From an optimization exercise on the open Yosys and OpenROAD flow, aimed at small area, a short achievable clock period and few clock cycles per item; shortcuts taken in it are not production practice. RTL that was checked went through simulation tests only; none was proved equivalent to the original. The series may have gaps, and a smaller design here may also do less where the tests do not look. For runs 2 to 6 and 10 to 14, only the layout was checked, not whether the RTL still works.

File: run.sh
#!/bin/bash
# synth_recipe.tcl (not shown) runs the flow's synth.tcl, then flattens the netlist and writes it again
# the make line also repeats each setting of config.mk as NAME=value (left out here)
make -C /OpenROAD-flow-scripts/flow DESIGN_CONFIG=/design/flow/config.mk WORK_HOME=/design/flow/orfs CLKGATE_MAP_FILE= SYNTH_SCRIPT=/design/flow/synth_recipe.tcl finish
File: config.mk
export PLATFORM = sky130hd
export DESIGN_NAME = jenc_backend
export DESIGN_NICKNAME = jenc_backend
export VERILOG_FILES = /design/flow/design.v
export SDC_FILE = /design/flow/constraint.sdc
export NUM_CORES = 4
export LEC_CHECK = 0
export CAP_MARGIN = 20
export CORE_MARGIN = 2
export CORE_UTILIZATION = 40
export PLACE_DENSITY = 0.6
export SLEW_MARGIN = 20
File: constraint.sdc
create_clock -name core_clock -period 9.5 [get_ports {clk}]
set_input_delay 1.9000 -clock core_clock [delete_from_list [all_inputs] [get_ports {clk}]]
set_output_delay 1.9000 -clock core_clock [all_outputs]
set_load 0.01 [all_outputs]
File: design.v
module huff_tables  (
    input   logic               clk,
    input   logic [1:0][3:0]    rl_p,
    input   logic [1:0][3:0]    coeff_length_p,
    input   logic               re,
    input   logic               chroma,
    input   logic [1:0]         ac,
    output  logic [1:0][4:0]    len_p,
    output  logic [1:0][15:0]   code_p
);
logic [3:0]         rl[1:0];
logic [3:0]         coeff_length[1:0];
logic [4:0]         len[1:0];
logic [15:0]        code[1:0];
always_comb for (int i=0; i<2; i++) begin
    rl[i] = rl_p[i];
    coeff_length[i] = coeff_length_p[i];
    len_p[i] = len[i];
    code_p[i] = code[i];
end
localparam N_ENTRIES = 2*(1 + 'h bb);  
logic [19:0] rom[N_ENTRIES-1:0]  ;  
logic [8:0] addr[1:0];
always @(*) for (int i=0; i<2; i++) begin
    if (ac[i])  addr[i] = {coeff_length[i],           rl[i], chroma};  
    else        addr[i] = {           4'hb, coeff_length[i], chroma};  
end
always @(posedge clk) for (int i=0; i<2; i++) begin
    if (re) len[i] <= rom[addr[i]][19:16] + 1;
    if (re) code[i] <= rom[addr[i]][15:0];
end
always_comb begin
    for (int a=0; a<N_ENTRIES; a++) rom[a] = '0;  
    rom[{4'h b, 4'h 0, 1'b0}] = {4'd  1, 12'b 00_0000000000, 4'h0};
    rom[{4'h b, 4'h 1, 1'b0}] = {4'd  2, 12'b 010_000000000, 4'h0};
    rom[{4'h b, 4'h 2, 1'b0}] = {4'd  2, 12'b 011_000000000, 4'h0};
    rom[{4'h b, 4'h 3, 1'b0}] = {4'd  2, 12'b 100_000000000, 4'h0};
    rom[{4'h b, 4'h 4, 1'b0}] = {4'd  2, 12'b 101_000000000, 4'h0};
    rom[{4'h b, 4'h 5, 1'b0}] = {4'd  2, 12'b 110_000000000, 4'h0};
    rom[{4'h b, 4'h 6, 1'b0}] = {4'd  3, 12'b 1110_00000000, 4'h0};
    rom[{4'h b, 4'h 7, 1'b0}] = {4'd  4, 12'b 11110_0000000, 4'h0};
    rom[{4'h b, 4'h 8, 1'b0}] = {4'd  5, 12'b 111110_000000, 4'h0};
    rom[{4'h b, 4'h 9, 1'b0}] = {4'd  6, 12'b 1111110_00000, 4'h0};
    rom[{4'h b, 4'h a, 1'b0}] = {4'd  7, 12'b 11111110_0000, 4'h0};
    rom[{4'h b, 4'h b, 1'b0}] = {4'd  8, 12'b 111111110_000, 4'h0};  
    rom[{4'h b, 4'h 0, 1'b1}] = {4'd  1, 12'b 00_0000000000, 4'h0};
    rom[{4'h b, 4'h 1, 1'b1}] = {4'd  1, 12'b 01_0000000000, 4'h0};
    rom[{4'h b, 4'h 2, 1'b1}] = {4'd  1, 12'b 10_0000000000, 4'h0};
    rom[{4'h b, 4'h 3, 1'b1}] = {4'd  2, 12'b 110_000000000, 4'h0};
    rom[{4'h b, 4'h 4, 1'b1}] = {4'd  3, 12'b 1110_00000000, 4'h0};
    rom[{4'h b, 4'h 5, 1'b1}] = {4'd  4, 12'b 11110_0000000, 4'h0};
    rom[{4'h b, 4'h 6, 1'b1}] = {4'd  5, 12'b 111110_000000, 4'h0};
    rom[{4'h b, 4'h 7, 1'b1}] = {4'd  6, 12'b 1111110_00000, 4'h0};
    rom[{4'h b, 4'h 8, 1'b1}] = {4'd  7, 12'b 11111110_0000, 4'h0};
    rom[{4'h b, 4'h 9, 1'b1}] = {4'd  8, 12'b 111111110_000, 4'h0};
    rom[{4'h b, 4'h a, 1'b1}] = {4'd  9, 12'b 1111111110_00, 4'h0};
    rom[{4'h b, 4'h b, 1'b1}] = {4'd 10, 12'b 11111111110_0, 4'h0};  
    rom[{8'h 10, 1'b0}] = {4'd  1, 16'b 00_00000000000000};
    rom[{8'h 20, 1'b0}] = {4'd  1, 16'b 01_00000000000000};
    rom[{8'h 30, 1'b0}] = {4'd  2, 16'b 100_0000000000000};
    rom[{8'h 00, 1'b0}] = {4'd  3, 16'b 1010_000000000000};
    rom[{8'h 40, 1'b0}] = {4'd  3, 16'b 1011_000000000000};
    rom[{8'h 11, 1'b0}] = {4'd  3, 16'b 1100_000000000000};
    rom[{8'h 50, 1'b0}] = {4'd  4, 16'b 11010_00000000000};
    rom[{8'h 21, 1'b0}] = {4'd  4, 16'b 11011_00000000000};
    rom[{8'h 12, 1'b0}] = {4'd  4, 16'b 11100_00000000000};
    rom[{8'h 13, 1'b0}] = {4'd  5, 16'b 111010_0000000000};
    rom[{8'h 14, 1'b0}] = {4'd  5, 16'b 111011_0000000000};
    rom[{8'h 60, 1'b0}] = {4'd  6, 16'b 1111000_000000000};
    rom[{8'h 31, 1'b0}] = {4'd  6, 16'b 1111001_000000000};
    rom[{8'h 15, 1'b0}] = {4'd  6, 16'b 1111010_000000000};
    rom[{8'h 16, 1'b0}] = {4'd  6, 16'b 1111011_000000000};
    rom[{8'h 70, 1'b0}] = {4'd  7, 16'b 11111000_00000000};
    rom[{8'h 22, 1'b0}] = {4'd  7, 16'b 11111001_00000000};
    rom[{8'h 17, 1'b0}] = {4'd  7, 16'b 11111010_00000000};
    rom[{8'h 41, 1'b0}] = {4'd  8, 16'b 111110110_0000000};
    rom[{8'h 23, 1'b0}] = {4'd  8, 16'b 111110111_0000000};
    rom[{8'h 18, 1'b0}] = {4'd  8, 16'b 111111000_0000000};
    rom[{8'h 19, 1'b0}] = {4'd  8, 16'b 111111001_0000000};
    rom[{8'h 1a, 1'b0}] = {4'd  8, 16'b 111111010_0000000};
    rom[{8'h 80, 1'b0}] = {4'd  9, 16'b 1111110110_000000};
    rom[{8'h 32, 1'b0}] = {4'd  9, 16'b 1111110111_000000};
    rom[{8'h 24, 1'b0}] = {4'd  9, 16'b 1111111000_000000};
    rom[{8'h 1b, 1'b0}] = {4'd  9, 16'b 1111111001_000000};
    rom[{8'h 1c, 1'b0}] = {4'd  9, 16'b 1111111010_000000};
    rom[{8'h 51, 1'b0}] = {4'd 10, 16'b 11111110110_00000};
    rom[{8'h 25, 1'b0}] = {4'd 10, 16'b 11111110111_00000};
    rom[{8'h 1d, 1'b0}] = {4'd 10, 16'b 11111111000_00000};
    rom[{8'h 0f, 1'b0}] = {4'd 10, 16'b 11111111001_00000};
    rom[{8'h 42, 1'b0}] = {4'd 11, 16'b 111111110100_0000};
    rom[{8'h 33, 1'b0}] = {4'd 11, 16'b 111111110101_0000};
    rom[{8'h 26, 1'b0}] = {4'd 11, 16'b 111111110110_0000};
    rom[{8'h 27, 1'b0}] = {4'd 11, 16'b 111111110111_0000};
    rom[{8'h 28, 1'b0}] = {4'd 14, 16'b 111111111000000_0};
    rom[{8'h 90, 1'b0}] = {4'd 15, 16'b 1111111110000010};
    rom[{8'h a0, 1'b0}] = {4'd 15, 16'b 1111111110000011};
    rom[{8'h 61, 1'b0}] = {4'd 15, 16'b 1111111110000100};
    rom[{8'h 71, 1'b0}] = {4'd 15, 16'b 1111111110000101};
    rom[{8'h 81, 1'b0}] = {4'd 15, 16'b 1111111110000110};
    rom[{8'h 91, 1'b0}] = {4'd 15, 16'b 1111111110000111};
    rom[{8'h a1, 1'b0}] = {4'd 15, 16'b 1111111110001000};
    rom[{8'h 52, 1'b0}] = {4'd 15, 16'b 1111111110001001};
    rom[{8'h 62, 1'b0}] = {4'd 15, 16'b 1111111110001010};
    rom[{8'h 72, 1'b0}] = {4'd 15, 16'b 1111111110001011};
    rom[{8'h 82, 1'b0}] = {4'd 15, 16'b 1111111110001100};
    rom[{8'h 92, 1'b0}] = {4'd 15, 16'b 1111111110001101};
    rom[{8'h a2, 1'b0}] = {4'd 15, 16'b 1111111110001110};
    rom[{8'h 43, 1'b0}] = {4'd 15, 16'b 1111111110001111};
    rom[{8'h 53, 1'b0}] = {4'd 15, 16'b 1111111110010000};
    rom[{8'h 63, 1'b0}] = {4'd 15, 16'b 1111111110010001};
    rom[{8'h 73, 1'b0}] = {4'd 15, 16'b 1111111110010010};
    rom[{8'h 83, 1'b0}] = {4'd 15, 16'b 1111111110010011};
    rom[{8'h 93, 1'b0}] = {4'd 15, 16'b 1111111110010100};
    rom[{8'h a3, 1'b0}] = {4'd 15, 16'b 1111111110010101};
    rom[{8'h 34, 1'b0}] = {4'd 15, 16'b 1111111110010110};
    rom[{8'h 44, 1'b0}] = {4'd 15, 16'b 1111111110010111};
    rom[{8'h 54, 1'b0}] = {4'd 15, 16'b 1111111110011000};
    rom[{8'h 64, 1'b0}] = {4'd 15, 16'b 1111111110011001};
    rom[{8'h 74, 1'b0}] = {4'd 15, 16'b 1111111110011010};
    rom[{8'h 84, 1'b0}] = {4'd 15, 16'b 1111111110011011};
    rom[{8'h 94, 1'b0}] = {4'd 15, 16'b 1111111110011100};
    rom[{8'h a4, 1'b0}] = {4'd 15, 16'b 1111111110011101};
    rom[{8'h 35, 1'b0}] = {4'd 15, 16'b 1111111110011110};
    rom[{8'h 45, 1'b0}] = {4'd 15, 16'b 1111111110011111};
    rom[{8'h 55, 1'b0}] = {4'd 15, 16'b 1111111110100000};
    rom[{8'h 65, 1'b0}] = {4'd 15, 16'b 1111111110100001};
    rom[{8'h 75, 1'b0}] = {4'd 15, 16'b 1111111110100010};
    rom[{8'h 85, 1'b0}] = {4'd 15, 16'b 1111111110100011};
    rom[{8'h 95, 1'b0}] = {4'd 15, 16'b 1111111110100100};
    rom[{8'h a5, 1'b0}] = {4'd 15, 16'b 1111111110100101};
    rom[{8'h 36, 1'b0}] = {4'd 15, 16'b 1111111110100110};
    rom[{8'h 46, 1'b0}] = {4'd 15, 16'b 1111111110100111};
    rom[{8'h 56, 1'b0}] = {4'd 15, 16'b 1111111110101000};
    rom[{8'h 66, 1'b0}] = {4'd 15, 16'b 1111111110101001};
    rom[{8'h 76, 1'b0}] = {4'd 15, 16'b 1111111110101010};
    rom[{8'h 86, 1'b0}] = {4'd 15, 16'b 1111111110101011};
    rom[{8'h 96, 1'b0}] = {4'd 15, 16'b 1111111110101100};
    rom[{8'h a6, 1'b0}] = {4'd 15, 16'b 1111111110101101};
    rom[{8'h 37, 1'b0}] = {4'd 15, 16'b 1111111110101110};
    rom[{8'h 47, 1'b0}] = {4'd 15, 16'b 1111111110101111};
    rom[{8'h 57, 1'b0}] = {4'd 15, 16'b 1111111110110000};
    rom[{8'h 67, 1'b0}] = {4'd 15, 16'b 1111111110110001};
    rom[{8'h 77, 1'b0}] = {4'd 15, 16'b 1111111110110010};
    rom[{8'h 87, 1'b0}] = {4'd 15, 16'b 1111111110110011};
    rom[{8'h 97, 1'b0}] = {4'd 15, 16'b 1111111110110100};
    rom[{8'h a7, 1'b0}] = {4'd 15, 16'b 1111111110110101};
    rom[{8'h 38, 1'b0}] = {4'd 15, 16'b 1111111110110110};
    rom[{8'h 48, 1'b0}] = {4'd 15, 16'b 1111111110110111};
    rom[{8'h 58, 1'b0}] = {4'd 15, 16'b 1111111110111000};
    rom[{8'h 68, 1'b0}] = {4'd 15, 16'b 1111111110111001};
    rom[{8'h 78, 1'b0}] = {4'd 15, 16'b 1111111110111010};
    rom[{8'h 88, 1'b0}] = {4'd 15, 16'b 1111111110111011};
    rom[{8'h 98, 1'b0}] = {4'd 15, 16'b 1111111110111100};
    rom[{8'h a8, 1'b0}] = {4'd 15, 16'b 1111111110111101};
    rom[{8'h 29, 1'b0}] = {4'd 15, 16'b 1111111110111110};
    rom[{8'h 39, 1'b0}] = {4'd 15, 16'b 1111111110111111};
    rom[{8'h 49, 1'b0}] = {4'd 15, 16'b 1111111111000000};
    rom[{8'h 59, 1'b0}] = {4'd 15, 16'b 1111111111000001};
    rom[{8'h 69, 1'b0}] = {4'd 15, 16'b 1111111111000010};
    rom[{8'h 79, 1'b0}] = {4'd 15, 16'b 1111111111000011};
    rom[{8'h 89, 1'b0}] = {4'd 15, 16'b 1111111111000100};
    rom[{8'h 99, 1'b0}] = {4'd 15, 16'b 1111111111000101};
    rom[{8'h a9, 1'b0}] = {4'd 15, 16'b 1111111111000110};
    rom[{8'h 2a, 1'b0}] = {4'd 15, 16'b 1111111111000111};
    rom[{8'h 3a, 1'b0}] = {4'd 15, 16'b 1111111111001000};
    rom[{8'h 4a, 1'b0}] = {4'd 15, 16'b 1111111111001001};
    rom[{8'h 5a, 1'b0}] = {4'd 15, 16'b 1111111111001010};
    rom[{8'h 6a, 1'b0}] = {4'd 15, 16'b 1111111111001011};
    rom[{8'h 7a, 1'b0}] = {4'd 15, 16'b 1111111111001100};
    rom[{8'h 8a, 1'b0}] = {4'd 15, 16'b 1111111111001101};
    rom[{8'h 9a, 1'b0}] = {4'd 15, 16'b 1111111111001110};
    rom[{8'h aa, 1'b0}] = {4'd 15, 16'b 1111111111001111};
    rom[{8'h 2b, 1'b0}] = {4'd 15, 16'b 1111111111010000};
    rom[{8'h 3b, 1'b0}] = {4'd 15, 16'b 1111111111010001};
    rom[{8'h 4b, 1'b0}] = {4'd 15, 16'b 1111111111010010};
    rom[{8'h 5b, 1'b0}] = {4'd 15, 16'b 1111111111010011};
    rom[{8'h 6b, 1'b0}] = {4'd 15, 16'b 1111111111010100};
    rom[{8'h 7b, 1'b0}] = {4'd 15, 16'b 1111111111010101};
    rom[{8'h 8b, 1'b0}] = {4'd 15, 16'b 1111111111010110};
    rom[{8'h 9b, 1'b0}] = {4'd 15, 16'b 1111111111010111};
    rom[{8'h ab, 1'b0}] = {4'd 15, 16'b 1111111111011000};
    rom[{8'h 2c, 1'b0}] = {4'd 15, 16'b 1111111111011001};
    rom[{8'h 3c, 1'b0}] = {4'd 15, 16'b 1111111111011010};
    rom[{8'h 4c, 1'b0}] = {4'd 15, 16'b 1111111111011011};
    rom[{8'h 5c, 1'b0}] = {4'd 15, 16'b 1111111111011100};
    rom[{8'h 6c, 1'b0}] = {4'd 15, 16'b 1111111111011101};
    rom[{8'h 7c, 1'b0}] = {4'd 15, 16'b 1111111111011110};
    rom[{8'h 8c, 1'b0}] = {4'd 15, 16'b 1111111111011111};
    rom[{8'h 9c, 1'b0}] = {4'd 15, 16'b 1111111111100000};
    rom[{8'h ac, 1'b0}] = {4'd 15, 16'b 1111111111100001};
    rom[{8'h 2d, 1'b0}] = {4'd 15, 16'b 1111111111100010};
    rom[{8'h 3d, 1'b0}] = {4'd 15, 16'b 1111111111100011};
    rom[{8'h 4d, 1'b0}] = {4'd 15, 16'b 1111111111100100};
    rom[{8'h 5d, 1'b0}] = {4'd 15, 16'b 1111111111100101};
    rom[{8'h 6d, 1'b0}] = {4'd 15, 16'b 1111111111100110};
    rom[{8'h 7d, 1'b0}] = {4'd 15, 16'b 1111111111100111};
    rom[{8'h 8d, 1'b0}] = {4'd 15, 16'b 1111111111101000};
    rom[{8'h 9d, 1'b0}] = {4'd 15, 16'b 1111111111101001};
    rom[{8'h ad, 1'b0}] = {4'd 15, 16'b 1111111111101010};
    rom[{8'h 1e, 1'b0}] = {4'd 15, 16'b 1111111111101011};
    rom[{8'h 2e, 1'b0}] = {4'd 15, 16'b 1111111111101100};
    rom[{8'h 3e, 1'b0}] = {4'd 15, 16'b 1111111111101101};
    rom[{8'h 4e, 1'b0}] = {4'd 15, 16'b 1111111111101110};
    rom[{8'h 5e, 1'b0}] = {4'd 15, 16'b 1111111111101111};
    rom[{8'h 6e, 1'b0}] = {4'd 15, 16'b 1111111111110000};
    rom[{8'h 7e, 1'b0}] = {4'd 15, 16'b 1111111111110001};
    rom[{8'h 8e, 1'b0}] = {4'd 15, 16'b 1111111111110010};
    rom[{8'h 9e, 1'b0}] = {4'd 15, 16'b 1111111111110011};
    rom[{8'h ae, 1'b0}] = {4'd 15, 16'b 1111111111110100};
    rom[{8'h 1f, 1'b0}] = {4'd 15, 16'b 1111111111110101};
    rom[{8'h 2f, 1'b0}] = {4'd 15, 16'b 1111111111110110};
    rom[{8'h 3f, 1'b0}] = {4'd 15, 16'b 1111111111110111};
    rom[{8'h 4f, 1'b0}] = {4'd 15, 16'b 1111111111111000};
    rom[{8'h 5f, 1'b0}] = {4'd 15, 16'b 1111111111111001};
    rom[{8'h 6f, 1'b0}] = {4'd 15, 16'b 1111111111111010};
    rom[{8'h 7f, 1'b0}] = {4'd 15, 16'b 1111111111111011};
    rom[{8'h 8f, 1'b0}] = {4'd 15, 16'b 1111111111111100};
    rom[{8'h 9f, 1'b0}] = {4'd 15, 16'b 1111111111111101};
    rom[{8'h af, 1'b0}] = {4'd 15, 16'b 1111111111111110};
    rom[{8'h 00, 1'b1}] = {4'd  1, 16'b 00_00000000000000};
    rom[{8'h 10, 1'b1}] = {4'd  1, 16'b 01_00000000000000};
    rom[{8'h 20, 1'b1}] = {4'd  2, 16'b 100_0000000000000};
    rom[{8'h 30, 1'b1}] = {4'd  3, 16'b 1010_000000000000};
    rom[{8'h 11, 1'b1}] = {4'd  3, 16'b 1011_000000000000};
    rom[{8'h 40, 1'b1}] = {4'd  4, 16'b 11000_00000000000};
    rom[{8'h 50, 1'b1}] = {4'd  4, 16'b 11001_00000000000};
    rom[{8'h 12, 1'b1}] = {4'd  4, 16'b 11010_00000000000};
    rom[{8'h 13, 1'b1}] = {4'd  4, 16'b 11011_00000000000};
    rom[{8'h 60, 1'b1}] = {4'd  5, 16'b 111000_0000000000};
    rom[{8'h 21, 1'b1}] = {4'd  5, 16'b 111001_0000000000};
    rom[{8'h 14, 1'b1}] = {4'd  5, 16'b 111010_0000000000};
    rom[{8'h 15, 1'b1}] = {4'd  5, 16'b 111011_0000000000};
    rom[{8'h 70, 1'b1}] = {4'd  6, 16'b 1111000_000000000};
    rom[{8'h 16, 1'b1}] = {4'd  6, 16'b 1111001_000000000};
    rom[{8'h 17, 1'b1}] = {4'd  6, 16'b 1111010_000000000};
    rom[{8'h 31, 1'b1}] = {4'd  7, 16'b 11110110_00000000};
    rom[{8'h 22, 1'b1}] = {4'd  7, 16'b 11110111_00000000};
    rom[{8'h 23, 1'b1}] = {4'd  7, 16'b 11111000_00000000};
    rom[{8'h 18, 1'b1}] = {4'd  7, 16'b 11111001_00000000};
    rom[{8'h 80, 1'b1}] = {4'd  8, 16'b 111110100_0000000};
    rom[{8'h 41, 1'b1}] = {4'd  8, 16'b 111110101_0000000};
    rom[{8'h 24, 1'b1}] = {4'd  8, 16'b 111110110_0000000};
    rom[{8'h 19, 1'b1}] = {4'd  8, 16'b 111110111_0000000};
    rom[{8'h 1a, 1'b1}] = {4'd  8, 16'b 111111000_0000000};
    rom[{8'h 1b, 1'b1}] = {4'd  8, 16'b 111111001_0000000};
    rom[{8'h 1c, 1'b1}] = {4'd  8, 16'b 111111010_0000000};
    rom[{8'h 90, 1'b1}] = {4'd  9, 16'b 1111110110_000000};
    rom[{8'h 32, 1'b1}] = {4'd  9, 16'b 1111110111_000000};
    rom[{8'h 33, 1'b1}] = {4'd  9, 16'b 1111111000_000000};
    rom[{8'h 25, 1'b1}] = {4'd  9, 16'b 1111111001_000000};
    rom[{8'h 0f, 1'b1}] = {4'd  9, 16'b 1111111010_000000};
    rom[{8'h 51, 1'b1}] = {4'd 10, 16'b 11111110110_00000};
    rom[{8'h 26, 1'b1}] = {4'd 10, 16'b 11111110111_00000};
    rom[{8'h 27, 1'b1}] = {4'd 10, 16'b 11111111000_00000};
    rom[{8'h 1d, 1'b1}] = {4'd 10, 16'b 11111111001_00000};
    rom[{8'h a0, 1'b1}] = {4'd 11, 16'b 111111110100_0000};
    rom[{8'h 61, 1'b1}] = {4'd 11, 16'b 111111110101_0000};
    rom[{8'h 42, 1'b1}] = {4'd 11, 16'b 111111110110_0000};
    rom[{8'h 43, 1'b1}] = {4'd 11, 16'b 111111110111_0000};
    rom[{8'h 1e, 1'b1}] = {4'd 13, 16'b 11111111100000_00};
    rom[{8'h 52, 1'b1}] = {4'd 14, 16'b 111111111000010_0};
    rom[{8'h 1f, 1'b1}] = {4'd 14, 16'b 111111111000011_0};
    rom[{8'h 71, 1'b1}] = {4'd 15, 16'b 1111111110001000};
    rom[{8'h 81, 1'b1}] = {4'd 15, 16'b 1111111110001001};
    rom[{8'h 91, 1'b1}] = {4'd 15, 16'b 1111111110001010};
    rom[{8'h a1, 1'b1}] = {4'd 15, 16'b 1111111110001011};
    rom[{8'h 62, 1'b1}] = {4'd 15, 16'b 1111111110001100};
    rom[{8'h 72, 1'b1}] = {4'd 15, 16'b 1111111110001101};
    rom[{8'h 82, 1'b1}] = {4'd 15, 16'b 1111111110001110};
    rom[{8'h 92, 1'b1}] = {4'd 15, 16'b 1111111110001111};
    rom[{8'h a2, 1'b1}] = {4'd 15, 16'b 1111111110010000};
    rom[{8'h 53, 1'b1}] = {4'd 15, 16'b 1111111110010001};
    rom[{8'h 63, 1'b1}] = {4'd 15, 16'b 1111111110010010};
    rom[{8'h 73, 1'b1}] = {4'd 15, 16'b 1111111110010011};
    rom[{8'h 83, 1'b1}] = {4'd 15, 16'b 1111111110010100};
    rom[{8'h 93, 1'b1}] = {4'd 15, 16'b 1111111110010101};
    rom[{8'h a3, 1'b1}] = {4'd 15, 16'b 1111111110010110};
    rom[{8'h 34, 1'b1}] = {4'd 15, 16'b 1111111110010111};
    rom[{8'h 44, 1'b1}] = {4'd 15, 16'b 1111111110011000};
    rom[{8'h 54, 1'b1}] = {4'd 15, 16'b 1111111110011001};
    rom[{8'h 64, 1'b1}] = {4'd 15, 16'b 1111111110011010};
    rom[{8'h 74, 1'b1}] = {4'd 15, 16'b 1111111110011011};
    rom[{8'h 84, 1'b1}] = {4'd 15, 16'b 1111111110011100};
    rom[{8'h 94, 1'b1}] = {4'd 15, 16'b 1111111110011101};
    rom[{8'h a4, 1'b1}] = {4'd 15, 16'b 1111111110011110};
    rom[{8'h 35, 1'b1}] = {4'd 15, 16'b 1111111110011111};
    rom[{8'h 45, 1'b1}] = {4'd 15, 16'b 1111111110100000};
    rom[{8'h 55, 1'b1}] = {4'd 15, 16'b 1111111110100001};
    rom[{8'h 65, 1'b1}] = {4'd 15, 16'b 1111111110100010};
    rom[{8'h 75, 1'b1}] = {4'd 15, 16'b 1111111110100011};
    rom[{8'h 85, 1'b1}] = {4'd 15, 16'b 1111111110100100};
    rom[{8'h 95, 1'b1}] = {4'd 15, 16'b 1111111110100101};
    rom[{8'h a5, 1'b1}] = {4'd 15, 16'b 1111111110100110};
    rom[{8'h 36, 1'b1}] = {4'd 15, 16'b 1111111110100111};
    rom[{8'h 46, 1'b1}] = {4'd 15, 16'b 1111111110101000};
    rom[{8'h 56, 1'b1}] = {4'd 15, 16'b 1111111110101001};
    rom[{8'h 66, 1'b1}] = {4'd 15, 16'b 1111111110101010};
    rom[{8'h 76, 1'b1}] = {4'd 15, 16'b 1111111110101011};
    rom[{8'h 86, 1'b1}] = {4'd 15, 16'b 1111111110101100};
    rom[{8'h 96, 1'b1}] = {4'd 15, 16'b 1111111110101101};
    rom[{8'h a6, 1'b1}] = {4'd 15, 16'b 1111111110101110};
    rom[{8'h 37, 1'b1}] = {4'd 15, 16'b 1111111110101111};
    rom[{8'h 47, 1'b1}] = {4'd 15, 16'b 1111111110110000};
    rom[{8'h 57, 1'b1}] = {4'd 15, 16'b 1111111110110001};
    rom[{8'h 67, 1'b1}] = {4'd 15, 16'b 1111111110110010};
    rom[{8'h 77, 1'b1}] = {4'd 15, 16'b 1111111110110011};
    rom[{8'h 87, 1'b1}] = {4'd 15, 16'b 1111111110110100};
    rom[{8'h 97, 1'b1}] = {4'd 15, 16'b 1111111110110101};
    rom[{8'h a7, 1'b1}] = {4'd 15, 16'b 1111111110110110};
    rom[{8'h 28, 1'b1}] = {4'd 15, 16'b 1111111110110111};
    rom[{8'h 38, 1'b1}] = {4'd 15, 16'b 1111111110111000};
    rom[{8'h 48, 1'b1}] = {4'd 15, 16'b 1111111110111001};
    rom[{8'h 58, 1'b1}] = {4'd 15, 16'b 1111111110111010};
    rom[{8'h 68, 1'b1}] = {4'd 15, 16'b 1111111110111011};
    rom[{8'h 78, 1'b1}] = {4'd 15, 16'b 1111111110111100};
    rom[{8'h 88, 1'b1}] = {4'd 15, 16'b 1111111110111101};
    rom[{8'h 98, 1'b1}] = {4'd 15, 16'b 1111111110111110};
    rom[{8'h a8, 1'b1}] = {4'd 15, 16'b 1111111110111111};
    rom[{8'h 29, 1'b1}] = {4'd 15, 16'b 1111111111000000};
    rom[{8'h 39, 1'b1}] = {4'd 15, 16'b 1111111111000001};
    rom[{8'h 49, 1'b1}] = {4'd 15, 16'b 1111111111000010};
    rom[{8'h 59, 1'b1}] = {4'd 15, 16'b 1111111111000011};
    rom[{8'h 69, 1'b1}] = {4'd 15, 16'b 1111111111000100};
    rom[{8'h 79, 1'b1}] = {4'd 15, 16'b 1111111111000101};
    rom[{8'h 89, 1'b1}] = {4'd 15, 16'b 1111111111000110};
    rom[{8'h 99, 1'b1}] = {4'd 15, 16'b 1111111111000111};
    rom[{8'h a9, 1'b1}] = {4'd 15, 16'b 1111111111001000};
    rom[{8'h 2a, 1'b1}] = {4'd 15, 16'b 1111111111001001};
    rom[{8'h 3a, 1'b1}] = {4'd 15, 16'b 1111111111001010};
    rom[{8'h 4a, 1'b1}] = {4'd 15, 16'b 1111111111001011};
    rom[{8'h 5a, 1'b1}] = {4'd 15, 16'b 1111111111001100};
    rom[{8'h 6a, 1'b1}] = {4'd 15, 16'b 1111111111001101};
    rom[{8'h 7a, 1'b1}] = {4'd 15, 16'b 1111111111001110};
    rom[{8'h 8a, 1'b1}] = {4'd 15, 16'b 1111111111001111};
    rom[{8'h 9a, 1'b1}] = {4'd 15, 16'b 1111111111010000};
    rom[{8'h aa, 1'b1}] = {4'd 15, 16'b 1111111111010001};
    rom[{8'h 2b, 1'b1}] = {4'd 15, 16'b 1111111111010010};
    rom[{8'h 3b, 1'b1}] = {4'd 15, 16'b 1111111111010011};
    rom[{8'h 4b, 1'b1}] = {4'd 15, 16'b 1111111111010100};
    rom[{8'h 5b, 1'b1}] = {4'd 15, 16'b 1111111111010101};
    rom[{8'h 6b, 1'b1}] = {4'd 15, 16'b 1111111111010110};
    rom[{8'h 7b, 1'b1}] = {4'd 15, 16'b 1111111111010111};
    rom[{8'h 8b, 1'b1}] = {4'd 15, 16'b 1111111111011000};
    rom[{8'h 9b, 1'b1}] = {4'd 15, 16'b 1111111111011001};
    rom[{8'h ab, 1'b1}] = {4'd 15, 16'b 1111111111011010};
    rom[{8'h 2c, 1'b1}] = {4'd 15, 16'b 1111111111011011};
    rom[{8'h 3c, 1'b1}] = {4'd 15, 16'b 1111111111011100};
    rom[{8'h 4c, 1'b1}] = {4'd 15, 16'b 1111111111011101};
    rom[{8'h 5c, 1'b1}] = {4'd 15, 16'b 1111111111011110};
    rom[{8'h 6c, 1'b1}] = {4'd 15, 16'b 1111111111011111};
    rom[{8'h 7c, 1'b1}] = {4'd 15, 16'b 1111111111100000};
    rom[{8'h 8c, 1'b1}] = {4'd 15, 16'b 1111111111100001};
    rom[{8'h 9c, 1'b1}] = {4'd 15, 16'b 1111111111100010};
    rom[{8'h ac, 1'b1}] = {4'd 15, 16'b 1111111111100011};
    rom[{8'h 2d, 1'b1}] = {4'd 15, 16'b 1111111111100100};
    rom[{8'h 3d, 1'b1}] = {4'd 15, 16'b 1111111111100101};
    rom[{8'h 4d, 1'b1}] = {4'd 15, 16'b 1111111111100110};
    rom[{8'h 5d, 1'b1}] = {4'd 15, 16'b 1111111111100111};
    rom[{8'h 6d, 1'b1}] = {4'd 15, 16'b 1111111111101000};
    rom[{8'h 7d, 1'b1}] = {4'd 15, 16'b 1111111111101001};
    rom[{8'h 8d, 1'b1}] = {4'd 15, 16'b 1111111111101010};
    rom[{8'h 9d, 1'b1}] = {4'd 15, 16'b 1111111111101011};
    rom[{8'h ad, 1'b1}] = {4'd 15, 16'b 1111111111101100};
    rom[{8'h 2e, 1'b1}] = {4'd 15, 16'b 1111111111101101};
    rom[{8'h 3e, 1'b1}] = {4'd 15, 16'b 1111111111101110};
    rom[{8'h 4e, 1'b1}] = {4'd 15, 16'b 1111111111101111};
    rom[{8'h 5e, 1'b1}] = {4'd 15, 16'b 1111111111110000};
    rom[{8'h 6e, 1'b1}] = {4'd 15, 16'b 1111111111110001};
    rom[{8'h 7e, 1'b1}] = {4'd 15, 16'b 1111111111110010};
    rom[{8'h 8e, 1'b1}] = {4'd 15, 16'b 1111111111110011};
    rom[{8'h 9e, 1'b1}] = {4'd 15, 16'b 1111111111110100};
    rom[{8'h ae, 1'b1}] = {4'd 15, 16'b 1111111111110101};
    rom[{8'h 2f, 1'b1}] = {4'd 15, 16'b 1111111111110110};
    rom[{8'h 3f, 1'b1}] = {4'd 15, 16'b 1111111111110111};
    rom[{8'h 4f, 1'b1}] = {4'd 15, 16'b 1111111111111000};
    rom[{8'h 5f, 1'b1}] = {4'd 15, 16'b 1111111111111001};
    rom[{8'h 6f, 1'b1}] = {4'd 15, 16'b 1111111111111010};
    rom[{8'h 7f, 1'b1}] = {4'd 15, 16'b 1111111111111011};
    rom[{8'h 8f, 1'b1}] = {4'd 15, 16'b 1111111111111100};
    rom[{8'h 9f, 1'b1}] = {4'd 15, 16'b 1111111111111101};
    rom[{8'h af, 1'b1}] = {4'd 15, 16'b 1111111111111110};
end
endmodule
module entropy (
    input   logic [1:0][10:0]       q_p,
    input   logic                   q_valid,
    output  logic                   q_hold,
    input   logic [4:0]             q_cnt,
    input   logic [1:0]             q_chroma,
    input   logic                   q_last_mcu,
    output  logic [5:0]             out_codecoeff_length,
    output  logic [51:0]            out_codecoeff,
    output  logic                   out_tlast,
    output  logic                   out_valid,
    input   logic                   out_hold,
    input   logic                   clk,
    input   logic                   resetn
);
always_comb q_hold = out_hold;
logic signed[10:0]          q[1:0];
always_comb for (int i=0; i<2; i++) q[i] = q_p[i];
function automatic [3:0] bit_length(input logic[11:0] coeff);
    bit_length = 0;
    for (int k = 0; k < 12; k++)
        if (coeff[k])
            bit_length = k + 1;
endfunction
logic signed[10:0]          previousDC[2:0];
always @(posedge clk)
if (!resetn)
    for (int c=0; c<3; c++)
        previousDC[c] <= '0;
else if (q_valid & !q_hold)
    if (q_last_mcu & &q_cnt)   
        for (int c=0; c<3; c++)
            previousDC[c] <= '0;
    else if (q_cnt == 0)
        previousDC[q_chroma] <= q[0];
logic unsigned[3:0]     rl[1:0], next_rl[1:0], rl_stored;
logic unsigned[1:0]     rl16[1:0], next_rl16[1:0], rl16_stored;
logic                   rl_valid[1:0];
always @(posedge clk)
if (!resetn) begin
    rl_stored <= 0;
    rl16_stored <= 0;
end
else if (q_valid & !q_hold) begin
    rl_stored <= next_rl[1];
    rl16_stored <= next_rl16[1];
end
always_comb
    for (int i=0; i<2; i++) begin
        rl[i] = i==0 ? rl_stored : next_rl[i-1];
        rl16[i] = i==0 ? rl16_stored : next_rl16[i-1];
        if (i==0 & q_cnt==0 || q[i] != 0) begin  
            rl_valid[i] = 1;
            next_rl[i] = 0;
            next_rl16[i] = 0;
        end
        else if(i==1 & &q_cnt) begin         
            rl_valid[i] = 1;
            next_rl[1] = 0;                  
            next_rl[0] = 0;                  
            next_rl16[1] = 0;
            next_rl16[0] = 0;
        end
        else if(rl[i]==15) begin             
            rl_valid[i] = 0;
            next_rl[i] = 0;
            next_rl16[i] = rl16[i] + 1;
        end
        else begin                           
            rl_valid[i] = 0;
            next_rl[i] = rl[i] + 1;
            next_rl16[i] = rl16[i];
        end
    end
logic signed[11:0]          tmp_coeff[1:0];      
logic unsigned[10:0]        coeff[1:0];          
logic unsigned[3:0]         coeff_length[1:0];
always_comb
    for (int i=0; i<2; i++) begin
        tmp_coeff[i] = (i==0 & q_cnt==0) ? q[i] - previousDC[q_chroma] : q[i];
        coeff_length[i] = bit_length(tmp_coeff[i] < 0 ? -tmp_coeff[i] : tmp_coeff[i]);
        if (tmp_coeff[i] < 0)
            coeff[i] = tmp_coeff[i] + ~('1 << coeff_length[i]);
        else 
            coeff[i] = tmp_coeff[i];
    end
logic [7:0]         ht_symbol[1:0];   
logic [3:0]         ht_rl[1:0], ht_coeff_length[1:0];
logic [1:0]         ht_re;
logic               ht_chroma;
logic [1:0]         ht_ac;
logic [4:0]         code_length0[1:0];
logic [15:0]        code0[1:0];
always_comb for (int i=0; i<2; i++) begin
    ht_rl[i]            =  rl_valid[i] ? ((q[i]==0 & i==1 & &q_cnt) ?  4'h0 :           rl[i]) : 8'hf;
    ht_coeff_length[i]  =  rl_valid[i] ? ((q[i]==0 & i==1 & &q_cnt) ?  4'h0 : coeff_length[i]) : 4'h0;
    ht_symbol[i] = {ht_rl[i], ht_coeff_length[i]};  
    ht_re[i] = q_valid & !q_hold & (rl_valid[i] | rl[i]==13-i | rl[i]==12-i);  
    ht_ac[i] = ~(i==0 & q_cnt==0);
end
always_comb ht_chroma = |q_chroma;
logic [1:0][3:0]    ht_rl_p, ht_coeff_length_p;
logic [1:0][4:0]    code_length0_p;
logic [1:0][15:0]   code0_p;
always_comb for (int i=0; i<2; i++) begin
    ht_rl_p[i] = ht_rl[i];
    ht_coeff_length_p[i] = ht_coeff_length[i];
    code_length0[i] = code_length0_p[i];
    code0[i] = code0_p[i];
end
huff_tables ht (
    .rl_p       (ht_rl_p),
    .coeff_length_p (ht_coeff_length_p),
    .re         (~out_hold),
    .chroma     (ht_chroma),
    .ac         (ht_ac),
    .len_p      (code_length0_p),
    .code_p     (code0_p),
    .clk
);
logic unsigned[10:0]        coeff0[1:0];         
logic unsigned[10:0]        coeff1[1:0];         
logic unsigned[10:0]        coeff2[1:0];         
logic unsigned[3:0]         coeff_length0[1:0];
logic unsigned[3:0]         coeff_length1[1:0];
logic unsigned[3:0]         coeff_length2[1:0];
logic unsigned[15:0]        code1[1:0];
logic unsigned[15:0]        code2[1:0];
logic unsigned[4:0]         code_length1[1:0];
logic unsigned[4:0]         code_length2[1:0];
logic [4:0]                 codecoeff_length3[1:0];
logic [25:0]                codecoeff3[1:0];
logic [1:0]                 out_valid0, out_valid1, out_valid2, out_valid3;
logic [3:0]                 last_mcu;
logic [4:0]                 tmp_codecoeff_length2[1:0];
always_comb for (int i=0; i<2; i++) tmp_codecoeff_length2[i] = code_length2[i] + coeff_length2[i];
always @(posedge clk)
for (int i=0; i<2; i++)
    if (!out_hold) begin
        if(q_valid & rl_valid[i]) begin
            coeff0[i] <= coeff[i];
            coeff_length0[i] <= coeff_length[i];
        end    
        if(out_valid0[i]) begin
            coeff1[i] <= coeff0[i];
            coeff_length1[i] <= coeff_length0[i];
        end else if (q_valid & (rl_valid[0] & q[0]!=0 & rl16[0][1]) | (rl_valid[1] & q[1]!=0 & rl16[1][1]))
            coeff_length1[i] <= 0;  
        if(out_valid1[i]) begin
            coeff2[i] <= coeff1[i];
            coeff_length2[i] <= coeff_length1[i];
        end else if (i==1 & q_valid & (rl_valid[0] & q[0]!=0 & rl16[0][0]) | (rl_valid[1] & q[1]!=0 & rl16[1][0]))
            coeff_length2[i] <= 0;  
        if (out_valid0[i] | (q_valid & (rl_valid[0] & q[0]!=0 & rl16[0][1]) | (rl_valid[1] & q[1]!=0 & rl16[1][1]))) begin   
            code1[i] <= code0[i];
            code_length1[i] <= code_length0[i];
        end
        if(out_valid1[i]) begin
            code2[i] <= code1[i];
            code_length2[i] <= code_length1[i];
        end
        else if(i==1 & q_valid & (rl_valid[0] & q[0]!=0 & rl16[0][0]) | (rl_valid[1] & q[1]!=0 & rl16[1][0])) begin  
            code2[i] <= code0[i];
            code_length2[i] <= code_length0[i];
        end
        if (out_valid2[i]) begin
            codecoeff_length3[i] <= tmp_codecoeff_length2[i];
            if (tmp_codecoeff_length2[i] > 26 | tmp_codecoeff_length2[i] < 1)
                codecoeff3[i] <= '0;
            else
                codecoeff3[i] <= (code_length2[i] != 0 ? (code2[i] << 10) : 0) | (coeff_length2[i] != 0 ? (coeff2[i] << (26 - tmp_codecoeff_length2[i])) : 0);
        end
    end
logic [4:0] tmp_codecoeff_length0;
logic [4:0] tmp_codecoeff_length1;
logic [5:0] tmp_codecoeff_length;
always_comb tmp_codecoeff_length0 = out_valid3[0] ? codecoeff_length3[0] : 0;
always_comb tmp_codecoeff_length1 = out_valid3[1] ? codecoeff_length3[1] : 0;
always_comb tmp_codecoeff_length = tmp_codecoeff_length0 + tmp_codecoeff_length1;
always @(posedge clk)
if (|out_valid3 & !out_hold) begin
    out_codecoeff_length <= tmp_codecoeff_length;
    if (tmp_codecoeff_length > 52 | tmp_codecoeff_length < 2)
        out_codecoeff <= '0;
    else
        out_codecoeff <= 
            (out_valid3[0] ? (codecoeff3[0] << 26) : 0) | 
            (out_valid3[1] ? (codecoeff3[1] << (26 - tmp_codecoeff_length0)) : 0);
end
always @(posedge clk)
if (!out_hold) begin
    if (q_valid) last_mcu[0] <= q_last_mcu & &q_cnt;
    if (out_valid0) last_mcu[1] <= last_mcu[0];
    if (out_valid1) last_mcu[2] <= last_mcu[1];
    if (out_valid2) last_mcu[3] <= last_mcu[2];
    if (out_valid3) out_tlast <= last_mcu[3];
end
always @(posedge clk)
if (!resetn)  begin
    out_valid0 <= 0;
    out_valid1 <= 0;
    out_valid2 <= 0;
    out_valid3 <= 0;
    out_valid <= 0;
end
else if (!out_hold) begin
    out_valid0[0] <= q_valid & rl_valid[0];
    out_valid0[1] <= q_valid & rl_valid[1];
    if (q_valid & ((rl_valid[0] & q[0]!=0 & rl16[0][1]) | (rl_valid[1] & q[1]!=0 & rl16[1][1])))  
        out_valid1 <= {1'b1, 1'b1};
    else
        out_valid1 <= out_valid0;
    if (q_valid & ((rl_valid[0] & q[0]!=0 & rl16[0][0]) | (rl_valid[1] & q[1]!=0 & rl16[1][0])))  
        out_valid2[1] <= '1;
    else
        out_valid2 <= out_valid1;
    out_valid3 <= out_valid2;
    out_valid <= |out_valid3;
end
endmodule
module bit_pack (
    input   logic [63:0]            in_data,
    input   logic [6:0]             in_nbits,
    input   logic                   in_tlast,
    input   logic                   in_valid,
    output  logic                   in_hold,
    output  logic [31:0]            out_data,
    output  logic [2:0]             out_nbytes,
    output  logic                   out_tlast,
    output  logic                   out_valid,
    input   logic                   out_hold,
    input   logic                   clk,
    input   logic                   resetn
);
logic [31:0]            in32_data;
logic [5:0]             in32_nbits;
logic                   in32_tlast;
logic                   in32_valid;
logic                   in32_hold;
logic                   long_in; 
always @(posedge clk)
if (!resetn) begin
    in32_valid <= 0;
    long_in <= 0;
end
else if (~(in32_hold & in32_valid)) begin
    in32_valid <= in_valid;
    if (long_in)
        long_in <= 0;
    else if (in_valid & in_nbits > 32)
        long_in <= 1;
end
always @(posedge clk)
if (~(in32_hold & in32_valid))
    if (long_in) begin
        in32_nbits <= in_nbits - 32;
        in32_data <= in_data;
        in32_tlast <= in_tlast;
    end
    else if (in_valid)
        if (in_nbits > 32)  begin
            in32_nbits <= 32;
            in32_data <= in_data >> 32;
            in32_tlast <= 0;
        end
        else begin
            in32_nbits <= in_nbits;
            in32_data <= in_data >> 32;
            in32_tlast <= in_tlast;
        end
always_comb in_hold = (in32_hold & in32_valid) | (~long_in & in_nbits > 32);  
logic [5:0]             bit_count, next_bit_count, next_bit_count_incr, next_bit_count_decr;
logic [63:0]            bit_packer, next_bit_packer, next_bit_packer_load;
logic [5:0]             next_bit_packer_shift;
logic                   tlast_cycle, next_tlast_cycle;
logic                   next_out_tlast;
always_comb out_data = (bit_packer >> 32) | (out_tlast ? (32'hffffffff >> bit_count) : 0);
always_comb next_bit_count = bit_count + next_bit_count_incr - next_bit_count_decr;
always_comb next_bit_packer = (out_tlast ? 64'h0 : (bit_packer << next_bit_packer_shift)) | (next_bit_packer_load << (32 + next_bit_count_decr - bit_count));
always_comb begin
    if (out_tlast) begin
        next_bit_count_decr = bit_count;
        next_bit_packer_shift = 32;
    end
    else if (bit_count >= 32) begin
        next_bit_count_decr = 32;
        next_bit_packer_shift = 32;
    end
    else begin
        next_bit_count_decr = 0;
        next_bit_packer_shift = 0;
    end
    if (in32_valid & ~in32_hold) begin
        next_bit_count_incr = in32_nbits;
        next_bit_packer_load = in32_data;
    end
    else begin
        next_bit_count_incr = 0;
        next_bit_packer_load = 0;
    end
    if (tlast_cycle)
        next_tlast_cycle = ~out_tlast | (in32_valid & ~in32_hold & in32_tlast);
    else if (in32_valid)
        next_tlast_cycle = in32_tlast;
    else
        next_tlast_cycle = tlast_cycle;
end
always @(posedge clk)
if (!resetn) begin
    bit_count <= 0;
    tlast_cycle <= 0;
    out_tlast <= 0;
    out_valid <= 0;
    bit_packer <= 0;
end
else if (~(out_hold & out_valid)) begin   
    bit_count <= next_bit_count;
    tlast_cycle <= next_tlast_cycle;
    out_tlast <= next_tlast_cycle & next_bit_count <= 32;
    out_valid <= (next_tlast_cycle & next_bit_count <= 32) | next_bit_count >= 32;  
    bit_packer <= next_bit_packer;
end
always @(posedge clk)
if (~(out_hold & out_valid))
    out_nbytes <= (next_tlast_cycle & next_bit_count <= 32) ? (next_bit_count + 7) >> 3 : 4;  
always_comb in32_hold = (out_hold & out_valid) | (tlast_cycle & ~out_tlast);
endmodule
module ff00 ( 
    input   logic [31:0]            in_data,
    input   logic [2:0]             in_nbytes,
    input   logic                   in_tlast,
    input   logic                   in_valid,
    output  logic                   in_hold,
    output  logic [63:0]            out_data,
    output  logic [3:0]             out_nbytes,
    output  logic                   out_tlast,
    output  logic                   out_valid,
    input   logic                   out_hold,
    input   logic                   clk,
    input   logic                   resetn
);
logic [3:0]             s_ff;
logic [63:0]            mask, data_0, data_1, data_2, data_3;
always_comb
    for (int i=0; i <= 3; i++)
        if (3 - i < in_nbytes)
            s_ff[i] = in_data[8*i +: 8] == 8'hff;
        else
            s_ff[i] = 0;
always_comb mask = '1 << 32;
always_comb data_0 = {in_data, 32'h0};
always_comb data_1 = s_ff[1] ? (data_0 & (mask <<  8)) | ((data_0 & ~(mask <<  8)) >> 8) : data_0;
always_comb data_2 = s_ff[2] ? (data_1 & (mask << 16)) | ((data_1 & ~(mask << 16)) >> 8) : data_1;
always_comb data_3 = s_ff[3] ? (data_2 & (mask << 24)) | ((data_2 & ~(mask << 24)) >> 8) : data_2;
always @(posedge clk)
if (!resetn)
    out_valid <= 0;
else if (~in_hold)
    out_valid <= in_valid;
always @(posedge clk)
if (~in_hold & in_valid) begin
        out_data <= data_3;
        out_nbytes <= in_nbytes + s_ff[0] + s_ff[1] + s_ff[2] + s_ff[3];
        out_tlast <= in_tlast;
end
always_comb in_hold = (out_hold & out_valid);
endmodule
module byte_pack (
    input   logic [5:0]             codecoeff_length,
    input   logic [51:0]            codecoeff,
    input   logic                   codecoeff_tlast,
    input   logic                   codecoeff_valid,
    output  logic                   codecoeff_hold,
    output  logic [31:0]            out_data,
    output  logic                   out_tlast,
    output  logic                   out_valid,
    input   logic                   out_hold,
    input   logic                   clk,
    input   logic                   resetn
);
logic [31:0]            data_0;
logic [2:0]             nbytes_0;
logic                   tlast_0;
logic                   valid_0;
logic                   hold_0;
bit_pack bit_pack_0 (
    .in_data                ({codecoeff, 12'h0}),
    .in_nbits               ({1'b0, codecoeff_length}),
    .in_tlast               (codecoeff_tlast),
    .in_valid               (codecoeff_valid),
    .in_hold                (codecoeff_hold),
    .out_data               (data_0),
    .out_nbytes             (nbytes_0),
    .out_tlast              (tlast_0),
    .out_valid              (valid_0),
    .out_hold               (hold_0 & valid_0),
    .*
);
logic [63:0]            data_1;
logic [3:0]             nbytes_1;
logic                   tlast_1;
logic                   valid_1;
logic                   hold_1;
ff00 ff00 ( 
    .in_data                (data_0),
    .in_nbytes              (nbytes_0),
    .in_tlast               (tlast_0),
    .in_valid               (valid_0),
    .in_hold                (hold_0),
    .out_data               (data_1),
    .out_nbytes             (nbytes_1),
    .out_tlast              (tlast_1),
    .out_valid              (valid_1),
    .out_hold               (hold_1 & valid_1),
    .*
);
bit_pack bit_pack_1 (
    .in_data                (data_1),
    .in_nbits               ({nbytes_1, 3'h0}),      
    .in_tlast               (tlast_1),
    .in_valid               (valid_1),
    .in_hold                (hold_1),
    .out_nbytes             ( ),     
    .out_hold               (out_hold & out_valid),
    .*
);
endmodule
module jenc_backend (
    input  logic               clk,
    input  logic               resetn,
    input  logic signed [10:0] q0,
    input  logic signed [10:0] q1,
    input  logic               q_valid,
    output logic               q_hold,
    input  logic [4:0]         q_cnt,
    input  logic [1:0]         q_chroma,
    input  logic               q_last_mcu,
    output logic [31:0]        out_data,
    output logic               out_tlast,
    output logic               out_valid,
    input  logic               out_hold
);
logic [5:0]             codecoeff_length;
logic [51:0]            codecoeff;
logic                   codecoeff_tlast;
logic                   codecoeff_valid;
logic                   codecoeff_hold;
entropy entropy(
    .q_p                    ({q1, q0}),
    .q_valid                (q_valid),
    .q_hold                 (q_hold),
    .q_cnt                  (q_cnt),
    .q_chroma               (q_chroma),
    .q_last_mcu             (q_last_mcu),
    .out_codecoeff_length   (codecoeff_length),
    .out_codecoeff          (codecoeff),
    .out_tlast              (codecoeff_tlast),
    .out_valid              (codecoeff_valid),
    .out_hold               (codecoeff_hold & codecoeff_valid),
    .clk                    (clk),
    .resetn                 (resetn)
);
byte_pack byte_pack(
    .codecoeff_length       (codecoeff_length),
    .codecoeff              (codecoeff),
    .codecoeff_tlast        (codecoeff_tlast),
    .codecoeff_valid        (codecoeff_valid),
    .codecoeff_hold         (codecoeff_hold),
    .out_data               (out_data),
    .out_tlast              (out_tlast),
    .out_valid              (out_valid),
    .out_hold               (out_hold & out_valid),
    .clk                    (clk),
    .resetn                 (resetn)
);
endmodule
run_1/flops_by_reg.png
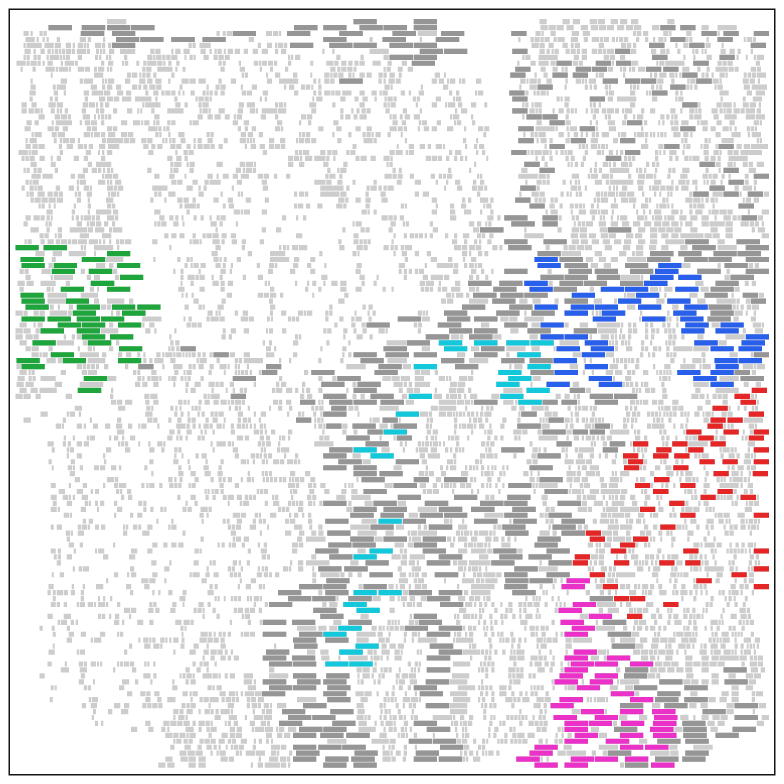
red -> `byte_pack.bit_pack_0.bit_packer`  # flops 64
magenta -> `entropy.out_codecoeff`  # flops 52, where bottom right
blue -> `byte_pack.ff00.out_data`  # flops 56, where right middle
green -> `entropy.previousDC`  # flops 44, where left middle
cyan -> `entropy.code2`  # flops 32

run_1/wires.png
Bar = 100 um.
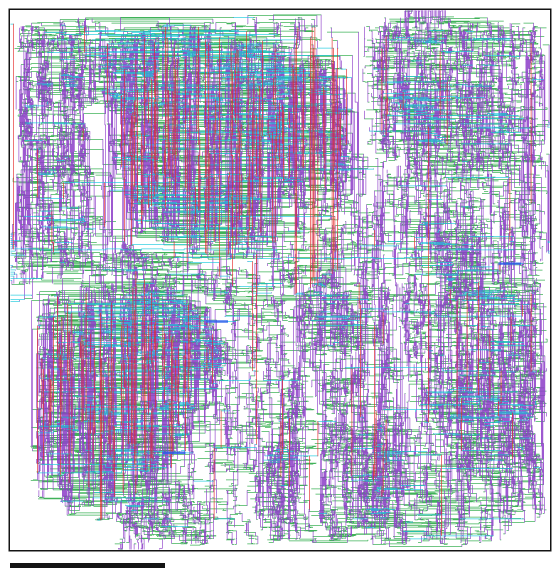
blue -> metal 5  # wire length 38.6 um
red -> metal 4  # wire length 12000 um
cyan -> metal 3  # wire length 14700 um
green -> metal 1  # wire length 84.9 mm
purple -> metal 2  # wire length 93.5 mm

run_1/cell_density.png
35 x 35 tiles, from dark blue (low) to red (high), 0 to 100% covered.
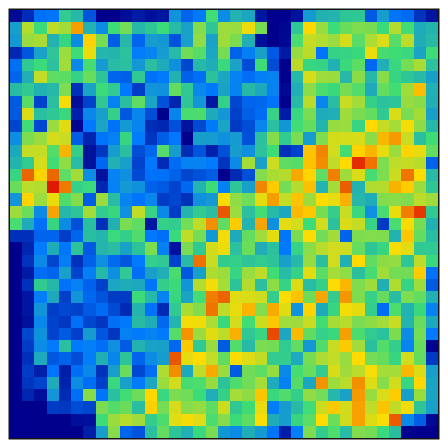
emptiest ninth of the die = bottom left
mean over tiles = 44%
tiles over 75% full = 7.0%
fullest tile = 97%
nearly empty tiles = 3.9%
densest ninth of the die = right middle

==> out/results.tsv, run 1 <==
metric	value	unit
outcome	timing/DRC/antenna clean	
yosys.cell_types.count	118	
fin_ws	0.748	ns
n_all_inverters	106	
highest_layer	met5	
design_area	0.0551	mm^2
min_to	entropy.coeff1[1][7]	
hold_viol	0	
worstHoldPathType	flip-flop to flip-flop	
dp_hpwl	158000	um
die_h	349	um
worstHoldStart	entropy.coeff0[1][7]	
multi_input_area_share	49.2	%
worst_pin_slew	1.11	ns
buf_share	7.35	%
clockBufferDepth	3	
diodes	3	
ys_async_sr_fraction	0	%
hold_depth	0	
io_pins	69	
cp_max_fo	12	
critPathBufInv	6	
crit_family	simple AND/OR/NAND/NOR gates	
r2r_start	entropy.previousDC[0][0]	
layout_common_cells	nor2_1, nand2_1, edfxtp_1	
placedCellCount	7145	
fmax	114	MHz
ctsResizeCount	0	
hold_slack	0.412	ns
setup_viol_count_final	0	
start_kind	primary input	
gp_congestion	1.06	
yosys_warnings	37	
grt_max_degree	72	
synthSimpleGateAreaFrac	21.6	%
synth_area_leaders	edfxtp_1, dfxtp_1, mux2i_1, nor2_1, a21oi_1	
synth_top_area_cell	edfxtp_1	
drcViolationCount	0	
seq_share	34.6	%
seq_area_frac_synth	39.9	%
synth_compound_area_share	20.3	%
r2r_cells	26	
Testbench counts for the RTL of run 1, summed over its fixed seeds: cycles 24,894, blocks 768.
## Run 2: files that changed since run 1, shown whole
==> design.v <==
module huff_tables (
    input  logic [9:0]  addr,
    output logic [4:0]  len,
    output logic [15:0] code
);
always_comb begin
    case (addr)
    10'b1_0_0000_0000: begin len = 5'd2; code = 16'b0000000000000000; end
    10'b1_0_0000_0001: begin len = 5'd3; code = 16'b0000000000000010; end
    10'b1_0_0000_0010: begin len = 5'd3; code = 16'b0000000000000011; end
    10'b1_0_0000_0011: begin len = 5'd3; code = 16'b0000000000000100; end
    10'b1_0_0000_0100: begin len = 5'd3; code = 16'b0000000000000101; end
    10'b1_0_0000_0101: begin len = 5'd3; code = 16'b0000000000000110; end
    10'b1_0_0000_0110: begin len = 5'd4; code = 16'b0000000000001110; end
    10'b1_0_0000_0111: begin len = 5'd5; code = 16'b0000000000011110; end
    10'b1_0_0000_1000: begin len = 5'd6; code = 16'b0000000000111110; end
    10'b1_0_0000_1001: begin len = 5'd7; code = 16'b0000000001111110; end
    10'b1_0_0000_1010: begin len = 5'd8; code = 16'b0000000011111110; end
    10'b1_0_0000_1011: begin len = 5'd9; code = 16'b0000000111111110; end
    10'b0_0_0000_0000: begin len = 5'd4; code = 16'b0000000000001010; end
    10'b0_0_0000_0001: begin len = 5'd2; code = 16'b0000000000000000; end
    10'b0_0_0000_0010: begin len = 5'd2; code = 16'b0000000000000001; end
    10'b0_0_0000_0011: begin len = 5'd3; code = 16'b0000000000000100; end
    10'b0_0_0000_0100: begin len = 5'd4; code = 16'b0000000000001011; end
    10'b0_0_0000_0101: begin len = 5'd5; code = 16'b0000000000011010; end
    10'b0_0_0000_0110: begin len = 5'd7; code = 16'b0000000001111000; end
    10'b0_0_0000_0111: begin len = 5'd8; code = 16'b0000000011111000; end
    10'b0_0_0000_1000: begin len = 5'd10; code = 16'b0000001111110110; end
    10'b0_0_0000_1001: begin len = 5'd16; code = 16'b1111111110000010; end
    10'b0_0_0000_1010: begin len = 5'd16; code = 16'b1111111110000011; end
    10'b0_0_0001_0001: begin len = 5'd4; code = 16'b0000000000001100; end
    10'b0_0_0001_0010: begin len = 5'd5; code = 16'b0000000000011011; end
    10'b0_0_0001_0011: begin len = 5'd7; code = 16'b0000000001111001; end
    10'b0_0_0001_0100: begin len = 5'd9; code = 16'b0000000111110110; end
    10'b0_0_0001_0101: begin len = 5'd11; code = 16'b0000011111110110; end
    10'b0_0_0001_0110: begin len = 5'd16; code = 16'b1111111110000100; end
    10'b0_0_0001_0111: begin len = 5'd16; code = 16'b1111111110000101; end
    10'b0_0_0001_1000: begin len = 5'd16; code = 16'b1111111110000110; end
    10'b0_0_0001_1001: begin len = 5'd16; code = 16'b1111111110000111; end
    10'b0_0_0001_1010: begin len = 5'd16; code = 16'b1111111110001000; end
    10'b0_0_0010_0001: begin len = 5'd5; code = 16'b0000000000011100; end
    10'b0_0_0010_0010: begin len = 5'd8; code = 16'b0000000011111001; end
    10'b0_0_0010_0011: begin len = 5'd10; code = 16'b0000001111110111; end
    10'b0_0_0010_0100: begin len = 5'd12; code = 16'b0000111111110100; end
    10'b0_0_0010_0101: begin len = 5'd16; code = 16'b1111111110001001; end
    10'b0_0_0010_0110: begin len = 5'd16; code = 16'b1111111110001010; end
    10'b0_0_0010_0111: begin len = 5'd16; code = 16'b1111111110001011; end
    10'b0_0_0010_1000: begin len = 5'd16; code = 16'b1111111110001100; end
    10'b0_0_0010_1001: begin len = 5'd16; code = 16'b1111111110001101; end
    10'b0_0_0010_1010: begin len = 5'd16; code = 16'b1111111110001110; end
    10'b0_0_0011_0001: begin len = 5'd6; code = 16'b0000000000111010; end
    10'b0_0_0011_0010: begin len = 5'd9; code = 16'b0000000111110111; end
    10'b0_0_0011_0011: begin len = 5'd12; code = 16'b0000111111110101; end
    10'b0_0_0011_0100: begin len = 5'd16; code = 16'b1111111110001111; end
    10'b0_0_0011_0101: begin len = 5'd16; code = 16'b1111111110010000; end
    10'b0_0_0011_0110: begin len = 5'd16; code = 16'b1111111110010001; end
    10'b0_0_0011_0111: begin len = 5'd16; code = 16'b1111111110010010; end
    10'b0_0_0011_1000: begin len = 5'd16; code = 16'b1111111110010011; end
    10'b0_0_0011_1001: begin len = 5'd16; code = 16'b1111111110010100; end
    10'b0_0_0011_1010: begin len = 5'd16; code = 16'b1111111110010101; end
    10'b0_0_0100_0001: begin len = 5'd6; code = 16'b0000000000111011; end
    10'b0_0_0100_0010: begin len = 5'd10; code = 16'b0000001111111000; end
    10'b0_0_0100_0011: begin len = 5'd16; code = 16'b1111111110010110; end
    10'b0_0_0100_0100: begin len = 5'd16; code = 16'b1111111110010111; end
    10'b0_0_0100_0101: begin len = 5'd16; code = 16'b1111111110011000; end
    10'b0_0_0100_0110: begin len = 5'd16; code = 16'b1111111110011001; end
    10'b0_0_0100_0111: begin len = 5'd16; code = 16'b1111111110011010; end
    10'b0_0_0100_1000: begin len = 5'd16; code = 16'b1111111110011011; end
    10'b0_0_0100_1001: begin len = 5'd16; code = 16'b1111111110011100; end
    10'b0_0_0100_1010: begin len = 5'd16; code = 16'b1111111110011101; end
    10'b0_0_0101_0001: begin len = 5'd7; code = 16'b0000000001111010; end
    10'b0_0_0101_0010: begin len = 5'd11; code = 16'b0000011111110111; end
    10'b0_0_0101_0011: begin len = 5'd16; code = 16'b1111111110011110; end
    10'b0_0_0101_0100: begin len = 5'd16; code = 16'b1111111110011111; end
    10'b0_0_0101_0101: begin len = 5'd16; code = 16'b1111111110100000; end
    10'b0_0_0101_0110: begin len = 5'd16; code = 16'b1111111110100001; end
    10'b0_0_0101_0111: begin len = 5'd16; code = 16'b1111111110100010; end
    10'b0_0_0101_1000: begin len = 5'd16; code = 16'b1111111110100011; end
    10'b0_0_0101_1001: begin len = 5'd16; code = 16'b1111111110100100; end
    10'b0_0_0101_1010: begin len = 5'd16; code = 16'b1111111110100101; end
    10'b0_0_0110_0001: begin len = 5'd7; code = 16'b0000000001111011; end
    10'b0_0_0110_0010: begin len = 5'd12; code = 16'b0000111111110110; end
    10'b0_0_0110_0011: begin len = 5'd16; code = 16'b1111111110100110; end
    10'b0_0_0110_0100: begin len = 5'd16; code = 16'b1111111110100111; end
    10'b0_0_0110_0101: begin len = 5'd16; code = 16'b1111111110101000; end
    10'b0_0_0110_0110: begin len = 5'd16; code = 16'b1111111110101001; end
    10'b0_0_0110_0111: begin len = 5'd16; code = 16'b1111111110101010; end
    10'b0_0_0110_1000: begin len = 5'd16; code = 16'b1111111110101011; end
    10'b0_0_0110_1001: begin len = 5'd16; code = 16'b1111111110101100; end
    10'b0_0_0110_1010: begin len = 5'd16; code = 16'b1111111110101101; end
    10'b0_0_0111_0001: begin len = 5'd8; code = 16'b0000000011111010; end
    10'b0_0_0111_0010: begin len = 5'd12; code = 16'b0000111111110111; end
    10'b0_0_0111_0011: begin len = 5'd16; code = 16'b1111111110101110; end
    10'b0_0_0111_0100: begin len = 5'd16; code = 16'b1111111110101111; end
    10'b0_0_0111_0101: begin len = 5'd16; code = 16'b1111111110110000; end
    10'b0_0_0111_0110: begin len = 5'd16; code = 16'b1111111110110001; end
    10'b0_0_0111_0111: begin len = 5'd16; code = 16'b1111111110110010; end
    10'b0_0_0111_1000: begin len = 5'd16; code = 16'b1111111110110011; end
    10'b0_0_0111_1001: begin len = 5'd16; code = 16'b1111111110110100; end
    10'b0_0_0111_1010: begin len = 5'd16; code = 16'b1111111110110101; end
    10'b0_0_1000_0001: begin len = 5'd9; code = 16'b0000000111111000; end
    10'b0_0_1000_0010: begin len = 5'd15; code = 16'b0111111111000000; end
    10'b0_0_1000_0011: begin len = 5'd16; code = 16'b1111111110110110; end
    10'b0_0_1000_0100: begin len = 5'd16; code = 16'b1111111110110111; end
    10'b0_0_1000_0101: begin len = 5'd16; code = 16'b1111111110111000; end
    10'b0_0_1000_0110: begin len = 5'd16; code = 16'b1111111110111001; end
    10'b0_0_1000_0111: begin len = 5'd16; code = 16'b1111111110111010; end
    10'b0_0_1000_1000: begin len = 5'd16; code = 16'b1111111110111011; end
    10'b0_0_1000_1001: begin len = 5'd16; code = 16'b1111111110111100; end
    10'b0_0_1000_1010: begin len = 5'd16; code = 16'b1111111110111101; end
    10'b0_0_1001_0001: begin len = 5'd9; code = 16'b0000000111111001; end
    10'b0_0_1001_0010: begin len = 5'd16; code = 16'b1111111110111110; end
    10'b0_0_1001_0011: begin len = 5'd16; code = 16'b1111111110111111; end
    10'b0_0_1001_0100: begin len = 5'd16; code = 16'b1111111111000000; end
    10'b0_0_1001_0101: begin len = 5'd16; code = 16'b1111111111000001; end
    10'b0_0_1001_0110: begin len = 5'd16; code = 16'b1111111111000010; end
    10'b0_0_1001_0111: begin len = 5'd16; code = 16'b1111111111000011; end
    10'b0_0_1001_1000: begin len = 5'd16; code = 16'b1111111111000100; end
    10'b0_0_1001_1001: begin len = 5'd16; code = 16'b1111111111000101; end
    10'b0_0_1001_1010: begin len = 5'd16; code = 16'b1111111111000110; end
    10'b0_0_1010_0001: begin len = 5'd9; code = 16'b0000000111111010; end
    10'b0_0_1010_0010: begin len = 5'd16; code = 16'b1111111111000111; end
    10'b0_0_1010_0011: begin len = 5'd16; code = 16'b1111111111001000; end
    10'b0_0_1010_0100: begin len = 5'd16; code = 16'b1111111111001001; end
    10'b0_0_1010_0101: begin len = 5'd16; code = 16'b1111111111001010; end
    10'b0_0_1010_0110: begin len = 5'd16; code = 16'b1111111111001011; end
    10'b0_0_1010_0111: begin len = 5'd16; code = 16'b1111111111001100; end
    10'b0_0_1010_1000: begin len = 5'd16; code = 16'b1111111111001101; end
    10'b0_0_1010_1001: begin len = 5'd16; code = 16'b1111111111001110; end
    10'b0_0_1010_1010: begin len = 5'd16; code = 16'b1111111111001111; end
    10'b0_0_1011_0001: begin len = 5'd10; code = 16'b0000001111111001; end
    10'b0_0_1011_0010: begin len = 5'd16; code = 16'b1111111111010000; end
    10'b0_0_1011_0011: begin len = 5'd16; code = 16'b1111111111010001; end
    10'b0_0_1011_0100: begin len = 5'd16; code = 16'b1111111111010010; end
    10'b0_0_1011_0101: begin len = 5'd16; code = 16'b1111111111010011; end
    10'b0_0_1011_0110: begin len = 5'd16; code = 16'b1111111111010100; end
    10'b0_0_1011_0111: begin len = 5'd16; code = 16'b1111111111010101; end
    10'b0_0_1011_1000: begin len = 5'd16; code = 16'b1111111111010110; end
    10'b0_0_1011_1001: begin len = 5'd16; code = 16'b1111111111010111; end
    10'b0_0_1011_1010: begin len = 5'd16; code = 16'b1111111111011000; end
    10'b0_0_1100_0001: begin len = 5'd10; code = 16'b0000001111111010; end
    10'b0_0_1100_0010: begin len = 5'd16; code = 16'b1111111111011001; end
    10'b0_0_1100_0011: begin len = 5'd16; code = 16'b1111111111011010; end
    10'b0_0_1100_0100: begin len = 5'd16; code = 16'b1111111111011011; end
    10'b0_0_1100_0101: begin len = 5'd16; code = 16'b1111111111011100; end
    10'b0_0_1100_0110: begin len = 5'd16; code = 16'b1111111111011101; end
    10'b0_0_1100_0111: begin len = 5'd16; code = 16'b1111111111011110; end
    10'b0_0_1100_1000: begin len = 5'd16; code = 16'b1111111111011111; end
    10'b0_0_1100_1001: begin len = 5'd16; code = 16'b1111111111100000; end
    10'b0_0_1100_1010: begin len = 5'd16; code = 16'b1111111111100001; end
    10'b0_0_1101_0001: begin len = 5'd11; code = 16'b0000011111111000; end
    10'b0_0_1101_0010: begin len = 5'd16; code = 16'b1111111111100010; end
    10'b0_0_1101_0011: begin len = 5'd16; code = 16'b1111111111100011; end
    10'b0_0_1101_0100: begin len = 5'd16; code = 16'b1111111111100100; end
    10'b0_0_1101_0101: begin len = 5'd16; code = 16'b1111111111100101; end
    10'b0_0_1101_0110: begin len = 5'd16; code = 16'b1111111111100110; end
    10'b0_0_1101_0111: begin len = 5'd16; code = 16'b1111111111100111; end
    10'b0_0_1101_1000: begin len = 5'd16; code = 16'b1111111111101000; end
    10'b0_0_1101_1001: begin len = 5'd16; code = 16'b1111111111101001; end
    10'b0_0_1101_1010: begin len = 5'd16; code = 16'b1111111111101010; end
    10'b0_0_1110_0001: begin len = 5'd16; code = 16'b1111111111101011; end
    10'b0_0_1110_0010: begin len = 5'd16; code = 16'b1111111111101100; end
    10'b0_0_1110_0011: begin len = 5'd16; code = 16'b1111111111101101; end
    10'b0_0_1110_0100: begin len = 5'd16; code = 16'b1111111111101110; end
    10'b0_0_1110_0101: begin len = 5'd16; code = 16'b1111111111101111; end
    10'b0_0_1110_0110: begin len = 5'd16; code = 16'b1111111111110000; end
    10'b0_0_1110_0111: begin len = 5'd16; code = 16'b1111111111110001; end
    10'b0_0_1110_1000: begin len = 5'd16; code = 16'b1111111111110010; end
    10'b0_0_1110_1001: begin len = 5'd16; code = 16'b1111111111110011; end
    10'b0_0_1110_1010: begin len = 5'd16; code = 16'b1111111111110100; end
    10'b0_0_1111_0000: begin len = 5'd11; code = 16'b0000011111111001; end
    10'b0_0_1111_0001: begin len = 5'd16; code = 16'b1111111111110101; end
    10'b0_0_1111_0010: begin len = 5'd16; code = 16'b1111111111110110; end
    10'b0_0_1111_0011: begin len = 5'd16; code = 16'b1111111111110111; end
    10'b0_0_1111_0100: begin len = 5'd16; code = 16'b1111111111111000; end
    10'b0_0_1111_0101: begin len = 5'd16; code = 16'b1111111111111001; end
    10'b0_0_1111_0110: begin len = 5'd16; code = 16'b1111111111111010; end
    10'b0_0_1111_0111: begin len = 5'd16; code = 16'b1111111111111011; end
    10'b0_0_1111_1000: begin len = 5'd16; code = 16'b1111111111111100; end
    10'b0_0_1111_1001: begin len = 5'd16; code = 16'b1111111111111101; end
    10'b0_0_1111_1010: begin len = 5'd16; code = 16'b1111111111111110; end
    10'b1_1_0000_0000: begin len = 5'd2; code = 16'b0000000000000000; end
    10'b1_1_0000_0001: begin len = 5'd2; code = 16'b0000000000000001; end
    10'b1_1_0000_0010: begin len = 5'd2; code = 16'b0000000000000010; end
    10'b1_1_0000_0011: begin len = 5'd3; code = 16'b0000000000000110; end
    10'b1_1_0000_0100: begin len = 5'd4; code = 16'b0000000000001110; end
    10'b1_1_0000_0101: begin len = 5'd5; code = 16'b0000000000011110; end
    10'b1_1_0000_0110: begin len = 5'd6; code = 16'b0000000000111110; end
    10'b1_1_0000_0111: begin len = 5'd7; code = 16'b0000000001111110; end
    10'b1_1_0000_1000: begin len = 5'd8; code = 16'b0000000011111110; end
    10'b1_1_0000_1001: begin len = 5'd9; code = 16'b0000000111111110; end
    10'b1_1_0000_1010: begin len = 5'd10; code = 16'b0000001111111110; end
    10'b1_1_0000_1011: begin len = 5'd11; code = 16'b0000011111111110; end
    10'b0_1_0000_0000: begin len = 5'd2; code = 16'b0000000000000000; end
    10'b0_1_0000_0001: begin len = 5'd2; code = 16'b0000000000000001; end
    10'b0_1_0000_0010: begin len = 5'd3; code = 16'b0000000000000100; end
    10'b0_1_0000_0011: begin len = 5'd4; code = 16'b0000000000001010; end
    10'b0_1_0000_0100: begin len = 5'd5; code = 16'b0000000000011000; end
    10'b0_1_0000_0101: begin len = 5'd5; code = 16'b0000000000011001; end
    10'b0_1_0000_0110: begin len = 5'd6; code = 16'b0000000000111000; end
    10'b0_1_0000_0111: begin len = 5'd7; code = 16'b0000000001111000; end
    10'b0_1_0000_1000: begin len = 5'd9; code = 16'b0000000111110100; end
    10'b0_1_0000_1001: begin len = 5'd10; code = 16'b0000001111110110; end
    10'b0_1_0000_1010: begin len = 5'd12; code = 16'b0000111111110100; end
    10'b0_1_0001_0001: begin len = 5'd4; code = 16'b0000000000001011; end
    10'b0_1_0001_0010: begin len = 5'd6; code = 16'b0000000000111001; end
    10'b0_1_0001_0011: begin len = 5'd8; code = 16'b0000000011110110; end
    10'b0_1_0001_0100: begin len = 5'd9; code = 16'b0000000111110101; end
    10'b0_1_0001_0101: begin len = 5'd11; code = 16'b0000011111110110; end
    10'b0_1_0001_0110: begin len = 5'd12; code = 16'b0000111111110101; end
    10'b0_1_0001_0111: begin len = 5'd16; code = 16'b1111111110001000; end
    10'b0_1_0001_1000: begin len = 5'd16; code = 16'b1111111110001001; end
    10'b0_1_0001_1001: begin len = 5'd16; code = 16'b1111111110001010; end
    10'b0_1_0001_1010: begin len = 5'd16; code = 16'b1111111110001011; end
    10'b0_1_0010_0001: begin len = 5'd5; code = 16'b0000000000011010; end
    10'b0_1_0010_0010: begin len = 5'd8; code = 16'b0000000011110111; end
    10'b0_1_0010_0011: begin len = 5'd10; code = 16'b0000001111110111; end
    10'b0_1_0010_0100: begin len = 5'd12; code = 16'b0000111111110110; end
    10'b0_1_0010_0101: begin len = 5'd15; code = 16'b0111111111000010; end
    10'b0_1_0010_0110: begin len = 5'd16; code = 16'b1111111110001100; end
    10'b0_1_0010_0111: begin len = 5'd16; code = 16'b1111111110001101; end
    10'b0_1_0010_1000: begin len = 5'd16; code = 16'b1111111110001110; end
    10'b0_1_0010_1001: begin len = 5'd16; code = 16'b1111111110001111; end
    10'b0_1_0010_1010: begin len = 5'd16; code = 16'b1111111110010000; end
    10'b0_1_0011_0001: begin len = 5'd5; code = 16'b0000000000011011; end
    10'b0_1_0011_0010: begin len = 5'd8; code = 16'b0000000011111000; end
    10'b0_1_0011_0011: begin len = 5'd10; code = 16'b0000001111111000; end
    10'b0_1_0011_0100: begin len = 5'd12; code = 16'b0000111111110111; end
    10'b0_1_0011_0101: begin len = 5'd16; code = 16'b1111111110010001; end
    10'b0_1_0011_0110: begin len = 5'd16; code = 16'b1111111110010010; end
    10'b0_1_0011_0111: begin len = 5'd16; code = 16'b1111111110010011; end
    10'b0_1_0011_1000: begin len = 5'd16; code = 16'b1111111110010100; end
    10'b0_1_0011_1001: begin len = 5'd16; code = 16'b1111111110010101; end
    10'b0_1_0011_1010: begin len = 5'd16; code = 16'b1111111110010110; end
    10'b0_1_0100_0001: begin len = 5'd6; code = 16'b0000000000111010; end
    10'b0_1_0100_0010: begin len = 5'd9; code = 16'b0000000111110110; end
    10'b0_1_0100_0011: begin len = 5'd16; code = 16'b1111111110010111; end
    10'b0_1_0100_0100: begin len = 5'd16; code = 16'b1111111110011000; end
    10'b0_1_0100_0101: begin len = 5'd16; code = 16'b1111111110011001; end
    10'b0_1_0100_0110: begin len = 5'd16; code = 16'b1111111110011010; end
    10'b0_1_0100_0111: begin len = 5'd16; code = 16'b1111111110011011; end
    10'b0_1_0100_1000: begin len = 5'd16; code = 16'b1111111110011100; end
    10'b0_1_0100_1001: begin len = 5'd16; code = 16'b1111111110011101; end
    10'b0_1_0100_1010: begin len = 5'd16; code = 16'b1111111110011110; end
    10'b0_1_0101_0001: begin len = 5'd6; code = 16'b0000000000111011; end
    10'b0_1_0101_0010: begin len = 5'd10; code = 16'b0000001111111001; end
    10'b0_1_0101_0011: begin len = 5'd16; code = 16'b1111111110011111; end
    10'b0_1_0101_0100: begin len = 5'd16; code = 16'b1111111110100000; end
    10'b0_1_0101_0101: begin len = 5'd16; code = 16'b1111111110100001; end
    10'b0_1_0101_0110: begin len = 5'd16; code = 16'b1111111110100010; end
    10'b0_1_0101_0111: begin len = 5'd16; code = 16'b1111111110100011; end
    10'b0_1_0101_1000: begin len = 5'd16; code = 16'b1111111110100100; end
    10'b0_1_0101_1001: begin len = 5'd16; code = 16'b1111111110100101; end
    10'b0_1_0101_1010: begin len = 5'd16; code = 16'b1111111110100110; end
    10'b0_1_0110_0001: begin len = 5'd7; code = 16'b0000000001111001; end
    10'b0_1_0110_0010: begin len = 5'd11; code = 16'b0000011111110111; end
    10'b0_1_0110_0011: begin len = 5'd16; code = 16'b1111111110100111; end
    10'b0_1_0110_0100: begin len = 5'd16; code = 16'b1111111110101000; end
    10'b0_1_0110_0101: begin len = 5'd16; code = 16'b1111111110101001; end
    10'b0_1_0110_0110: begin len = 5'd16; code = 16'b1111111110101010; end
    10'b0_1_0110_0111: begin len = 5'd16; code = 16'b1111111110101011; end
    10'b0_1_0110_1000: begin len = 5'd16; code = 16'b1111111110101100; end
    10'b0_1_0110_1001: begin len = 5'd16; code = 16'b1111111110101101; end
    10'b0_1_0110_1010: begin len = 5'd16; code = 16'b1111111110101110; end
    10'b0_1_0111_0001: begin len = 5'd7; code = 16'b0000000001111010; end
    10'b0_1_0111_0010: begin len = 5'd11; code = 16'b0000011111111000; end
    10'b0_1_0111_0011: begin len = 5'd16; code = 16'b1111111110101111; end
    10'b0_1_0111_0100: begin len = 5'd16; code = 16'b1111111110110000; end
    10'b0_1_0111_0101: begin len = 5'd16; code = 16'b1111111110110001; end
    10'b0_1_0111_0110: begin len = 5'd16; code = 16'b1111111110110010; end
    10'b0_1_0111_0111: begin len = 5'd16; code = 16'b1111111110110011; end
    10'b0_1_0111_1000: begin len = 5'd16; code = 16'b1111111110110100; end
    10'b0_1_0111_1001: begin len = 5'd16; code = 16'b1111111110110101; end
    10'b0_1_0111_1010: begin len = 5'd16; code = 16'b1111111110110110; end
    10'b0_1_1000_0001: begin len = 5'd8; code = 16'b0000000011111001; end
    10'b0_1_1000_0010: begin len = 5'd16; code = 16'b1111111110110111; end
    10'b0_1_1000_0011: begin len = 5'd16; code = 16'b1111111110111000; end
    10'b0_1_1000_0100: begin len = 5'd16; code = 16'b1111111110111001; end
    10'b0_1_1000_0101: begin len = 5'd16; code = 16'b1111111110111010; end
    10'b0_1_1000_0110: begin len = 5'd16; code = 16'b1111111110111011; end
    10'b0_1_1000_0111: begin len = 5'd16; code = 16'b1111111110111100; end
    10'b0_1_1000_1000: begin len = 5'd16; code = 16'b1111111110111101; end
    10'b0_1_1000_1001: begin len = 5'd16; code = 16'b1111111110111110; end
    10'b0_1_1000_1010: begin len = 5'd16; code = 16'b1111111110111111; end
    10'b0_1_1001_0001: begin len = 5'd9; code = 16'b0000000111110111; end
    10'b0_1_1001_0010: begin len = 5'd16; code = 16'b1111111111000000; end
    10'b0_1_1001_0011: begin len = 5'd16; code = 16'b1111111111000001; end
    10'b0_1_1001_0100: begin len = 5'd16; code = 16'b1111111111000010; end
    10'b0_1_1001_0101: begin len = 5'd16; code = 16'b1111111111000011; end
    10'b0_1_1001_0110: begin len = 5'd16; code = 16'b1111111111000100; end
    10'b0_1_1001_0111: begin len = 5'd16; code = 16'b1111111111000101; end
    10'b0_1_1001_1000: begin len = 5'd16; code = 16'b1111111111000110; end
    10'b0_1_1001_1001: begin len = 5'd16; code = 16'b1111111111000111; end
    10'b0_1_1001_1010: begin len = 5'd16; code = 16'b1111111111001000; end
    10'b0_1_1010_0001: begin len = 5'd9; code = 16'b0000000111111000; end
    10'b0_1_1010_0010: begin len = 5'd16; code = 16'b1111111111001001; end
    10'b0_1_1010_0011: begin len = 5'd16; code = 16'b1111111111001010; end
    10'b0_1_1010_0100: begin len = 5'd16; code = 16'b1111111111001011; end
    10'b0_1_1010_0101: begin len = 5'd16; code = 16'b1111111111001100; end
    10'b0_1_1010_0110: begin len = 5'd16; code = 16'b1111111111001101; end
    10'b0_1_1010_0111: begin len = 5'd16; code = 16'b1111111111001110; end
    10'b0_1_1010_1000: begin len = 5'd16; code = 16'b1111111111001111; end
    10'b0_1_1010_1001: begin len = 5'd16; code = 16'b1111111111010000; end
    10'b0_1_1010_1010: begin len = 5'd16; code = 16'b1111111111010001; end
    10'b0_1_1011_0001: begin len = 5'd9; code = 16'b0000000111111001; end
    10'b0_1_1011_0010: begin len = 5'd16; code = 16'b1111111111010010; end
    10'b0_1_1011_0011: begin len = 5'd16; code = 16'b1111111111010011; end
    10'b0_1_1011_0100: begin len = 5'd16; code = 16'b1111111111010100; end
    10'b0_1_1011_0101: begin len = 5'd16; code = 16'b1111111111010101; end
    10'b0_1_1011_0110: begin len = 5'd16; code = 16'b1111111111010110; end
    10'b0_1_1011_0111: begin len = 5'd16; code = 16'b1111111111010111; end
    10'b0_1_1011_1000: begin len = 5'd16; code = 16'b1111111111011000; end
    10'b0_1_1011_1001: begin len = 5'd16; code = 16'b1111111111011001; end
    10'b0_1_1011_1010: begin len = 5'd16; code = 16'b1111111111011010; end
    10'b0_1_1100_0001: begin len = 5'd9; code = 16'b0000000111111010; end
    10'b0_1_1100_0010: begin len = 5'd16; code = 16'b1111111111011011; end
    10'b0_1_1100_0011: begin len = 5'd16; code = 16'b1111111111011100; end
    10'b0_1_1100_0100: begin len = 5'd16; code = 16'b1111111111011101; end
    10'b0_1_1100_0101: begin len = 5'd16; code = 16'b1111111111011110; end
    10'b0_1_1100_0110: begin len = 5'd16; code = 16'b1111111111011111; end
    10'b0_1_1100_0111: begin len = 5'd16; code = 16'b1111111111100000; end
    10'b0_1_1100_1000: begin len = 5'd16; code = 16'b1111111111100001; end
    10'b0_1_1100_1001: begin len = 5'd16; code = 16'b1111111111100010; end
    10'b0_1_1100_1010: begin len = 5'd16; code = 16'b1111111111100011; end
    10'b0_1_1101_0001: begin len = 5'd11; code = 16'b0000011111111001; end
    10'b0_1_1101_0010: begin len = 5'd16; code = 16'b1111111111100100; end
    10'b0_1_1101_0011: begin len = 5'd16; code = 16'b1111111111100101; end
    10'b0_1_1101_0100: begin len = 5'd16; code = 16'b1111111111100110; end
    10'b0_1_1101_0101: begin len = 5'd16; code = 16'b1111111111100111; end
    10'b0_1_1101_0110: begin len = 5'd16; code = 16'b1111111111101000; end
    10'b0_1_1101_0111: begin len = 5'd16; code = 16'b1111111111101001; end
    10'b0_1_1101_1000: begin len = 5'd16; code = 16'b1111111111101010; end
    10'b0_1_1101_1001: begin len = 5'd16; code = 16'b1111111111101011; end
    10'b0_1_1101_1010: begin len = 5'd16; code = 16'b1111111111101100; end
    10'b0_1_1110_0001: begin len = 5'd14; code = 16'b0011111111100000; end
    10'b0_1_1110_0010: begin len = 5'd16; code = 16'b1111111111101101; end
    10'b0_1_1110_0011: begin len = 5'd16; code = 16'b1111111111101110; end
    10'b0_1_1110_0100: begin len = 5'd16; code = 16'b1111111111101111; end
    10'b0_1_1110_0101: begin len = 5'd16; code = 16'b1111111111110000; end
    10'b0_1_1110_0110: begin len = 5'd16; code = 16'b1111111111110001; end
    10'b0_1_1110_0111: begin len = 5'd16; code = 16'b1111111111110010; end
    10'b0_1_1110_1000: begin len = 5'd16; code = 16'b1111111111110011; end
    10'b0_1_1110_1001: begin len = 5'd16; code = 16'b1111111111110100; end
    10'b0_1_1110_1010: begin len = 5'd16; code = 16'b1111111111110101; end
    10'b0_1_1111_0000: begin len = 5'd10; code = 16'b0000001111111010; end
    10'b0_1_1111_0001: begin len = 5'd15; code = 16'b0111111111000011; end
    10'b0_1_1111_0010: begin len = 5'd16; code = 16'b1111111111110110; end
    10'b0_1_1111_0011: begin len = 5'd16; code = 16'b1111111111110111; end
    10'b0_1_1111_0100: begin len = 5'd16; code = 16'b1111111111111000; end
    10'b0_1_1111_0101: begin len = 5'd16; code = 16'b1111111111111001; end
    10'b0_1_1111_0110: begin len = 5'd16; code = 16'b1111111111111010; end
    10'b0_1_1111_0111: begin len = 5'd16; code = 16'b1111111111111011; end
    10'b0_1_1111_1000: begin len = 5'd16; code = 16'b1111111111111100; end
    10'b0_1_1111_1001: begin len = 5'd16; code = 16'b1111111111111101; end
    10'b0_1_1111_1010: begin len = 5'd16; code = 16'b1111111111111110; end
    default: begin len = 5'd0; code = 16'd0; end
    endcase
end
endmodule
module entropy #(
    parameter int DEPTH = 4                 
) (
    input  logic signed [10:0]  q0,
    input  logic signed [10:0]  q1,
    input  logic                q_valid,
    output logic                q_hold,
    input  logic [4:0]          q_cnt,
    input  logic [1:0]          q_chroma,
    input  logic                q_last_mcu,
    output logic [25:0]         out_chunk,      
    output logic [4:0]          out_len,        
    output logic                out_last,       
    output logic                out_valid,
    input  logic                out_take,       
    input  logic                clk,
    input  logic                resetn
);
localparam int AW = $clog2(DEPTH);
typedef struct packed {
    logic               last;
    logic               dc;
    logic [1:0]         chroma;
    logic [1:0]         zrl;
    logic [3:0]         run;
    logic [10:0]        val;
} entry_t;
logic [5:0]     run_r;            
logic           take;
logic           is_dc, is_end, nz0, nz1;
logic           e0, e1;
logic [5:0]     run1;
entry_t         ent0, ent1;
always_comb begin
    take   = q_valid & ~q_hold;
    is_dc  = q_cnt == 5'd0;
    is_end = &q_cnt;
    nz0    = |q0;
    nz1    = |q1;
    e0     = is_dc | nz0;
    e1     = is_end | nz1;
    run1   = e0 ? 6'd0 : run_r + 6'd1;
    ent0.last   = 1'b0;
    ent0.dc     = is_dc;
    ent0.chroma = q_chroma;
    ent0.zrl    = is_dc ? 2'd0 : run_r[5:4];
    ent0.run    = is_dc ? 4'd0 : run_r[3:0];
    ent0.val    = q0;
    ent1.last   = is_end & q_last_mcu;
    ent1.dc     = 1'b0;
    ent1.chroma = q_chroma;
    ent1.zrl    = nz1 ? run1[5:4] : 2'd0;       
    ent1.run    = nz1 ? run1[3:0] : 4'd0;
    ent1.val    = q1;
end
always_ff @(posedge clk)
    if (take)
        run_r <= nz1 ? 6'd0 : run1 + 6'd1;
entry_t         mem [DEPTH];
logic [AW-1:0]  wp, rp;
logic [AW:0]    cnt, cnt_next;
logic           pop;
logic [1:0]     npush;
entry_t         first;
entry_t         head;
always_comb begin
    npush    = take ? {1'b0, e0} + {1'b0, e1} : 2'd0;
    first    = e0 ? ent0 : ent1;
    head     = mem[rp];
    cnt_next = cnt + {{(AW-1){1'b0}}, npush} - {{AW{1'b0}}, pop};
end
always_ff @(posedge clk) begin
    for (int i = 0; i < DEPTH; i++) begin
        if (take & (e0 | e1) & wp == AW'(i))
            mem[i] <= first;
        else if (take & e0 & e1 & wp + AW'(1) == AW'(i))
            mem[i] <= ent1;
    end
end
always_ff @(posedge clk)
    if (!resetn) begin
        wp     <= '0;
        rp     <= '0;
        cnt    <= '0;
        q_hold <= 1'b0;
    end else begin
        wp     <= wp + AW'(npush);
        rp     <= rp + AW'(pop);
        cnt    <= cnt_next;
        q_hold <= cnt_next > (AW+1)'(DEPTH - 2);
    end
function automatic [3:0] bit_length(input logic [10:0] m);
    bit_length = 0;
    for (int k = 0; k < 11; k++)
        if (m[k])
            bit_length = 4'(k + 1);
endfunction
logic signed [10:0] pred [3];
logic [1:0]         zc;           
logic               s_valid, s_ready;
logic               s_dc, s_chroma, s_last;
logic [3:0]         s_run, s_size;
logic [10:0]        s_amp;
logic               h_valid, h_zrl;
logic signed [11:0] v;
logic signed [10:0] p;
logic [10:0]        mag, smear;
logic [3:0]         size;
logic               c_ready;
always_comb begin
    h_valid = cnt != '0;
    h_zrl   = head.zrl != zc;
    p       = head.dc ? pred[head.chroma] : 11'sd0;
    v       = {head.val[10], head.val} - {p[10], p};
    mag     = v[11] ? 11'(-v) : v[10:0];
    size    = bit_length(mag);
    smear   = mag;
    for (int k = 9; k >= 0; k--)
        smear[k] = smear[k] | smear[k+1];
    s_ready = ~s_valid | c_ready;
    pop     = h_valid & s_ready & ~h_zrl;
end
always_ff @(posedge clk)
    if (!resetn) begin
        s_valid <= 1'b0;
        zc      <= 2'd0;
        for (int c = 0; c < 3; c++)
            pred[c] <= '0;
    end else if (s_ready) begin
        s_valid <= h_valid;
        if (h_valid) begin
            if (h_zrl)
                zc <= zc + 2'd1;
            else begin
                zc <= 2'd0;
                if (head.last)
                    for (int c = 0; c < 3; c++)
                        pred[c] <= '0;
                else if (head.dc)
                    pred[head.chroma] <= head.val;
            end
        end
    end
always_ff @(posedge clk)
    if (s_ready & h_valid) begin
        s_dc     <= head.dc;
        s_chroma <= |head.chroma;
        s_last   <= head.last & ~h_zrl;
        s_run    <= h_zrl ? 4'hf : head.run;
        s_size   <= h_zrl ? 4'h0 : size;
        s_amp    <= h_zrl ? 11'h0 : (v[11] ? mag ^ smear : mag);
    end
logic [4:0]     code_len;
logic [15:0]    code;
huff_tables ht (
    .addr   ({s_dc, s_chroma, s_run, s_size}),
    .len    (code_len),
    .code   (code)
);
always_comb c_ready = ~out_valid | out_take;
always_ff @(posedge clk)
    if (!resetn)
        out_valid <= 1'b0;
    else if (c_ready)
        out_valid <= s_valid;
always_ff @(posedge clk)
    if (c_ready & s_valid) begin
        out_chunk <= (26'(code) << s_size) | 26'(s_amp);
        out_len   <= code_len + 5'(s_size);
        out_last  <= s_last;
    end
endmodule
module byte_pack #(
    parameter int W = 33                    
) (
    input  logic [25:0]         chunk,          
    input  logic [4:0]          chunk_len,
    input  logic                chunk_last,
    input  logic                chunk_valid,
    output logic                chunk_take,
    output logic [31:0]         out_data,
    output logic                out_tlast,
    output logic                out_valid,
    input  logic                out_hold,
    input  logic                clk,
    input  logic                resetn
);
localparam int NW = $clog2(W + 1);
logic [W-1:0]   acc;             
logic [NW-1:0]  n;               
logic           flush;           
logic           stuffp;          
logic [23:0]    asm_r;           
logic [1:0]     k;               
logic [NW-4:0]  full;
logic           part;
logic [1:0]     avail;           
logic [15:0]    pad, tb;
logic [7:0]     b0, b1;
logic           ff0, ff1;
always_comb begin
    full  = n[NW-1:3];
    part  = flush & (n[2:0] != 3'd0);
    avail = (full >= 2) ? 2'd2 : 2'(full) + 2'(part);
    if (avail > 2'd2) avail = 2'd2;
    pad   = (flush && n < NW'(16)) ? (16'hffff >> n[3:0]) : 16'h0;
    tb    = acc[W-1 -: 16] | pad;
    b0    = tb[15:8];
    b1    = tb[7:0];
    ff0   = &b0;
    ff1   = &b1;
end
logic [1:0]     e;               
logic [1:0]     d;               
logic [7:0]     x0, x1;
logic           stuffp_n;
always_comb begin
    x0 = 8'h00; x1 = 8'h00; e = 2'd0; d = 2'd0; stuffp_n = 1'b0;
    if (stuffp) begin
        x0 = 8'h00;
        if (avail != 2'd0) begin
            x1 = b0; e = 2'd2; d = 2'd1; stuffp_n = ff0;
        end else begin
            e = 2'd1;
        end
    end else if (avail != 2'd0) begin
        x0 = b0;
        if (ff0) begin
            x1 = 8'h00; e = 2'd2; d = 2'd1;
        end else if (avail == 2'd2) begin
            x1 = b1; e = 2'd2; d = 2'd2; stuffp_n = ff1;
        end else begin
            e = 2'd1; d = 2'd1;
        end
    end
end
logic [NW-1:0]  n_d;
logic [2:0]     t;
logic           done, push, go;
logic [31:0]    word;
logic [3:0]     left_after;
always_comb begin
    n_d   = (n > NW'(8 * d)) ? n - NW'(8 * d) : '0;
    t     = {1'b0, k} + {1'b0, e};
    done  = flush & (n_d == '0) & ~stuffp_n;
    push  = (t >= 3'd4) | (done & (t != 3'd0));
    go    = ~(push & out_valid);
    case (k)
        2'd0: word = {x0, x1, 16'hffff};
        2'd1: word = {asm_r[23:16], x0, x1, 8'hff};
        2'd2: word = {asm_r[23:8], x0, x1};
        default: word = {asm_r, x0};
    endcase
    if (t < 3'd4) begin
        if (t <= 3'd1) word[23:16] = 8'hff;
        if (t <= 3'd2) word[15:8]  = 8'hff;
        if (t <= 3'd3) word[7:0]   = 8'hff;
    end
end
logic [W+15:0]  ext, ext_d;
logic           fit;
logic [NW:0]    nl;
always_comb begin
    nl    = (NW+1)'(n) + (NW+1)'(chunk_len);
    case (d)
        2'd0: fit = nl <= (NW+1)'(W);
        2'd1: fit = nl <= (NW+1)'(W + 8);
        default: fit = nl <= (NW+1)'(W + 16);
    endcase
    chunk_take = chunk_valid & ~flush & go & fit;
    ext   = {acc, 16'h0};
    if (chunk_take)
        ext = ext | ((W+16)'(chunk) << (W + 16 - nl));
    case (go ? d : 2'd0)
        2'd0: ext_d = ext;
        2'd1: ext_d = ext << 8;
        default: ext_d = ext << 16;
    endcase
end
always_ff @(posedge clk)
    if (!resetn) begin
        acc       <= '0;
        n         <= '0;
        flush     <= 1'b0;
        stuffp    <= 1'b0;
        k         <= 2'd0;
        out_valid <= 1'b0;
    end else begin
        if (out_valid & ~out_hold)
            out_valid <= 1'b0;
        if (go) begin
            acc    <= ext_d[W+15 -: W];
            n      <= n_d + (chunk_take ? NW'(chunk_len) : '0);
            stuffp <= stuffp_n;
            if (chunk_take & chunk_last)
                flush <= 1'b1;
            else if (done & (t <= 3'd4))
                flush <= 1'b0;
            if (push) begin
                out_valid <= 1'b1;
                k         <= (t == 3'd5) ? 2'd1 : 2'd0;
            end else
                k         <= t[1:0];
        end
    end
always_ff @(posedge clk)
    if (go) begin
        if (push) begin
            out_data  <= word;
            out_tlast <= done & (t <= 3'd4);
            asm_r[23:16] <= x1;           
        end else
            case (k)
                2'd0: asm_r[23:8] <= {x0, x1};
                2'd1: asm_r[15:0] <= {x0, x1};
                2'd2: asm_r[7:0] <= x0;
                default: ;
            endcase
    end
endmodule
module jenc_backend (
    input  logic               clk,
    input  logic               resetn,
    input  logic signed [10:0] q0,
    input  logic signed [10:0] q1,
    input  logic               q_valid,
    output logic               q_hold,
    input  logic [4:0]         q_cnt,
    input  logic [1:0]         q_chroma,
    input  logic               q_last_mcu,
    output logic [31:0]        out_data,
    output logic               out_tlast,
    output logic               out_valid,
    input  logic               out_hold
);
logic [25:0]    chunk;
logic [4:0]     chunk_len;
logic           chunk_last;
logic           chunk_valid;
logic           chunk_take;
entropy entropy (
    .q0             (q0),
    .q1             (q1),
    .q_valid        (q_valid),
    .q_hold         (q_hold),
    .q_cnt          (q_cnt),
    .q_chroma       (q_chroma),
    .q_last_mcu     (q_last_mcu),
    .out_chunk      (chunk),
    .out_len        (chunk_len),
    .out_last       (chunk_last),
    .out_valid      (chunk_valid),
    .out_take       (chunk_take),
    .clk            (clk),
    .resetn         (resetn)
);
byte_pack byte_pack (
    .chunk          (chunk),
    .chunk_len      (chunk_len),
    .chunk_last     (chunk_last),
    .chunk_valid    (chunk_valid),
    .chunk_take     (chunk_take),
    .out_data       (out_data),
    .out_tlast      (out_tlast),
    .out_valid      (out_valid),
    .out_hold       (out_hold),
    .clk            (clk),
    .resetn         (resetn)
);
endmodule
==> run 2 against run 1 <==
The flow now stops in synthesis.
==> out/results.tsv, run 2 <==
metric	value	unit
outcome	aborted with a tool error	
stop_stage	synthesis	
error_line	ERROR: TCL interpreter returned an error: Source files actually used in the design:	
yosys_warnings	3	
==> run 3: a larger rewrite; changed files in full <==
==> design.v <==
module huff_tables (
    input  logic        dc,
    input  logic        chroma,
    input  logic [3:0]  run,
    input  logic [3:0]  size,
    output logic [4:0]  len,
    output logic [15:0] code
);
always_comb begin
    len = 5'd0;
    code = 16'd0;
    case ({dc, chroma, size})
    6'b0_0_0000: if (&run) begin len = 5'd11; code = 16'b0000011111111001; end
        else begin len = 5'd4; code = 16'b0000000000001010; end
    6'b0_0_0001:
        case (run)
        4'd0: begin len = 5'd2; code = 16'b0000000000000000; end
        4'd1: begin len = 5'd4; code = 16'b0000000000001100; end
        4'd2: begin len = 5'd5; code = 16'b0000000000011100; end
        4'd3: begin len = 5'd6; code = 16'b0000000000111010; end
        4'd4: begin len = 5'd6; code = 16'b0000000000111011; end
        4'd5: begin len = 5'd7; code = 16'b0000000001111010; end
        4'd6: begin len = 5'd7; code = 16'b0000000001111011; end
        4'd7: begin len = 5'd8; code = 16'b0000000011111010; end
        4'd8: begin len = 5'd9; code = 16'b0000000111111000; end
        4'd9: begin len = 5'd9; code = 16'b0000000111111001; end
        4'd10: begin len = 5'd9; code = 16'b0000000111111010; end
        4'd11: begin len = 5'd10; code = 16'b0000001111111001; end
        4'd12: begin len = 5'd10; code = 16'b0000001111111010; end
        4'd13: begin len = 5'd11; code = 16'b0000011111111000; end
        4'd14: begin len = 5'd16; code = 16'b1111111111101011; end
        4'd15: begin len = 5'd16; code = 16'b1111111111110101; end
        endcase
    6'b0_0_0010:
        case (run)
        4'd0: begin len = 5'd2; code = 16'b0000000000000001; end
        4'd1: begin len = 5'd5; code = 16'b0000000000011011; end
        4'd2: begin len = 5'd8; code = 16'b0000000011111001; end
        4'd3: begin len = 5'd9; code = 16'b0000000111110111; end
        4'd4: begin len = 5'd10; code = 16'b0000001111111000; end
        4'd5: begin len = 5'd11; code = 16'b0000011111110111; end
        4'd6: begin len = 5'd12; code = 16'b0000111111110110; end
        4'd7: begin len = 5'd12; code = 16'b0000111111110111; end
        4'd8: begin len = 5'd15; code = 16'b0111111111000000; end
        4'd9: begin len = 5'd16; code = 16'b1111111110111110; end
        4'd10: begin len = 5'd16; code = 16'b1111111111000111; end
        4'd11: begin len = 5'd16; code = 16'b1111111111010000; end
        4'd12: begin len = 5'd16; code = 16'b1111111111011001; end
        4'd13: begin len = 5'd16; code = 16'b1111111111100010; end
        4'd14: begin len = 5'd16; code = 16'b1111111111101100; end
        4'd15: begin len = 5'd16; code = 16'b1111111111110110; end
        endcase
    6'b0_0_0011:
        case (run)
        4'd0: begin len = 5'd3; code = 16'b0000000000000100; end
        4'd1: begin len = 5'd7; code = 16'b0000000001111001; end
        4'd2: begin len = 5'd10; code = 16'b0000001111110111; end
        4'd3: begin len = 5'd12; code = 16'b0000111111110101; end
        4'd4: begin len = 5'd16; code = 16'b1111111110010110; end
        4'd5: begin len = 5'd16; code = 16'b1111111110011110; end
        4'd6: begin len = 5'd16; code = 16'b1111111110100110; end
        4'd7: begin len = 5'd16; code = 16'b1111111110101110; end
        4'd8: begin len = 5'd16; code = 16'b1111111110110110; end
        4'd9: begin len = 5'd16; code = 16'b1111111110111111; end
        4'd10: begin len = 5'd16; code = 16'b1111111111001000; end
        4'd11: begin len = 5'd16; code = 16'b1111111111010001; end
        4'd12: begin len = 5'd16; code = 16'b1111111111011010; end
        4'd13: begin len = 5'd16; code = 16'b1111111111100011; end
        4'd14: begin len = 5'd16; code = 16'b1111111111101101; end
        4'd15: begin len = 5'd16; code = 16'b1111111111110111; end
        endcase
    6'b0_0_0100:
        case (run)
        4'd0: begin len = 5'd4; code = 16'b0000000000001011; end
        4'd1: begin len = 5'd9; code = 16'b0000000111110110; end
        4'd2: begin len = 5'd12; code = 16'b0000111111110100; end
        4'd3: begin len = 5'd16; code = 16'b1111111110001111; end
        4'd4: begin len = 5'd16; code = 16'b1111111110010111; end
        4'd5: begin len = 5'd16; code = 16'b1111111110011111; end
        4'd6: begin len = 5'd16; code = 16'b1111111110100111; end
        4'd7: begin len = 5'd16; code = 16'b1111111110101111; end
        4'd8: begin len = 5'd16; code = 16'b1111111110110111; end
        4'd9: begin len = 5'd16; code = 16'b1111111111000000; end
        4'd10: begin len = 5'd16; code = 16'b1111111111001001; end
        4'd11: begin len = 5'd16; code = 16'b1111111111010010; end
        4'd12: begin len = 5'd16; code = 16'b1111111111011011; end
        4'd13: begin len = 5'd16; code = 16'b1111111111100100; end
        4'd14: begin len = 5'd16; code = 16'b1111111111101110; end
        4'd15: begin len = 5'd16; code = 16'b1111111111111000; end
        endcase
    6'b0_0_0101:
        case (run)
        4'd0: begin len = 5'd5; code = 16'b0000000000011010; end
        4'd1: begin len = 5'd11; code = 16'b0000011111110110; end
        4'd2: begin len = 5'd16; code = 16'b1111111110001001; end
        4'd3: begin len = 5'd16; code = 16'b1111111110010000; end
        4'd4: begin len = 5'd16; code = 16'b1111111110011000; end
        4'd5: begin len = 5'd16; code = 16'b1111111110100000; end
        4'd6: begin len = 5'd16; code = 16'b1111111110101000; end
        4'd7: begin len = 5'd16; code = 16'b1111111110110000; end
        4'd8: begin len = 5'd16; code = 16'b1111111110111000; end
        4'd9: begin len = 5'd16; code = 16'b1111111111000001; end
        4'd10: begin len = 5'd16; code = 16'b1111111111001010; end
        4'd11: begin len = 5'd16; code = 16'b1111111111010011; end
        4'd12: begin len = 5'd16; code = 16'b1111111111011100; end
        4'd13: begin len = 5'd16; code = 16'b1111111111100101; end
        4'd14: begin len = 5'd16; code = 16'b1111111111101111; end
        4'd15: begin len = 5'd16; code = 16'b1111111111111001; end
        endcase
    6'b0_0_0110:
        case (run)
        4'd0: begin len = 5'd7; code = 16'b0000000001111000; end
        4'd1: begin len = 5'd16; code = 16'b1111111110000100; end
        4'd2: begin len = 5'd16; code = 16'b1111111110001010; end
        4'd3: begin len = 5'd16; code = 16'b1111111110010001; end
        4'd4: begin len = 5'd16; code = 16'b1111111110011001; end
        4'd5: begin len = 5'd16; code = 16'b1111111110100001; end
        4'd6: begin len = 5'd16; code = 16'b1111111110101001; end
        4'd7: begin len = 5'd16; code = 16'b1111111110110001; end
        4'd8: begin len = 5'd16; code = 16'b1111111110111001; end
        4'd9: begin len = 5'd16; code = 16'b1111111111000010; end
        4'd10: begin len = 5'd16; code = 16'b1111111111001011; end
        4'd11: begin len = 5'd16; code = 16'b1111111111010100; end
        4'd12: begin len = 5'd16; code = 16'b1111111111011101; end
        4'd13: begin len = 5'd16; code = 16'b1111111111100110; end
        4'd14: begin len = 5'd16; code = 16'b1111111111110000; end
        4'd15: begin len = 5'd16; code = 16'b1111111111111010; end
        endcase
    6'b0_0_0111:
        case (run)
        4'd0: begin len = 5'd8; code = 16'b0000000011111000; end
        4'd1: begin len = 5'd16; code = 16'b1111111110000101; end
        4'd2: begin len = 5'd16; code = 16'b1111111110001011; end
        4'd3: begin len = 5'd16; code = 16'b1111111110010010; end
        4'd4: begin len = 5'd16; code = 16'b1111111110011010; end
        4'd5: begin len = 5'd16; code = 16'b1111111110100010; end
        4'd6: begin len = 5'd16; code = 16'b1111111110101010; end
        4'd7: begin len = 5'd16; code = 16'b1111111110110010; end
        4'd8: begin len = 5'd16; code = 16'b1111111110111010; end
        4'd9: begin len = 5'd16; code = 16'b1111111111000011; end
        4'd10: begin len = 5'd16; code = 16'b1111111111001100; end
        4'd11: begin len = 5'd16; code = 16'b1111111111010101; end
        4'd12: begin len = 5'd16; code = 16'b1111111111011110; end
        4'd13: begin len = 5'd16; code = 16'b1111111111100111; end
        4'd14: begin len = 5'd16; code = 16'b1111111111110001; end
        4'd15: begin len = 5'd16; code = 16'b1111111111111011; end
        endcase
    6'b0_0_1000:
        case (run)
        4'd0: begin len = 5'd10; code = 16'b0000001111110110; end
        4'd1: begin len = 5'd16; code = 16'b1111111110000110; end
        4'd2: begin len = 5'd16; code = 16'b1111111110001100; end
        4'd3: begin len = 5'd16; code = 16'b1111111110010011; end
        4'd4: begin len = 5'd16; code = 16'b1111111110011011; end
        4'd5: begin len = 5'd16; code = 16'b1111111110100011; end
        4'd6: begin len = 5'd16; code = 16'b1111111110101011; end
        4'd7: begin len = 5'd16; code = 16'b1111111110110011; end
        4'd8: begin len = 5'd16; code = 16'b1111111110111011; end
        4'd9: begin len = 5'd16; code = 16'b1111111111000100; end
        4'd10: begin len = 5'd16; code = 16'b1111111111001101; end
        4'd11: begin len = 5'd16; code = 16'b1111111111010110; end
        4'd12: begin len = 5'd16; code = 16'b1111111111011111; end
        4'd13: begin len = 5'd16; code = 16'b1111111111101000; end
        4'd14: begin len = 5'd16; code = 16'b1111111111110010; end
        4'd15: begin len = 5'd16; code = 16'b1111111111111100; end
        endcase
    6'b0_0_1001:
        case (run)
        4'd0: begin len = 5'd16; code = 16'b1111111110000010; end
        4'd1: begin len = 5'd16; code = 16'b1111111110000111; end
        4'd2: begin len = 5'd16; code = 16'b1111111110001101; end
        4'd3: begin len = 5'd16; code = 16'b1111111110010100; end
        4'd4: begin len = 5'd16; code = 16'b1111111110011100; end
        4'd5: begin len = 5'd16; code = 16'b1111111110100100; end
        4'd6: begin len = 5'd16; code = 16'b1111111110101100; end
        4'd7: begin len = 5'd16; code = 16'b1111111110110100; end
        4'd8: begin len = 5'd16; code = 16'b1111111110111100; end
        4'd9: begin len = 5'd16; code = 16'b1111111111000101; end
        4'd10: begin len = 5'd16; code = 16'b1111111111001110; end
        4'd11: begin len = 5'd16; code = 16'b1111111111010111; end
        4'd12: begin len = 5'd16; code = 16'b1111111111100000; end
        4'd13: begin len = 5'd16; code = 16'b1111111111101001; end
        4'd14: begin len = 5'd16; code = 16'b1111111111110011; end
        4'd15: begin len = 5'd16; code = 16'b1111111111111101; end
        endcase
    6'b0_0_1010:
        case (run)
        4'd0: begin len = 5'd16; code = 16'b1111111110000011; end
        4'd1: begin len = 5'd16; code = 16'b1111111110001000; end
        4'd2: begin len = 5'd16; code = 16'b1111111110001110; end
        4'd3: begin len = 5'd16; code = 16'b1111111110010101; end
        4'd4: begin len = 5'd16; code = 16'b1111111110011101; end
        4'd5: begin len = 5'd16; code = 16'b1111111110100101; end
        4'd6: begin len = 5'd16; code = 16'b1111111110101101; end
        4'd7: begin len = 5'd16; code = 16'b1111111110110101; end
        4'd8: begin len = 5'd16; code = 16'b1111111110111101; end
        4'd9: begin len = 5'd16; code = 16'b1111111111000110; end
        4'd10: begin len = 5'd16; code = 16'b1111111111001111; end
        4'd11: begin len = 5'd16; code = 16'b1111111111011000; end
        4'd12: begin len = 5'd16; code = 16'b1111111111100001; end
        4'd13: begin len = 5'd16; code = 16'b1111111111101010; end
        4'd14: begin len = 5'd16; code = 16'b1111111111110100; end
        4'd15: begin len = 5'd16; code = 16'b1111111111111110; end
        endcase
    6'b0_1_0000: if (&run) begin len = 5'd10; code = 16'b0000001111111010; end
        else begin len = 5'd2; code = 16'b0000000000000000; end
    6'b0_1_0001:
        case (run)
        4'd0: begin len = 5'd2; code = 16'b0000000000000001; end
        4'd1: begin len = 5'd4; code = 16'b0000000000001011; end
        4'd2: begin len = 5'd5; code = 16'b0000000000011010; end
        4'd3: begin len = 5'd5; code = 16'b0000000000011011; end
        4'd4: begin len = 5'd6; code = 16'b0000000000111010; end
        4'd5: begin len = 5'd6; code = 16'b0000000000111011; end
        4'd6: begin len = 5'd7; code = 16'b0000000001111001; end
        4'd7: begin len = 5'd7; code = 16'b0000000001111010; end
        4'd8: begin len = 5'd8; code = 16'b0000000011111001; end
        4'd9: begin len = 5'd9; code = 16'b0000000111110111; end
        4'd10: begin len = 5'd9; code = 16'b0000000111111000; end
        4'd11: begin len = 5'd9; code = 16'b0000000111111001; end
        4'd12: begin len = 5'd9; code = 16'b0000000111111010; end
        4'd13: begin len = 5'd11; code = 16'b0000011111111001; end
        4'd14: begin len = 5'd14; code = 16'b0011111111100000; end
        4'd15: begin len = 5'd15; code = 16'b0111111111000011; end
        endcase
    6'b0_1_0010:
        case (run)
        4'd0: begin len = 5'd3; code = 16'b0000000000000100; end
        4'd1: begin len = 5'd6; code = 16'b0000000000111001; end
        4'd2: begin len = 5'd8; code = 16'b0000000011110111; end
        4'd3: begin len = 5'd8; code = 16'b0000000011111000; end
        4'd4: begin len = 5'd9; code = 16'b0000000111110110; end
        4'd5: begin len = 5'd10; code = 16'b0000001111111001; end
        4'd6: begin len = 5'd11; code = 16'b0000011111110111; end
        4'd7: begin len = 5'd11; code = 16'b0000011111111000; end
        4'd8: begin len = 5'd16; code = 16'b1111111110110111; end
        4'd9: begin len = 5'd16; code = 16'b1111111111000000; end
        4'd10: begin len = 5'd16; code = 16'b1111111111001001; end
        4'd11: begin len = 5'd16; code = 16'b1111111111010010; end
        4'd12: begin len = 5'd16; code = 16'b1111111111011011; end
        4'd13: begin len = 5'd16; code = 16'b1111111111100100; end
        4'd14: begin len = 5'd16; code = 16'b1111111111101101; end
        4'd15: begin len = 5'd16; code = 16'b1111111111110110; end
        endcase
    6'b0_1_0011:
        case (run)
        4'd0: begin len = 5'd4; code = 16'b0000000000001010; end
        4'd1: begin len = 5'd8; code = 16'b0000000011110110; end
        4'd2: begin len = 5'd10; code = 16'b0000001111110111; end
        4'd3: begin len = 5'd10; code = 16'b0000001111111000; end
        4'd4: begin len = 5'd16; code = 16'b1111111110010111; end
        4'd5: begin len = 5'd16; code = 16'b1111111110011111; end
        4'd6: begin len = 5'd16; code = 16'b1111111110100111; end
        4'd7: begin len = 5'd16; code = 16'b1111111110101111; end
        4'd8: begin len = 5'd16; code = 16'b1111111110111000; end
        4'd9: begin len = 5'd16; code = 16'b1111111111000001; end
        4'd10: begin len = 5'd16; code = 16'b1111111111001010; end
        4'd11: begin len = 5'd16; code = 16'b1111111111010011; end
        4'd12: begin len = 5'd16; code = 16'b1111111111011100; end
        4'd13: begin len = 5'd16; code = 16'b1111111111100101; end
        4'd14: begin len = 5'd16; code = 16'b1111111111101110; end
        4'd15: begin len = 5'd16; code = 16'b1111111111110111; end
        endcase
    6'b0_1_0100:
        case (run)
        4'd0: begin len = 5'd5; code = 16'b0000000000011000; end
        4'd1: begin len = 5'd9; code = 16'b0000000111110101; end
        4'd2: begin len = 5'd12; code = 16'b0000111111110110; end
        4'd3: begin len = 5'd12; code = 16'b0000111111110111; end
        4'd4: begin len = 5'd16; code = 16'b1111111110011000; end
        4'd5: begin len = 5'd16; code = 16'b1111111110100000; end
        4'd6: begin len = 5'd16; code = 16'b1111111110101000; end
        4'd7: begin len = 5'd16; code = 16'b1111111110110000; end
        4'd8: begin len = 5'd16; code = 16'b1111111110111001; end
        4'd9: begin len = 5'd16; code = 16'b1111111111000010; end
        4'd10: begin len = 5'd16; code = 16'b1111111111001011; end
        4'd11: begin len = 5'd16; code = 16'b1111111111010100; end
        4'd12: begin len = 5'd16; code = 16'b1111111111011101; end
        4'd13: begin len = 5'd16; code = 16'b1111111111100110; end
        4'd14: begin len = 5'd16; code = 16'b1111111111101111; end
        4'd15: begin len = 5'd16; code = 16'b1111111111111000; end
        endcase
    6'b0_1_0101:
        case (run)
        4'd0: begin len = 5'd5; code = 16'b0000000000011001; end
        4'd1: begin len = 5'd11; code = 16'b0000011111110110; end
        4'd2: begin len = 5'd15; code = 16'b0111111111000010; end
        4'd3: begin len = 5'd16; code = 16'b1111111110010001; end
        4'd4: begin len = 5'd16; code = 16'b1111111110011001; end
        4'd5: begin len = 5'd16; code = 16'b1111111110100001; end
        4'd6: begin len = 5'd16; code = 16'b1111111110101001; end
        4'd7: begin len = 5'd16; code = 16'b1111111110110001; end
        4'd8: begin len = 5'd16; code = 16'b1111111110111010; end
        4'd9: begin len = 5'd16; code = 16'b1111111111000011; end
        4'd10: begin len = 5'd16; code = 16'b1111111111001100; end
        4'd11: begin len = 5'd16; code = 16'b1111111111010101; end
        4'd12: begin len = 5'd16; code = 16'b1111111111011110; end
        4'd13: begin len = 5'd16; code = 16'b1111111111100111; end
        4'd14: begin len = 5'd16; code = 16'b1111111111110000; end
        4'd15: begin len = 5'd16; code = 16'b1111111111111001; end
        endcase
    6'b0_1_0110:
        case (run)
        4'd0: begin len = 5'd6; code = 16'b0000000000111000; end
        4'd1: begin len = 5'd12; code = 16'b0000111111110101; end
        4'd2: begin len = 5'd16; code = 16'b1111111110001100; end
        4'd3: begin len = 5'd16; code = 16'b1111111110010010; end
        4'd4: begin len = 5'd16; code = 16'b1111111110011010; end
        4'd5: begin len = 5'd16; code = 16'b1111111110100010; end
        4'd6: begin len = 5'd16; code = 16'b1111111110101010; end
        4'd7: begin len = 5'd16; code = 16'b1111111110110010; end
        4'd8: begin len = 5'd16; code = 16'b1111111110111011; end
        4'd9: begin len = 5'd16; code = 16'b1111111111000100; end
        4'd10: begin len = 5'd16; code = 16'b1111111111001101; end
        4'd11: begin len = 5'd16; code = 16'b1111111111010110; end
        4'd12: begin len = 5'd16; code = 16'b1111111111011111; end
        4'd13: begin len = 5'd16; code = 16'b1111111111101000; end
        4'd14: begin len = 5'd16; code = 16'b1111111111110001; end
        4'd15: begin len = 5'd16; code = 16'b1111111111111010; end
        endcase
    6'b0_1_0111:
        case (run)
        4'd0: begin len = 5'd7; code = 16'b0000000001111000; end
        4'd1: begin len = 5'd16; code = 16'b1111111110001000; end
        4'd2: begin len = 5'd16; code = 16'b1111111110001101; end
        4'd3: begin len = 5'd16; code = 16'b1111111110010011; end
        4'd4: begin len = 5'd16; code = 16'b1111111110011011; end
        4'd5: begin len = 5'd16; code = 16'b1111111110100011; end
        4'd6: begin len = 5'd16; code = 16'b1111111110101011; end
        4'd7: begin len = 5'd16; code = 16'b1111111110110011; end
        4'd8: begin len = 5'd16; code = 16'b1111111110111100; end
        4'd9: begin len = 5'd16; code = 16'b1111111111000101; end
        4'd10: begin len = 5'd16; code = 16'b1111111111001110; end
        4'd11: begin len = 5'd16; code = 16'b1111111111010111; end
        4'd12: begin len = 5'd16; code = 16'b1111111111100000; end
        4'd13: begin len = 5'd16; code = 16'b1111111111101001; end
        4'd14: begin len = 5'd16; code = 16'b1111111111110010; end
        4'd15: begin len = 5'd16; code = 16'b1111111111111011; end
        endcase
    6'b0_1_1000:
        case (run)
        4'd0: begin len = 5'd9; code = 16'b0000000111110100; end
        4'd1: begin len = 5'd16; code = 16'b1111111110001001; end
        4'd2: begin len = 5'd16; code = 16'b1111111110001110; end
        4'd3: begin len = 5'd16; code = 16'b1111111110010100; end
        4'd4: begin len = 5'd16; code = 16'b1111111110011100; end
        4'd5: begin len = 5'd16; code = 16'b1111111110100100; end
        4'd6: begin len = 5'd16; code = 16'b1111111110101100; end
        4'd7: begin len = 5'd16; code = 16'b1111111110110100; end
        4'd8: begin len = 5'd16; code = 16'b1111111110111101; end
        4'd9: begin len = 5'd16; code = 16'b1111111111000110; end
        4'd10: begin len = 5'd16; code = 16'b1111111111001111; end
        4'd11: begin len = 5'd16; code = 16'b1111111111011000; end
        4'd12: begin len = 5'd16; code = 16'b1111111111100001; end
        4'd13: begin len = 5'd16; code = 16'b1111111111101010; end
        4'd14: begin len = 5'd16; code = 16'b1111111111110011; end
        4'd15: begin len = 5'd16; code = 16'b1111111111111100; end
        endcase
    6'b0_1_1001:
        case (run)
        4'd0: begin len = 5'd10; code = 16'b0000001111110110; end
        4'd1: begin len = 5'd16; code = 16'b1111111110001010; end
        4'd2: begin len = 5'd16; code = 16'b1111111110001111; end
        4'd3: begin len = 5'd16; code = 16'b1111111110010101; end
        4'd4: begin len = 5'd16; code = 16'b1111111110011101; end
        4'd5: begin len = 5'd16; code = 16'b1111111110100101; end
        4'd6: begin len = 5'd16; code = 16'b1111111110101101; end
        4'd7: begin len = 5'd16; code = 16'b1111111110110101; end
        4'd8: begin len = 5'd16; code = 16'b1111111110111110; end
        4'd9: begin len = 5'd16; code = 16'b1111111111000111; end
        4'd10: begin len = 5'd16; code = 16'b1111111111010000; end
        4'd11: begin len = 5'd16; code = 16'b1111111111011001; end
        4'd12: begin len = 5'd16; code = 16'b1111111111100010; end
        4'd13: begin len = 5'd16; code = 16'b1111111111101011; end
        4'd14: begin len = 5'd16; code = 16'b1111111111110100; end
        4'd15: begin len = 5'd16; code = 16'b1111111111111101; end
        endcase
    6'b0_1_1010:
        case (run)
        4'd0: begin len = 5'd12; code = 16'b0000111111110100; end
        4'd1: begin len = 5'd16; code = 16'b1111111110001011; end
        4'd2: begin len = 5'd16; code = 16'b1111111110010000; end
        4'd3: begin len = 5'd16; code = 16'b1111111110010110; end
        4'd4: begin len = 5'd16; code = 16'b1111111110011110; end
        4'd5: begin len = 5'd16; code = 16'b1111111110100110; end
        4'd6: begin len = 5'd16; code = 16'b1111111110101110; end
        4'd7: begin len = 5'd16; code = 16'b1111111110110110; end
        4'd8: begin len = 5'd16; code = 16'b1111111110111111; end
        4'd9: begin len = 5'd16; code = 16'b1111111111001000; end
        4'd10: begin len = 5'd16; code = 16'b1111111111010001; end
        4'd11: begin len = 5'd16; code = 16'b1111111111011010; end
        4'd12: begin len = 5'd16; code = 16'b1111111111100011; end
        4'd13: begin len = 5'd16; code = 16'b1111111111101100; end
        4'd14: begin len = 5'd16; code = 16'b1111111111110101; end
        4'd15: begin len = 5'd16; code = 16'b1111111111111110; end
        endcase
    6'b1_0_0000: begin len = 5'd2; code = 16'b0000000000000000; end
    6'b1_0_0001: begin len = 5'd3; code = 16'b0000000000000010; end
    6'b1_0_0010: begin len = 5'd3; code = 16'b0000000000000011; end
    6'b1_0_0011: begin len = 5'd3; code = 16'b0000000000000100; end
    6'b1_0_0100: begin len = 5'd3; code = 16'b0000000000000101; end
    6'b1_0_0101: begin len = 5'd3; code = 16'b0000000000000110; end
    6'b1_0_0110: begin len = 5'd4; code = 16'b0000000000001110; end
    6'b1_0_0111: begin len = 5'd5; code = 16'b0000000000011110; end
    6'b1_0_1000: begin len = 5'd6; code = 16'b0000000000111110; end
    6'b1_0_1001: begin len = 5'd7; code = 16'b0000000001111110; end
    6'b1_0_1010: begin len = 5'd8; code = 16'b0000000011111110; end
    6'b1_0_1011: begin len = 5'd9; code = 16'b0000000111111110; end
    6'b1_1_0000: begin len = 5'd2; code = 16'b0000000000000000; end
    6'b1_1_0001: begin len = 5'd2; code = 16'b0000000000000001; end
    6'b1_1_0010: begin len = 5'd2; code = 16'b0000000000000010; end
    6'b1_1_0011: begin len = 5'd3; code = 16'b0000000000000110; end
    6'b1_1_0100: begin len = 5'd4; code = 16'b0000000000001110; end
    6'b1_1_0101: begin len = 5'd5; code = 16'b0000000000011110; end
    6'b1_1_0110: begin len = 5'd6; code = 16'b0000000000111110; end
    6'b1_1_0111: begin len = 5'd7; code = 16'b0000000001111110; end
    6'b1_1_1000: begin len = 5'd8; code = 16'b0000000011111110; end
    6'b1_1_1001: begin len = 5'd9; code = 16'b0000000111111110; end
    6'b1_1_1010: begin len = 5'd10; code = 16'b0000001111111110; end
    6'b1_1_1011: begin len = 5'd11; code = 16'b0000011111111110; end
    default: ;
    endcase
end
endmodule
module entropy #(
    parameter int DEPTH = 4                 
) (
    input  logic signed [10:0]  q0,
    input  logic signed [10:0]  q1,
    input  logic                q_valid,
    output logic                q_hold,
    input  logic [4:0]          q_cnt,
    input  logic [1:0]          q_chroma,
    input  logic                q_last_mcu,
    output logic [25:0]         out_chunk,      
    output logic [4:0]          out_len,        
    output logic                out_last,       
    output logic                out_valid,
    input  logic                out_take,       
    input  logic                clk,
    input  logic                resetn
);
localparam int AW = $clog2(DEPTH);
typedef struct packed {
    logic               last;
    logic               dc;
    logic [1:0]         chroma;
    logic [1:0]         zrl;
    logic [3:0]         run;
    logic [10:0]        val;
} entry_t;
logic [5:0]     run_r;            
logic           take;
logic           is_dc, is_end, nz0, nz1;
logic           e0, e1;
logic [5:0]     run1;
entry_t         ent0, ent1;
always_comb begin
    take   = q_valid & ~q_hold;
    is_dc  = q_cnt == 5'd0;
    is_end = &q_cnt;
    nz0    = |q0;
    nz1    = |q1;
    e0     = is_dc | nz0;
    e1     = is_end | nz1;
    run1   = e0 ? 6'd0 : run_r + 6'd1;
    ent0.last   = 1'b0;
    ent0.dc     = is_dc;
    ent0.chroma = q_chroma;
    ent0.zrl    = is_dc ? 2'd0 : run_r[5:4];
    ent0.run    = is_dc ? 4'd0 : run_r[3:0];
    ent0.val    = q0;
    ent1.last   = is_end & q_last_mcu;
    ent1.dc     = 1'b0;
    ent1.chroma = q_chroma;
    ent1.zrl    = nz1 ? run1[5:4] : 2'd0;       
    ent1.run    = nz1 ? run1[3:0] : 4'd0;
    ent1.val    = q1;
end
always_ff @(posedge clk)
    if (take)
        run_r <= nz1 ? 6'd0 : run1 + 6'd1;
entry_t         mem [DEPTH];
logic [AW-1:0]  wp, rp;
logic [AW:0]    cnt, cnt_next;
logic           pop;
logic [1:0]     npush;
entry_t         first;
entry_t         head;
always_comb begin
    npush    = take ? {1'b0, e0} + {1'b0, e1} : 2'd0;
    first    = e0 ? ent0 : ent1;
    head     = mem[rp];
    cnt_next = cnt + {{(AW-1){1'b0}}, npush} - {{AW{1'b0}}, pop};
end
always_ff @(posedge clk) begin
    for (int i = 0; i < DEPTH; i++) begin
        if (take & (e0 | e1) & wp == AW'(i))
            mem[i] <= first;
        else if (take & e0 & e1 & wp + AW'(1) == AW'(i))
            mem[i] <= ent1;
    end
end
always_ff @(posedge clk)
    if (!resetn) begin
        wp     <= '0;
        rp     <= '0;
        cnt    <= '0;
        q_hold <= 1'b0;
    end else begin
        wp     <= wp + AW'(npush);
        rp     <= rp + AW'(pop);
        cnt    <= cnt_next;
        q_hold <= cnt_next > (AW+1)'(DEPTH - 2);
    end
function automatic [3:0] bit_length(input logic [10:0] m);
    bit_length = 0;
    for (int k = 0; k < 11; k++)
        if (m[k])
            bit_length = 4'(k + 1);
endfunction
logic signed [10:0] pred [3];
logic [1:0]         zc;           
logic               s_valid, s_ready;
logic               s_dc, s_chroma, s_last;
logic [3:0]         s_run, s_size;
logic [10:0]        s_amp;
logic               h_valid, h_zrl;
logic signed [11:0] v;
logic signed [10:0] p;
logic [10:0]        mag, smear;
logic [3:0]         size;
logic               c_ready;
always_comb begin
    h_valid = cnt != '0;
    h_zrl   = head.zrl != zc;
    p       = head.dc ? pred[head.chroma] : 11'sd0;
    v       = {head.val[10], head.val} - {p[10], p};
    mag     = v[11] ? 11'(-v) : v[10:0];
    size    = bit_length(mag);
    smear   = mag;
    for (int k = 9; k >= 0; k--)
        smear[k] = smear[k] | smear[k+1];
    s_ready = ~s_valid | c_ready;
    pop     = h_valid & s_ready & ~h_zrl;
end
always_ff @(posedge clk)
    if (!resetn) begin
        s_valid <= 1'b0;
        zc      <= 2'd0;
        for (int c = 0; c < 3; c++)
            pred[c] <= '0;
    end else if (s_ready) begin
        s_valid <= h_valid;
        if (h_valid) begin
            if (h_zrl)
                zc <= zc + 2'd1;
            else begin
                zc <= 2'd0;
                if (head.last)
                    for (int c = 0; c < 3; c++)
                        pred[c] <= '0;
                else if (head.dc)
                    pred[head.chroma] <= head.val;
            end
        end
    end
always_ff @(posedge clk)
    if (s_ready & h_valid) begin
        s_dc     <= head.dc;
        s_chroma <= |head.chroma;
        s_last   <= head.last & ~h_zrl;
        s_run    <= h_zrl ? 4'hf : head.run;
        s_size   <= h_zrl ? 4'h0 : size;
        s_amp    <= h_zrl ? 11'h0 : (v[11] ? mag ^ smear : mag);
    end
logic [4:0]     code_len;
logic [15:0]    code;
huff_tables ht (
    .dc     (s_dc),
    .chroma (s_chroma),
    .run    (s_run),
    .size   (s_size),
    .len    (code_len),
    .code   (code)
);
always_comb c_ready = ~out_valid | out_take;
always_ff @(posedge clk)
    if (!resetn)
        out_valid <= 1'b0;
    else if (c_ready)
        out_valid <= s_valid;
always_ff @(posedge clk)
    if (c_ready & s_valid) begin
        out_chunk <= (26'(code) << s_size) | 26'(s_amp);
        out_len   <= code_len + 5'(s_size);
        out_last  <= s_last;
    end
endmodule
module byte_pack #(
    parameter int W = 33                    
) (
    input  logic [25:0]         chunk,          
    input  logic [4:0]          chunk_len,
    input  logic                chunk_last,
    input  logic                chunk_valid,
    output logic                chunk_take,
    output logic [31:0]         out_data,
    output logic                out_tlast,
    output logic                out_valid,
    input  logic                out_hold,
    input  logic                clk,
    input  logic                resetn
);
localparam int NW = $clog2(W + 1);
logic [W-1:0]   acc;             
logic [NW-1:0]  n;               
logic           flush;           
logic           stuffp;          
logic [23:0]    asm_r;           
logic [1:0]     k;               
logic [NW-4:0]  full;
logic           part;
logic [1:0]     avail;           
logic [15:0]    pad, tb;
logic [7:0]     b0, b1;
logic           ff0, ff1;
always_comb begin
    full  = n[NW-1:3];
    part  = flush & (n[2:0] != 3'd0);
    avail = (full >= 2) ? 2'd2 : 2'(full) + 2'(part);
    if (avail > 2'd2) avail = 2'd2;
    pad   = (flush && n < NW'(16)) ? (16'hffff >> n[3:0]) : 16'h0;
    tb    = acc[W-1 -: 16] | pad;
    b0    = tb[15:8];
    b1    = tb[7:0];
    ff0   = &b0;
    ff1   = &b1;
end
logic [1:0]     e;               
logic [1:0]     d;               
logic [7:0]     x0, x1;
logic           stuffp_n;
always_comb begin
    x0 = 8'h00; x1 = 8'h00; e = 2'd0; d = 2'd0; stuffp_n = 1'b0;
    if (stuffp) begin
        x0 = 8'h00;
        if (avail != 2'd0) begin
            x1 = b0; e = 2'd2; d = 2'd1; stuffp_n = ff0;
        end else begin
            e = 2'd1;
        end
    end else if (avail != 2'd0) begin
        x0 = b0;
        if (ff0) begin
            x1 = 8'h00; e = 2'd2; d = 2'd1;
        end else if (avail == 2'd2) begin
            x1 = b1; e = 2'd2; d = 2'd2; stuffp_n = ff1;
        end else begin
            e = 2'd1; d = 2'd1;
        end
    end
end
logic [NW-1:0]  n_d;
logic [2:0]     t;
logic           done, push, go;
logic [31:0]    word;
logic [3:0]     left_after;
always_comb begin
    n_d   = (n > NW'(8 * d)) ? n - NW'(8 * d) : '0;
    t     = {1'b0, k} + {1'b0, e};
    done  = flush & (n_d == '0) & ~stuffp_n;
    push  = (t >= 3'd4) | (done & (t != 3'd0));
    go    = ~(push & out_valid);
    case (k)
        2'd0: word = {x0, x1, 16'hffff};
        2'd1: word = {asm_r[23:16], x0, x1, 8'hff};
        2'd2: word = {asm_r[23:8], x0, x1};
        default: word = {asm_r, x0};
    endcase
    if (t < 3'd4) begin
        if (t <= 3'd1) word[23:16] = 8'hff;
        if (t <= 3'd2) word[15:8]  = 8'hff;
        if (t <= 3'd3) word[7:0]   = 8'hff;
    end
end
logic [W+15:0]  ext, ext_d;
logic           fit;
logic [NW:0]    nl;
always_comb begin
    nl    = (NW+1)'(n) + (NW+1)'(chunk_len);
    case (d)
        2'd0: fit = nl <= (NW+1)'(W);
        2'd1: fit = nl <= (NW+1)'(W + 8);
        default: fit = nl <= (NW+1)'(W + 16);
    endcase
    chunk_take = chunk_valid & ~flush & go & fit;
    ext   = {acc, 16'h0};
    if (chunk_take)
        ext = ext | ((W+16)'(chunk) << (W + 16 - nl));
    case (go ? d : 2'd0)
        2'd0: ext_d = ext;
        2'd1: ext_d = ext << 8;
        default: ext_d = ext << 16;
    endcase
end
always_ff @(posedge clk)
    if (!resetn) begin
        acc       <= '0;
        n         <= '0;
        flush     <= 1'b0;
        stuffp    <= 1'b0;
        k         <= 2'd0;
        out_valid <= 1'b0;
    end else begin
        if (out_valid & ~out_hold)
            out_valid <= 1'b0;
        if (go) begin
            acc    <= ext_d[W+15 -: W];
            n      <= n_d + (chunk_take ? NW'(chunk_len) : '0);
            stuffp <= stuffp_n;
            if (chunk_take & chunk_last)
                flush <= 1'b1;
            else if (done & (t <= 3'd4))
                flush <= 1'b0;
            if (push) begin
                out_valid <= 1'b1;
                k         <= (t == 3'd5) ? 2'd1 : 2'd0;
            end else
                k         <= t[1:0];
        end
    end
always_ff @(posedge clk)
    if (go) begin
        if (push) begin
            out_data  <= word;
            out_tlast <= done & (t <= 3'd4);
            asm_r[23:16] <= x1;           
        end else
            case (k)
                2'd0: asm_r[23:8] <= {x0, x1};
                2'd1: asm_r[15:0] <= {x0, x1};
                2'd2: asm_r[7:0] <= x0;
                default: ;
            endcase
    end
endmodule
module jenc_backend (
    input  logic               clk,
    input  logic               resetn,
    input  logic signed [10:0] q0,
    input  logic signed [10:0] q1,
    input  logic               q_valid,
    output logic               q_hold,
    input  logic [4:0]         q_cnt,
    input  logic [1:0]         q_chroma,
    input  logic               q_last_mcu,
    output logic [31:0]        out_data,
    output logic               out_tlast,
    output logic               out_valid,
    input  logic               out_hold
);
logic [25:0]    chunk;
logic [4:0]     chunk_len;
logic           chunk_last;
logic           chunk_valid;
logic           chunk_take;
entropy entropy (
    .q0             (q0),
    .q1             (q1),
    .q_valid        (q_valid),
    .q_hold         (q_hold),
    .q_cnt          (q_cnt),
    .q_chroma       (q_chroma),
    .q_last_mcu     (q_last_mcu),
    .out_chunk      (chunk),
    .out_len        (chunk_len),
    .out_last       (chunk_last),
    .out_valid      (chunk_valid),
    .out_take       (chunk_take),
    .clk            (clk),
    .resetn         (resetn)
);
byte_pack byte_pack (
    .chunk          (chunk),
    .chunk_len      (chunk_len),
    .chunk_last     (chunk_last),
    .chunk_valid    (chunk_valid),
    .chunk_take     (chunk_take),
    .out_data       (out_data),
    .out_tlast      (out_tlast),
    .out_valid      (out_valid),
    .out_hold       (out_hold),
    .clk            (clk),
    .resetn         (resetn)
);
endmodule
run_3/flops_by_reg.png
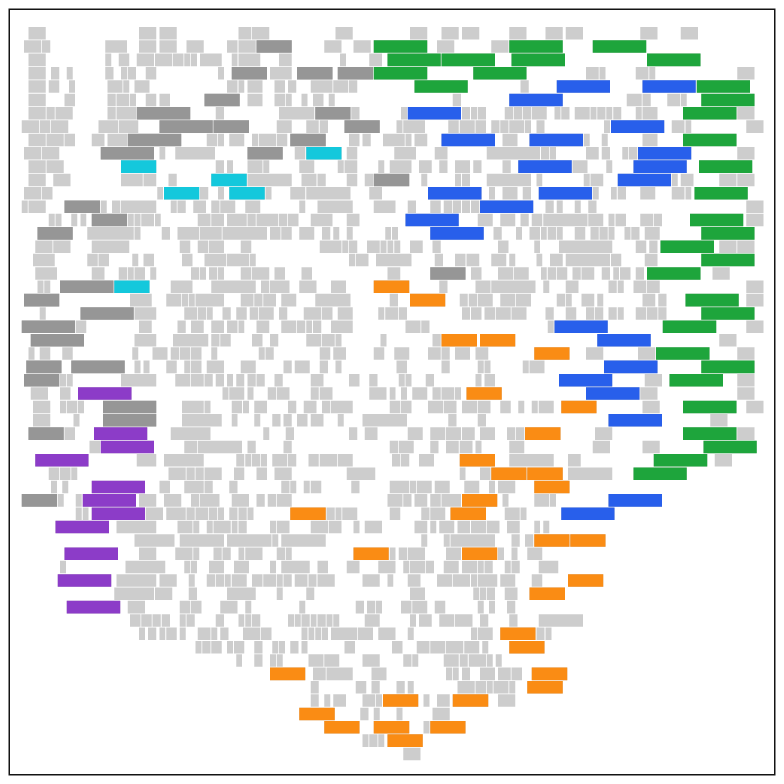
cyan -> `byte_pack.n`  # flops 6, where top left
orange -> `byte_pack.acc`  # flops 33
purple -> `entropy.out_chunk`  # flops 11
blue -> `byte_pack.asm_r`  # flops 24
green -> `byte_pack.out_data`  # flops 32
not coloured = 31

run_3/cell_density.png
16 x 16 tiles, from dark blue (low) to red (high), 0 to 100% covered.
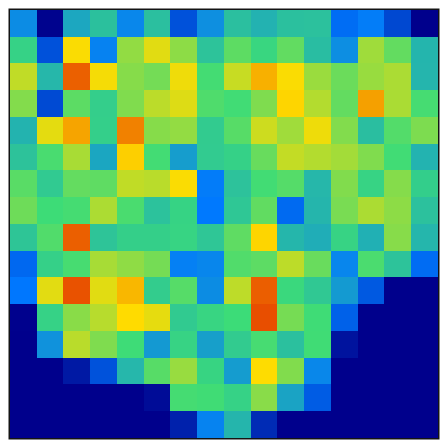
emptiest ninth of the die = bottom right
nearly empty tiles = 15%
tiles over 75% full = 5.5%
mean over tiles = 43%
fullest tile = 91%

==> run 3 against run 2 <==
Now clean on timing, DRC and antenna.
==> out/results.tsv, run 3 <==
metric	value	unit
outcome	timing/DRC/antenna clean	
highest_layer	met4	
synth_flop_cell	edfxtp_1	
io_pins	69	
start_kind	flip-flop	
synthAdderAreaFrac	4.49	%
dp_hpwl	19700	um
design_area	0.0107	mm^2
crit_family	compound AO/OA/AOI/OAI gates	
seq_share	33.0	%
grt.busiest_layer	met2	
nMultiInputCombCells	789	
yosys.cell_types.count	85	
seq_area_frac_synth	38.3	%
cp_data_required_time	9.85	ns
drcViolationCount	0	
r2r_start	byte_pack.acc[29]	
worstHoldPathType	flip-flop to flip-flop	
core-area	0.0226	mm^2
hold_depth	2	
worst_pin_slew	1.01	ns
critical_path.endpoint_type	flip-flop	
grt_max_degree	44	
die_h	156	um
r2r_slack	4.03	ns
fmax	183	MHz
hold_slack	0.463	ns
cp_max_fo	37	
diodes	0	
placed_area	0.0101	mm^2
r2r_cells	20	
vias	8454	
register_area	0.00352	mm^2
n_all_inverters	39	
placedCellCount	1336	
gp_congestion	0.943	
mostFrequentLayoutCell	nand2_1	
fin_ws	4.03	ns
viasPerCell	6.18	
worstHoldStart	byte_pack.acc[10]	
ys_async_sr_fraction	0	%
synth_area_leaders	edfxtp_1, dfxtp_1, nand2_1, o21ai_0, nor2_1	
buf_share	7.54	%
min_to	byte_pack.acc[10]	
ant_nets	0	
synthSimpleGateAreaFrac	18.4	%
clockBufferDepth	2	
setup_viol_count_final	0	
critPathBufInv	1	
hold_viol	0	
skew	0.0168	ns
synth_compound_area_share	27.3	%
multi_input_area_share	49.0	%
layout_common_cells	nand2_1, nor2_1, edfxtp_1	
ctsResizeCount	0	
synth_top_area_cell	edfxtp_1	
nets	1134	
yosys_warnings	20	
synth_top_family_by_area	compound AO/OA/AOI/OAI gates	
period_needed	5.47	ns
maxCapViolCount	0	
cts_setup_buffers	0	
run_3/clock_tree.png
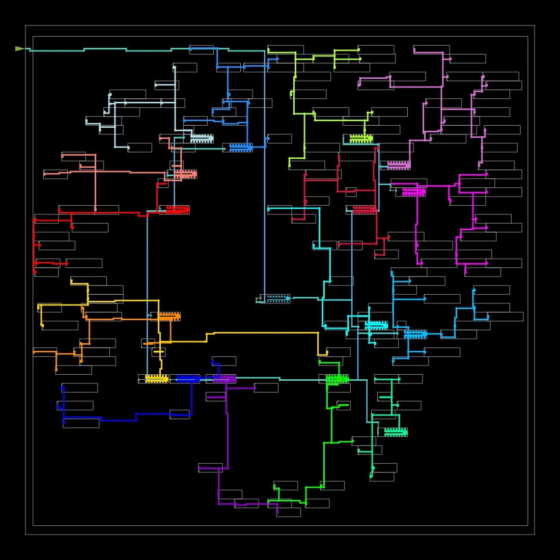
Clock Root Buffer: clkbuf_16
TritonCTS buffer count: 17

run_3/layer_met4.png
Supply wires on this layer in grey.
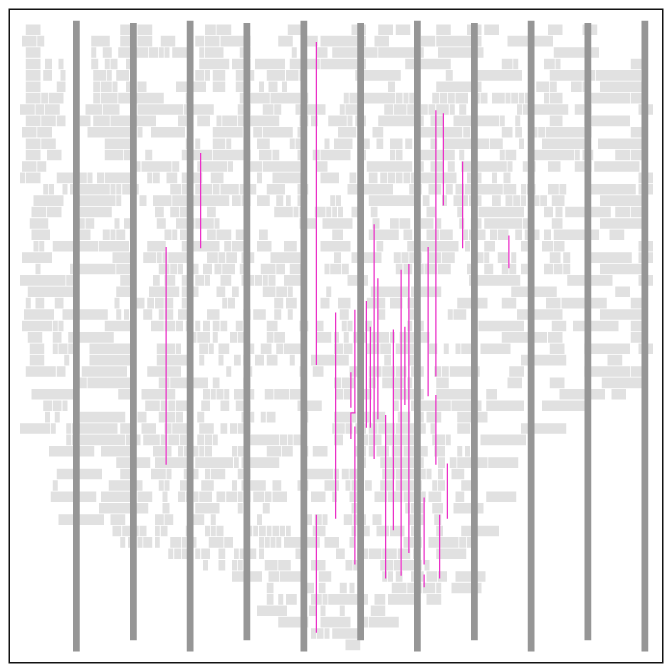
wire length on this layer = 900 um
share of all routed wire = 3.3%

==> run 4, diff against run 3 <==
--- a/design.v
+++ b/design.v
@@ -440,7 +440,7 @@
     input  logic                clk,
     input  logic                resetn
 );
-localparam int AW = $clog2(DEPTH);
+localparam int AW = 2;                   
 typedef struct packed {
     logic               last;
     logic               dc;
@@ -482,7 +482,8 @@
         run_r <= nz1 ? 6'd0 : run1 + 6'd1;
 entry_t         mem [DEPTH];
 logic [AW-1:0]  wp, rp;
-logic [AW:0]    cnt, cnt_next;
+logic [AW:0]    cnt, cnt_next, cnt_push, cnt_pop;
+logic           hold_next;
 logic           pop;
 logic [1:0]     npush;
 entry_t         first;
@@ -491,7 +492,10 @@
     npush    = take ? {1'b0, e0} + {1'b0, e1} : 2'd0;
     first    = e0 ? ent0 : ent1;
     head     = mem[rp];
-    cnt_next = cnt + {{(AW-1){1'b0}}, npush} - {{AW{1'b0}}, pop};
+    cnt_push = cnt + {{(AW-1){1'b0}}, npush};
+    cnt_pop  = cnt_push - (AW+1)'(1);
+    cnt_next = pop ? cnt_pop : cnt_push;
+    hold_next = pop ? (cnt_pop > (AW+1)'(DEPTH - 2)) : (cnt_push > (AW+1)'(DEPTH - 2));
 end
 always_ff @(posedge clk) begin
     for (int i = 0; i < DEPTH; i++) begin
@@ -511,7 +515,7 @@
         wp     <= wp + AW'(npush);
         rp     <= rp + AW'(pop);
         cnt    <= cnt_next;
-        q_hold <= cnt_next > (AW+1)'(DEPTH - 2);
+        q_hold <= hold_next;
     end
 function automatic [3:0] bit_length(input logic [10:0] m);
     bit_length = 0;
@@ -526,7 +530,7 @@
 logic [3:0]         s_run, s_size;
 logic [10:0]        s_amp;
 logic               h_valid, h_zrl;
-logic signed [11:0] v;
+logic signed [11:0] v, vn;
 logic signed [10:0] p;
 logic [10:0]        mag, smear;
 logic [3:0]         size;
@@ -536,7 +540,8 @@
     h_zrl   = head.zrl != zc;
     p       = head.dc ? pred[head.chroma] : 11'sd0;
     v       = {head.val[10], head.val} - {p[10], p};
-    mag     = v[11] ? 11'(-v) : v[10:0];
+    vn      = {p[10], p} - {head.val[10], head.val};
+    mag     = v[11] ? vn[10:0] : v[10:0];
     size    = bit_length(mag);
     smear   = mag;
     for (int k = 9; k >= 0; k--)
@@ -612,7 +617,7 @@
     input  logic                clk,
     input  logic                resetn
 );
-localparam int NW = $clog2(W + 1);
+localparam int NW = 6;                   
 logic [W-1:0]   acc;             
 logic [NW-1:0]  n;               
 logic           flush;           
@@ -665,9 +670,12 @@
 logic [2:0]     t;
 logic           done, push, go;
 logic [31:0]    word;
-logic [3:0]     left_after;
 always_comb begin
-    n_d   = (n > NW'(8 * d)) ? n - NW'(8 * d) : '0;
+    case (d)
+        2'd0: n_d = n;
+        2'd1: n_d = (n > NW'(8))  ? n - NW'(8)  : '0;
+        default: n_d = (n > NW'(16)) ? n - NW'(16) : '0;
+    endcase
     t     = {1'b0, k} + {1'b0, e};
     done  = flush & (n_d == '0) & ~stuffp_n;
     push  = (t >= 3'd4) | (done & (t != 3'd0));
@@ -684,25 +692,41 @@
         if (t <= 3'd3) word[7:0]   = 8'hff;
     end
 end
-logic [W+15:0]  ext, ext_d;
+logic [W+15:0]  ext, ext_d, ins;
 logic           fit;
 logic [NW:0]    nl;
+logic [NW-1:0]  n_new;
+logic           fit0, fit1, fit2;
+logic [NW-1:0]  nl0, nl1, nl2;
 always_comb begin
     nl    = (NW+1)'(n) + (NW+1)'(chunk_len);
+    fit0  = nl <= (NW+1)'(W);
+    fit1  = nl <= (NW+1)'(W + 8);
+    fit2  = nl <= (NW+1)'(W + 16);
+    nl0   = NW'(nl);
+    nl1   = NW'(nl - (NW+1)'(8));
+    nl2   = NW'(nl - (NW+1)'(16));
     case (d)
-        2'd0: fit = nl <= (NW+1)'(W);
-        2'd1: fit = nl <= (NW+1)'(W + 8);
-        default: fit = nl <= (NW+1)'(W + 16);
+        2'd0: fit = fit0;
+        2'd1: fit = fit1;
+        default: fit = fit2;
     endcase
     chunk_take = chunk_valid & ~flush & go & fit;
-    ext   = {acc, 16'h0};
-    if (chunk_take)
-        ext = ext | ((W+16)'(chunk) << (W + 16 - nl));
+    ins   = (W+16)'(chunk) << (W + 16 - nl);
+    ext   = {acc, 16'h0} | (chunk_take ? ins : '0);
     case (go ? d : 2'd0)
         2'd0: ext_d = ext;
         2'd1: ext_d = ext << 8;
         default: ext_d = ext << 16;
     endcase
+    if (chunk_take)
+        case (d)
+            2'd0: n_new = nl0;
+            2'd1: n_new = nl1;
+            default: n_new = nl2;
+        endcase
+    else
+        n_new = n_d;
 end
 always_ff @(posedge clk)
     if (!resetn) begin
@@ -717,7 +741,7 @@
             out_valid <= 1'b0;
         if (go) begin
             acc    <= ext_d[W+15 -: W];
-            n      <= n_d + (chunk_take ? NW'(chunk_len) : '0);
+            n      <= n_new;
             stuffp <= stuffp_n;
             if (chunk_take & chunk_last)
                 flush <= 1'b1;
run_4/clock_tree.png
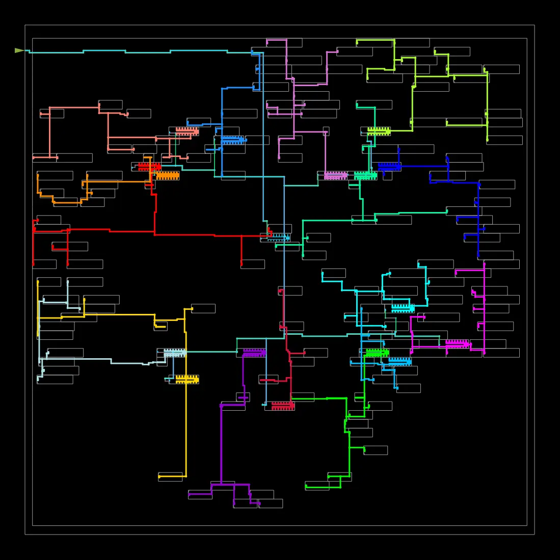
FFs & Latches: 137
Clock Sinks: 137
H-tree levels: 4

run_4/wires.png
Bar = 50 um.
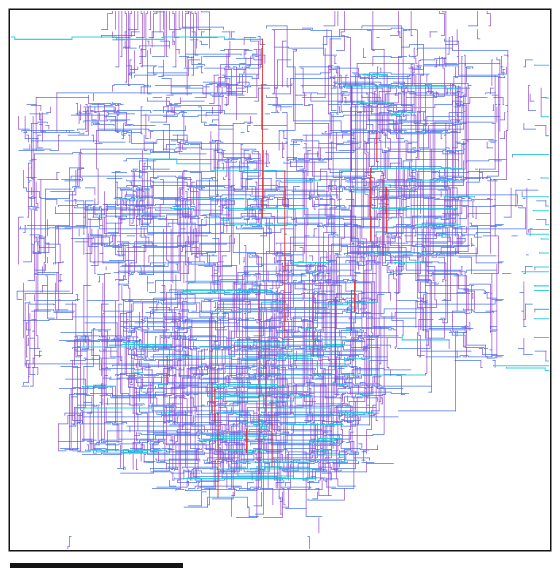
purple -> metal 2  # wire length 12200 um
blue -> metal 1  # wire length 12200 um
cyan -> metal 3  # wire length 1940 um
red -> metal 4  # wire length 440 um

==> run 4 against run 3 <==
Register-to-register slack improved by 0.51 ns. Worst setup slack improved by 0.51 ns. Still clean on timing, DRC and antenna. Synthesized cell count decreased by 0.96%.
==> out/results.tsv, run 4 <==
metric	value	unit
cp_max_fo	35	
highest_layer	met4	
synth_flop_cell	edfxtp_1	
synth_top_family_by_area	compound AO/OA/AOI/OAI gates	
maxCapViolCount	0	
r2r_start	byte_pack.n[3]	
synth_area_leaders	edfxtp_1, dfxtp_1, ha_1, a21oi_1, nor2_1	
skew	0.0123	ns
diodes	0	
cts_setup_buffers	0	
nMultiInputCombCells	784	
synth_compound_area_share	26.7	%
critPathBufInv	1	
clkTransAtPathRegs	0.07	ns
outcome	timing/DRC/antenna clean	
seq_share	33.1	%
worstHoldStart	byte_pack.acc[8]	
core-area	0.0227	mm^2
vias	8272	
r2r_slack	4.55	ns
hold_depth	1	
synth-seq-cells	137	
worst_pin_slew	1.11	ns
multi_input_area_share	50.1	%
fin_ws	4.55	ns
dr_wl_met3	1940	um
buf_share	6.94	%
hold_slack	0.484	ns
layout_common_cells	nor2_1, nand2_1, a21oi_1, edfxtp_1, o21ai_0	
setup_viol_count_final	0	
register_area	0.00352	mm^2
yosys_warnings	20	
yosys.cell_types.count	96	
start_kind	flip-flop	
drcViolationCount	0	
fillerInstances	2177	
cts_hold_buf	0	
synthAdderAreaFrac	4.96	%
ys_async_sr_fraction	0	%
hold_viol	0	
dp_hpwl	18600	um
grt.busiest_layer	met2	
grt_util_all_layers	22.1	%
min_to	byte_pack.acc[8]	
placedCellCount	1318	
period_needed	4.95	ns
viasPerCell	6.13	
top_regs	byte_pack.acc (33), byte_pack.out_data (32), byte_pack.asm_r (24)	
die_h	156	um
ant_nets	0	
critical_path.endpoint_type	flip-flop	
clockBufferDepth	2	
root_buffer	clkbuf_16	
worstHoldPathType	flip-flop to flip-flop	
ctsResizeCount	0	
tritoncts	done	
nets	1121	
n_all_inverters	35	
synth_top_area_cell	edfxtp_1	
io_pins	69	
synthSimpleGateAreaFrac	18.6	%
crit_family	compound AO/OA/AOI/OAI gates	
top_register	byte_pack.acc	
grt_max_degree	44	
run_4/layout.png
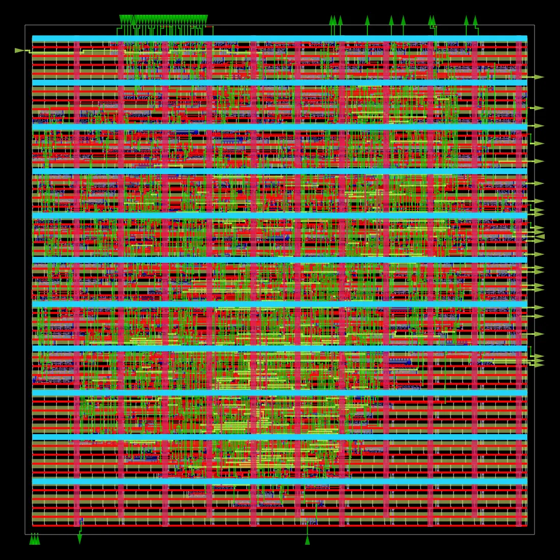
area of the die: 0.0245 mm^2
Final Cell Area: 0.0106 mm^2
final WL: 26800 um

run_4/flops_by_reg.png
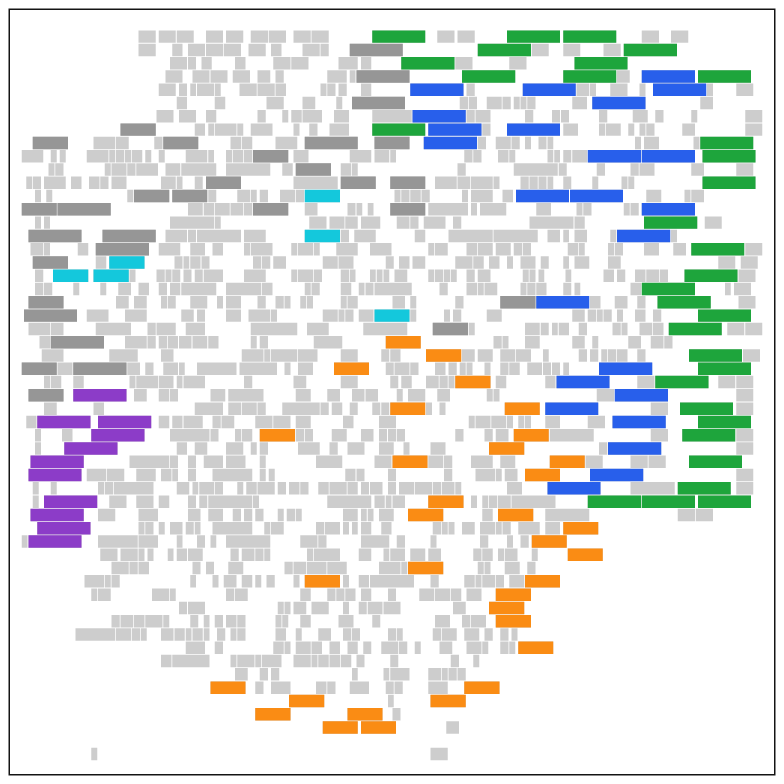
orange -> `byte_pack.acc`  # flops 33
purple -> `entropy.out_chunk`  # flops 11, where left middle
green -> `byte_pack.out_data`  # flops 32
cyan -> `byte_pack.n`  # flops 6
blue -> `byte_pack.asm_r`  # flops 24
not coloured = 31

==> run 5, diff against run 4 <==
--- a/design.v
+++ b/design.v
@@ -480,7 +480,7 @@
 always_ff @(posedge clk)
     if (take)
         run_r <= nz1 ? 6'd0 : run1 + 6'd1;
-entry_t         mem [DEPTH];
+logic [DEPTH-1:0][20:0] mem;      
 logic [AW-1:0]  wp, rp;
 logic [AW:0]    cnt, cnt_next, cnt_push, cnt_pop;
 logic           hold_next;
run_5/cell_density.png
27 x 27 tiles, from dark blue (low) to red (high), 0 to 100% covered.
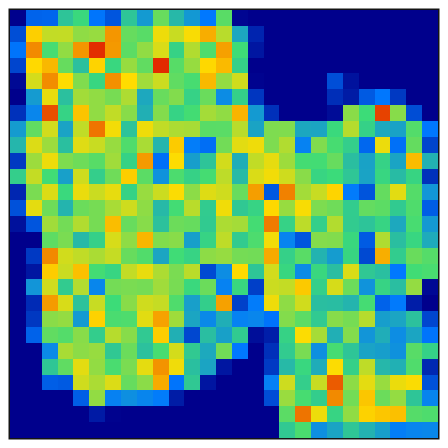
tiles over 75% full = 7.4%
fullest tile = 95%
emptiest ninth of the die = top right
mean over tiles = 42%

run_5/wires.png
Bar = 100 um.
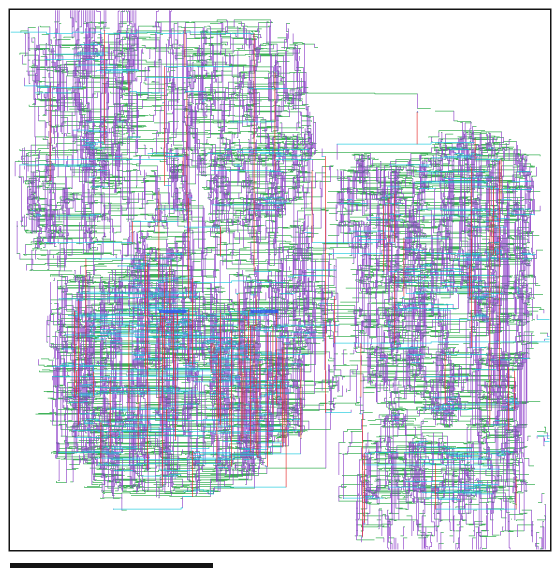
final WL: 88500 um
Avg WL per Cell: 23.8 um
DR vias: 23.6k
Total GRT Usage: 24.5%

==> run 5 against run 4 <==
Still clean on timing, DRC and antenna. First-iteration DRC count rose to 3.0 times the previous value.
==> out/results.tsv, run 5 <==
metric	value	unit
synth_flop_cell	edfxtp_1	
cpMostUsedCell	ha_1	
cts_hold_buf	0	
synth-seq-cells	446	
fin_ws	2.10	ns
pre_cts_ws	2.09	ns
r2r_slack	2.10	ns
setup_viol_count_final	0	
ys_async_sr_fraction	0	%
highest_layer	met5	
worstHoldStart	byte_pack.acc[5]	
maxCapViolCount	0	
gp_congestion	0.955	
setup.worst_path.class	flip-flop to flip-flop	
synthSimpleGateAreaFrac	17.3	%
skew	0.0259	ns
grt_max_degree	55	
clkbuf_count	71	
setup_tns	0	ns
yosysTopAreaCellShare	26.9	%
clkTransAtPathRegs	0.06	ns
min_to	byte_pack.acc[5]	
layout_common_cells	nand2_1, edfxtp_1, dfxtp_1	
drcViolationCount	0	
dp_hpwl	62500	um
fin_util	45.2	%
muxShareOfSynthArea	11.1	%
critPathBufInv	4	
diodes	0	
port_buffers	68	
slew_viol_final	0	
ctsResizeCount	0	
clockBufferDepth	3	
synth_area_leaders	edfxtp_1, dfxtp_1, mux4_2, nand2_1, ha_1	
area_growth	11.3	%
r2r_start	byte_pack.n[3]	
outcome	timing/DRC/antenna clean	
register_area	0.0114	mm^2
drtPass1Iterations	8	
viasPerCell	6.34	
hold_viol	0	
dr_wl_met3	7050	um
cts_sinks	446	
buf_share	3.58	%
crit_family	simple AND/OR/NAND/NOR gates	
start_kind	flip-flop	
clkCellAreaFrac	5.61	%
tritoncts	done	
taps	873	
period_share	77.9	%
cp_max_fo	24	
numCtsBuffers	50	
root_buffer	clkbuf_16	
buffers	122	
cts_setup_buffers	0	
n_all_inverters	104	
worst_pin_slew	1.11	ns
die_area	0.0705	mm^2
design.seq.count	446	
core-area	0.0674	mm^2
synth_top_family_by_area	compound AO/OA/AOI/OAI gates	
placed_area	0.0287	mm^2
synth_compound_area_share	20.6	%
cp_slowest_cell	o311ai_0	
yosys.cell_types.count	98	
cp-startpoint	byte_pack.n[3]	
seq_share	37.4	%
ant_nets	0	
multi_input_area_share	48.6	%
synthAdderAreaFrac	3.60	%
critical_path.endpoint_type	flip-flop	
grt.busiest_layer	met2	
htreeDepth	2	
design_area	0.0304	mm^2
die_w	265	um
crit_chain	ha_1, o21ai_0, or4b_2, and3_1, inv_2, ha_1, nand3_1, o311ai_0, o41a_1, nand3_4, inv_2, mux2i_2, ha_1, buf_4, clkinv_1, nor2_1, o31ai_1	
hold_depth	2	
first_global_vias	22500	
cp_data_required_time	9.96	ns
die_h	265	um
worstHoldPathType	flip-flop to flip-flop	
seq_area_frac_synth	41.6	%
mostFrequentLayoutCell	nand2_1	
period_needed	7.40	ns
synth_top_area_cell	edfxtp_1	
nMultiInputCombCells	2082	
slew_headroom	26.2	%
grt_pass1_wl	137000	um
nets	2915	
r2r_cells	17	
io_pins	69	
fmax	135	MHz
fillerInstances	6368	
placedCellCount	3626	
hold_slack	0.462	ns
yosys_warnings	3	
crit_cells	17	
run_5/layer_met4.png
Supply wires on this layer in grey.
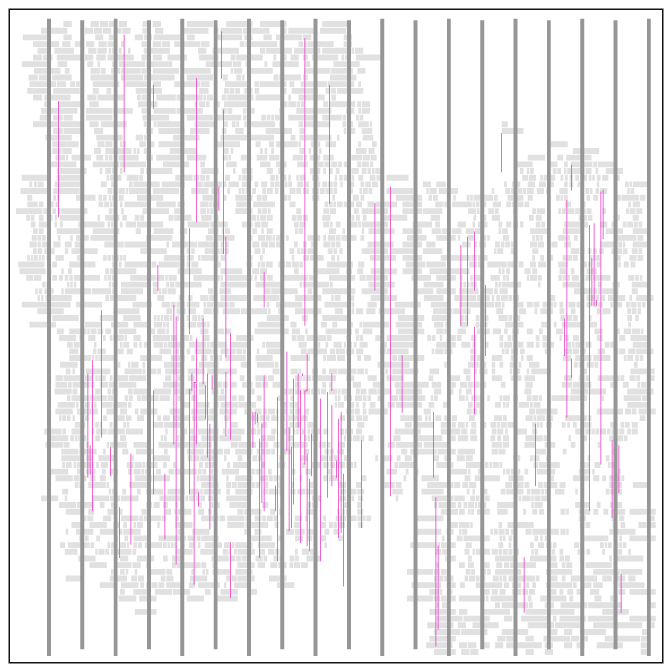
nets with wire on the layer = 71
main direction = vertical
wire length on this layer = 3350 um
share of all routed wire = 3.8%

run_5/flops_by_reg.png
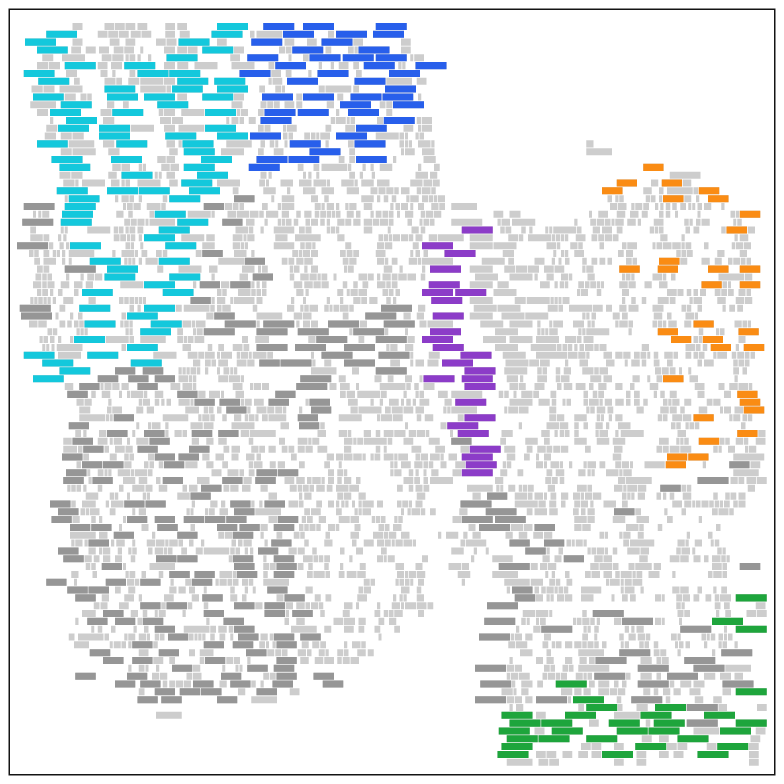
green -> `byte_pack.out_data`  # flops 32, where bottom right
purple -> `entropy.out_chunk`  # flops 26, where middle
blue -> `entropy.pred`  # flops 44, where top middle
cyan -> `entropy.mem`  # flops 84, where top left
orange -> `byte_pack.acc`  # flops 33
not coloured = 227

==> run 6, diff against run 5 <==
--- a/design.v
+++ b/design.v
@@ -622,7 +622,6 @@
 logic [NW-1:0]  n;               
 logic           flush;           
 logic           stuffp;          
-logic [23:0]    asm_r;           
 logic [1:0]     k;               
 logic [NW-4:0]  full;
 logic           part;
@@ -646,20 +645,26 @@
 logic [1:0]     d;               
 logic [7:0]     x0, x1;
 logic           stuffp_n;
+logic           one;             
 always_comb begin
+    one = &k;
     x0 = 8'h00; x1 = 8'h00; e = 2'd0; d = 2'd0; stuffp_n = 1'b0;
-    if (stuffp) begin
+    if (out_valid) begin
+        stuffp_n = stuffp;
+    end else if (stuffp) begin
         x0 = 8'h00;
-        if (avail != 2'd0) begin
+        if (avail != 2'd0 && !one) begin
             x1 = b0; e = 2'd2; d = 2'd1; stuffp_n = ff0;
         end else begin
             e = 2'd1;
         end
     end else if (avail != 2'd0) begin
         x0 = b0;
-        if (ff0) begin
+        if (ff0 & one) begin
+            e = 2'd1; d = 2'd1; stuffp_n = 1'b1;
+        end else if (ff0) begin
             x1 = 8'h00; e = 2'd2; d = 2'd1;
-        end else if (avail == 2'd2) begin
+        end else if (avail == 2'd2 && !one) begin
             x1 = b1; e = 2'd2; d = 2'd2; stuffp_n = ff1;
         end else begin
             e = 2'd1; d = 2'd1;
@@ -679,14 +684,15 @@
     t     = {1'b0, k} + {1'b0, e};
     done  = flush & (n_d == '0) & ~stuffp_n;
     push  = (t >= 3'd4) | (done & (t != 3'd0));
-    go    = ~(push & out_valid);
+    go    = 1'b1;
+    word  = out_data;
     case (k)
-        2'd0: word = {x0, x1, 16'hffff};
-        2'd1: word = {asm_r[23:16], x0, x1, 8'hff};
-        2'd2: word = {asm_r[23:8], x0, x1};
-        default: word = {asm_r, x0};
+        2'd0: word[31:16] = {x0, x1};
+        2'd1: word[23:8]  = {x0, x1};
+        2'd2: word[15:0]  = {x0, x1};
+        default: word[7:0] = x0;
     endcase
-    if (t < 3'd4) begin
+    if (push & (t < 3'd4)) begin
         if (t <= 3'd1) word[23:16] = 8'hff;
         if (t <= 3'd2) word[15:8]  = 8'hff;
         if (t <= 3'd3) word[7:0]   = 8'hff;
@@ -749,24 +755,15 @@
                 flush <= 1'b0;
             if (push) begin
                 out_valid <= 1'b1;
-                k         <= (t == 3'd5) ? 2'd1 : 2'd0;
+                k         <= 2'd0;
             end else
                 k         <= t[1:0];
         end
     end
 always_ff @(posedge clk)
-    if (go) begin
-        if (push) begin
-            out_data  <= word;
-            out_tlast <= done & (t <= 3'd4);
-            asm_r[23:16] <= x1;           
-        end else
-            case (k)
-                2'd0: asm_r[23:8] <= {x0, x1};
-                2'd1: asm_r[15:0] <= {x0, x1};
-                2'd2: asm_r[7:0] <= x0;
-                default: ;
-            endcase
+    if (e != 2'd0) begin
+        out_data  <= word;
+        out_tlast <= done;
     end
 endmodule
 module jenc_backend (
run_6/layer_met4.png
Supply wires on this layer in grey.
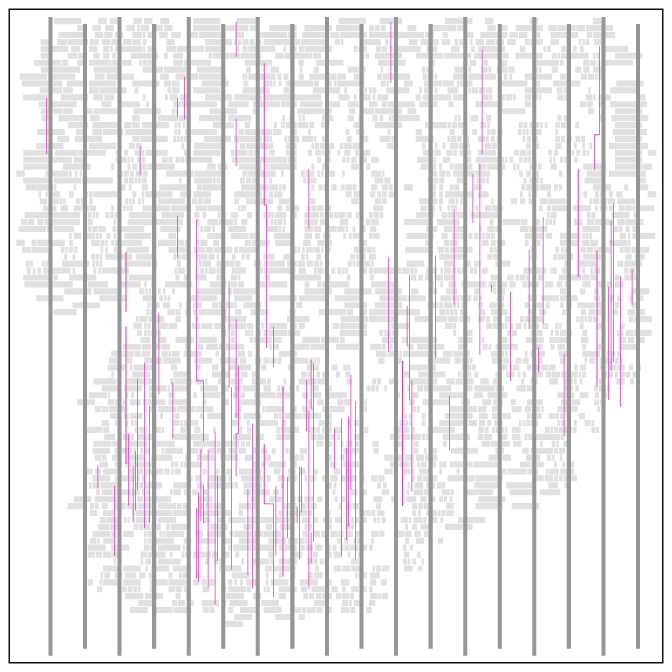
nets with wire on the layer = 64
longest straight run = 74.8 um
wire length on this layer = 2970 um

run_6/cell_density.png
26 x 26 tiles, from dark blue (low) to red (high), 0 to 100% covered.
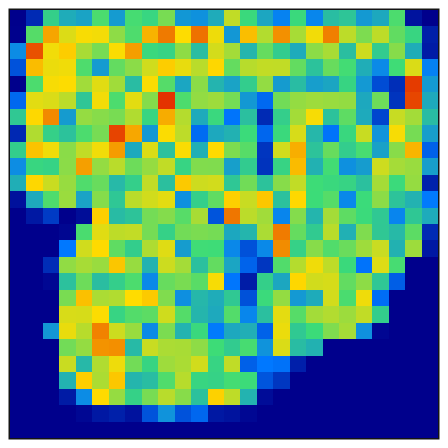
emptiest ninth of the die = bottom right
nearly empty tiles = 19%
tiles over 75% full = 7.2%
fullest tile = 94%
mean over tiles = 42%

==> run 6 against run 5 <==
Worst hold slack improved by 0.011 ns. Area after synthesis down 7.1%. Clock skew grew 0.025 ns. Synthesized cell count decreased by 4.4%. Worst setup slack gained 0.20 ns. Fmax increased by 2.8%. Critical path type unchanged. Largest cell class unchanged. Highest routed layer is now met4.
==> out/results.tsv, run 6 <==
metric	value	unit
outcome	timing/DRC/antenna clean	
grt.busiest_layer	met2	
clkTransAtPathRegs	0.06	ns
seq_area_frac_synth	42.0	%
synth_area_leaders	edfxtp_1, dfxtp_1, mux2i_1, nand2_1, ha_1	
min_to	entropy.out_last	
skew	0.0505	ns
diodes	0	
synth_top_area_cell	edfxtp_1	
period_share	75.7	%
synth-seq-cells	422	
fmax	139	MHz
vias	21700	
synth_flop_cell	edfxtp_1	
mostFrequentLayoutCell	nand2_1	
r2r_cells	22	
cts_setup_buffers	0	
buf_share	3.61	%
crit_cells	22	
grt_pass1_wl	126000	um
dp_hpwl	58700	um
synthSimpleGateAreaFrac	18.2	%
worstHoldPathType	flip-flop to flip-flop	
clockBufferDepth	3	
wirelength	82000	um
pre_cts_ws	2.48	ns
cts_sinks	422	
maxCapViolCount	0	
port_buffers	68	
crit_chain	ha_1, inv_1, fa_1, nand2b_1, a21oi_2, xor2_2, ha_1, nand3_1, a211o_1, o311a_1, or2_2, and3_1, a211oi_4, o21ai_4, inv_4, mux2i_1, buf_4, inv_1, ha_1, a21oi_1, or3_1, o21ai_1	
fin_ws	2.31	ns
numCtsBuffers	48	
clkbuf_count	60	
period_needed	7.19	ns
first_global_vias	20900	
cp_slowest_cell	ha_1	
setup_viol_count_final	0	
cp_max_fo	39	
r2r_start	byte_pack.n[0]	
placedCellCount	3476	
worstHoldStart	entropy.s_last	
setup.worst_path.class	flip-flop to flip-flop	
critical_path.endpoint_type	flip-flop	
slew_viol_final	0	
cpMostUsedCell	ha_1	
clkCellAreaFrac	6.02	%
die_area	0.0655	mm^2
drtPass1Iterations	6	
hold_depth	0	
htreeDepth	2	
buffers	114	
tritoncts	done	
ys_async_sr_fraction	0	%
grt_max_degree	56	
r2r_slack	2.31	ns
gp_congestion	0.970	
muxShareOfSynthArea	9.26	%
die_h	256	um
run_6/flops_by_reg.png
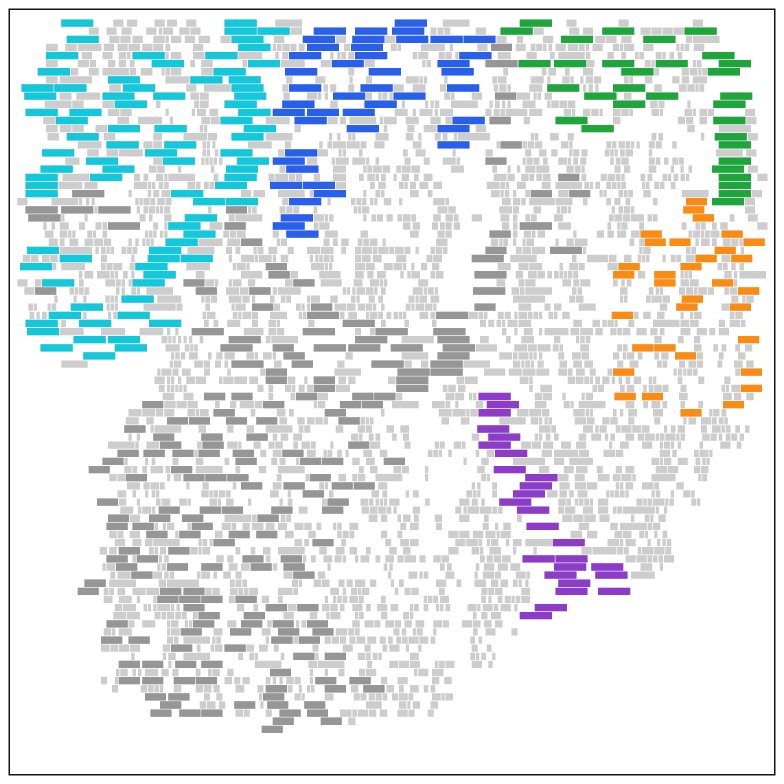
Seq. cell area: 0.0107 mm^2
Seq/total area: 37.5%
final core occ: 45.1%

run_6/wires.png
Bar = 100 um.
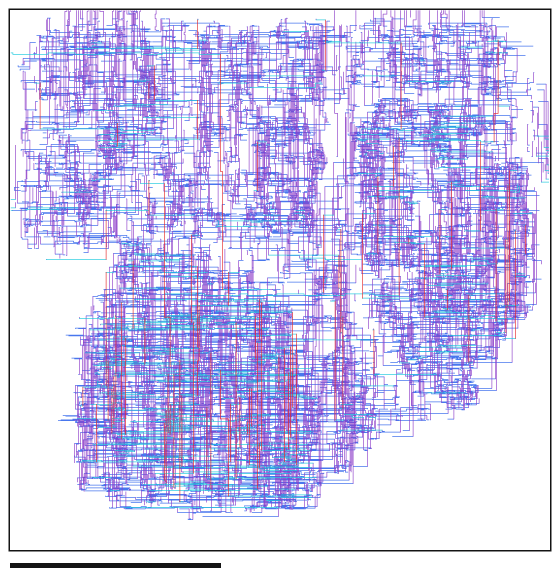
purple -> metal 2  # wire length 38.3 mm
cyan -> metal 3  # wire length 6010 um
blue -> metal 1  # wire length 34.7 mm
red -> metal 4  # wire length 2970 um

==> run 7, diff against run 6 <==
--- a/design.v
+++ b/design.v
@@ -523,10 +523,11 @@
         if (m[k])
             bit_length = 4'(k + 1);
 endfunction
-logic signed [10:0] pred [3];
+logic signed [10:0] pred0, pred1, pred2;    
 logic [1:0]         zc;           
 logic               s_valid, s_ready;
-logic               s_dc, s_chroma, s_last;
+logic               s_dc, s_chroma, s_last, s_zrl;
+logic [3:0]         a_run, a_size;
 logic [3:0]         s_run, s_size;
 logic [10:0]        s_amp;
 logic               h_valid, h_zrl;
@@ -538,7 +539,12 @@
 always_comb begin
     h_valid = cnt != '0;
     h_zrl   = head.zrl != zc;
-    p       = head.dc ? pred[head.chroma] : 11'sd0;
+    case (head.dc ? head.chroma : 2'd3)
+        2'd0: p = pred0;
+        2'd1: p = pred1;
+        2'd2: p = pred2;
+        default: p = 11'sd0;
+    endcase
     v       = {head.val[10], head.val} - {p[10], p};
     vn      = {p[10], p} - {head.val[10], head.val};
     mag     = v[11] ? vn[10:0] : v[10:0];
@@ -553,8 +559,9 @@
     if (!resetn) begin
         s_valid <= 1'b0;
         zc      <= 2'd0;
-        for (int c = 0; c < 3; c++)
-            pred[c] <= '0;
+        pred0   <= '0;
+        pred1   <= '0;
+        pred2   <= '0;
     end else if (s_ready) begin
         s_valid <= h_valid;
         if (h_valid) begin
@@ -562,11 +569,16 @@
                 zc <= zc + 2'd1;
             else begin
                 zc <= 2'd0;
-                if (head.last)
-                    for (int c = 0; c < 3; c++)
-                        pred[c] <= '0;
-                else if (head.dc)
-                    pred[head.chroma] <= head.val;
+                if (head.last) begin
+                    pred0 <= '0;
+                    pred1 <= '0;
+                    pred2 <= '0;
+                end else if (head.dc)
+                    case (head.chroma)
+                        2'd0: pred0 <= head.val;
+                        2'd1: pred1 <= head.val;
+                        default: pred2 <= head.val;
+                    endcase
             end
         end
     end
@@ -575,17 +587,22 @@
         s_dc     <= head.dc;
         s_chroma <= |head.chroma;
         s_last   <= head.last & ~h_zrl;
-        s_run    <= h_zrl ? 4'hf : head.run;
-        s_size   <= h_zrl ? 4'h0 : size;
+        s_zrl    <= h_zrl;
+        s_run    <= head.run;
+        s_size   <= size;
         s_amp    <= h_zrl ? 11'h0 : (v[11] ? mag ^ smear : mag);
     end
 logic [4:0]     code_len;
 logic [15:0]    code;
+always_comb begin
+    a_run  = s_zrl ? 4'hf : s_run;
+    a_size = s_zrl ? 4'h0 : s_size;
+end
 huff_tables ht (
     .dc     (s_dc),
     .chroma (s_chroma),
-    .run    (s_run),
-    .size   (s_size),
+    .run    (a_run),
+    .size   (a_size),
     .len    (code_len),
     .code   (code)
 );
@@ -597,8 +614,8 @@
         out_valid <= s_valid;
 always_ff @(posedge clk)
     if (c_ready & s_valid) begin
-        out_chunk <= (26'(code) << s_size) | 26'(s_amp);
-        out_len   <= code_len + 5'(s_size);
+        out_chunk <= (26'(code) << a_size) | 26'(s_amp);
+        out_len   <= code_len + 5'(a_size);
         out_last  <= s_last;
     end
 endmodule
run_7/layer_met4.png
Supply wires on this layer in grey.
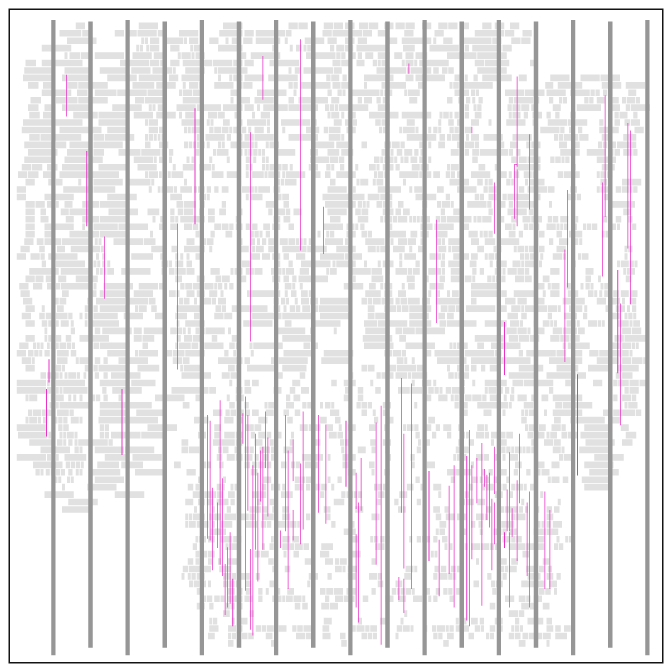
longest straight run = 87.0 um
nets with wire on the layer = 75
share of all routed wire = 3.8%

run_7/cell_density.png
24 x 24 tiles, from dark blue (low) to red (high), 0 to 100% covered.
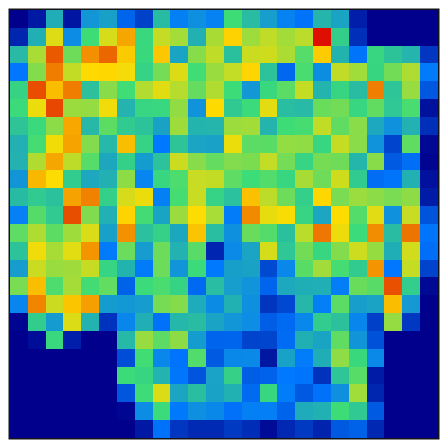
tiles over 75% full = 7.6%
mean over tiles = 41%
fullest tile = 98%
nearly empty tiles = 12%

==> run 7 against run 6 <==
Still clean. Fmax grew 15%. First-iteration DRC count shrank 0.49%. Largest cell class unchanged.
==> out/results.tsv, run 7 <==
metric	value	unit
outcome	timing/DRC/antenna clean	
synth_top_family_by_area	compound AO/OA/AOI/OAI gates	
gp_congestion	1.03	
seq_area_frac_synth	32.4	%
core-area	0.0540	mm^2
design.seq.count	267	
cp-startpoint	entropy.rp[0]	
n_all_inverters	93	
worst_pin_slew	1.27	ns
setup.worst_path.class	flip-flop to flip-flop	
synth_flop_cell	edfxtp_1	
register_area	0.00713	mm^2
routedWlPerCell	25.6	um
min_to	entropy.out_last	
r2r_cells	17	
dr_wl_met3	7230	um
synth_area_leaders	edfxtp_1, dfxtp_1, mux2i_1, nor2_1, ha_1	
pre_cts_ws	2.97	ns
root_buffer	clkbuf_16	
grt_max_degree	62	
yosys_warnings	3	
synth_compound_area_share	24.9	%
vias	21200	
synth_top_area_cell	edfxtp_1	
clkCellAreaFrac	3.93	%
yosys.cell_types.count	93	
die_area	0.0568	mm^2
buf_share	4.58	%
yosysTopAreaCellShare	24.3	%
fmax	160	MHz
setup_tns	0	ns
crit_chain	buf_4, mux4_2, nor2b_1, nand2_1, o21ai_0, nand2_1, inv_1, ha_1, nor2b_1, o31ai_1, a211oi_1, o31ai_4, mux2i_1, xor2_1, nand4b_1, nor3_1, a311oi_1	
io_pins	69	
first_global_vias	20200	
die_h	238	um
cp_max_fo	22	
clkTransAtPathRegs	0.06	ns
hold_depth	0	
muxShareOfSynthArea	11.8	%
ctsResizeCount	0	
cp_slowest_cell	mux4_2	
clkbuf_count	42	
multi_input_area_share	57.0	%
slew_headroom	14.4	%
drcViolationCount	0	
nMultiInputCombCells	1989	
mostFrequentLayoutCell	nor2_1	
fin_util	44.8	%
period_share	65.7	%
r2r_slack	3.26	ns
synthAdderAreaFrac	4.65	%
start_kind	flip-flop	
placed_area	0.0232	mm^2
htreeDepth	1	
port_buffers	68	
cp_data_required_time	9.80	ns
hold_viol	0	
grt.busiest_layer	met2	
tritoncts	done	
drtPass1Iterations	6	
viasPerCell	6.56	
die_w	238	um
critPathBufInv	2	
period_needed	6.24	ns
setup_viol_count_final	0	
buffers	125	
skew	0.0122	ns
dp_hpwl	59600	um
slew_viol_final	0	
seq_share	29.5	%
taps	696	
clockBufferDepth	3	
maxCapViolCount	0	
layout_common_cells	nor2_1, nand2_1, edfxtp_1	
synth-seq-cells	267	
critical_path.endpoint_type	flip-flop	
grt_util_all_layers	28.4	%
cts_setup_buffers	0	
placedCellCount	3170	
ys_async_sr_fraction	0	%
grt_pass1_wl	125000	um
area_growth	10.1	%
hold_slack	0.430	ns
Testbench counts for the RTL of run 7, summed over its fixed seeds: cycles 25,848, blocks 768.
run_7/clock_tree.png
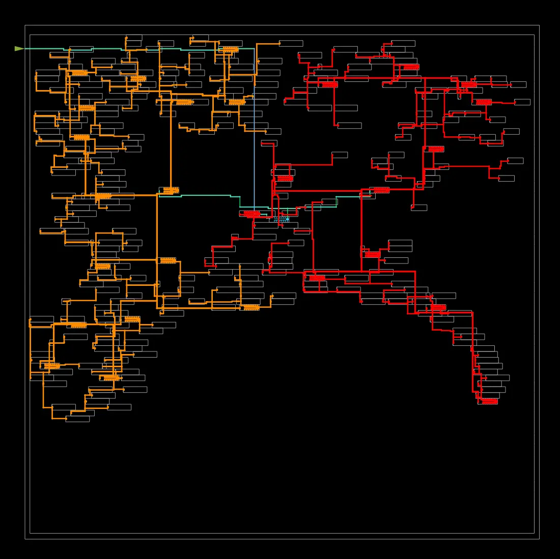
Clock Sinks: 267
TritonCTS buffer count: 29

run_7/layout.png
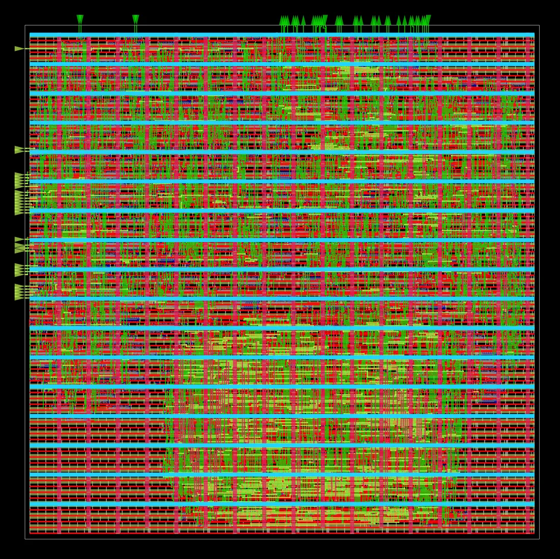
final WL: 82600 um
Final Cell Area: 0.0242 mm^2

==> run 8, diff against run 7 <==
--- a/config.mk
+++ b/config.mk
@@ -9,4 +9,5 @@
 export CORE_MARGIN = 2
 export CORE_UTILIZATION = 40
 export PLACE_DENSITY = 0.6
+export SETUP_SLACK_MARGIN = 4
 export SLEW_MARGIN = 20
run_8/wires.png
Bar = 50 um.
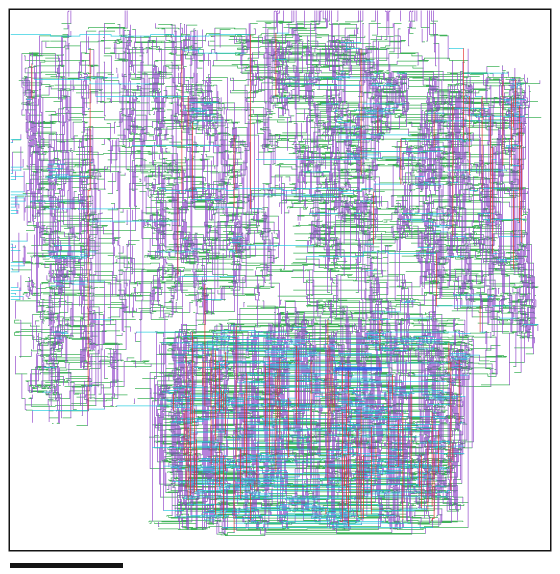
blue -> metal 5  # wire length 19.3 um
purple -> metal 2  # wire length 37.2 mm
red -> metal 4  # wire length 3140 um
cyan -> metal 3  # wire length 7390 um
green -> metal 1  # wire length 35.2 mm

run_8/cell_density.png
24 x 24 tiles, from dark blue (low) to red (high), 0 to 100% covered.
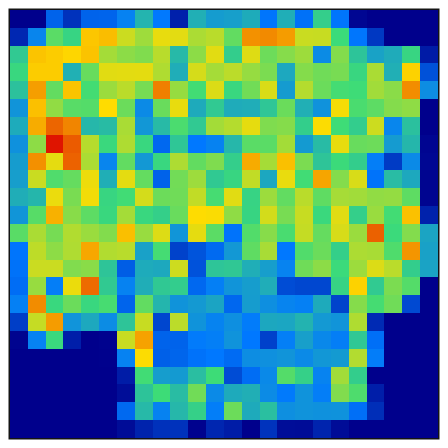
core outline area: 0.0540 mm^2
Starting Density: 40.7%

==> run 8 against run 7 <==
Still clean on timing, DRC and antenna. Design area up 0.60%. Via count up 1.6%. Flip-flop and latch count stayed put. Non-clock buffer count is 4 higher. Count of clock-buffer cells in the layout unchanged. Global-route usage fell by 0.17 points. Wire length rose by 0.42%.
==> out/results.tsv, run 8 <==
metric	value	unit
yosys.cell_types.count	93	
synth.avg_cell_area	8.61	um^2
worstHoldPathType	flip-flop to flip-flop	
top_regs	entropy.mem (84), byte_pack.acc (33), byte_pack.out_data (32)	
yosysTopAreaCellShare	24.3	%
dp_hpwl	58700	um
die_w	238	um
synthAdderAreaFrac	4.65	%
viasPerCell	6.65	
placed_area	0.0232	mm^2
area_growth	10.8	%
first_global_vias	20300	
fmax	182	MHz
synth_area_leaders	edfxtp_1, dfxtp_1, mux2i_1, nor2_1, ha_1	
setup_tns	0	ns
setup_viol_count_final	0	
r2r_slack	4.01	ns
ys_async_sr_fraction	0	%
crit_chain	nor2_1, inv_1, ha_1, o211a_1, a21boi_0, o311ai_0, nor4_2, a221oi_1, a211oi_1, a31oi_1, a221o_1	
hold_depth	0	
skew	0.0216	ns
clockBufferDepth	3	
worstHoldStart	entropy.s_last	
critPathBufInv	1	
port_buffers	68	
clkTransAtPathRegs	0.06	ns
nMultiInputCombCells	1989	
r2r_start	entropy.s_run[1]	
crit_cells	11	
synth-seq-cells	267	
slew_viol_final	0	
outcome	timing/DRC/antenna clean	
synth_xor_area_share	2.00	%
buf_share	4.78	%
fillerInstances	5249	
design_area	0.0243	mm^2
cp_max_fo	20	
fin_ws	4.01	ns
start_kind	flip-flop	
seq_area_frac_synth	32.4	%
root_buffer	clkbuf_16	
slew_headroom	23.2	%
placedCellCount	3167	
diodes	3	
hold_slack	0.449	ns
clkbuf_count	42	
synth_compound_area_share	24.9	%
gp_congestion	1.03	
top_register	entropy.mem	
grt_pass1_wl	125000	um
tritoncts	done	
maxCapViolCount	0	
drcViolationCount	0	
buffers	129	
muxShareOfSynthArea	11.8	%
vias	21500	
hold_viol	0	
setup.worst_path.class	flip-flop to flip-flop	
drive_above_1_share	11.1	%
critical_path.endpoint_type	flip-flop	
cp-startpoint	entropy.s_run[1]	
layout_common_cells	nor2_1, nand2_1, edfxtp_1	
min_to	entropy.out_last	
register_area	0.00713	mm^2
ant_nets	0	
period_needed	5.49	ns
mostFrequentLayoutCell	nor2_1	
synth_top_area_cell	edfxtp_1	
grt_max_degree	69	
clkCellAreaFrac	4.01	%
n_all_inverters	94	
dr_wl_met3	7390	um
met3_usage	5.53	%
worst_pin_slew	1.12	ns
yosys_warnings	3	
period_share	57.8	%
synthSimpleGateAreaFrac	18.9	%
routedWlPerCell	25.7	um
cp_slowest_cell	edfxtp_1	
numCtsBuffers	29	
r2r_cells	11	
grt.busiest_layer	met2	
synth_top_family_by_area	compound AO/OA/AOI/OAI gates	
drtPass1Iterations	5	
cts_setup_buffers	4	
cts_hold_buf	0	
pre_cts_ws	2.95	ns
seq_share	29.3	%
cts_sinks	267	
cp_data_required_time	9.83	ns
multi_input_area_share	56.8	%
grt_util_all_layers	28.2	%
nets	2622	
run_8/layout.png
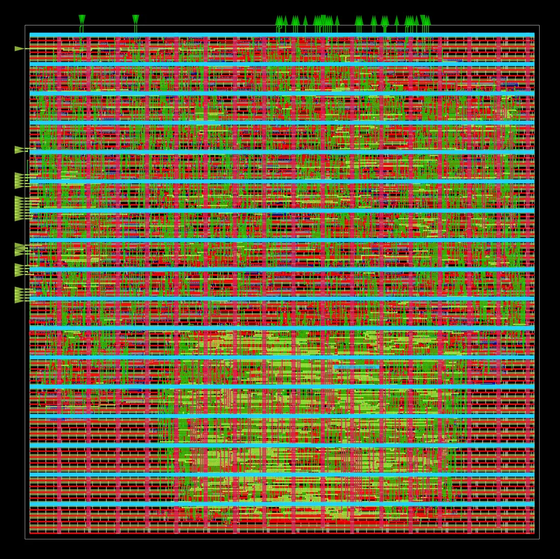
Finished Layout Cells: 3232
Chip Height: 238 um
area of the die: 0.0568 mm^2
IO Pins: 69
final core occ: 45.0%

run_8/clock_tree.png
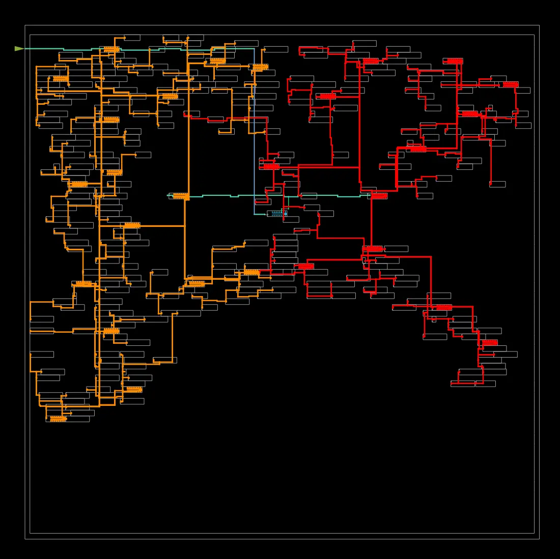
FFs & Latches: 267
H-tree levels: 1

==> run 9, diff against run 8 <==
--- a/config.mk
+++ b/config.mk
@@ -5,6 +5,7 @@
 export SDC_FILE = /design/flow/constraint.sdc
 export NUM_CORES = 4
 export LEC_CHECK = 0
+export ABC_AREA = 1
 export CAP_MARGIN = 20
 export CORE_MARGIN = 2
 export CORE_UTILIZATION = 40
run_9/clock_tree.png
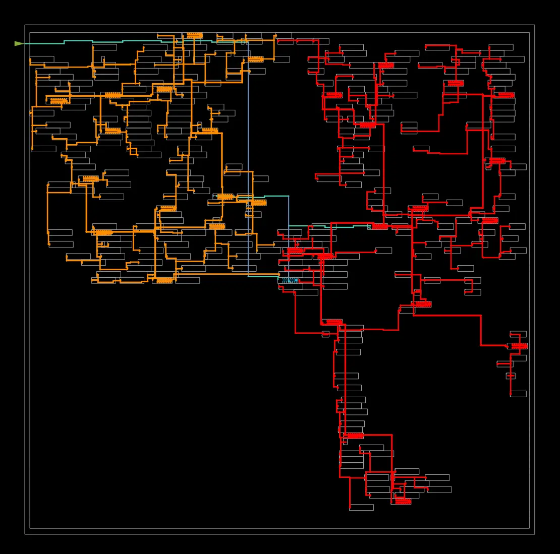
TritonCTS buffer count: 31

run_9/layer_met4.png
Supply wires on this layer in grey.
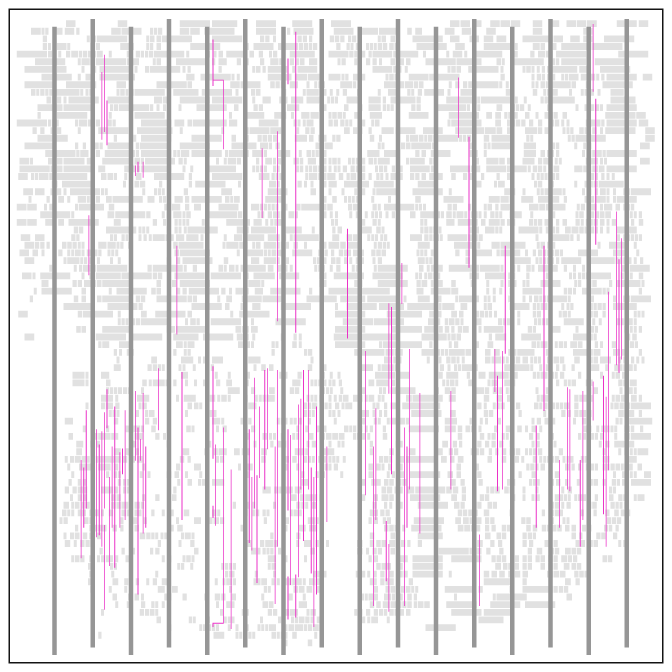
main direction = vertical
share of all routed wire = 4.7%

==> run 9 against run 8 <==
Register-to-register slack improved by 0.49 ns. Sequential share of layout area rose by 1.6 points. Global-route usage is 0.13 points lower. Final cell count increased by 16%. Wire length down 7.9%. First-iteration DRC count fell by 4.9%. Worst setup slack better by 0.31 ns. Synthesized cell count is 20% higher.
==> out/results.tsv, run 9 <==
metric	value	unit
outcome	timing/DRC/antenna clean	
hold_slack	0.431	ns
highest_layer	met4	
slew_headroom	26.7	%
pre_cts_ws	3.05	ns
fin_cells	3755	
grt_pass1_wl	119000	um
design.seq.count	267	
setup_viol_count_final	0	
hold_depth	0	
top_regs	entropy.mem (84), byte_pack.acc (33), byte_pack.out_data (32)	
clockBufferDepth	3	
drtPass1Iterations	6	
synth_flop_cell	edfxtp_1	
ctsResizeCount	6	
fillerInstances	5327	
synthSimpleGateAreaFrac	33.3	%
crit_chain	clkdlybuf4s50_1, or4_1, nor4_4, inv_2, nor2_1, inv_1, ha_1, inv_1, nor2_1, ha_1, fa_1, inv_1, ha_1, xor2_1, o21ai_0, nand2_1, a21oi_1	
clkbuf_count	39	
die_area	0.0538	mm^2
multi_input_area_share	51.1	%
dp_hpwl	57000	um
die_w	232	um
buf_share	4.04	%
ant_nets	0	
cts_sinks	267	
initial_core_util	40.5	%
diodes	0	
critical_path.endpoint_type	flip-flop	
nets	3162	
cp_max_fo	9	
cts_setup_buffers	0	
dr_wl_met3	5170	um
synth_xor_area_share	1.14	%
yosysTopAreaCellShare	25.7	%
root_buffer	clkbuf_16	
crit_family	adder cells	
io_pins	69	
yosys.cell_types.count	70	
buffers	99	
skew	0.0470	ns
met3_usage	4.02	%
first_global_vias	20900	
synth_area_leaders	edfxtp_1, nand2_1, nand3_1, dfxtp_1, inv_1	
n_all_inverters	368	
clkTransAtPathRegs	0.06	ns
grt_max_degree	64	
nMultiInputCombCells	2283	
maxCapViolCount	0	
core-area	0.0513	mm^2
period_share	54.5	%
wirelength	76300	um
seq_area_frac_synth	34.3	%
layout_common_cells	nand2_1, nand3_1, inv_1	
gp_congestion	1.01	
viasPerCell	5.81	
crit_cells	17	
htreeDepth	1	
run_9/flops_by_reg.png
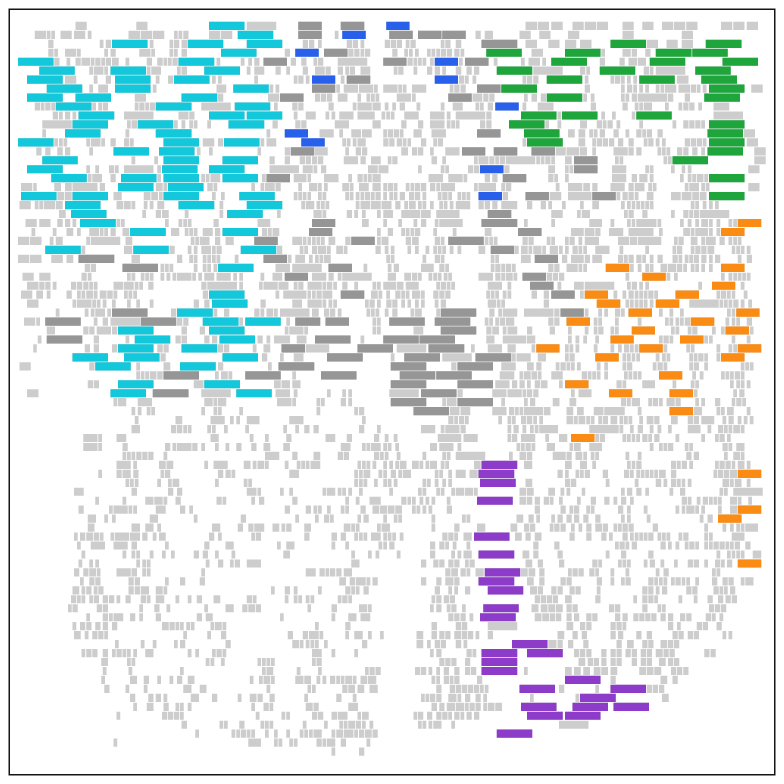
Seq. cell area: 0.00713 mm^2
final core occ: 45.0%
Seq/total area: 30.9%

run_9/wires.png
Bar = 50 um.
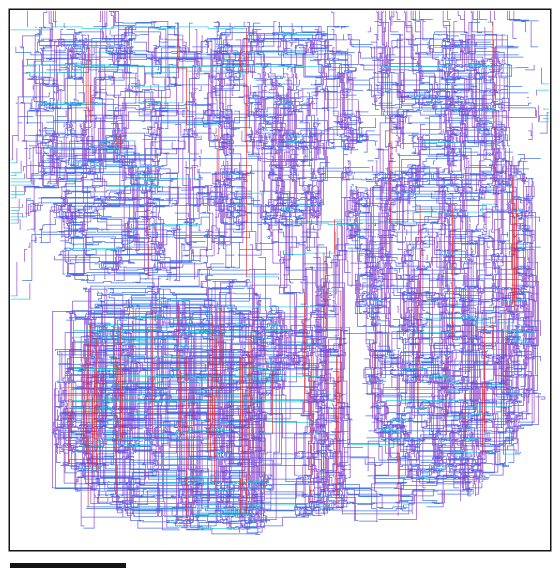
Total GRT Usage: 28.1%
Avg WL per Cell: 20.3 um
DR vias: 21.8k

==> run 10, diff against run 9 <==
--- a/design.v
+++ b/design.v
@@ -517,24 +517,15 @@
         cnt    <= cnt_next;
         q_hold <= hold_next;
     end
-function automatic [3:0] bit_length(input logic [10:0] m);
-    bit_length = 0;
-    for (int k = 0; k < 11; k++)
-        if (m[k])
-            bit_length = 4'(k + 1);
-endfunction
 logic signed [10:0] pred0, pred1, pred2;    
 logic [1:0]         zc;           
 logic               s_valid, s_ready;
-logic               s_dc, s_chroma, s_last, s_zrl;
-logic [3:0]         a_run, a_size;
-logic [3:0]         s_run, s_size;
-logic [10:0]        s_amp;
+logic               s_dc, s_chroma, s_last, s_zrl, s_neg;
+logic [3:0]         s_run;
+logic [10:0]        s_mag;
 logic               h_valid, h_zrl;
 logic signed [11:0] v, vn;
 logic signed [10:0] p;
-logic [10:0]        mag, smear;
-logic [3:0]         size;
 logic               c_ready;
 always_comb begin
     h_valid = cnt != '0;
@@ -547,11 +538,6 @@
     endcase
     v       = {head.val[10], head.val} - {p[10], p};
     vn      = {p[10], p} - {head.val[10], head.val};
-    mag     = v[11] ? vn[10:0] : v[10:0];
-    size    = bit_length(mag);
-    smear   = mag;
-    for (int k = 9; k >= 0; k--)
-        smear[k] = smear[k] | smear[k+1];
     s_ready = ~s_valid | c_ready;
     pop     = h_valid & s_ready & ~h_zrl;
 end
@@ -589,20 +575,32 @@
         s_last   <= head.last & ~h_zrl;
         s_zrl    <= h_zrl;
         s_run    <= head.run;
-        s_size   <= size;
-        s_amp    <= h_zrl ? 11'h0 : (v[11] ? mag ^ smear : mag);
+        s_neg    <= v[11];
+        s_mag    <= h_zrl ? 11'h0 : (v[11] ? vn[10:0] : v[10:0]);
     end
+function automatic [3:0] bit_length(input logic [10:0] m);
+    bit_length = 0;
+    for (int k = 0; k < 11; k++)
+        if (m[k])
+            bit_length = 4'(k + 1);
+endfunction
+logic [3:0]     size, a_run;
+logic [10:0]    smear, amp;
 logic [4:0]     code_len;
 logic [15:0]    code;
 always_comb begin
-    a_run  = s_zrl ? 4'hf : s_run;
-    a_size = s_zrl ? 4'h0 : s_size;
+    size  = bit_length(s_mag);
+    smear = s_mag;
+    for (int k = 9; k >= 0; k--)
+        smear[k] = smear[k] | smear[k+1];
+    amp   = s_neg ? s_mag ^ smear : s_mag;
+    a_run = s_zrl ? 4'hf : s_run;
 end
 huff_tables ht (
     .dc     (s_dc),
     .chroma (s_chroma),
     .run    (a_run),
-    .size   (a_size),
+    .size   (size),
     .len    (code_len),
     .code   (code)
 );
@@ -614,8 +612,8 @@
         out_valid <= s_valid;
 always_ff @(posedge clk)
     if (c_ready & s_valid) begin
-        out_chunk <= (26'(code) << a_size) | 26'(s_amp);
-        out_len   <= code_len + 5'(a_size);
+        out_chunk <= (26'(code) << size) | 26'(amp);
+        out_len   <= code_len + 5'(size);
         out_last  <= s_last;
     end
 endmodule
run_10/flops_by_reg.png
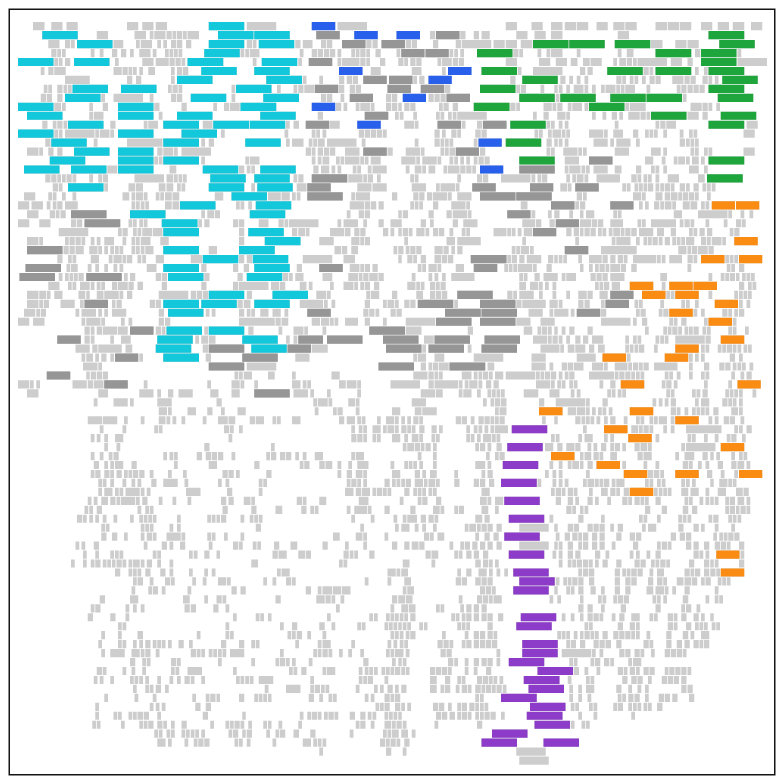
purple -> `entropy.out_chunk`  # flops 26
blue -> `entropy.pred0`  # flops 11, where top middle
cyan -> `entropy.mem`  # flops 84, where top left
green -> `byte_pack.out_data`  # flops 32, where top right
orange -> `byte_pack.acc`  # flops 33, where right middle

run_10/layout.png
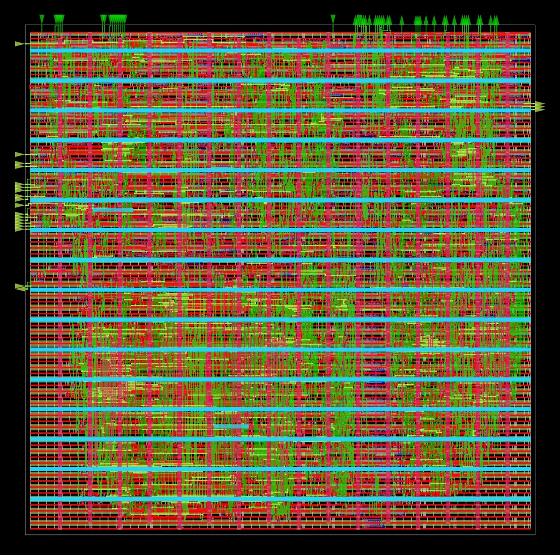
Rows: 83
Final Cell Area: 0.0233 mm^2
final core occ: 45.3%

==> run 10 against run 9 <==
Register-to-register slack got worse by 0.02 ns. Synthesized cell count increased by 3.2%. Worst setup slack got worse by 0.079 ns. Worst hold slack worse by 0.013 ns. Global-route usage is 0.20 points higher. Largest cell class unchanged. Highest routed layer is now met5.
==> out/results.tsv, run 10 <==
metric	value	unit
outcome	timing/DRC/antenna clean	
worst_pin_slew	1.18	ns
ctsResizeCount	2	
nets	3285	
yosysTopAreaCellShare	25.3	%
r2r_start	entropy.s_mag[3]	
seq_area_frac_synth	33.8	%
mostFrequentLayoutCell	nand2_1	
synth_xor_area_share	0.842	%
io_pins	69	
ys_async_sr_fraction	0	%
nMultiInputCombCells	2376	
skew	0.0242	ns
drive_above_1_share	5.19	%
synthAdderAreaFrac	4.97	%
clockBufferDepth	3	
critical_path.endpoint_type	flip-flop	
placed_area	0.0221	mm^2
cpMostUsedCell	inv_1	
placedCellCount	3813	
first_global_vias	21100	
clkbuf_count	39	
fmax	190	MHz
synth_top_family_by_area	simple AND/OR/NAND/NOR gates	
r2r_cells	18	
drcViolationCount	0	
synth-seq-cells	264	
top_register	entropy.mem	
synth_area_leaders	edfxtp_1, nand2_1, dfxtp_1, nand3_1, nor2_1	
top_regs	entropy.mem (84), byte_pack.acc (33), byte_pack.out_data (32)	
tritoncts	done	
worstHoldPathType	flip-flop to flip-flop	
slew_viol_final	0	
synth.avg_cell_area	6.60	um^2
dr_wl_met3	4970	um
taps	680	
cp_slowest_cell	fa_1	
worstHoldStart	entropy.s_last	
critPathBufInv	6	
yosys.cell_types.count	65	
hold_viol	0	
area_growth	12.0	%
layout_common_cells	nand2_1, nor2_1, inv_1	
ant_nets	0	
synthSimpleGateAreaFrac	35.0	%
register_area	0.00704	mm^2
seq_share	30.2	%
clkCellAreaFrac	4.64	%
diodes	0	
synth_flop_cell	edfxtp_1	
cts_sinks	264	
min_to	entropy.out_last	
die_w	232	um
root_buffer	clkbuf_16	
buffers	108	
crit_family	simple AND/OR/NAND/NOR gates	
period_share	55.4	%
maxCapViolCount	0	
cp_data_required_time	9.93	ns
gp_congestion	0.997	
pre_cts_ws	3.34	ns
die_area	0.0538	mm^2
design.seq.count	264	
initial_core_util	40.5	%
port_buffers	68	
setup.worst_path.class	primary input to flip-flop	
hold_slack	0.419	ns
clkTransAtPathRegs	0.06	ns
setup_tns	0	ns
multi_input_area_share	50.9	%
n_all_inverters	391	
viasPerCell	5.69	
wirelength	77600	um
drtPass1Iterations	6	
run_10/wires.png
Bar = 50 um.
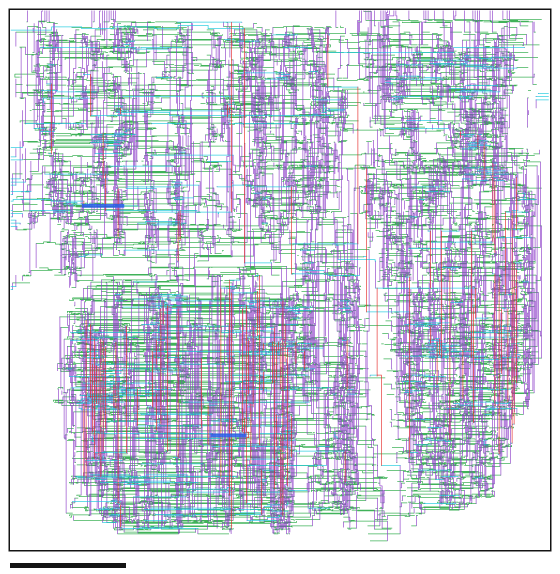
Total GRT Usage: 28.3%
Avg WL per Cell: 20.0 um
DR vias: 22.0k

run_10/cell_density.png
23 x 23 tiles, from dark blue (low) to red (high), 0 to 100% covered.
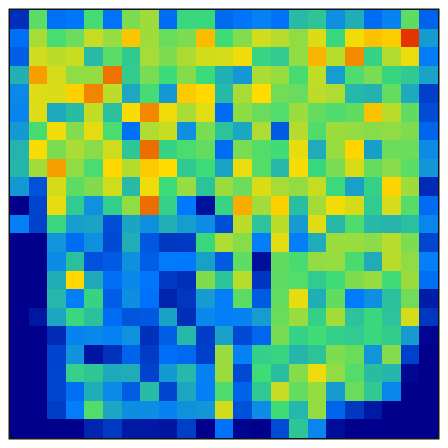
emptiest ninth of the die = bottom left
fullest tile = 94%
mean over tiles = 42%
nearly empty tiles = 7.8%
tiles over 75% full = 4.9%

==> run 11, diff against run 10 <==
--- a/design.v
+++ b/design.v
@@ -499,9 +499,9 @@
 end
 always_ff @(posedge clk) begin
     for (int i = 0; i < DEPTH; i++) begin
-        if (take & (e0 | e1) & wp == AW'(i))
+        if (take & wp == AW'(i))
             mem[i] <= first;
-        else if (take & e0 & e1 & wp + AW'(1) == AW'(i))
+        else if (take & wp + AW'(1) == AW'(i))
             mem[i] <= ent1;
     end
 end
@@ -717,21 +717,18 @@
 logic           fit;
 logic [NW:0]    nl;
 logic [NW-1:0]  n_new;
-logic           fit0, fit1, fit2;
+logic           fit0, fit1, fit2, dge1;
 logic [NW-1:0]  nl0, nl1, nl2;
 always_comb begin
     nl    = (NW+1)'(n) + (NW+1)'(chunk_len);
     fit0  = nl <= (NW+1)'(W);
     fit1  = nl <= (NW+1)'(W + 8);
     fit2  = nl <= (NW+1)'(W + 16);
+    dge1  = ~out_valid & (avail != 2'd0) & ~(stuffp & one);
     nl0   = NW'(nl);
     nl1   = NW'(nl - (NW+1)'(8));
     nl2   = NW'(nl - (NW+1)'(16));
-    case (d)
-        2'd0: fit = fit0;
-        2'd1: fit = fit1;
-        default: fit = fit2;
-    endcase
+    fit   = fit0 | (dge1 & fit1);
     chunk_take = chunk_valid & ~flush & go & fit;
     ins   = (W+16)'(chunk) << (W + 16 - nl);
     ext   = {acc, 16'h0} | (chunk_take ? ins : '0);
run_11/layer_met4.png
Supply wires on this layer in grey.
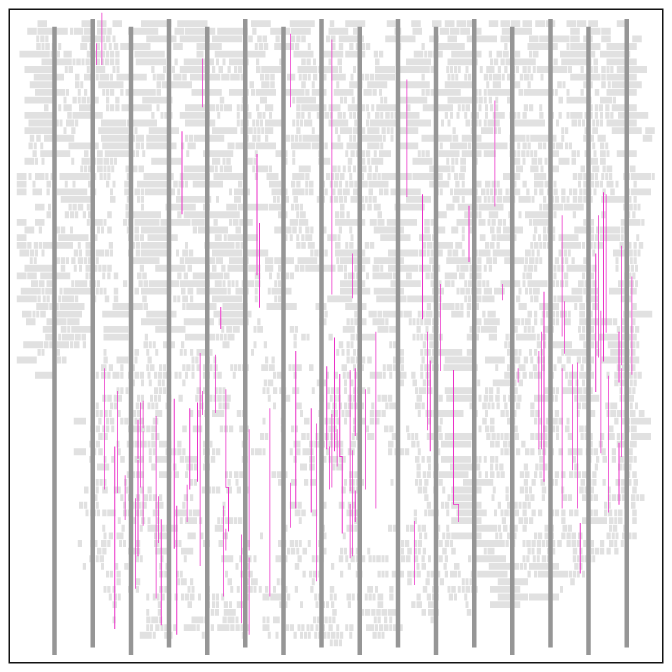
share of all routed wire = 3.8%
longest straight run = 90.4 um
nets with wire on the layer = 69
main direction = vertical
wire length on this layer = 2960 um

run_11/layout.png
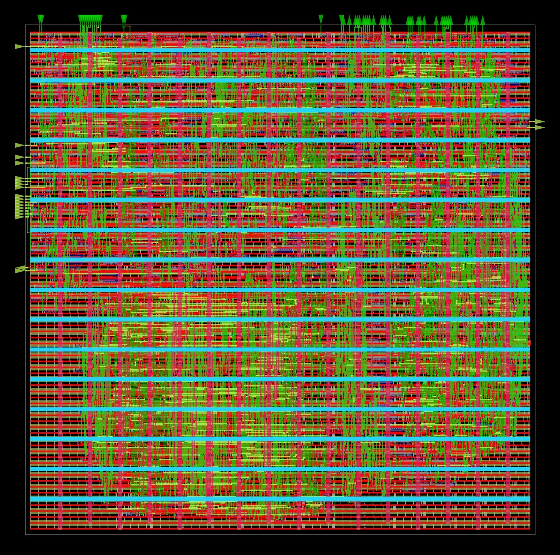
Die X: 232 um
Final Cell Area: 0.0233 mm^2
Finished Layout Cells: 3820
area of the die: 0.0538 mm^2

==> run 11 against run 10 <==
Sequential share of layout area up 0.061 points. Register-to-register slack got worse by 0.09 ns. Critical path depth is 5 lower. Die area hardly changed. Non-clock buffer count shrank 2. Area after synthesis barely moved. Count of clock-buffer cells in the layout increased by 1. Worst hold slack improved by 0.012 ns. Utilization hardly changed. Largest cell class unchanged.
==> out/results.tsv, run 11 <==
metric	value	unit
hold_viol	0	
clkbuf_count	40	
drtPass1Iterations	8	
buf_share	4.28	%
cp_slowest_cell	or4_1	
synth_top_area_cell	edfxtp_1	
cp-startpoint	q1[5]	
grt_pass1_wl	120000	um
slew_headroom	25.7	%
r2r_start	entropy.s_zrl	
tritoncts	done	
numCtsBuffers	31	
htreeDepth	1	
io_pins	69	
hold_depth	0	
diodes	0	
largest_class	multi-input gates	
cpMostUsedCell	ha_1	
hold_slack	0.430	ns
cp_data_required_time	10.00	ns
critical_path.endpoint_type	flip-flop	
gp_congestion	1.00	
register_area	0.00704	mm^2
taps	680	
setup.worst_path.class	primary input to flip-flop	
mostFrequentLayoutCell	nand2_1	
slew_viol_final	0	
nMultiInputCombCells	2355	
drcViolationCount	0	
crit_family	simple AND/OR/NAND/NOR gates	
synthSimpleGateAreaFrac	35.4	%
cts_setup_buffers	0	
ctsResizeCount	3	
pre_cts_ws	3.37	ns
seq_share	30.3	%
port_buffers	68	
outcome	timing/DRC/antenna clean	
top_register	entropy.mem	
synth_flop_cell	edfxtp_1	
synth_compound_area_share	15.7	%
vias	22000	
placed_area	0.0221	mm^2
multi_input_area_share	51.6	%
first_global_vias	20600	
fin_ws	4.33	ns
highest_layer	met4	
ys_async_sr_fraction	0	%
met3_usage	3.67	%
r2r_cells	17	
syn_inst	3094	
min_to	entropy.out_last	
setup_viol_count_final	0	
critPathBufInv	2	
setup_tns	0	ns
root_buffer	clkbuf_16	
n_all_inverters	357	
area_growth	11.9	%
initial_core_util	40.5	%
yosysTopAreaCellShare	25.3	%
worstHoldStart	entropy.s_last	
yosys.cell_types.count	65	
dr_wl_met3	5390	um
seq_area_frac_synth	33.9	%
routedWlPerCell	20.3	um
fillerInstances	5220	
worstHoldPathType	flip-flop to flip-flop	
worst_pin_slew	1.11	ns
period_needed	5.17	ns
synth_top_family_by_area	simple AND/OR/NAND/NOR gates	
crit_cells	14	
yosys_warnings	3	
drive_above_1_share	5.92	%
viasPerCell	5.77	
buffers	106	
synth_area_leaders	edfxtp_1, nand2_1, nand3_1, dfxtp_1, nor2_1	
dp_hpwl	58200	um
fmax	193	MHz
maxCapViolCount	0	
grt.busiest_layer	met2	
clockBufferDepth	3	
clkCellAreaFrac	4.37	%
synth.avg_cell_area	6.72	um^2
ant_nets	0	
core-area	0.0513	mm^2
period_share	54.4	%
skew	0.0307	ns
cp_max_fo	6	
start_kind	primary input	
crit_chain	clkdlybuf4s50_1, or4_1, nor4_2, o21ai_0, ha_1, inv_1, nor2_1, ha_1, fa_1, ha_1, or2_1, o22ai_1, nand2_1, nand2_1	
nets	3235	
layout_common_cells	nand2_1, nand3_1, nor2_1	
grt_max_degree	55	
clkTransAtPathRegs	0.06	ns
top_regs	entropy.mem (84), byte_pack.acc (33), byte_pack.out_data (32)	
r2r_slack	4.39	ns
run_11/wires.png
Bar = 50 um.
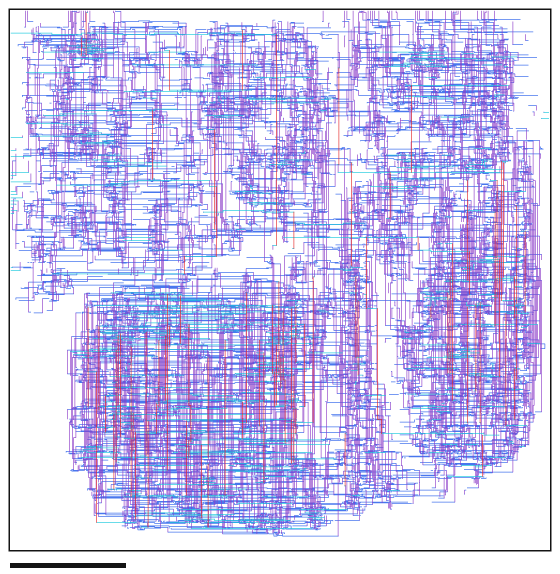
final WL: 77600 um
Total GRT Usage: 28.4%

run_11/clock_tree.png
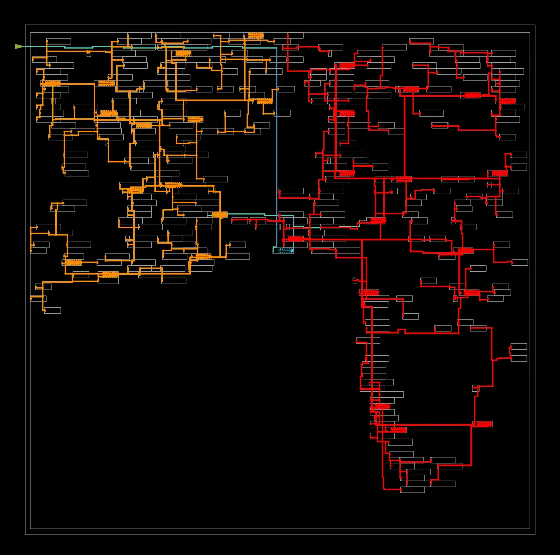
FFs & Latches: 264
Clock Sinks: 264

==> run 12, diff against run 11 <==
--- a/design.v
+++ b/design.v
@@ -618,7 +618,7 @@
     end
 endmodule
 module byte_pack #(
-    parameter int W = 33                    
+    parameter int W = 40                    
 ) (
     input  logic [25:0]         chunk,          
     input  logic [4:0]          chunk_len,
run_12/wires.png
Bar = 50 um.
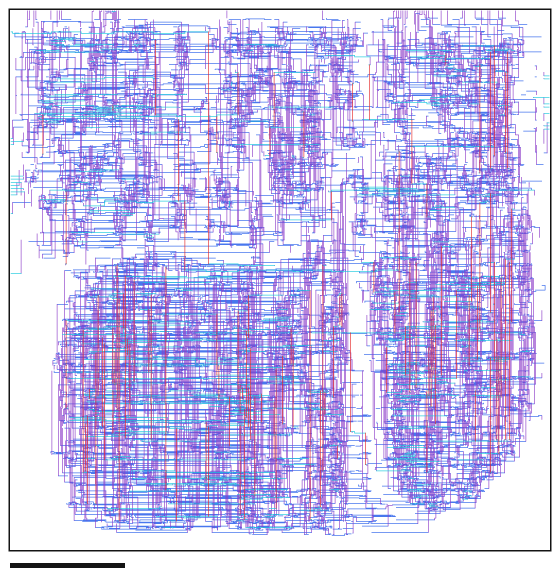
Total GRT Usage: 29.8%
final WL: 82500 um

run_12/clock_tree.png
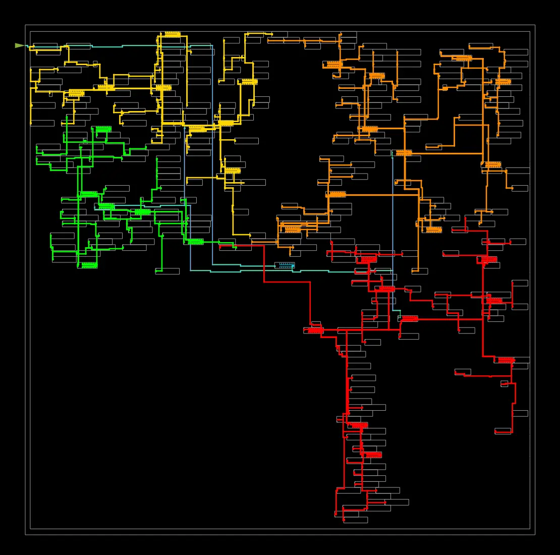
TritonCTS buffer count: 34
H-tree levels: 2
Clock Sinks: 271
FFs & Latches: 271

==> run 12 against run 11 <==
Critical endpoint unchanged. Flip-flop and latch count is 7 higher. Critical path depth is 1 lower. Design area is 2.5% higher. Die area is 2.0% higher. Largest cell class unchanged. Still clean. Wire length is 6.3% higher.
==> out/results.tsv, run 12 <==
metric	value	unit
gp_congestion	1.03	
tritoncts	done	
clkTransAtPathRegs	0.06	ns
maxCapViolCount	0	
synth_top_area_cell	edfxtp_1	
multi_input_area_share	51.2	%
clkCellAreaFrac	5.27	%
yosysTopAreaCellShare	24.8	%
drcViolationCount	0	
largest_class	multi-input gates	
cp-startpoint	q1[5]	
crit_family	simple AND/OR/NAND/NOR gates	
r2r_cells	16	
synthSimpleGateAreaFrac	35.9	%
cp_data_required_time	9.98	ns
worstHoldPathType	flip-flop to flip-flop	
nets	3298	
crit_cells	13	
register_area	0.00718	mm^2
buf_share	4.12	%
placedCellCount	3834	
synth_area_leaders	edfxtp_1, nand2_1, nand3_1, dfxtp_1, nor2_1	
cp_slowest_cell	or4_1	
cts_setup_buffers	0	
synth_compound_area_share	15.5	%
start_kind	primary input	
drtPass1Iterations	8	
clkbuf_count	41	
crit_chain	clkdlybuf4s50_1, or4_1, nor4_4, o21ai_0, ha_1, inv_1, nor2_1, ha_1, fa_1, ha_1, or2_2, o22ai_1, a21o_1	
vias	22800	
ant_nets	0	
highest_layer	met4	
placed_area	0.0225	mm^2
grt_pass1_wl	126000	um
fmax	189	MHz
pre_cts_ws	3.31	ns
diodes	1	
syn_inst	3180	
hold_viol	0	
port_buffers	68	
die_h	234	um
seq_area_frac_synth	33.9	%
met3_usage	4.28	%
ctsResizeCount	3	
dp_hpwl	61400	um
grt_max_degree	56	
buffers	107	
period_share	55.6	%
slew_headroom	21.3	%
period_needed	5.28	ns
area_growth	12.4	%
muxShareOfSynthArea	0.0944	%
outcome	timing/DRC/antenna clean	
fillerInstances	5447	
n_all_inverters	358	
hold_depth	0	
rows	84	
taps	688	
io_pins	69	
hold_slack	0.417	ns
critical_path.endpoint_type	flip-flop	
top_regs	entropy.mem (84), byte_pack.acc (40), byte_pack.out_data (32)	
r2r_start	byte_pack.n[0]	
min_to	entropy.out_last	
cts_hold_buf	0	
setup_viol_count_final	0	
run_12/cell_density.png
23 x 23 tiles, from dark blue (low) to red (high), 0 to 100% covered.
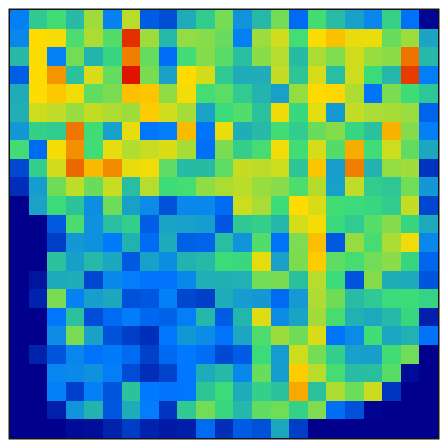
Starting Density: 40.4%
final core occ: 45.4%
core outline area: 0.0524 mm^2

run_12/flops_by_reg.png
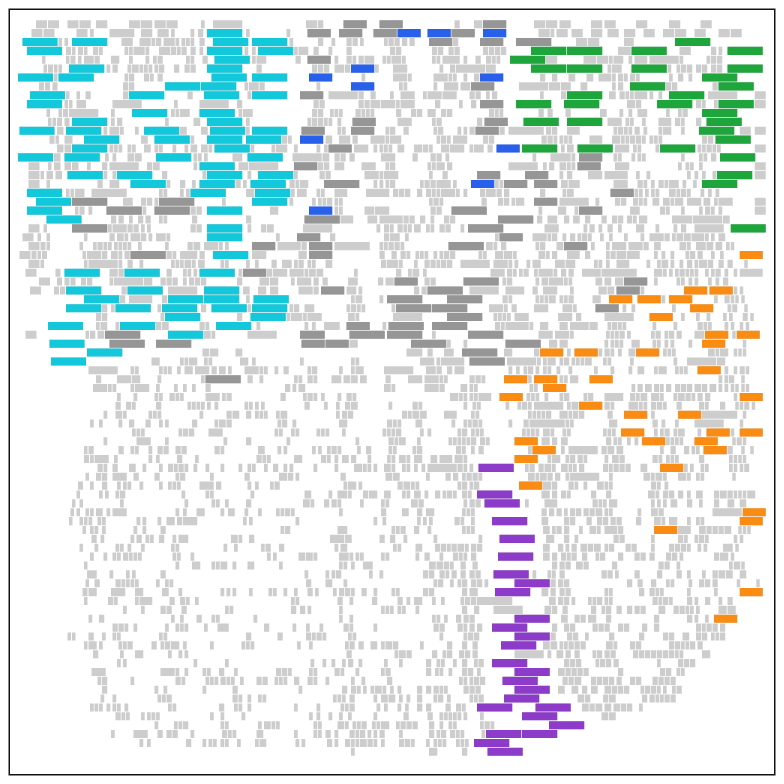
green -> `byte_pack.out_data`  # flops 32, where top right
orange -> `byte_pack.acc`  # flops 40, where right middle
purple -> `entropy.out_chunk`  # flops 26
cyan -> `entropy.mem`  # flops 84, where top left
blue -> `entropy.pred0`  # flops 11, where top middle
not coloured = 78

==> run 13, diff against run 12 <==
--- a/design.v
+++ b/design.v
@@ -618,7 +618,7 @@
     end
 endmodule
 module byte_pack #(
-    parameter int W = 40                    
+    parameter int W = 33                    
 ) (
     input  logic [25:0]         chunk,          
     input  logic [4:0]          chunk_len,
--- a/config.mk
+++ b/config.mk
@@ -8,7 +8,9 @@
 export ABC_AREA = 1
 export CAP_MARGIN = 20
 export CORE_MARGIN = 2
-export CORE_UTILIZATION = 40
-export PLACE_DENSITY = 0.6
+export CORE_UTILIZATION = 55
+export CTS_CLUSTER_DIAMETER = 100
+export CTS_CLUSTER_SIZE = 20
+export PLACE_DENSITY = 0.7
 export SETUP_SLACK_MARGIN = 4
 export SLEW_MARGIN = 20
run_13/flops_by_reg.png
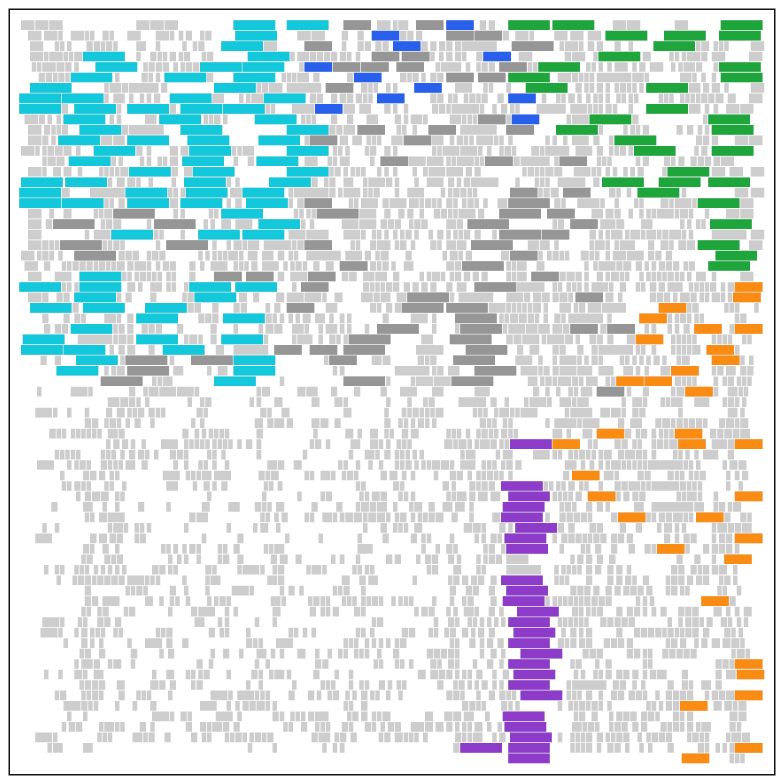
green -> `byte_pack.out_data`  # flops 32, where top right
orange -> `byte_pack.acc`  # flops 33
blue -> `entropy.pred0`  # flops 11, where top middle
cyan -> `entropy.mem`  # flops 84, where top left
purple -> `entropy.out_chunk`  # flops 26
not coloured = 78

run_13/wires.png
Bar = 50 um.
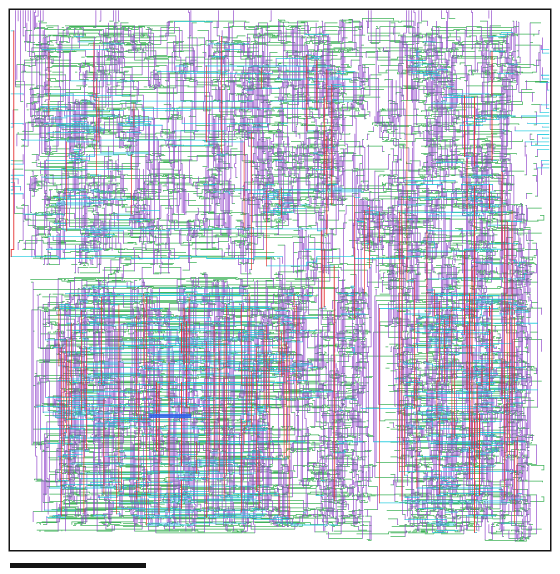
blue -> metal 5  # wire length 13.8 um
purple -> metal 2  # wire length 33.1 mm
cyan -> metal 3  # wire length 7440 um
green -> metal 1  # wire length 29.1 mm
red -> metal 4  # wire length 4330 um

==> run 13 against run 12 <==
Final cell count is 7.3% lower. Critical endpoint unchanged. Design area down 5.8%. Still clean on timing, DRC and antenna. Flip-flop and latch count decreased by 7.
==> out/results.tsv, run 13 <==
metric	value	unit
rows	71	
buf_share	4.05	%
buffers	98	
seq_share	31.3	%
slew_headroom	20.3	%
routedWlPerCell	20.5	um
worst_pin_slew	1.19	ns
synth-seq-cells	264	
critical_path.endpoint_type	flip-flop	
die_area	0.0394	mm^2
clkbuf_count	27	
synthSimpleGateAreaFrac	35.4	%
period_share	54.9	%
placedCellCount	3585	
synth_compound_area_share	15.7	%
drive_above_1_share	4.64	%
highest_layer	met5	
cts_setup_buffers	0	
yosys_warnings	3	
synthAdderAreaFrac	5.39	%
skew	0.0233	ns
synth_xor_area_share	0.879	%
ctsResizeCount	2	
period_needed	5.21	ns
fin_util	60.0	%
ant_nets	0	
cp_slowest_cell	or4_1	
largest_class	multi-input gates	
synth_top_area_cell	edfxtp_1	
top_regs	entropy.mem (84), byte_pack.acc (33), byte_pack.out_data (32)	
cp_data_required_time	9.97	ns
dr_wl_met3	7440	um
setup.worst_path.class	primary input to flip-flop	
cts_hold_buf	0	
die_w	198	um
start_kind	primary input	
synth_flop_cell	edfxtp_1	
vias	22300	
ys_async_sr_fraction	0	%
setup_tns	0	ns
clockBufferDepth	3	
initial_core_util	55.6	%
outcome	timing/DRC/antenna clean	
cp-startpoint	q1[5]	
first_global_vias	20400	
critPathBufInv	2	
min_to	entropy.out_last	
grt.busiest_layer	met2	
hold_depth	0	
crit_family	simple AND/OR/NAND/NOR gates	
fmax	192	MHz
nMultiInputCombCells	2355	
fin_cells	3615	
dp_hpwl	54300	um
core-area	0.0374	mm^2
pre_cts_ws	3.34	ns
yosys.cell_types.count	65	
placed_area	0.0219	mm^2
run_13/clock_tree.png
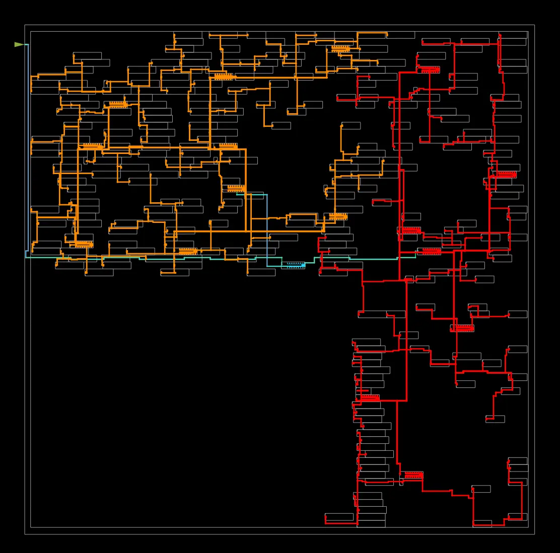
TritonCTS buffer count: 17
Clock Sinks: 264
FFs & Latches: 264

run_13/cell_density.png
20 x 20 tiles, from dark blue (low) to red (high), 0 to 100% covered.
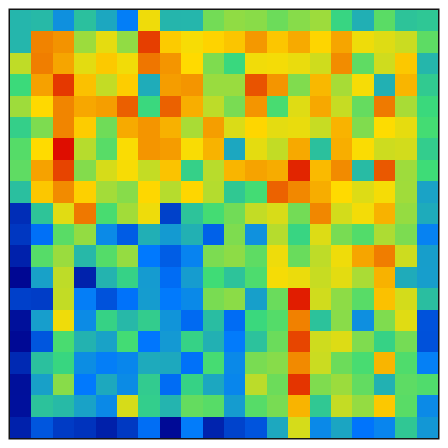
emptiest ninth of the die = bottom left
nearly empty tiles = 0.50%
tiles over 75% full = 22%
fullest tile = 99%
mean over tiles = 55%

==> run 14, diff against run 13 <==
--- a/design.v
+++ b/design.v
@@ -482,20 +482,31 @@
         run_r <= nz1 ? 6'd0 : run1 + 6'd1;
 logic [DEPTH-1:0][20:0] mem;      
 logic [AW-1:0]  wp, rp;
-logic [AW:0]    cnt, cnt_next, cnt_push, cnt_pop;
+logic [AW:0]    cnt, cnt_next;
+logic [AW:0]    cnt_c [4];
+logic [3:0]     hold_c;
+logic           push1, push2;
 logic           hold_next;
 logic           pop;
-logic [1:0]     npush;
 entry_t         first;
 entry_t         head;
 always_comb begin
-    npush    = take ? {1'b0, e0} + {1'b0, e1} : 2'd0;
     first    = e0 ? ent0 : ent1;
     head     = mem[rp];
-    cnt_push = cnt + {{(AW-1){1'b0}}, npush};
-    cnt_pop  = cnt_push - (AW+1)'(1);
-    cnt_next = pop ? cnt_pop : cnt_push;
-    hold_next = pop ? (cnt_pop > (AW+1)'(DEPTH - 2)) : (cnt_push > (AW+1)'(DEPTH - 2));
+    push1    = take & (e0 ^ e1);
+    push2    = take & e0 & e1;
+    for (int j = 0; j < 4; j++) begin
+        cnt_c[j]  = cnt + (AW+1)'(j) - (AW+1)'(1);
+        hold_c[j] = cnt_c[j] > (AW+1)'(DEPTH - 2);
+    end
+    case ({push2, push1, pop})
+        3'b000: begin cnt_next = cnt_c[1]; hold_next = hold_c[1]; end
+        3'b001: begin cnt_next = cnt_c[0]; hold_next = hold_c[0]; end
+        3'b010: begin cnt_next = cnt_c[2]; hold_next = hold_c[2]; end
+        3'b011: begin cnt_next = cnt_c[1]; hold_next = hold_c[1]; end
+        3'b100: begin cnt_next = cnt_c[3]; hold_next = hold_c[3]; end
+        default: begin cnt_next = cnt_c[2]; hold_next = hold_c[2]; end
+    endcase
 end
 always_ff @(posedge clk) begin
     for (int i = 0; i < DEPTH; i++) begin
@@ -512,11 +523,22 @@
         cnt    <= '0;
         q_hold <= 1'b0;
     end else begin
-        wp     <= wp + AW'(npush);
+        if (push2)
+            wp <= wp + AW'(2);
+        else if (push1)
+            wp <= wp + AW'(1);
         rp     <= rp + AW'(pop);
         cnt    <= cnt_next;
         q_hold <= hold_next;
     end
+function automatic [11:0] sub12(input logic [11:0] a, input logic [11:0] b);
+    logic [6:0] lo;
+    logic [5:0] hi0, hi1;
+    lo  = {1'b0, a[5:0]} + {1'b0, ~b[5:0]} + 7'd1;
+    hi0 = a[11:6] + ~b[11:6];
+    hi1 = a[11:6] + ~b[11:6] + 6'd1;
+    sub12 = {lo[6] ? hi1 : hi0, lo[5:0]};
+endfunction
 logic signed [10:0] pred0, pred1, pred2;    
 logic [1:0]         zc;           
 logic               s_valid, s_ready;
@@ -536,8 +558,8 @@
         2'd2: p = pred2;
         default: p = 11'sd0;
     endcase
-    v       = {head.val[10], head.val} - {p[10], p};
-    vn      = {p[10], p} - {head.val[10], head.val};
+    v       = sub12({head.val[10], head.val}, {p[10], p});
+    vn      = sub12({p[10], p}, {head.val[10], head.val});
     s_ready = ~s_valid | c_ready;
     pop     = h_valid & s_ready & ~h_zrl;
 end
--- a/config.mk
+++ b/config.mk
@@ -8,9 +8,7 @@
 export ABC_AREA = 1
 export CAP_MARGIN = 20
 export CORE_MARGIN = 2
-export CORE_UTILIZATION = 55
-export CTS_CLUSTER_DIAMETER = 100
-export CTS_CLUSTER_SIZE = 20
-export PLACE_DENSITY = 0.7
+export CORE_UTILIZATION = 40
+export PLACE_DENSITY = 0.6
 export SETUP_SLACK_MARGIN = 4
 export SLEW_MARGIN = 20
run_14/flops_by_reg.png
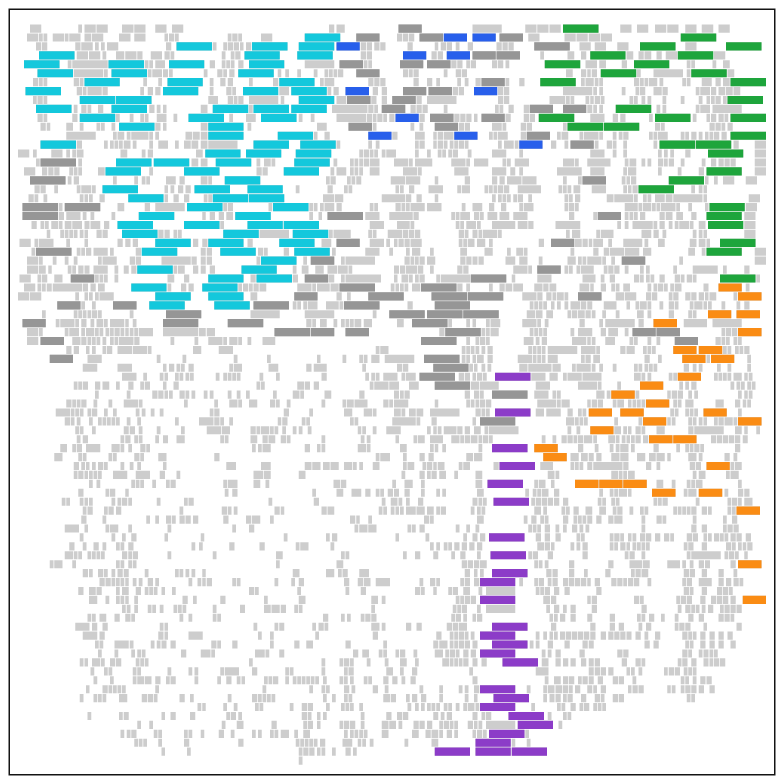
blue -> `entropy.pred0`  # flops 11, where top middle
orange -> `byte_pack.acc`  # flops 33, where right middle
cyan -> `entropy.mem`  # flops 84
green -> `byte_pack.out_data`  # flops 32, where top right
purple -> `entropy.out_chunk`  # flops 26
not coloured = 78

run_14/layout.png
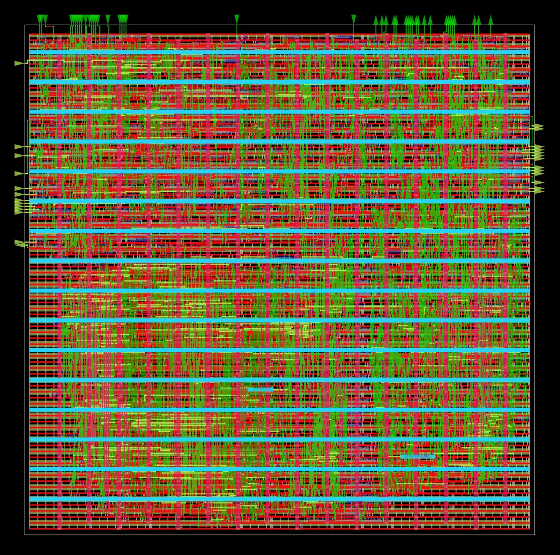
Finished Layout Cells: 3833
Final Cell Area: 0.0233 mm^2
final WL: 80000 um
Die X: 233 um

==> run 14 against run 13 <==
Still clean. Register-to-register slack gained 0.15 ns. First-iteration DRC count shrank 16%. Clock skew shrank 0.011 ns. Wire length grew 8.1%. Via count shrank 1.5%. Worst setup slack gained 0.24 ns. Critical endpoint is now entropy.out_len[4].
==> out/results.tsv, run 14 <==
metric	value	unit
design.seq.count	264	
period_share	52.4	%
cts_hold_buf	0	
ys_async_sr_fraction	0	%
top_regs	entropy.mem (84), byte_pack.acc (33), byte_pack.out_data (32)	
grt.busiest_layer	met2	
outcome	timing/DRC/antenna clean	
synth.avg_cell_area	6.72	um^2
largest_class	multi-input gates	
nets	3249	
seq_area_frac_synth	33.6	%
setup_tns	0	ns
top_register	entropy.mem	
htreeDepth	1	
clkbuf_count	33	
cts_sinks	264	
critical_path.endpoint_type	flip-flop	
grt_pass1_wl	122000	um
ctsResizeCount	1	
gp_congestion	1.01	
drcViolationCount	0	
multi_input_area_share	51.4	%
clkCellAreaFrac	4.56	%
critPathBufInv	2	
period_needed	4.98	ns
synthAdderAreaFrac	5.45	%
r2r_slack	4.52	ns
buffers	97	
crit_family	simple AND/OR/NAND/NOR gates	
slew_headroom	31.1	%
maxCapViolCount	0	
grt_util_all_layers	29.0	%
skew	0.0125	ns
clockBufferDepth	3	
clkTransAtPathRegs	0.06	ns
port_buffers	68	
mostFrequentLayoutCell	nand2_1	
nMultiInputCombCells	2351	
hold_depth	0	
pre_cts_ws	4.01	ns
synth_top_family_by_area	simple AND/OR/NAND/NOR gates	
synthSimpleGateAreaFrac	34.9	%
dp_hpwl	60700	um
synth_top_area_cell	edfxtp_1	
cpMostUsedCell	nand2_1	
hold_viol	0	
cp_slowest_cell	nand4_1	
r2r_start	entropy.s_mag[3]	
root_buffer	clkbuf_16	
numCtsBuffers	31	
yosysTopAreaCellShare	25.1	%
r2r_cells	15	
highest_layer	met5	
synth_area_leaders	edfxtp_1, nand2_1, dfxtp_1, nand3_1, nor2_1	
tritoncts	done	
synth_xor_area_share	1.08	%
synth_flop_cell	edfxtp_1	
cts_setup_buffers	0	
fillerInstances	5339	
drive_above_1_share	5.68	%
core-area	0.0515	mm^2
die_area	0.0542	mm^2
slew_viol_final	0	
diodes	0	
taps	680	
cp_max_fo	27	
area_growth	11.2	%
routedWlPerCell	20.9	um
cp_data_required_time	9.81	ns
fmax	201	MHz
syn_inst	3117	
crit_chain	nor2_1, nand2_1, nand2_1, nand2_1, nand2_2, inv_2, nand4_1, nand2_1, inv_1, a31oi_1, or4_1, ha_1, a21oi_1, o21ai_0, xnor2_1	
synth-seq-cells	264	
setup_viol_count_final	0	
seq_share	30.2	%
crit_cells	15	
grt_max_degree	54	
first_global_vias	20700	
ant_nets	0	
initial_core_util	40.6	%
start_kind	flip-flop	
worst_pin_slew	1.03	ns
run_14/wires.png
Bar = 50 um.
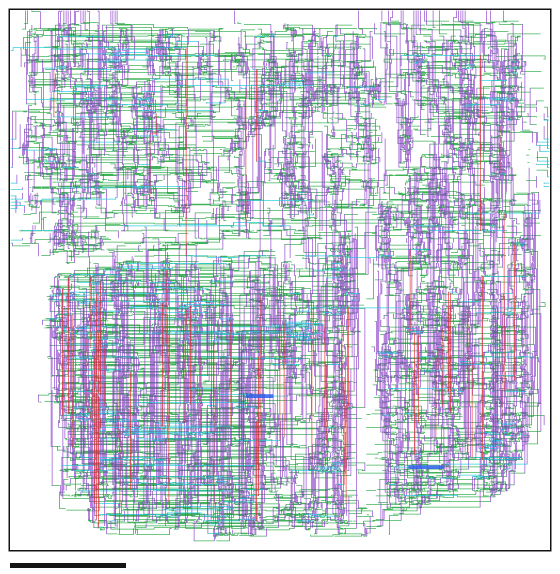
cyan -> metal 3  # wire length 4100 um
green -> metal 1  # wire length 34.8 mm
red -> metal 4  # wire length 3520 um
purple -> metal 2  # wire length 37.5 mm
blue -> metal 5  # wire length 23.9 um

run_14/layer_met4.png
Supply wires on this layer in grey.
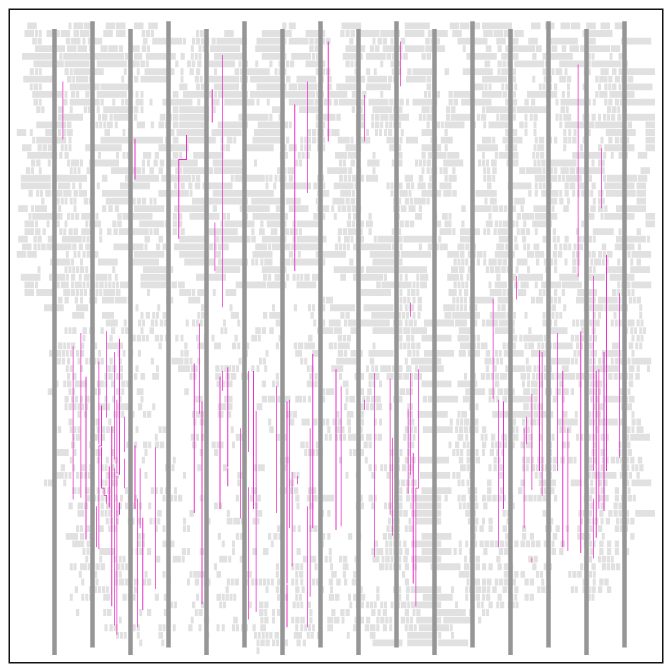
main direction = vertical
wire length on this layer = 3520 um
longest straight run = 89.8 um
share of all routed wire = 4.4%

==> run 15, diff against run 14 <==
--- a/design.v
+++ b/design.v
@@ -735,25 +735,24 @@
         if (t <= 3'd3) word[7:0]   = 8'hff;
     end
 end
-logic [W+15:0]  ext, ext_d, ins;
+logic [W+7:0]   ext, ext_d, ins;
 logic           fit;
 logic [NW:0]    nl;
 logic [NW-1:0]  n_new;
-logic           fit0, fit1, fit2, dge1;
+logic           fit0, fit1, dge1;
 logic [NW-1:0]  nl0, nl1, nl2;
 always_comb begin
     nl    = (NW+1)'(n) + (NW+1)'(chunk_len);
     fit0  = nl <= (NW+1)'(W);
     fit1  = nl <= (NW+1)'(W + 8);
-    fit2  = nl <= (NW+1)'(W + 16);
     dge1  = ~out_valid & (avail != 2'd0) & ~(stuffp & one);
     nl0   = NW'(nl);
     nl1   = NW'(nl - (NW+1)'(8));
     nl2   = NW'(nl - (NW+1)'(16));
     fit   = fit0 | (dge1 & fit1);
     chunk_take = chunk_valid & ~flush & go & fit;
-    ins   = (W+16)'(chunk) << (W + 16 - nl);
-    ext   = {acc, 16'h0} | (chunk_take ? ins : '0);
+    ins   = (W+8)'(chunk) << (W + 8 - nl);
+    ext   = {acc, 8'h0} | (chunk_take ? ins : '0);
     case (go ? d : 2'd0)
         2'd0: ext_d = ext;
         2'd1: ext_d = ext << 8;
@@ -780,7 +779,7 @@
         if (out_valid & ~out_hold)
             out_valid <= 1'b0;
         if (go) begin
-            acc    <= ext_d[W+15 -: W];
+            acc    <= ext_d[W+7 -: W];
             n      <= n_new;
             stuffp <= stuffp_n;
             if (chunk_take & chunk_last)
run_15/flops_by_reg.png
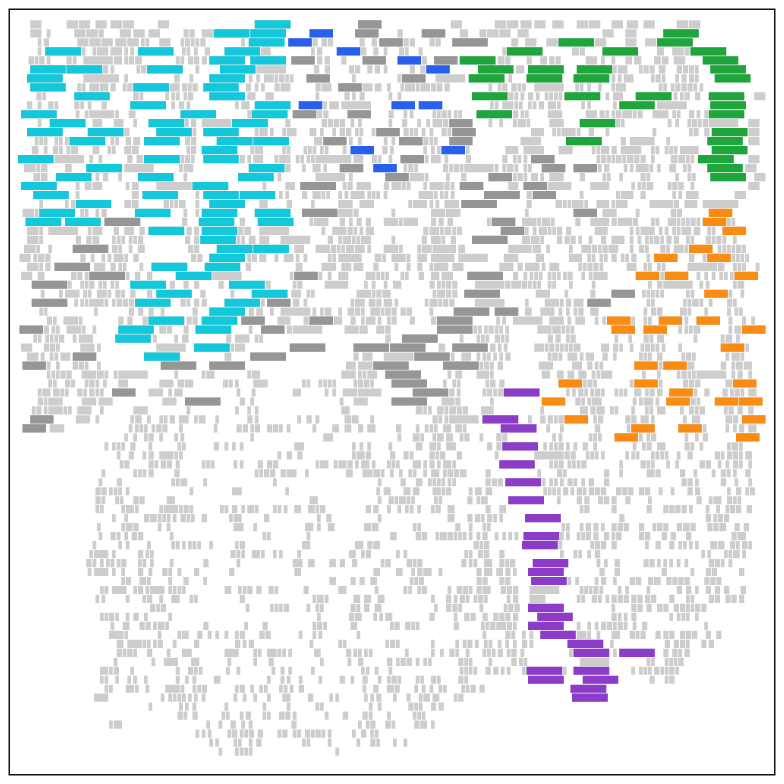
cyan -> `entropy.mem`  # flops 84, where top left
purple -> `entropy.out_chunk`  # flops 26
green -> `byte_pack.out_data`  # flops 32, where top right
blue -> `entropy.pred0`  # flops 11, where top middle
orange -> `byte_pack.acc`  # flops 33, where right middle

run_15/cell_density.png
23 x 23 tiles, from dark blue (low) to red (high), 0 to 100% covered.
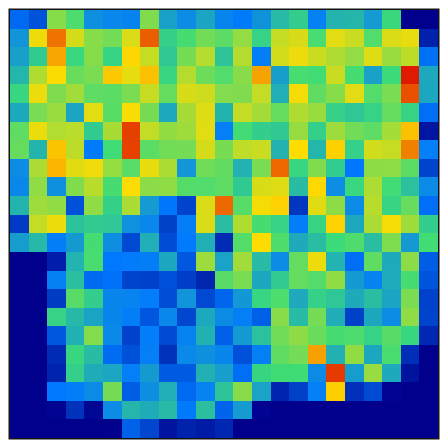
emptiest ninth of the die = bottom left
mean over tiles = 41%
nearly empty tiles = 10%
fullest tile = 97%

==> run 15 against run 14 <==
Still clean on timing, DRC and antenna. Area after synthesis shrank 1.1%. Flip-flop and latch count unchanged. Via count down 0.69%. Worst hold slack worse by 0.0013 ns. Wire length fell by 4.4%.
==> out/results.tsv, run 15 <==
metric	value	unit
drive_above_1_share	5.49	%
initial_core_util	40.4	%
seq_area_frac_synth	34.0	%
synth_area_leaders	edfxtp_1, nand2_1, dfxtp_1, nand3_1, nor2_1	
area_growth	11.3	%
largest_class	multi-input gates	
ctsResizeCount	0	
cp-startpoint	entropy.rp[0]	
setup.worst_path.class	flip-flop to flip-flop	
cp_slowest_cell	fa_1	
skew	0.0111	ns
first_global_vias	20600	
buffers	98	
setup_viol_count_final	0	
clockBufferDepth	3	
vias	21800	
viasPerCell	5.74	
rows	83	
top_register	entropy.mem	
maxCapViolCount	0	
synthAdderAreaFrac	5.33	%
yosysTopAreaCellShare	25.4	%
outcome	timing/DRC/antenna clean	
synth_xor_area_share	1.27	%
ys_async_sr_fraction	0	%
synth.avg_cell_area	6.72	um^2
layout_common_cells	nand2_1, nor2_1, inv_1	
cts_sinks	264	
die_h	232	um
register_area	0.00704	mm^2
multi_input_area_share	50.9	%
hold_viol	0	
root_buffer	clkbuf_16	
setup_tns	0	ns
drtPass1Iterations	6	
hold_depth	0	
nMultiInputCombCells	2316	
yosys.cell_types.count	70	
seq_share	30.5	%
design.seq.count	264	
r2r_cells	28	
start_kind	flip-flop	
r2r_start	entropy.rp[0]	
drcViolationCount	0	
dr_wl_met3	5230	um
period_needed	5.05	ns
taps	680	
port_buffers	68	
highest_layer	met4	
yosys_warnings	4	
n_all_inverters	383	
clkCellAreaFrac	4.54	%
met3_usage	3.99	%
tritoncts	done	
fillerInstances	5388	
critical_path.endpoint_type	flip-flop	
cts_setup_buffers	0	
min_to	entropy.out_last	
buf_share	3.95	%
muxShareOfSynthArea	0.0967	%
routedWlPerCell	20.1	um
placedCellCount	3737	
worstHoldPathType	flip-flop to flip-flop	
pre_cts_ws	4.26	ns
hold_slack	0.420	ns
clkTransAtPathRegs	0.06	ns
nets	3211	
top_regs	entropy.mem (84), byte_pack.acc (33), byte_pack.out_data (32)	
cts_hold_buf	0	
diodes	1	
die_w	232	um
Testbench counts for the RTL of run 15, summed over its fixed seeds: cycles 26,041, blocks 768.
run_15/clock_tree.png
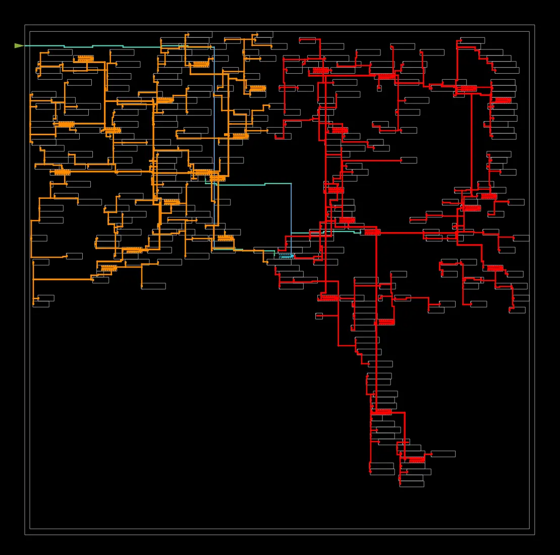
TritonCTS buffer count: 30
H-tree levels: 1

run_15/layout.png
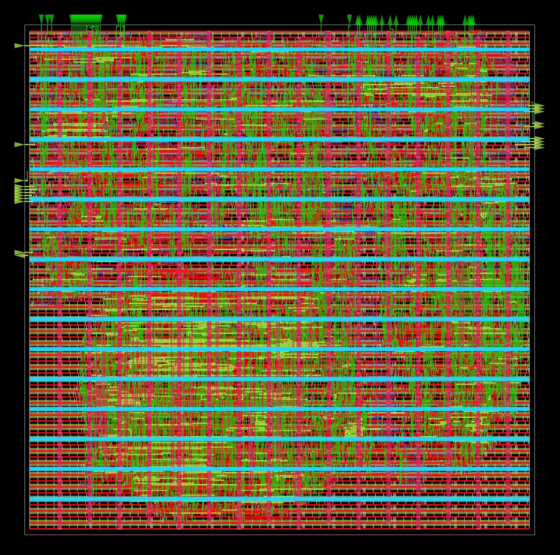
final WL: 76500 um
area of the die: 0.0536 mm^2
Final Cell Area: 0.0230 mm^2

==> run 16, diff against run 15 <==
--- a/config.mk
+++ b/config.mk
@@ -8,7 +8,9 @@
 export ABC_AREA = 1
 export CAP_MARGIN = 20
 export CORE_MARGIN = 2
-export CORE_UTILIZATION = 40
-export PLACE_DENSITY = 0.6
+export CORE_UTILIZATION = 55
+export CTS_CLUSTER_DIAMETER = 100
+export CTS_CLUSTER_SIZE = 20
+export PLACE_DENSITY = 0.7
 export SETUP_SLACK_MARGIN = 4
 export SLEW_MARGIN = 20
run_16/cell_density.png
20 x 20 tiles, from dark blue (low) to red (high), 0 to 100% covered.
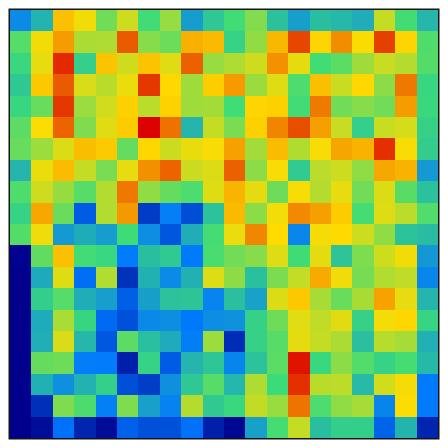
Starting Density: 55.4%
final core occ: 59.7%
core outline area: 0.0374 mm^2

run_16/flops_by_reg.png
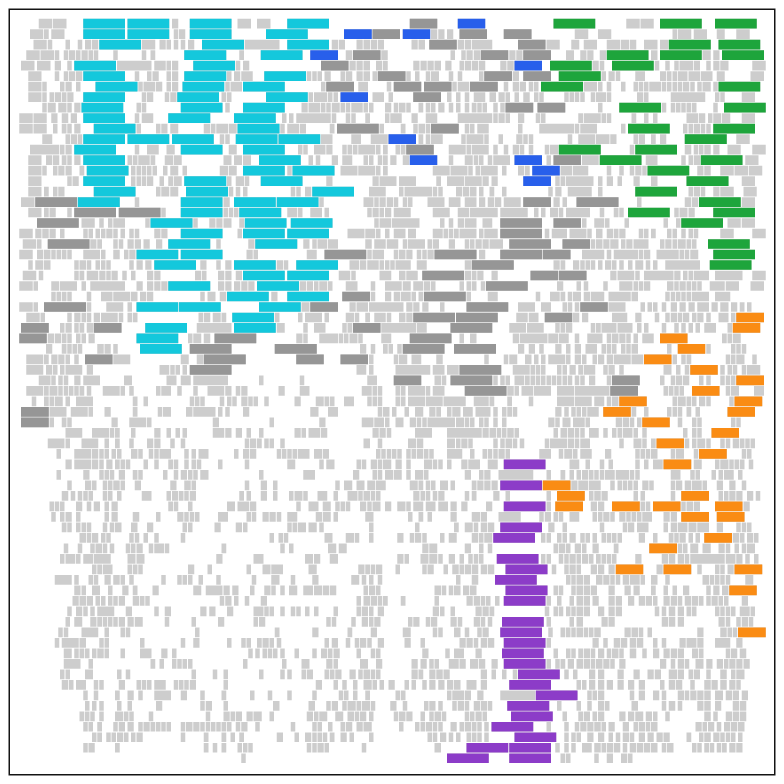
Seq/total area: 31.5%
Seq. cell area: 0.00704 mm^2

==> run 16 against run 15 <==
Count of clock-buffer cells in the layout fell by 7. Critical path depth rose by 1. Synthesized cell count did not move. First-iteration DRC count rose by 15%. Design area fell by 3.2%. Critical path type unchanged. Critical endpoint unchanged.
==> out/results.tsv, run 16 <==
metric	value	unit
ant_nets	0	
hold_viol	0	
buffers	95	
viasPerCell	6.10	
clockBufferDepth	3	
synth_top_family_by_area	simple AND/OR/NAND/NOR gates	
outcome	timing/DRC/antenna clean	
cp_max_fo	44	
mostFrequentLayoutCell	nand2_1	
pre_cts_ws	3.96	ns
die_area	0.0392	mm^2
synth_xor_area_share	1.27	%
cp_slowest_cell	fa_1	
drive_above_1_share	4.37	%
dp_hpwl	52900	um
largest_class	multi-input gates	
hold_depth	0	
grt_pass1_wl	109000	um
fin_ws	4.46	ns
dr_wl_met3	7250	um
period_needed	5.04	ns
hold_slack	0.438	ns
top_regs	entropy.mem (84), byte_pack.acc (33), byte_pack.out_data (32)	
worstHoldPathType	flip-flop to flip-flop	
worst_pin_slew	1.06	ns
nMultiInputCombCells	2316	
top_register	entropy.mem	
critical_path.endpoint_type	flip-flop	
layout_common_cells	nand2_1, nor2_1, inv_1	
wirelength	71100	um
fin_cells	3599	
cp_data_required_time	9.76	ns
die_w	198	um
synthAdderAreaFrac	5.33	%
r2r_cells	29	
cts_sinks	264	
run_16/clock_tree.png
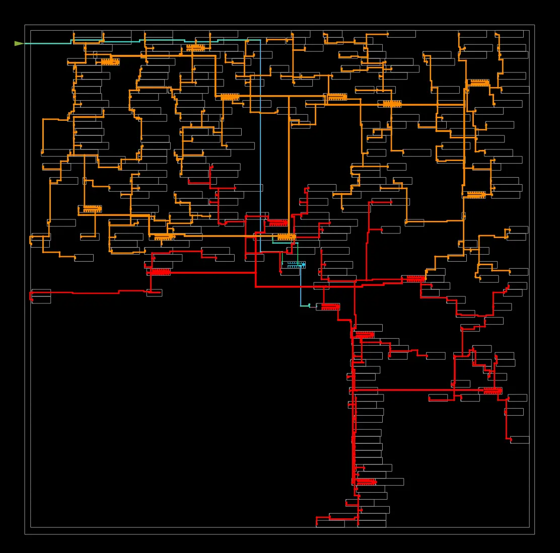
TritonCTS buffer count: 18

run_16/layer_met4.png
Supply wires on this layer in grey.
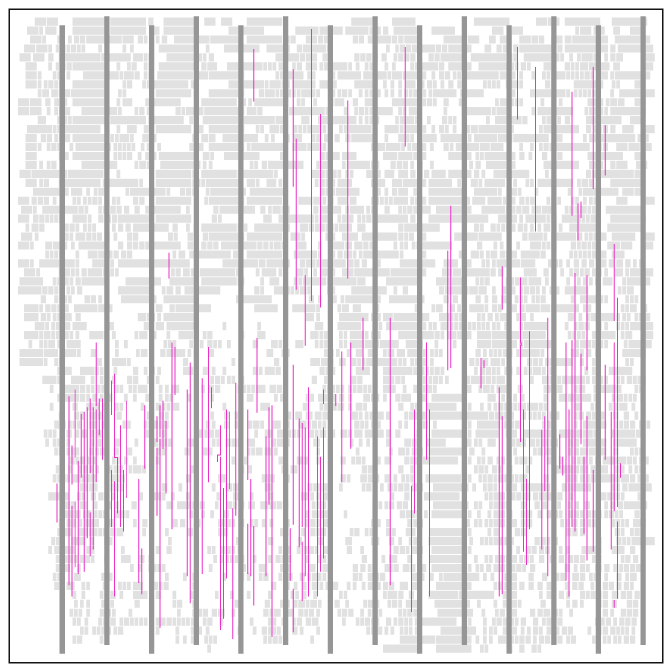
nets with wire on the layer = 109
wire length on this layer = 4090 um
longest straight run = 82.3 um
main direction = vertical


==> gallery <==
Final layout.
image #1
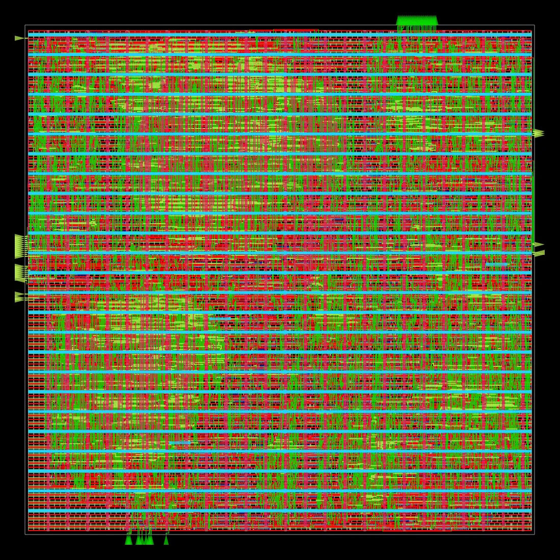
image #2
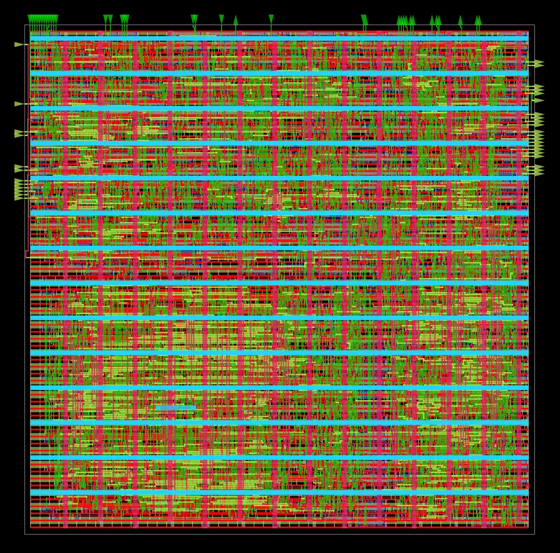
image #3
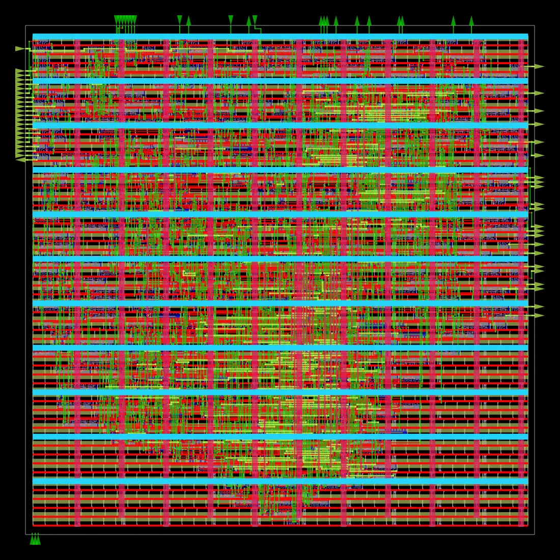
image #4
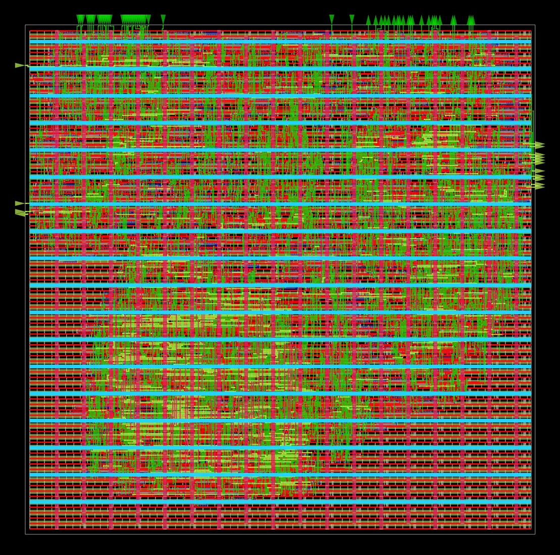
Of these, most wire: image #1
Of these, largest die: image #1
Run 1 is image #1.
Run 6 is image #4.
Run 13 is image #2.
Run 3 is image #3.


==> screenshots <==
Routed metal, one colour a layer.
Bar = 50 um.
(a)
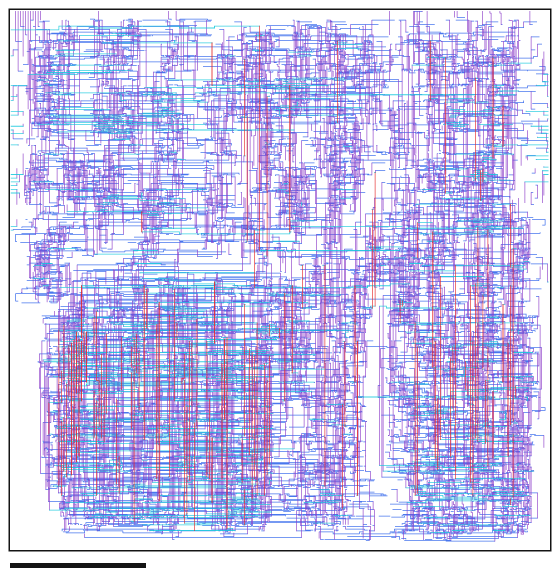
(b)
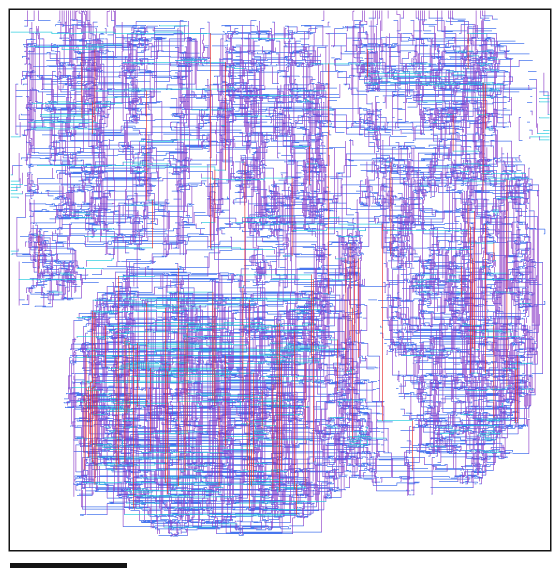
(c)
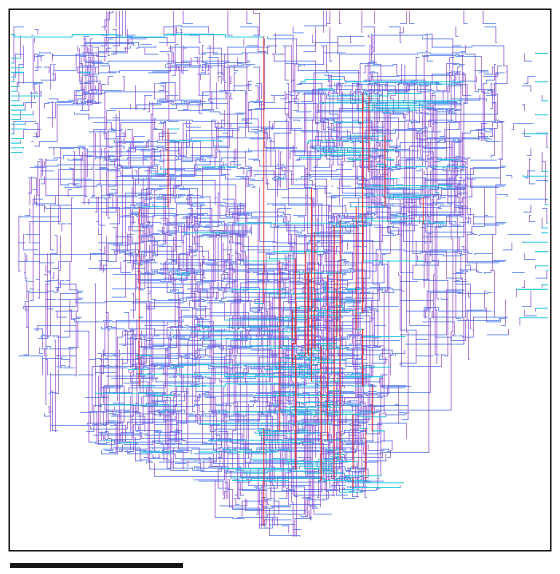
(d)
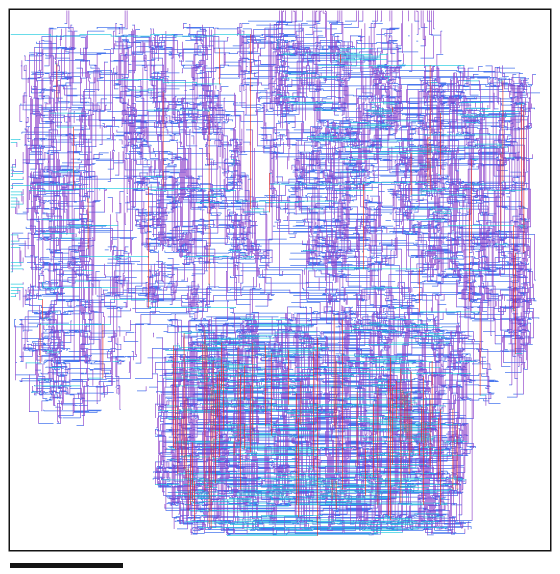
For run 15, see (b).
For run 7, see (d).
For run 16, see (a).
For run 3, see (c).
The one with the smallest die is (c).
The one with the least wire is (c).

separate check: timing with driven ports:
How much do the figures lean on ideal ports? The routed layouts below were timed once more, with nothing changed but the port constraints. Step 1 sets driving cells, clkbuf_16 on the clock port and buf_2 on the other inputs (assumed; they add their load-dependent delay and slew). Step 2 times the ports against the registers' clock, not the clock port: input delays grow and output delays shrink by t, the midpoint of the rising clock arrivals with the driver on. Slacks: ideal / step 1 / step 2; pairs: ideal / step 1.
| run | t, ns | setup slack, ns | slew at the worst register clock pin (ns) |
|---|---|---|---|
| run 1 | 0.726 | 0.748 / 0.788 / 0.061 | 0.07 / 0.07 |
| run 3 | 0.481 | 4.034 / 4.034 / 4.034 | 0.07 / 0.07 |
| run 4 | 0.466 | 4.546 / 4.546 / 4.115 | 0.07 / 0.07 |
| run 5 | 0.669 | 2.103 / 2.103 / 2.103 | 0.06 / 0.06 |
| run 6 | 0.649 | 2.306 / 2.306 / 2.306 | 0.06 / 0.06 |
| run 7 | 0.629 | 3.260 / 3.260 / 3.260 | 0.07 / 0.07 |
| run 8 | 0.632 | 4.007 / 4.007 / 3.632 | 0.07 / 0.07 |
| run 9 | 0.637 | 4.318 / 4.355 / 3.718 | 0.07 / 0.07 |
| run 10 | 0.639 | 4.239 / 4.279 / 3.641 | 0.06 / 0.06 |
| run 11 | 0.626 | 4.329 / 4.369 / 3.743 | 0.07 / 0.07 |
| run 12 | 0.603 | 4.216 / 4.254 / 3.651 | 0.06 / 0.06 |
| run 13 | 0.565 | 4.288 / 4.319 / 3.754 | 0.09 / 0.09 |
| run 14 | 0.625 | 4.525 / 4.525 / 4.525 | 0.07 / 0.07 |
| run 15 | 0.627 | 4.446 / 4.446 / 4.446 | 0.07 / 0.07 |
| run 16 | 0.564 | 4.459 / 4.459 / 4.436 | 0.09 / 0.09 |
After both steps every run listed still meets setup and hold. For run 1, which loses most, drivers alone change the setup slack by +0.040 ns; drivers and shift together by -0.687 ns.
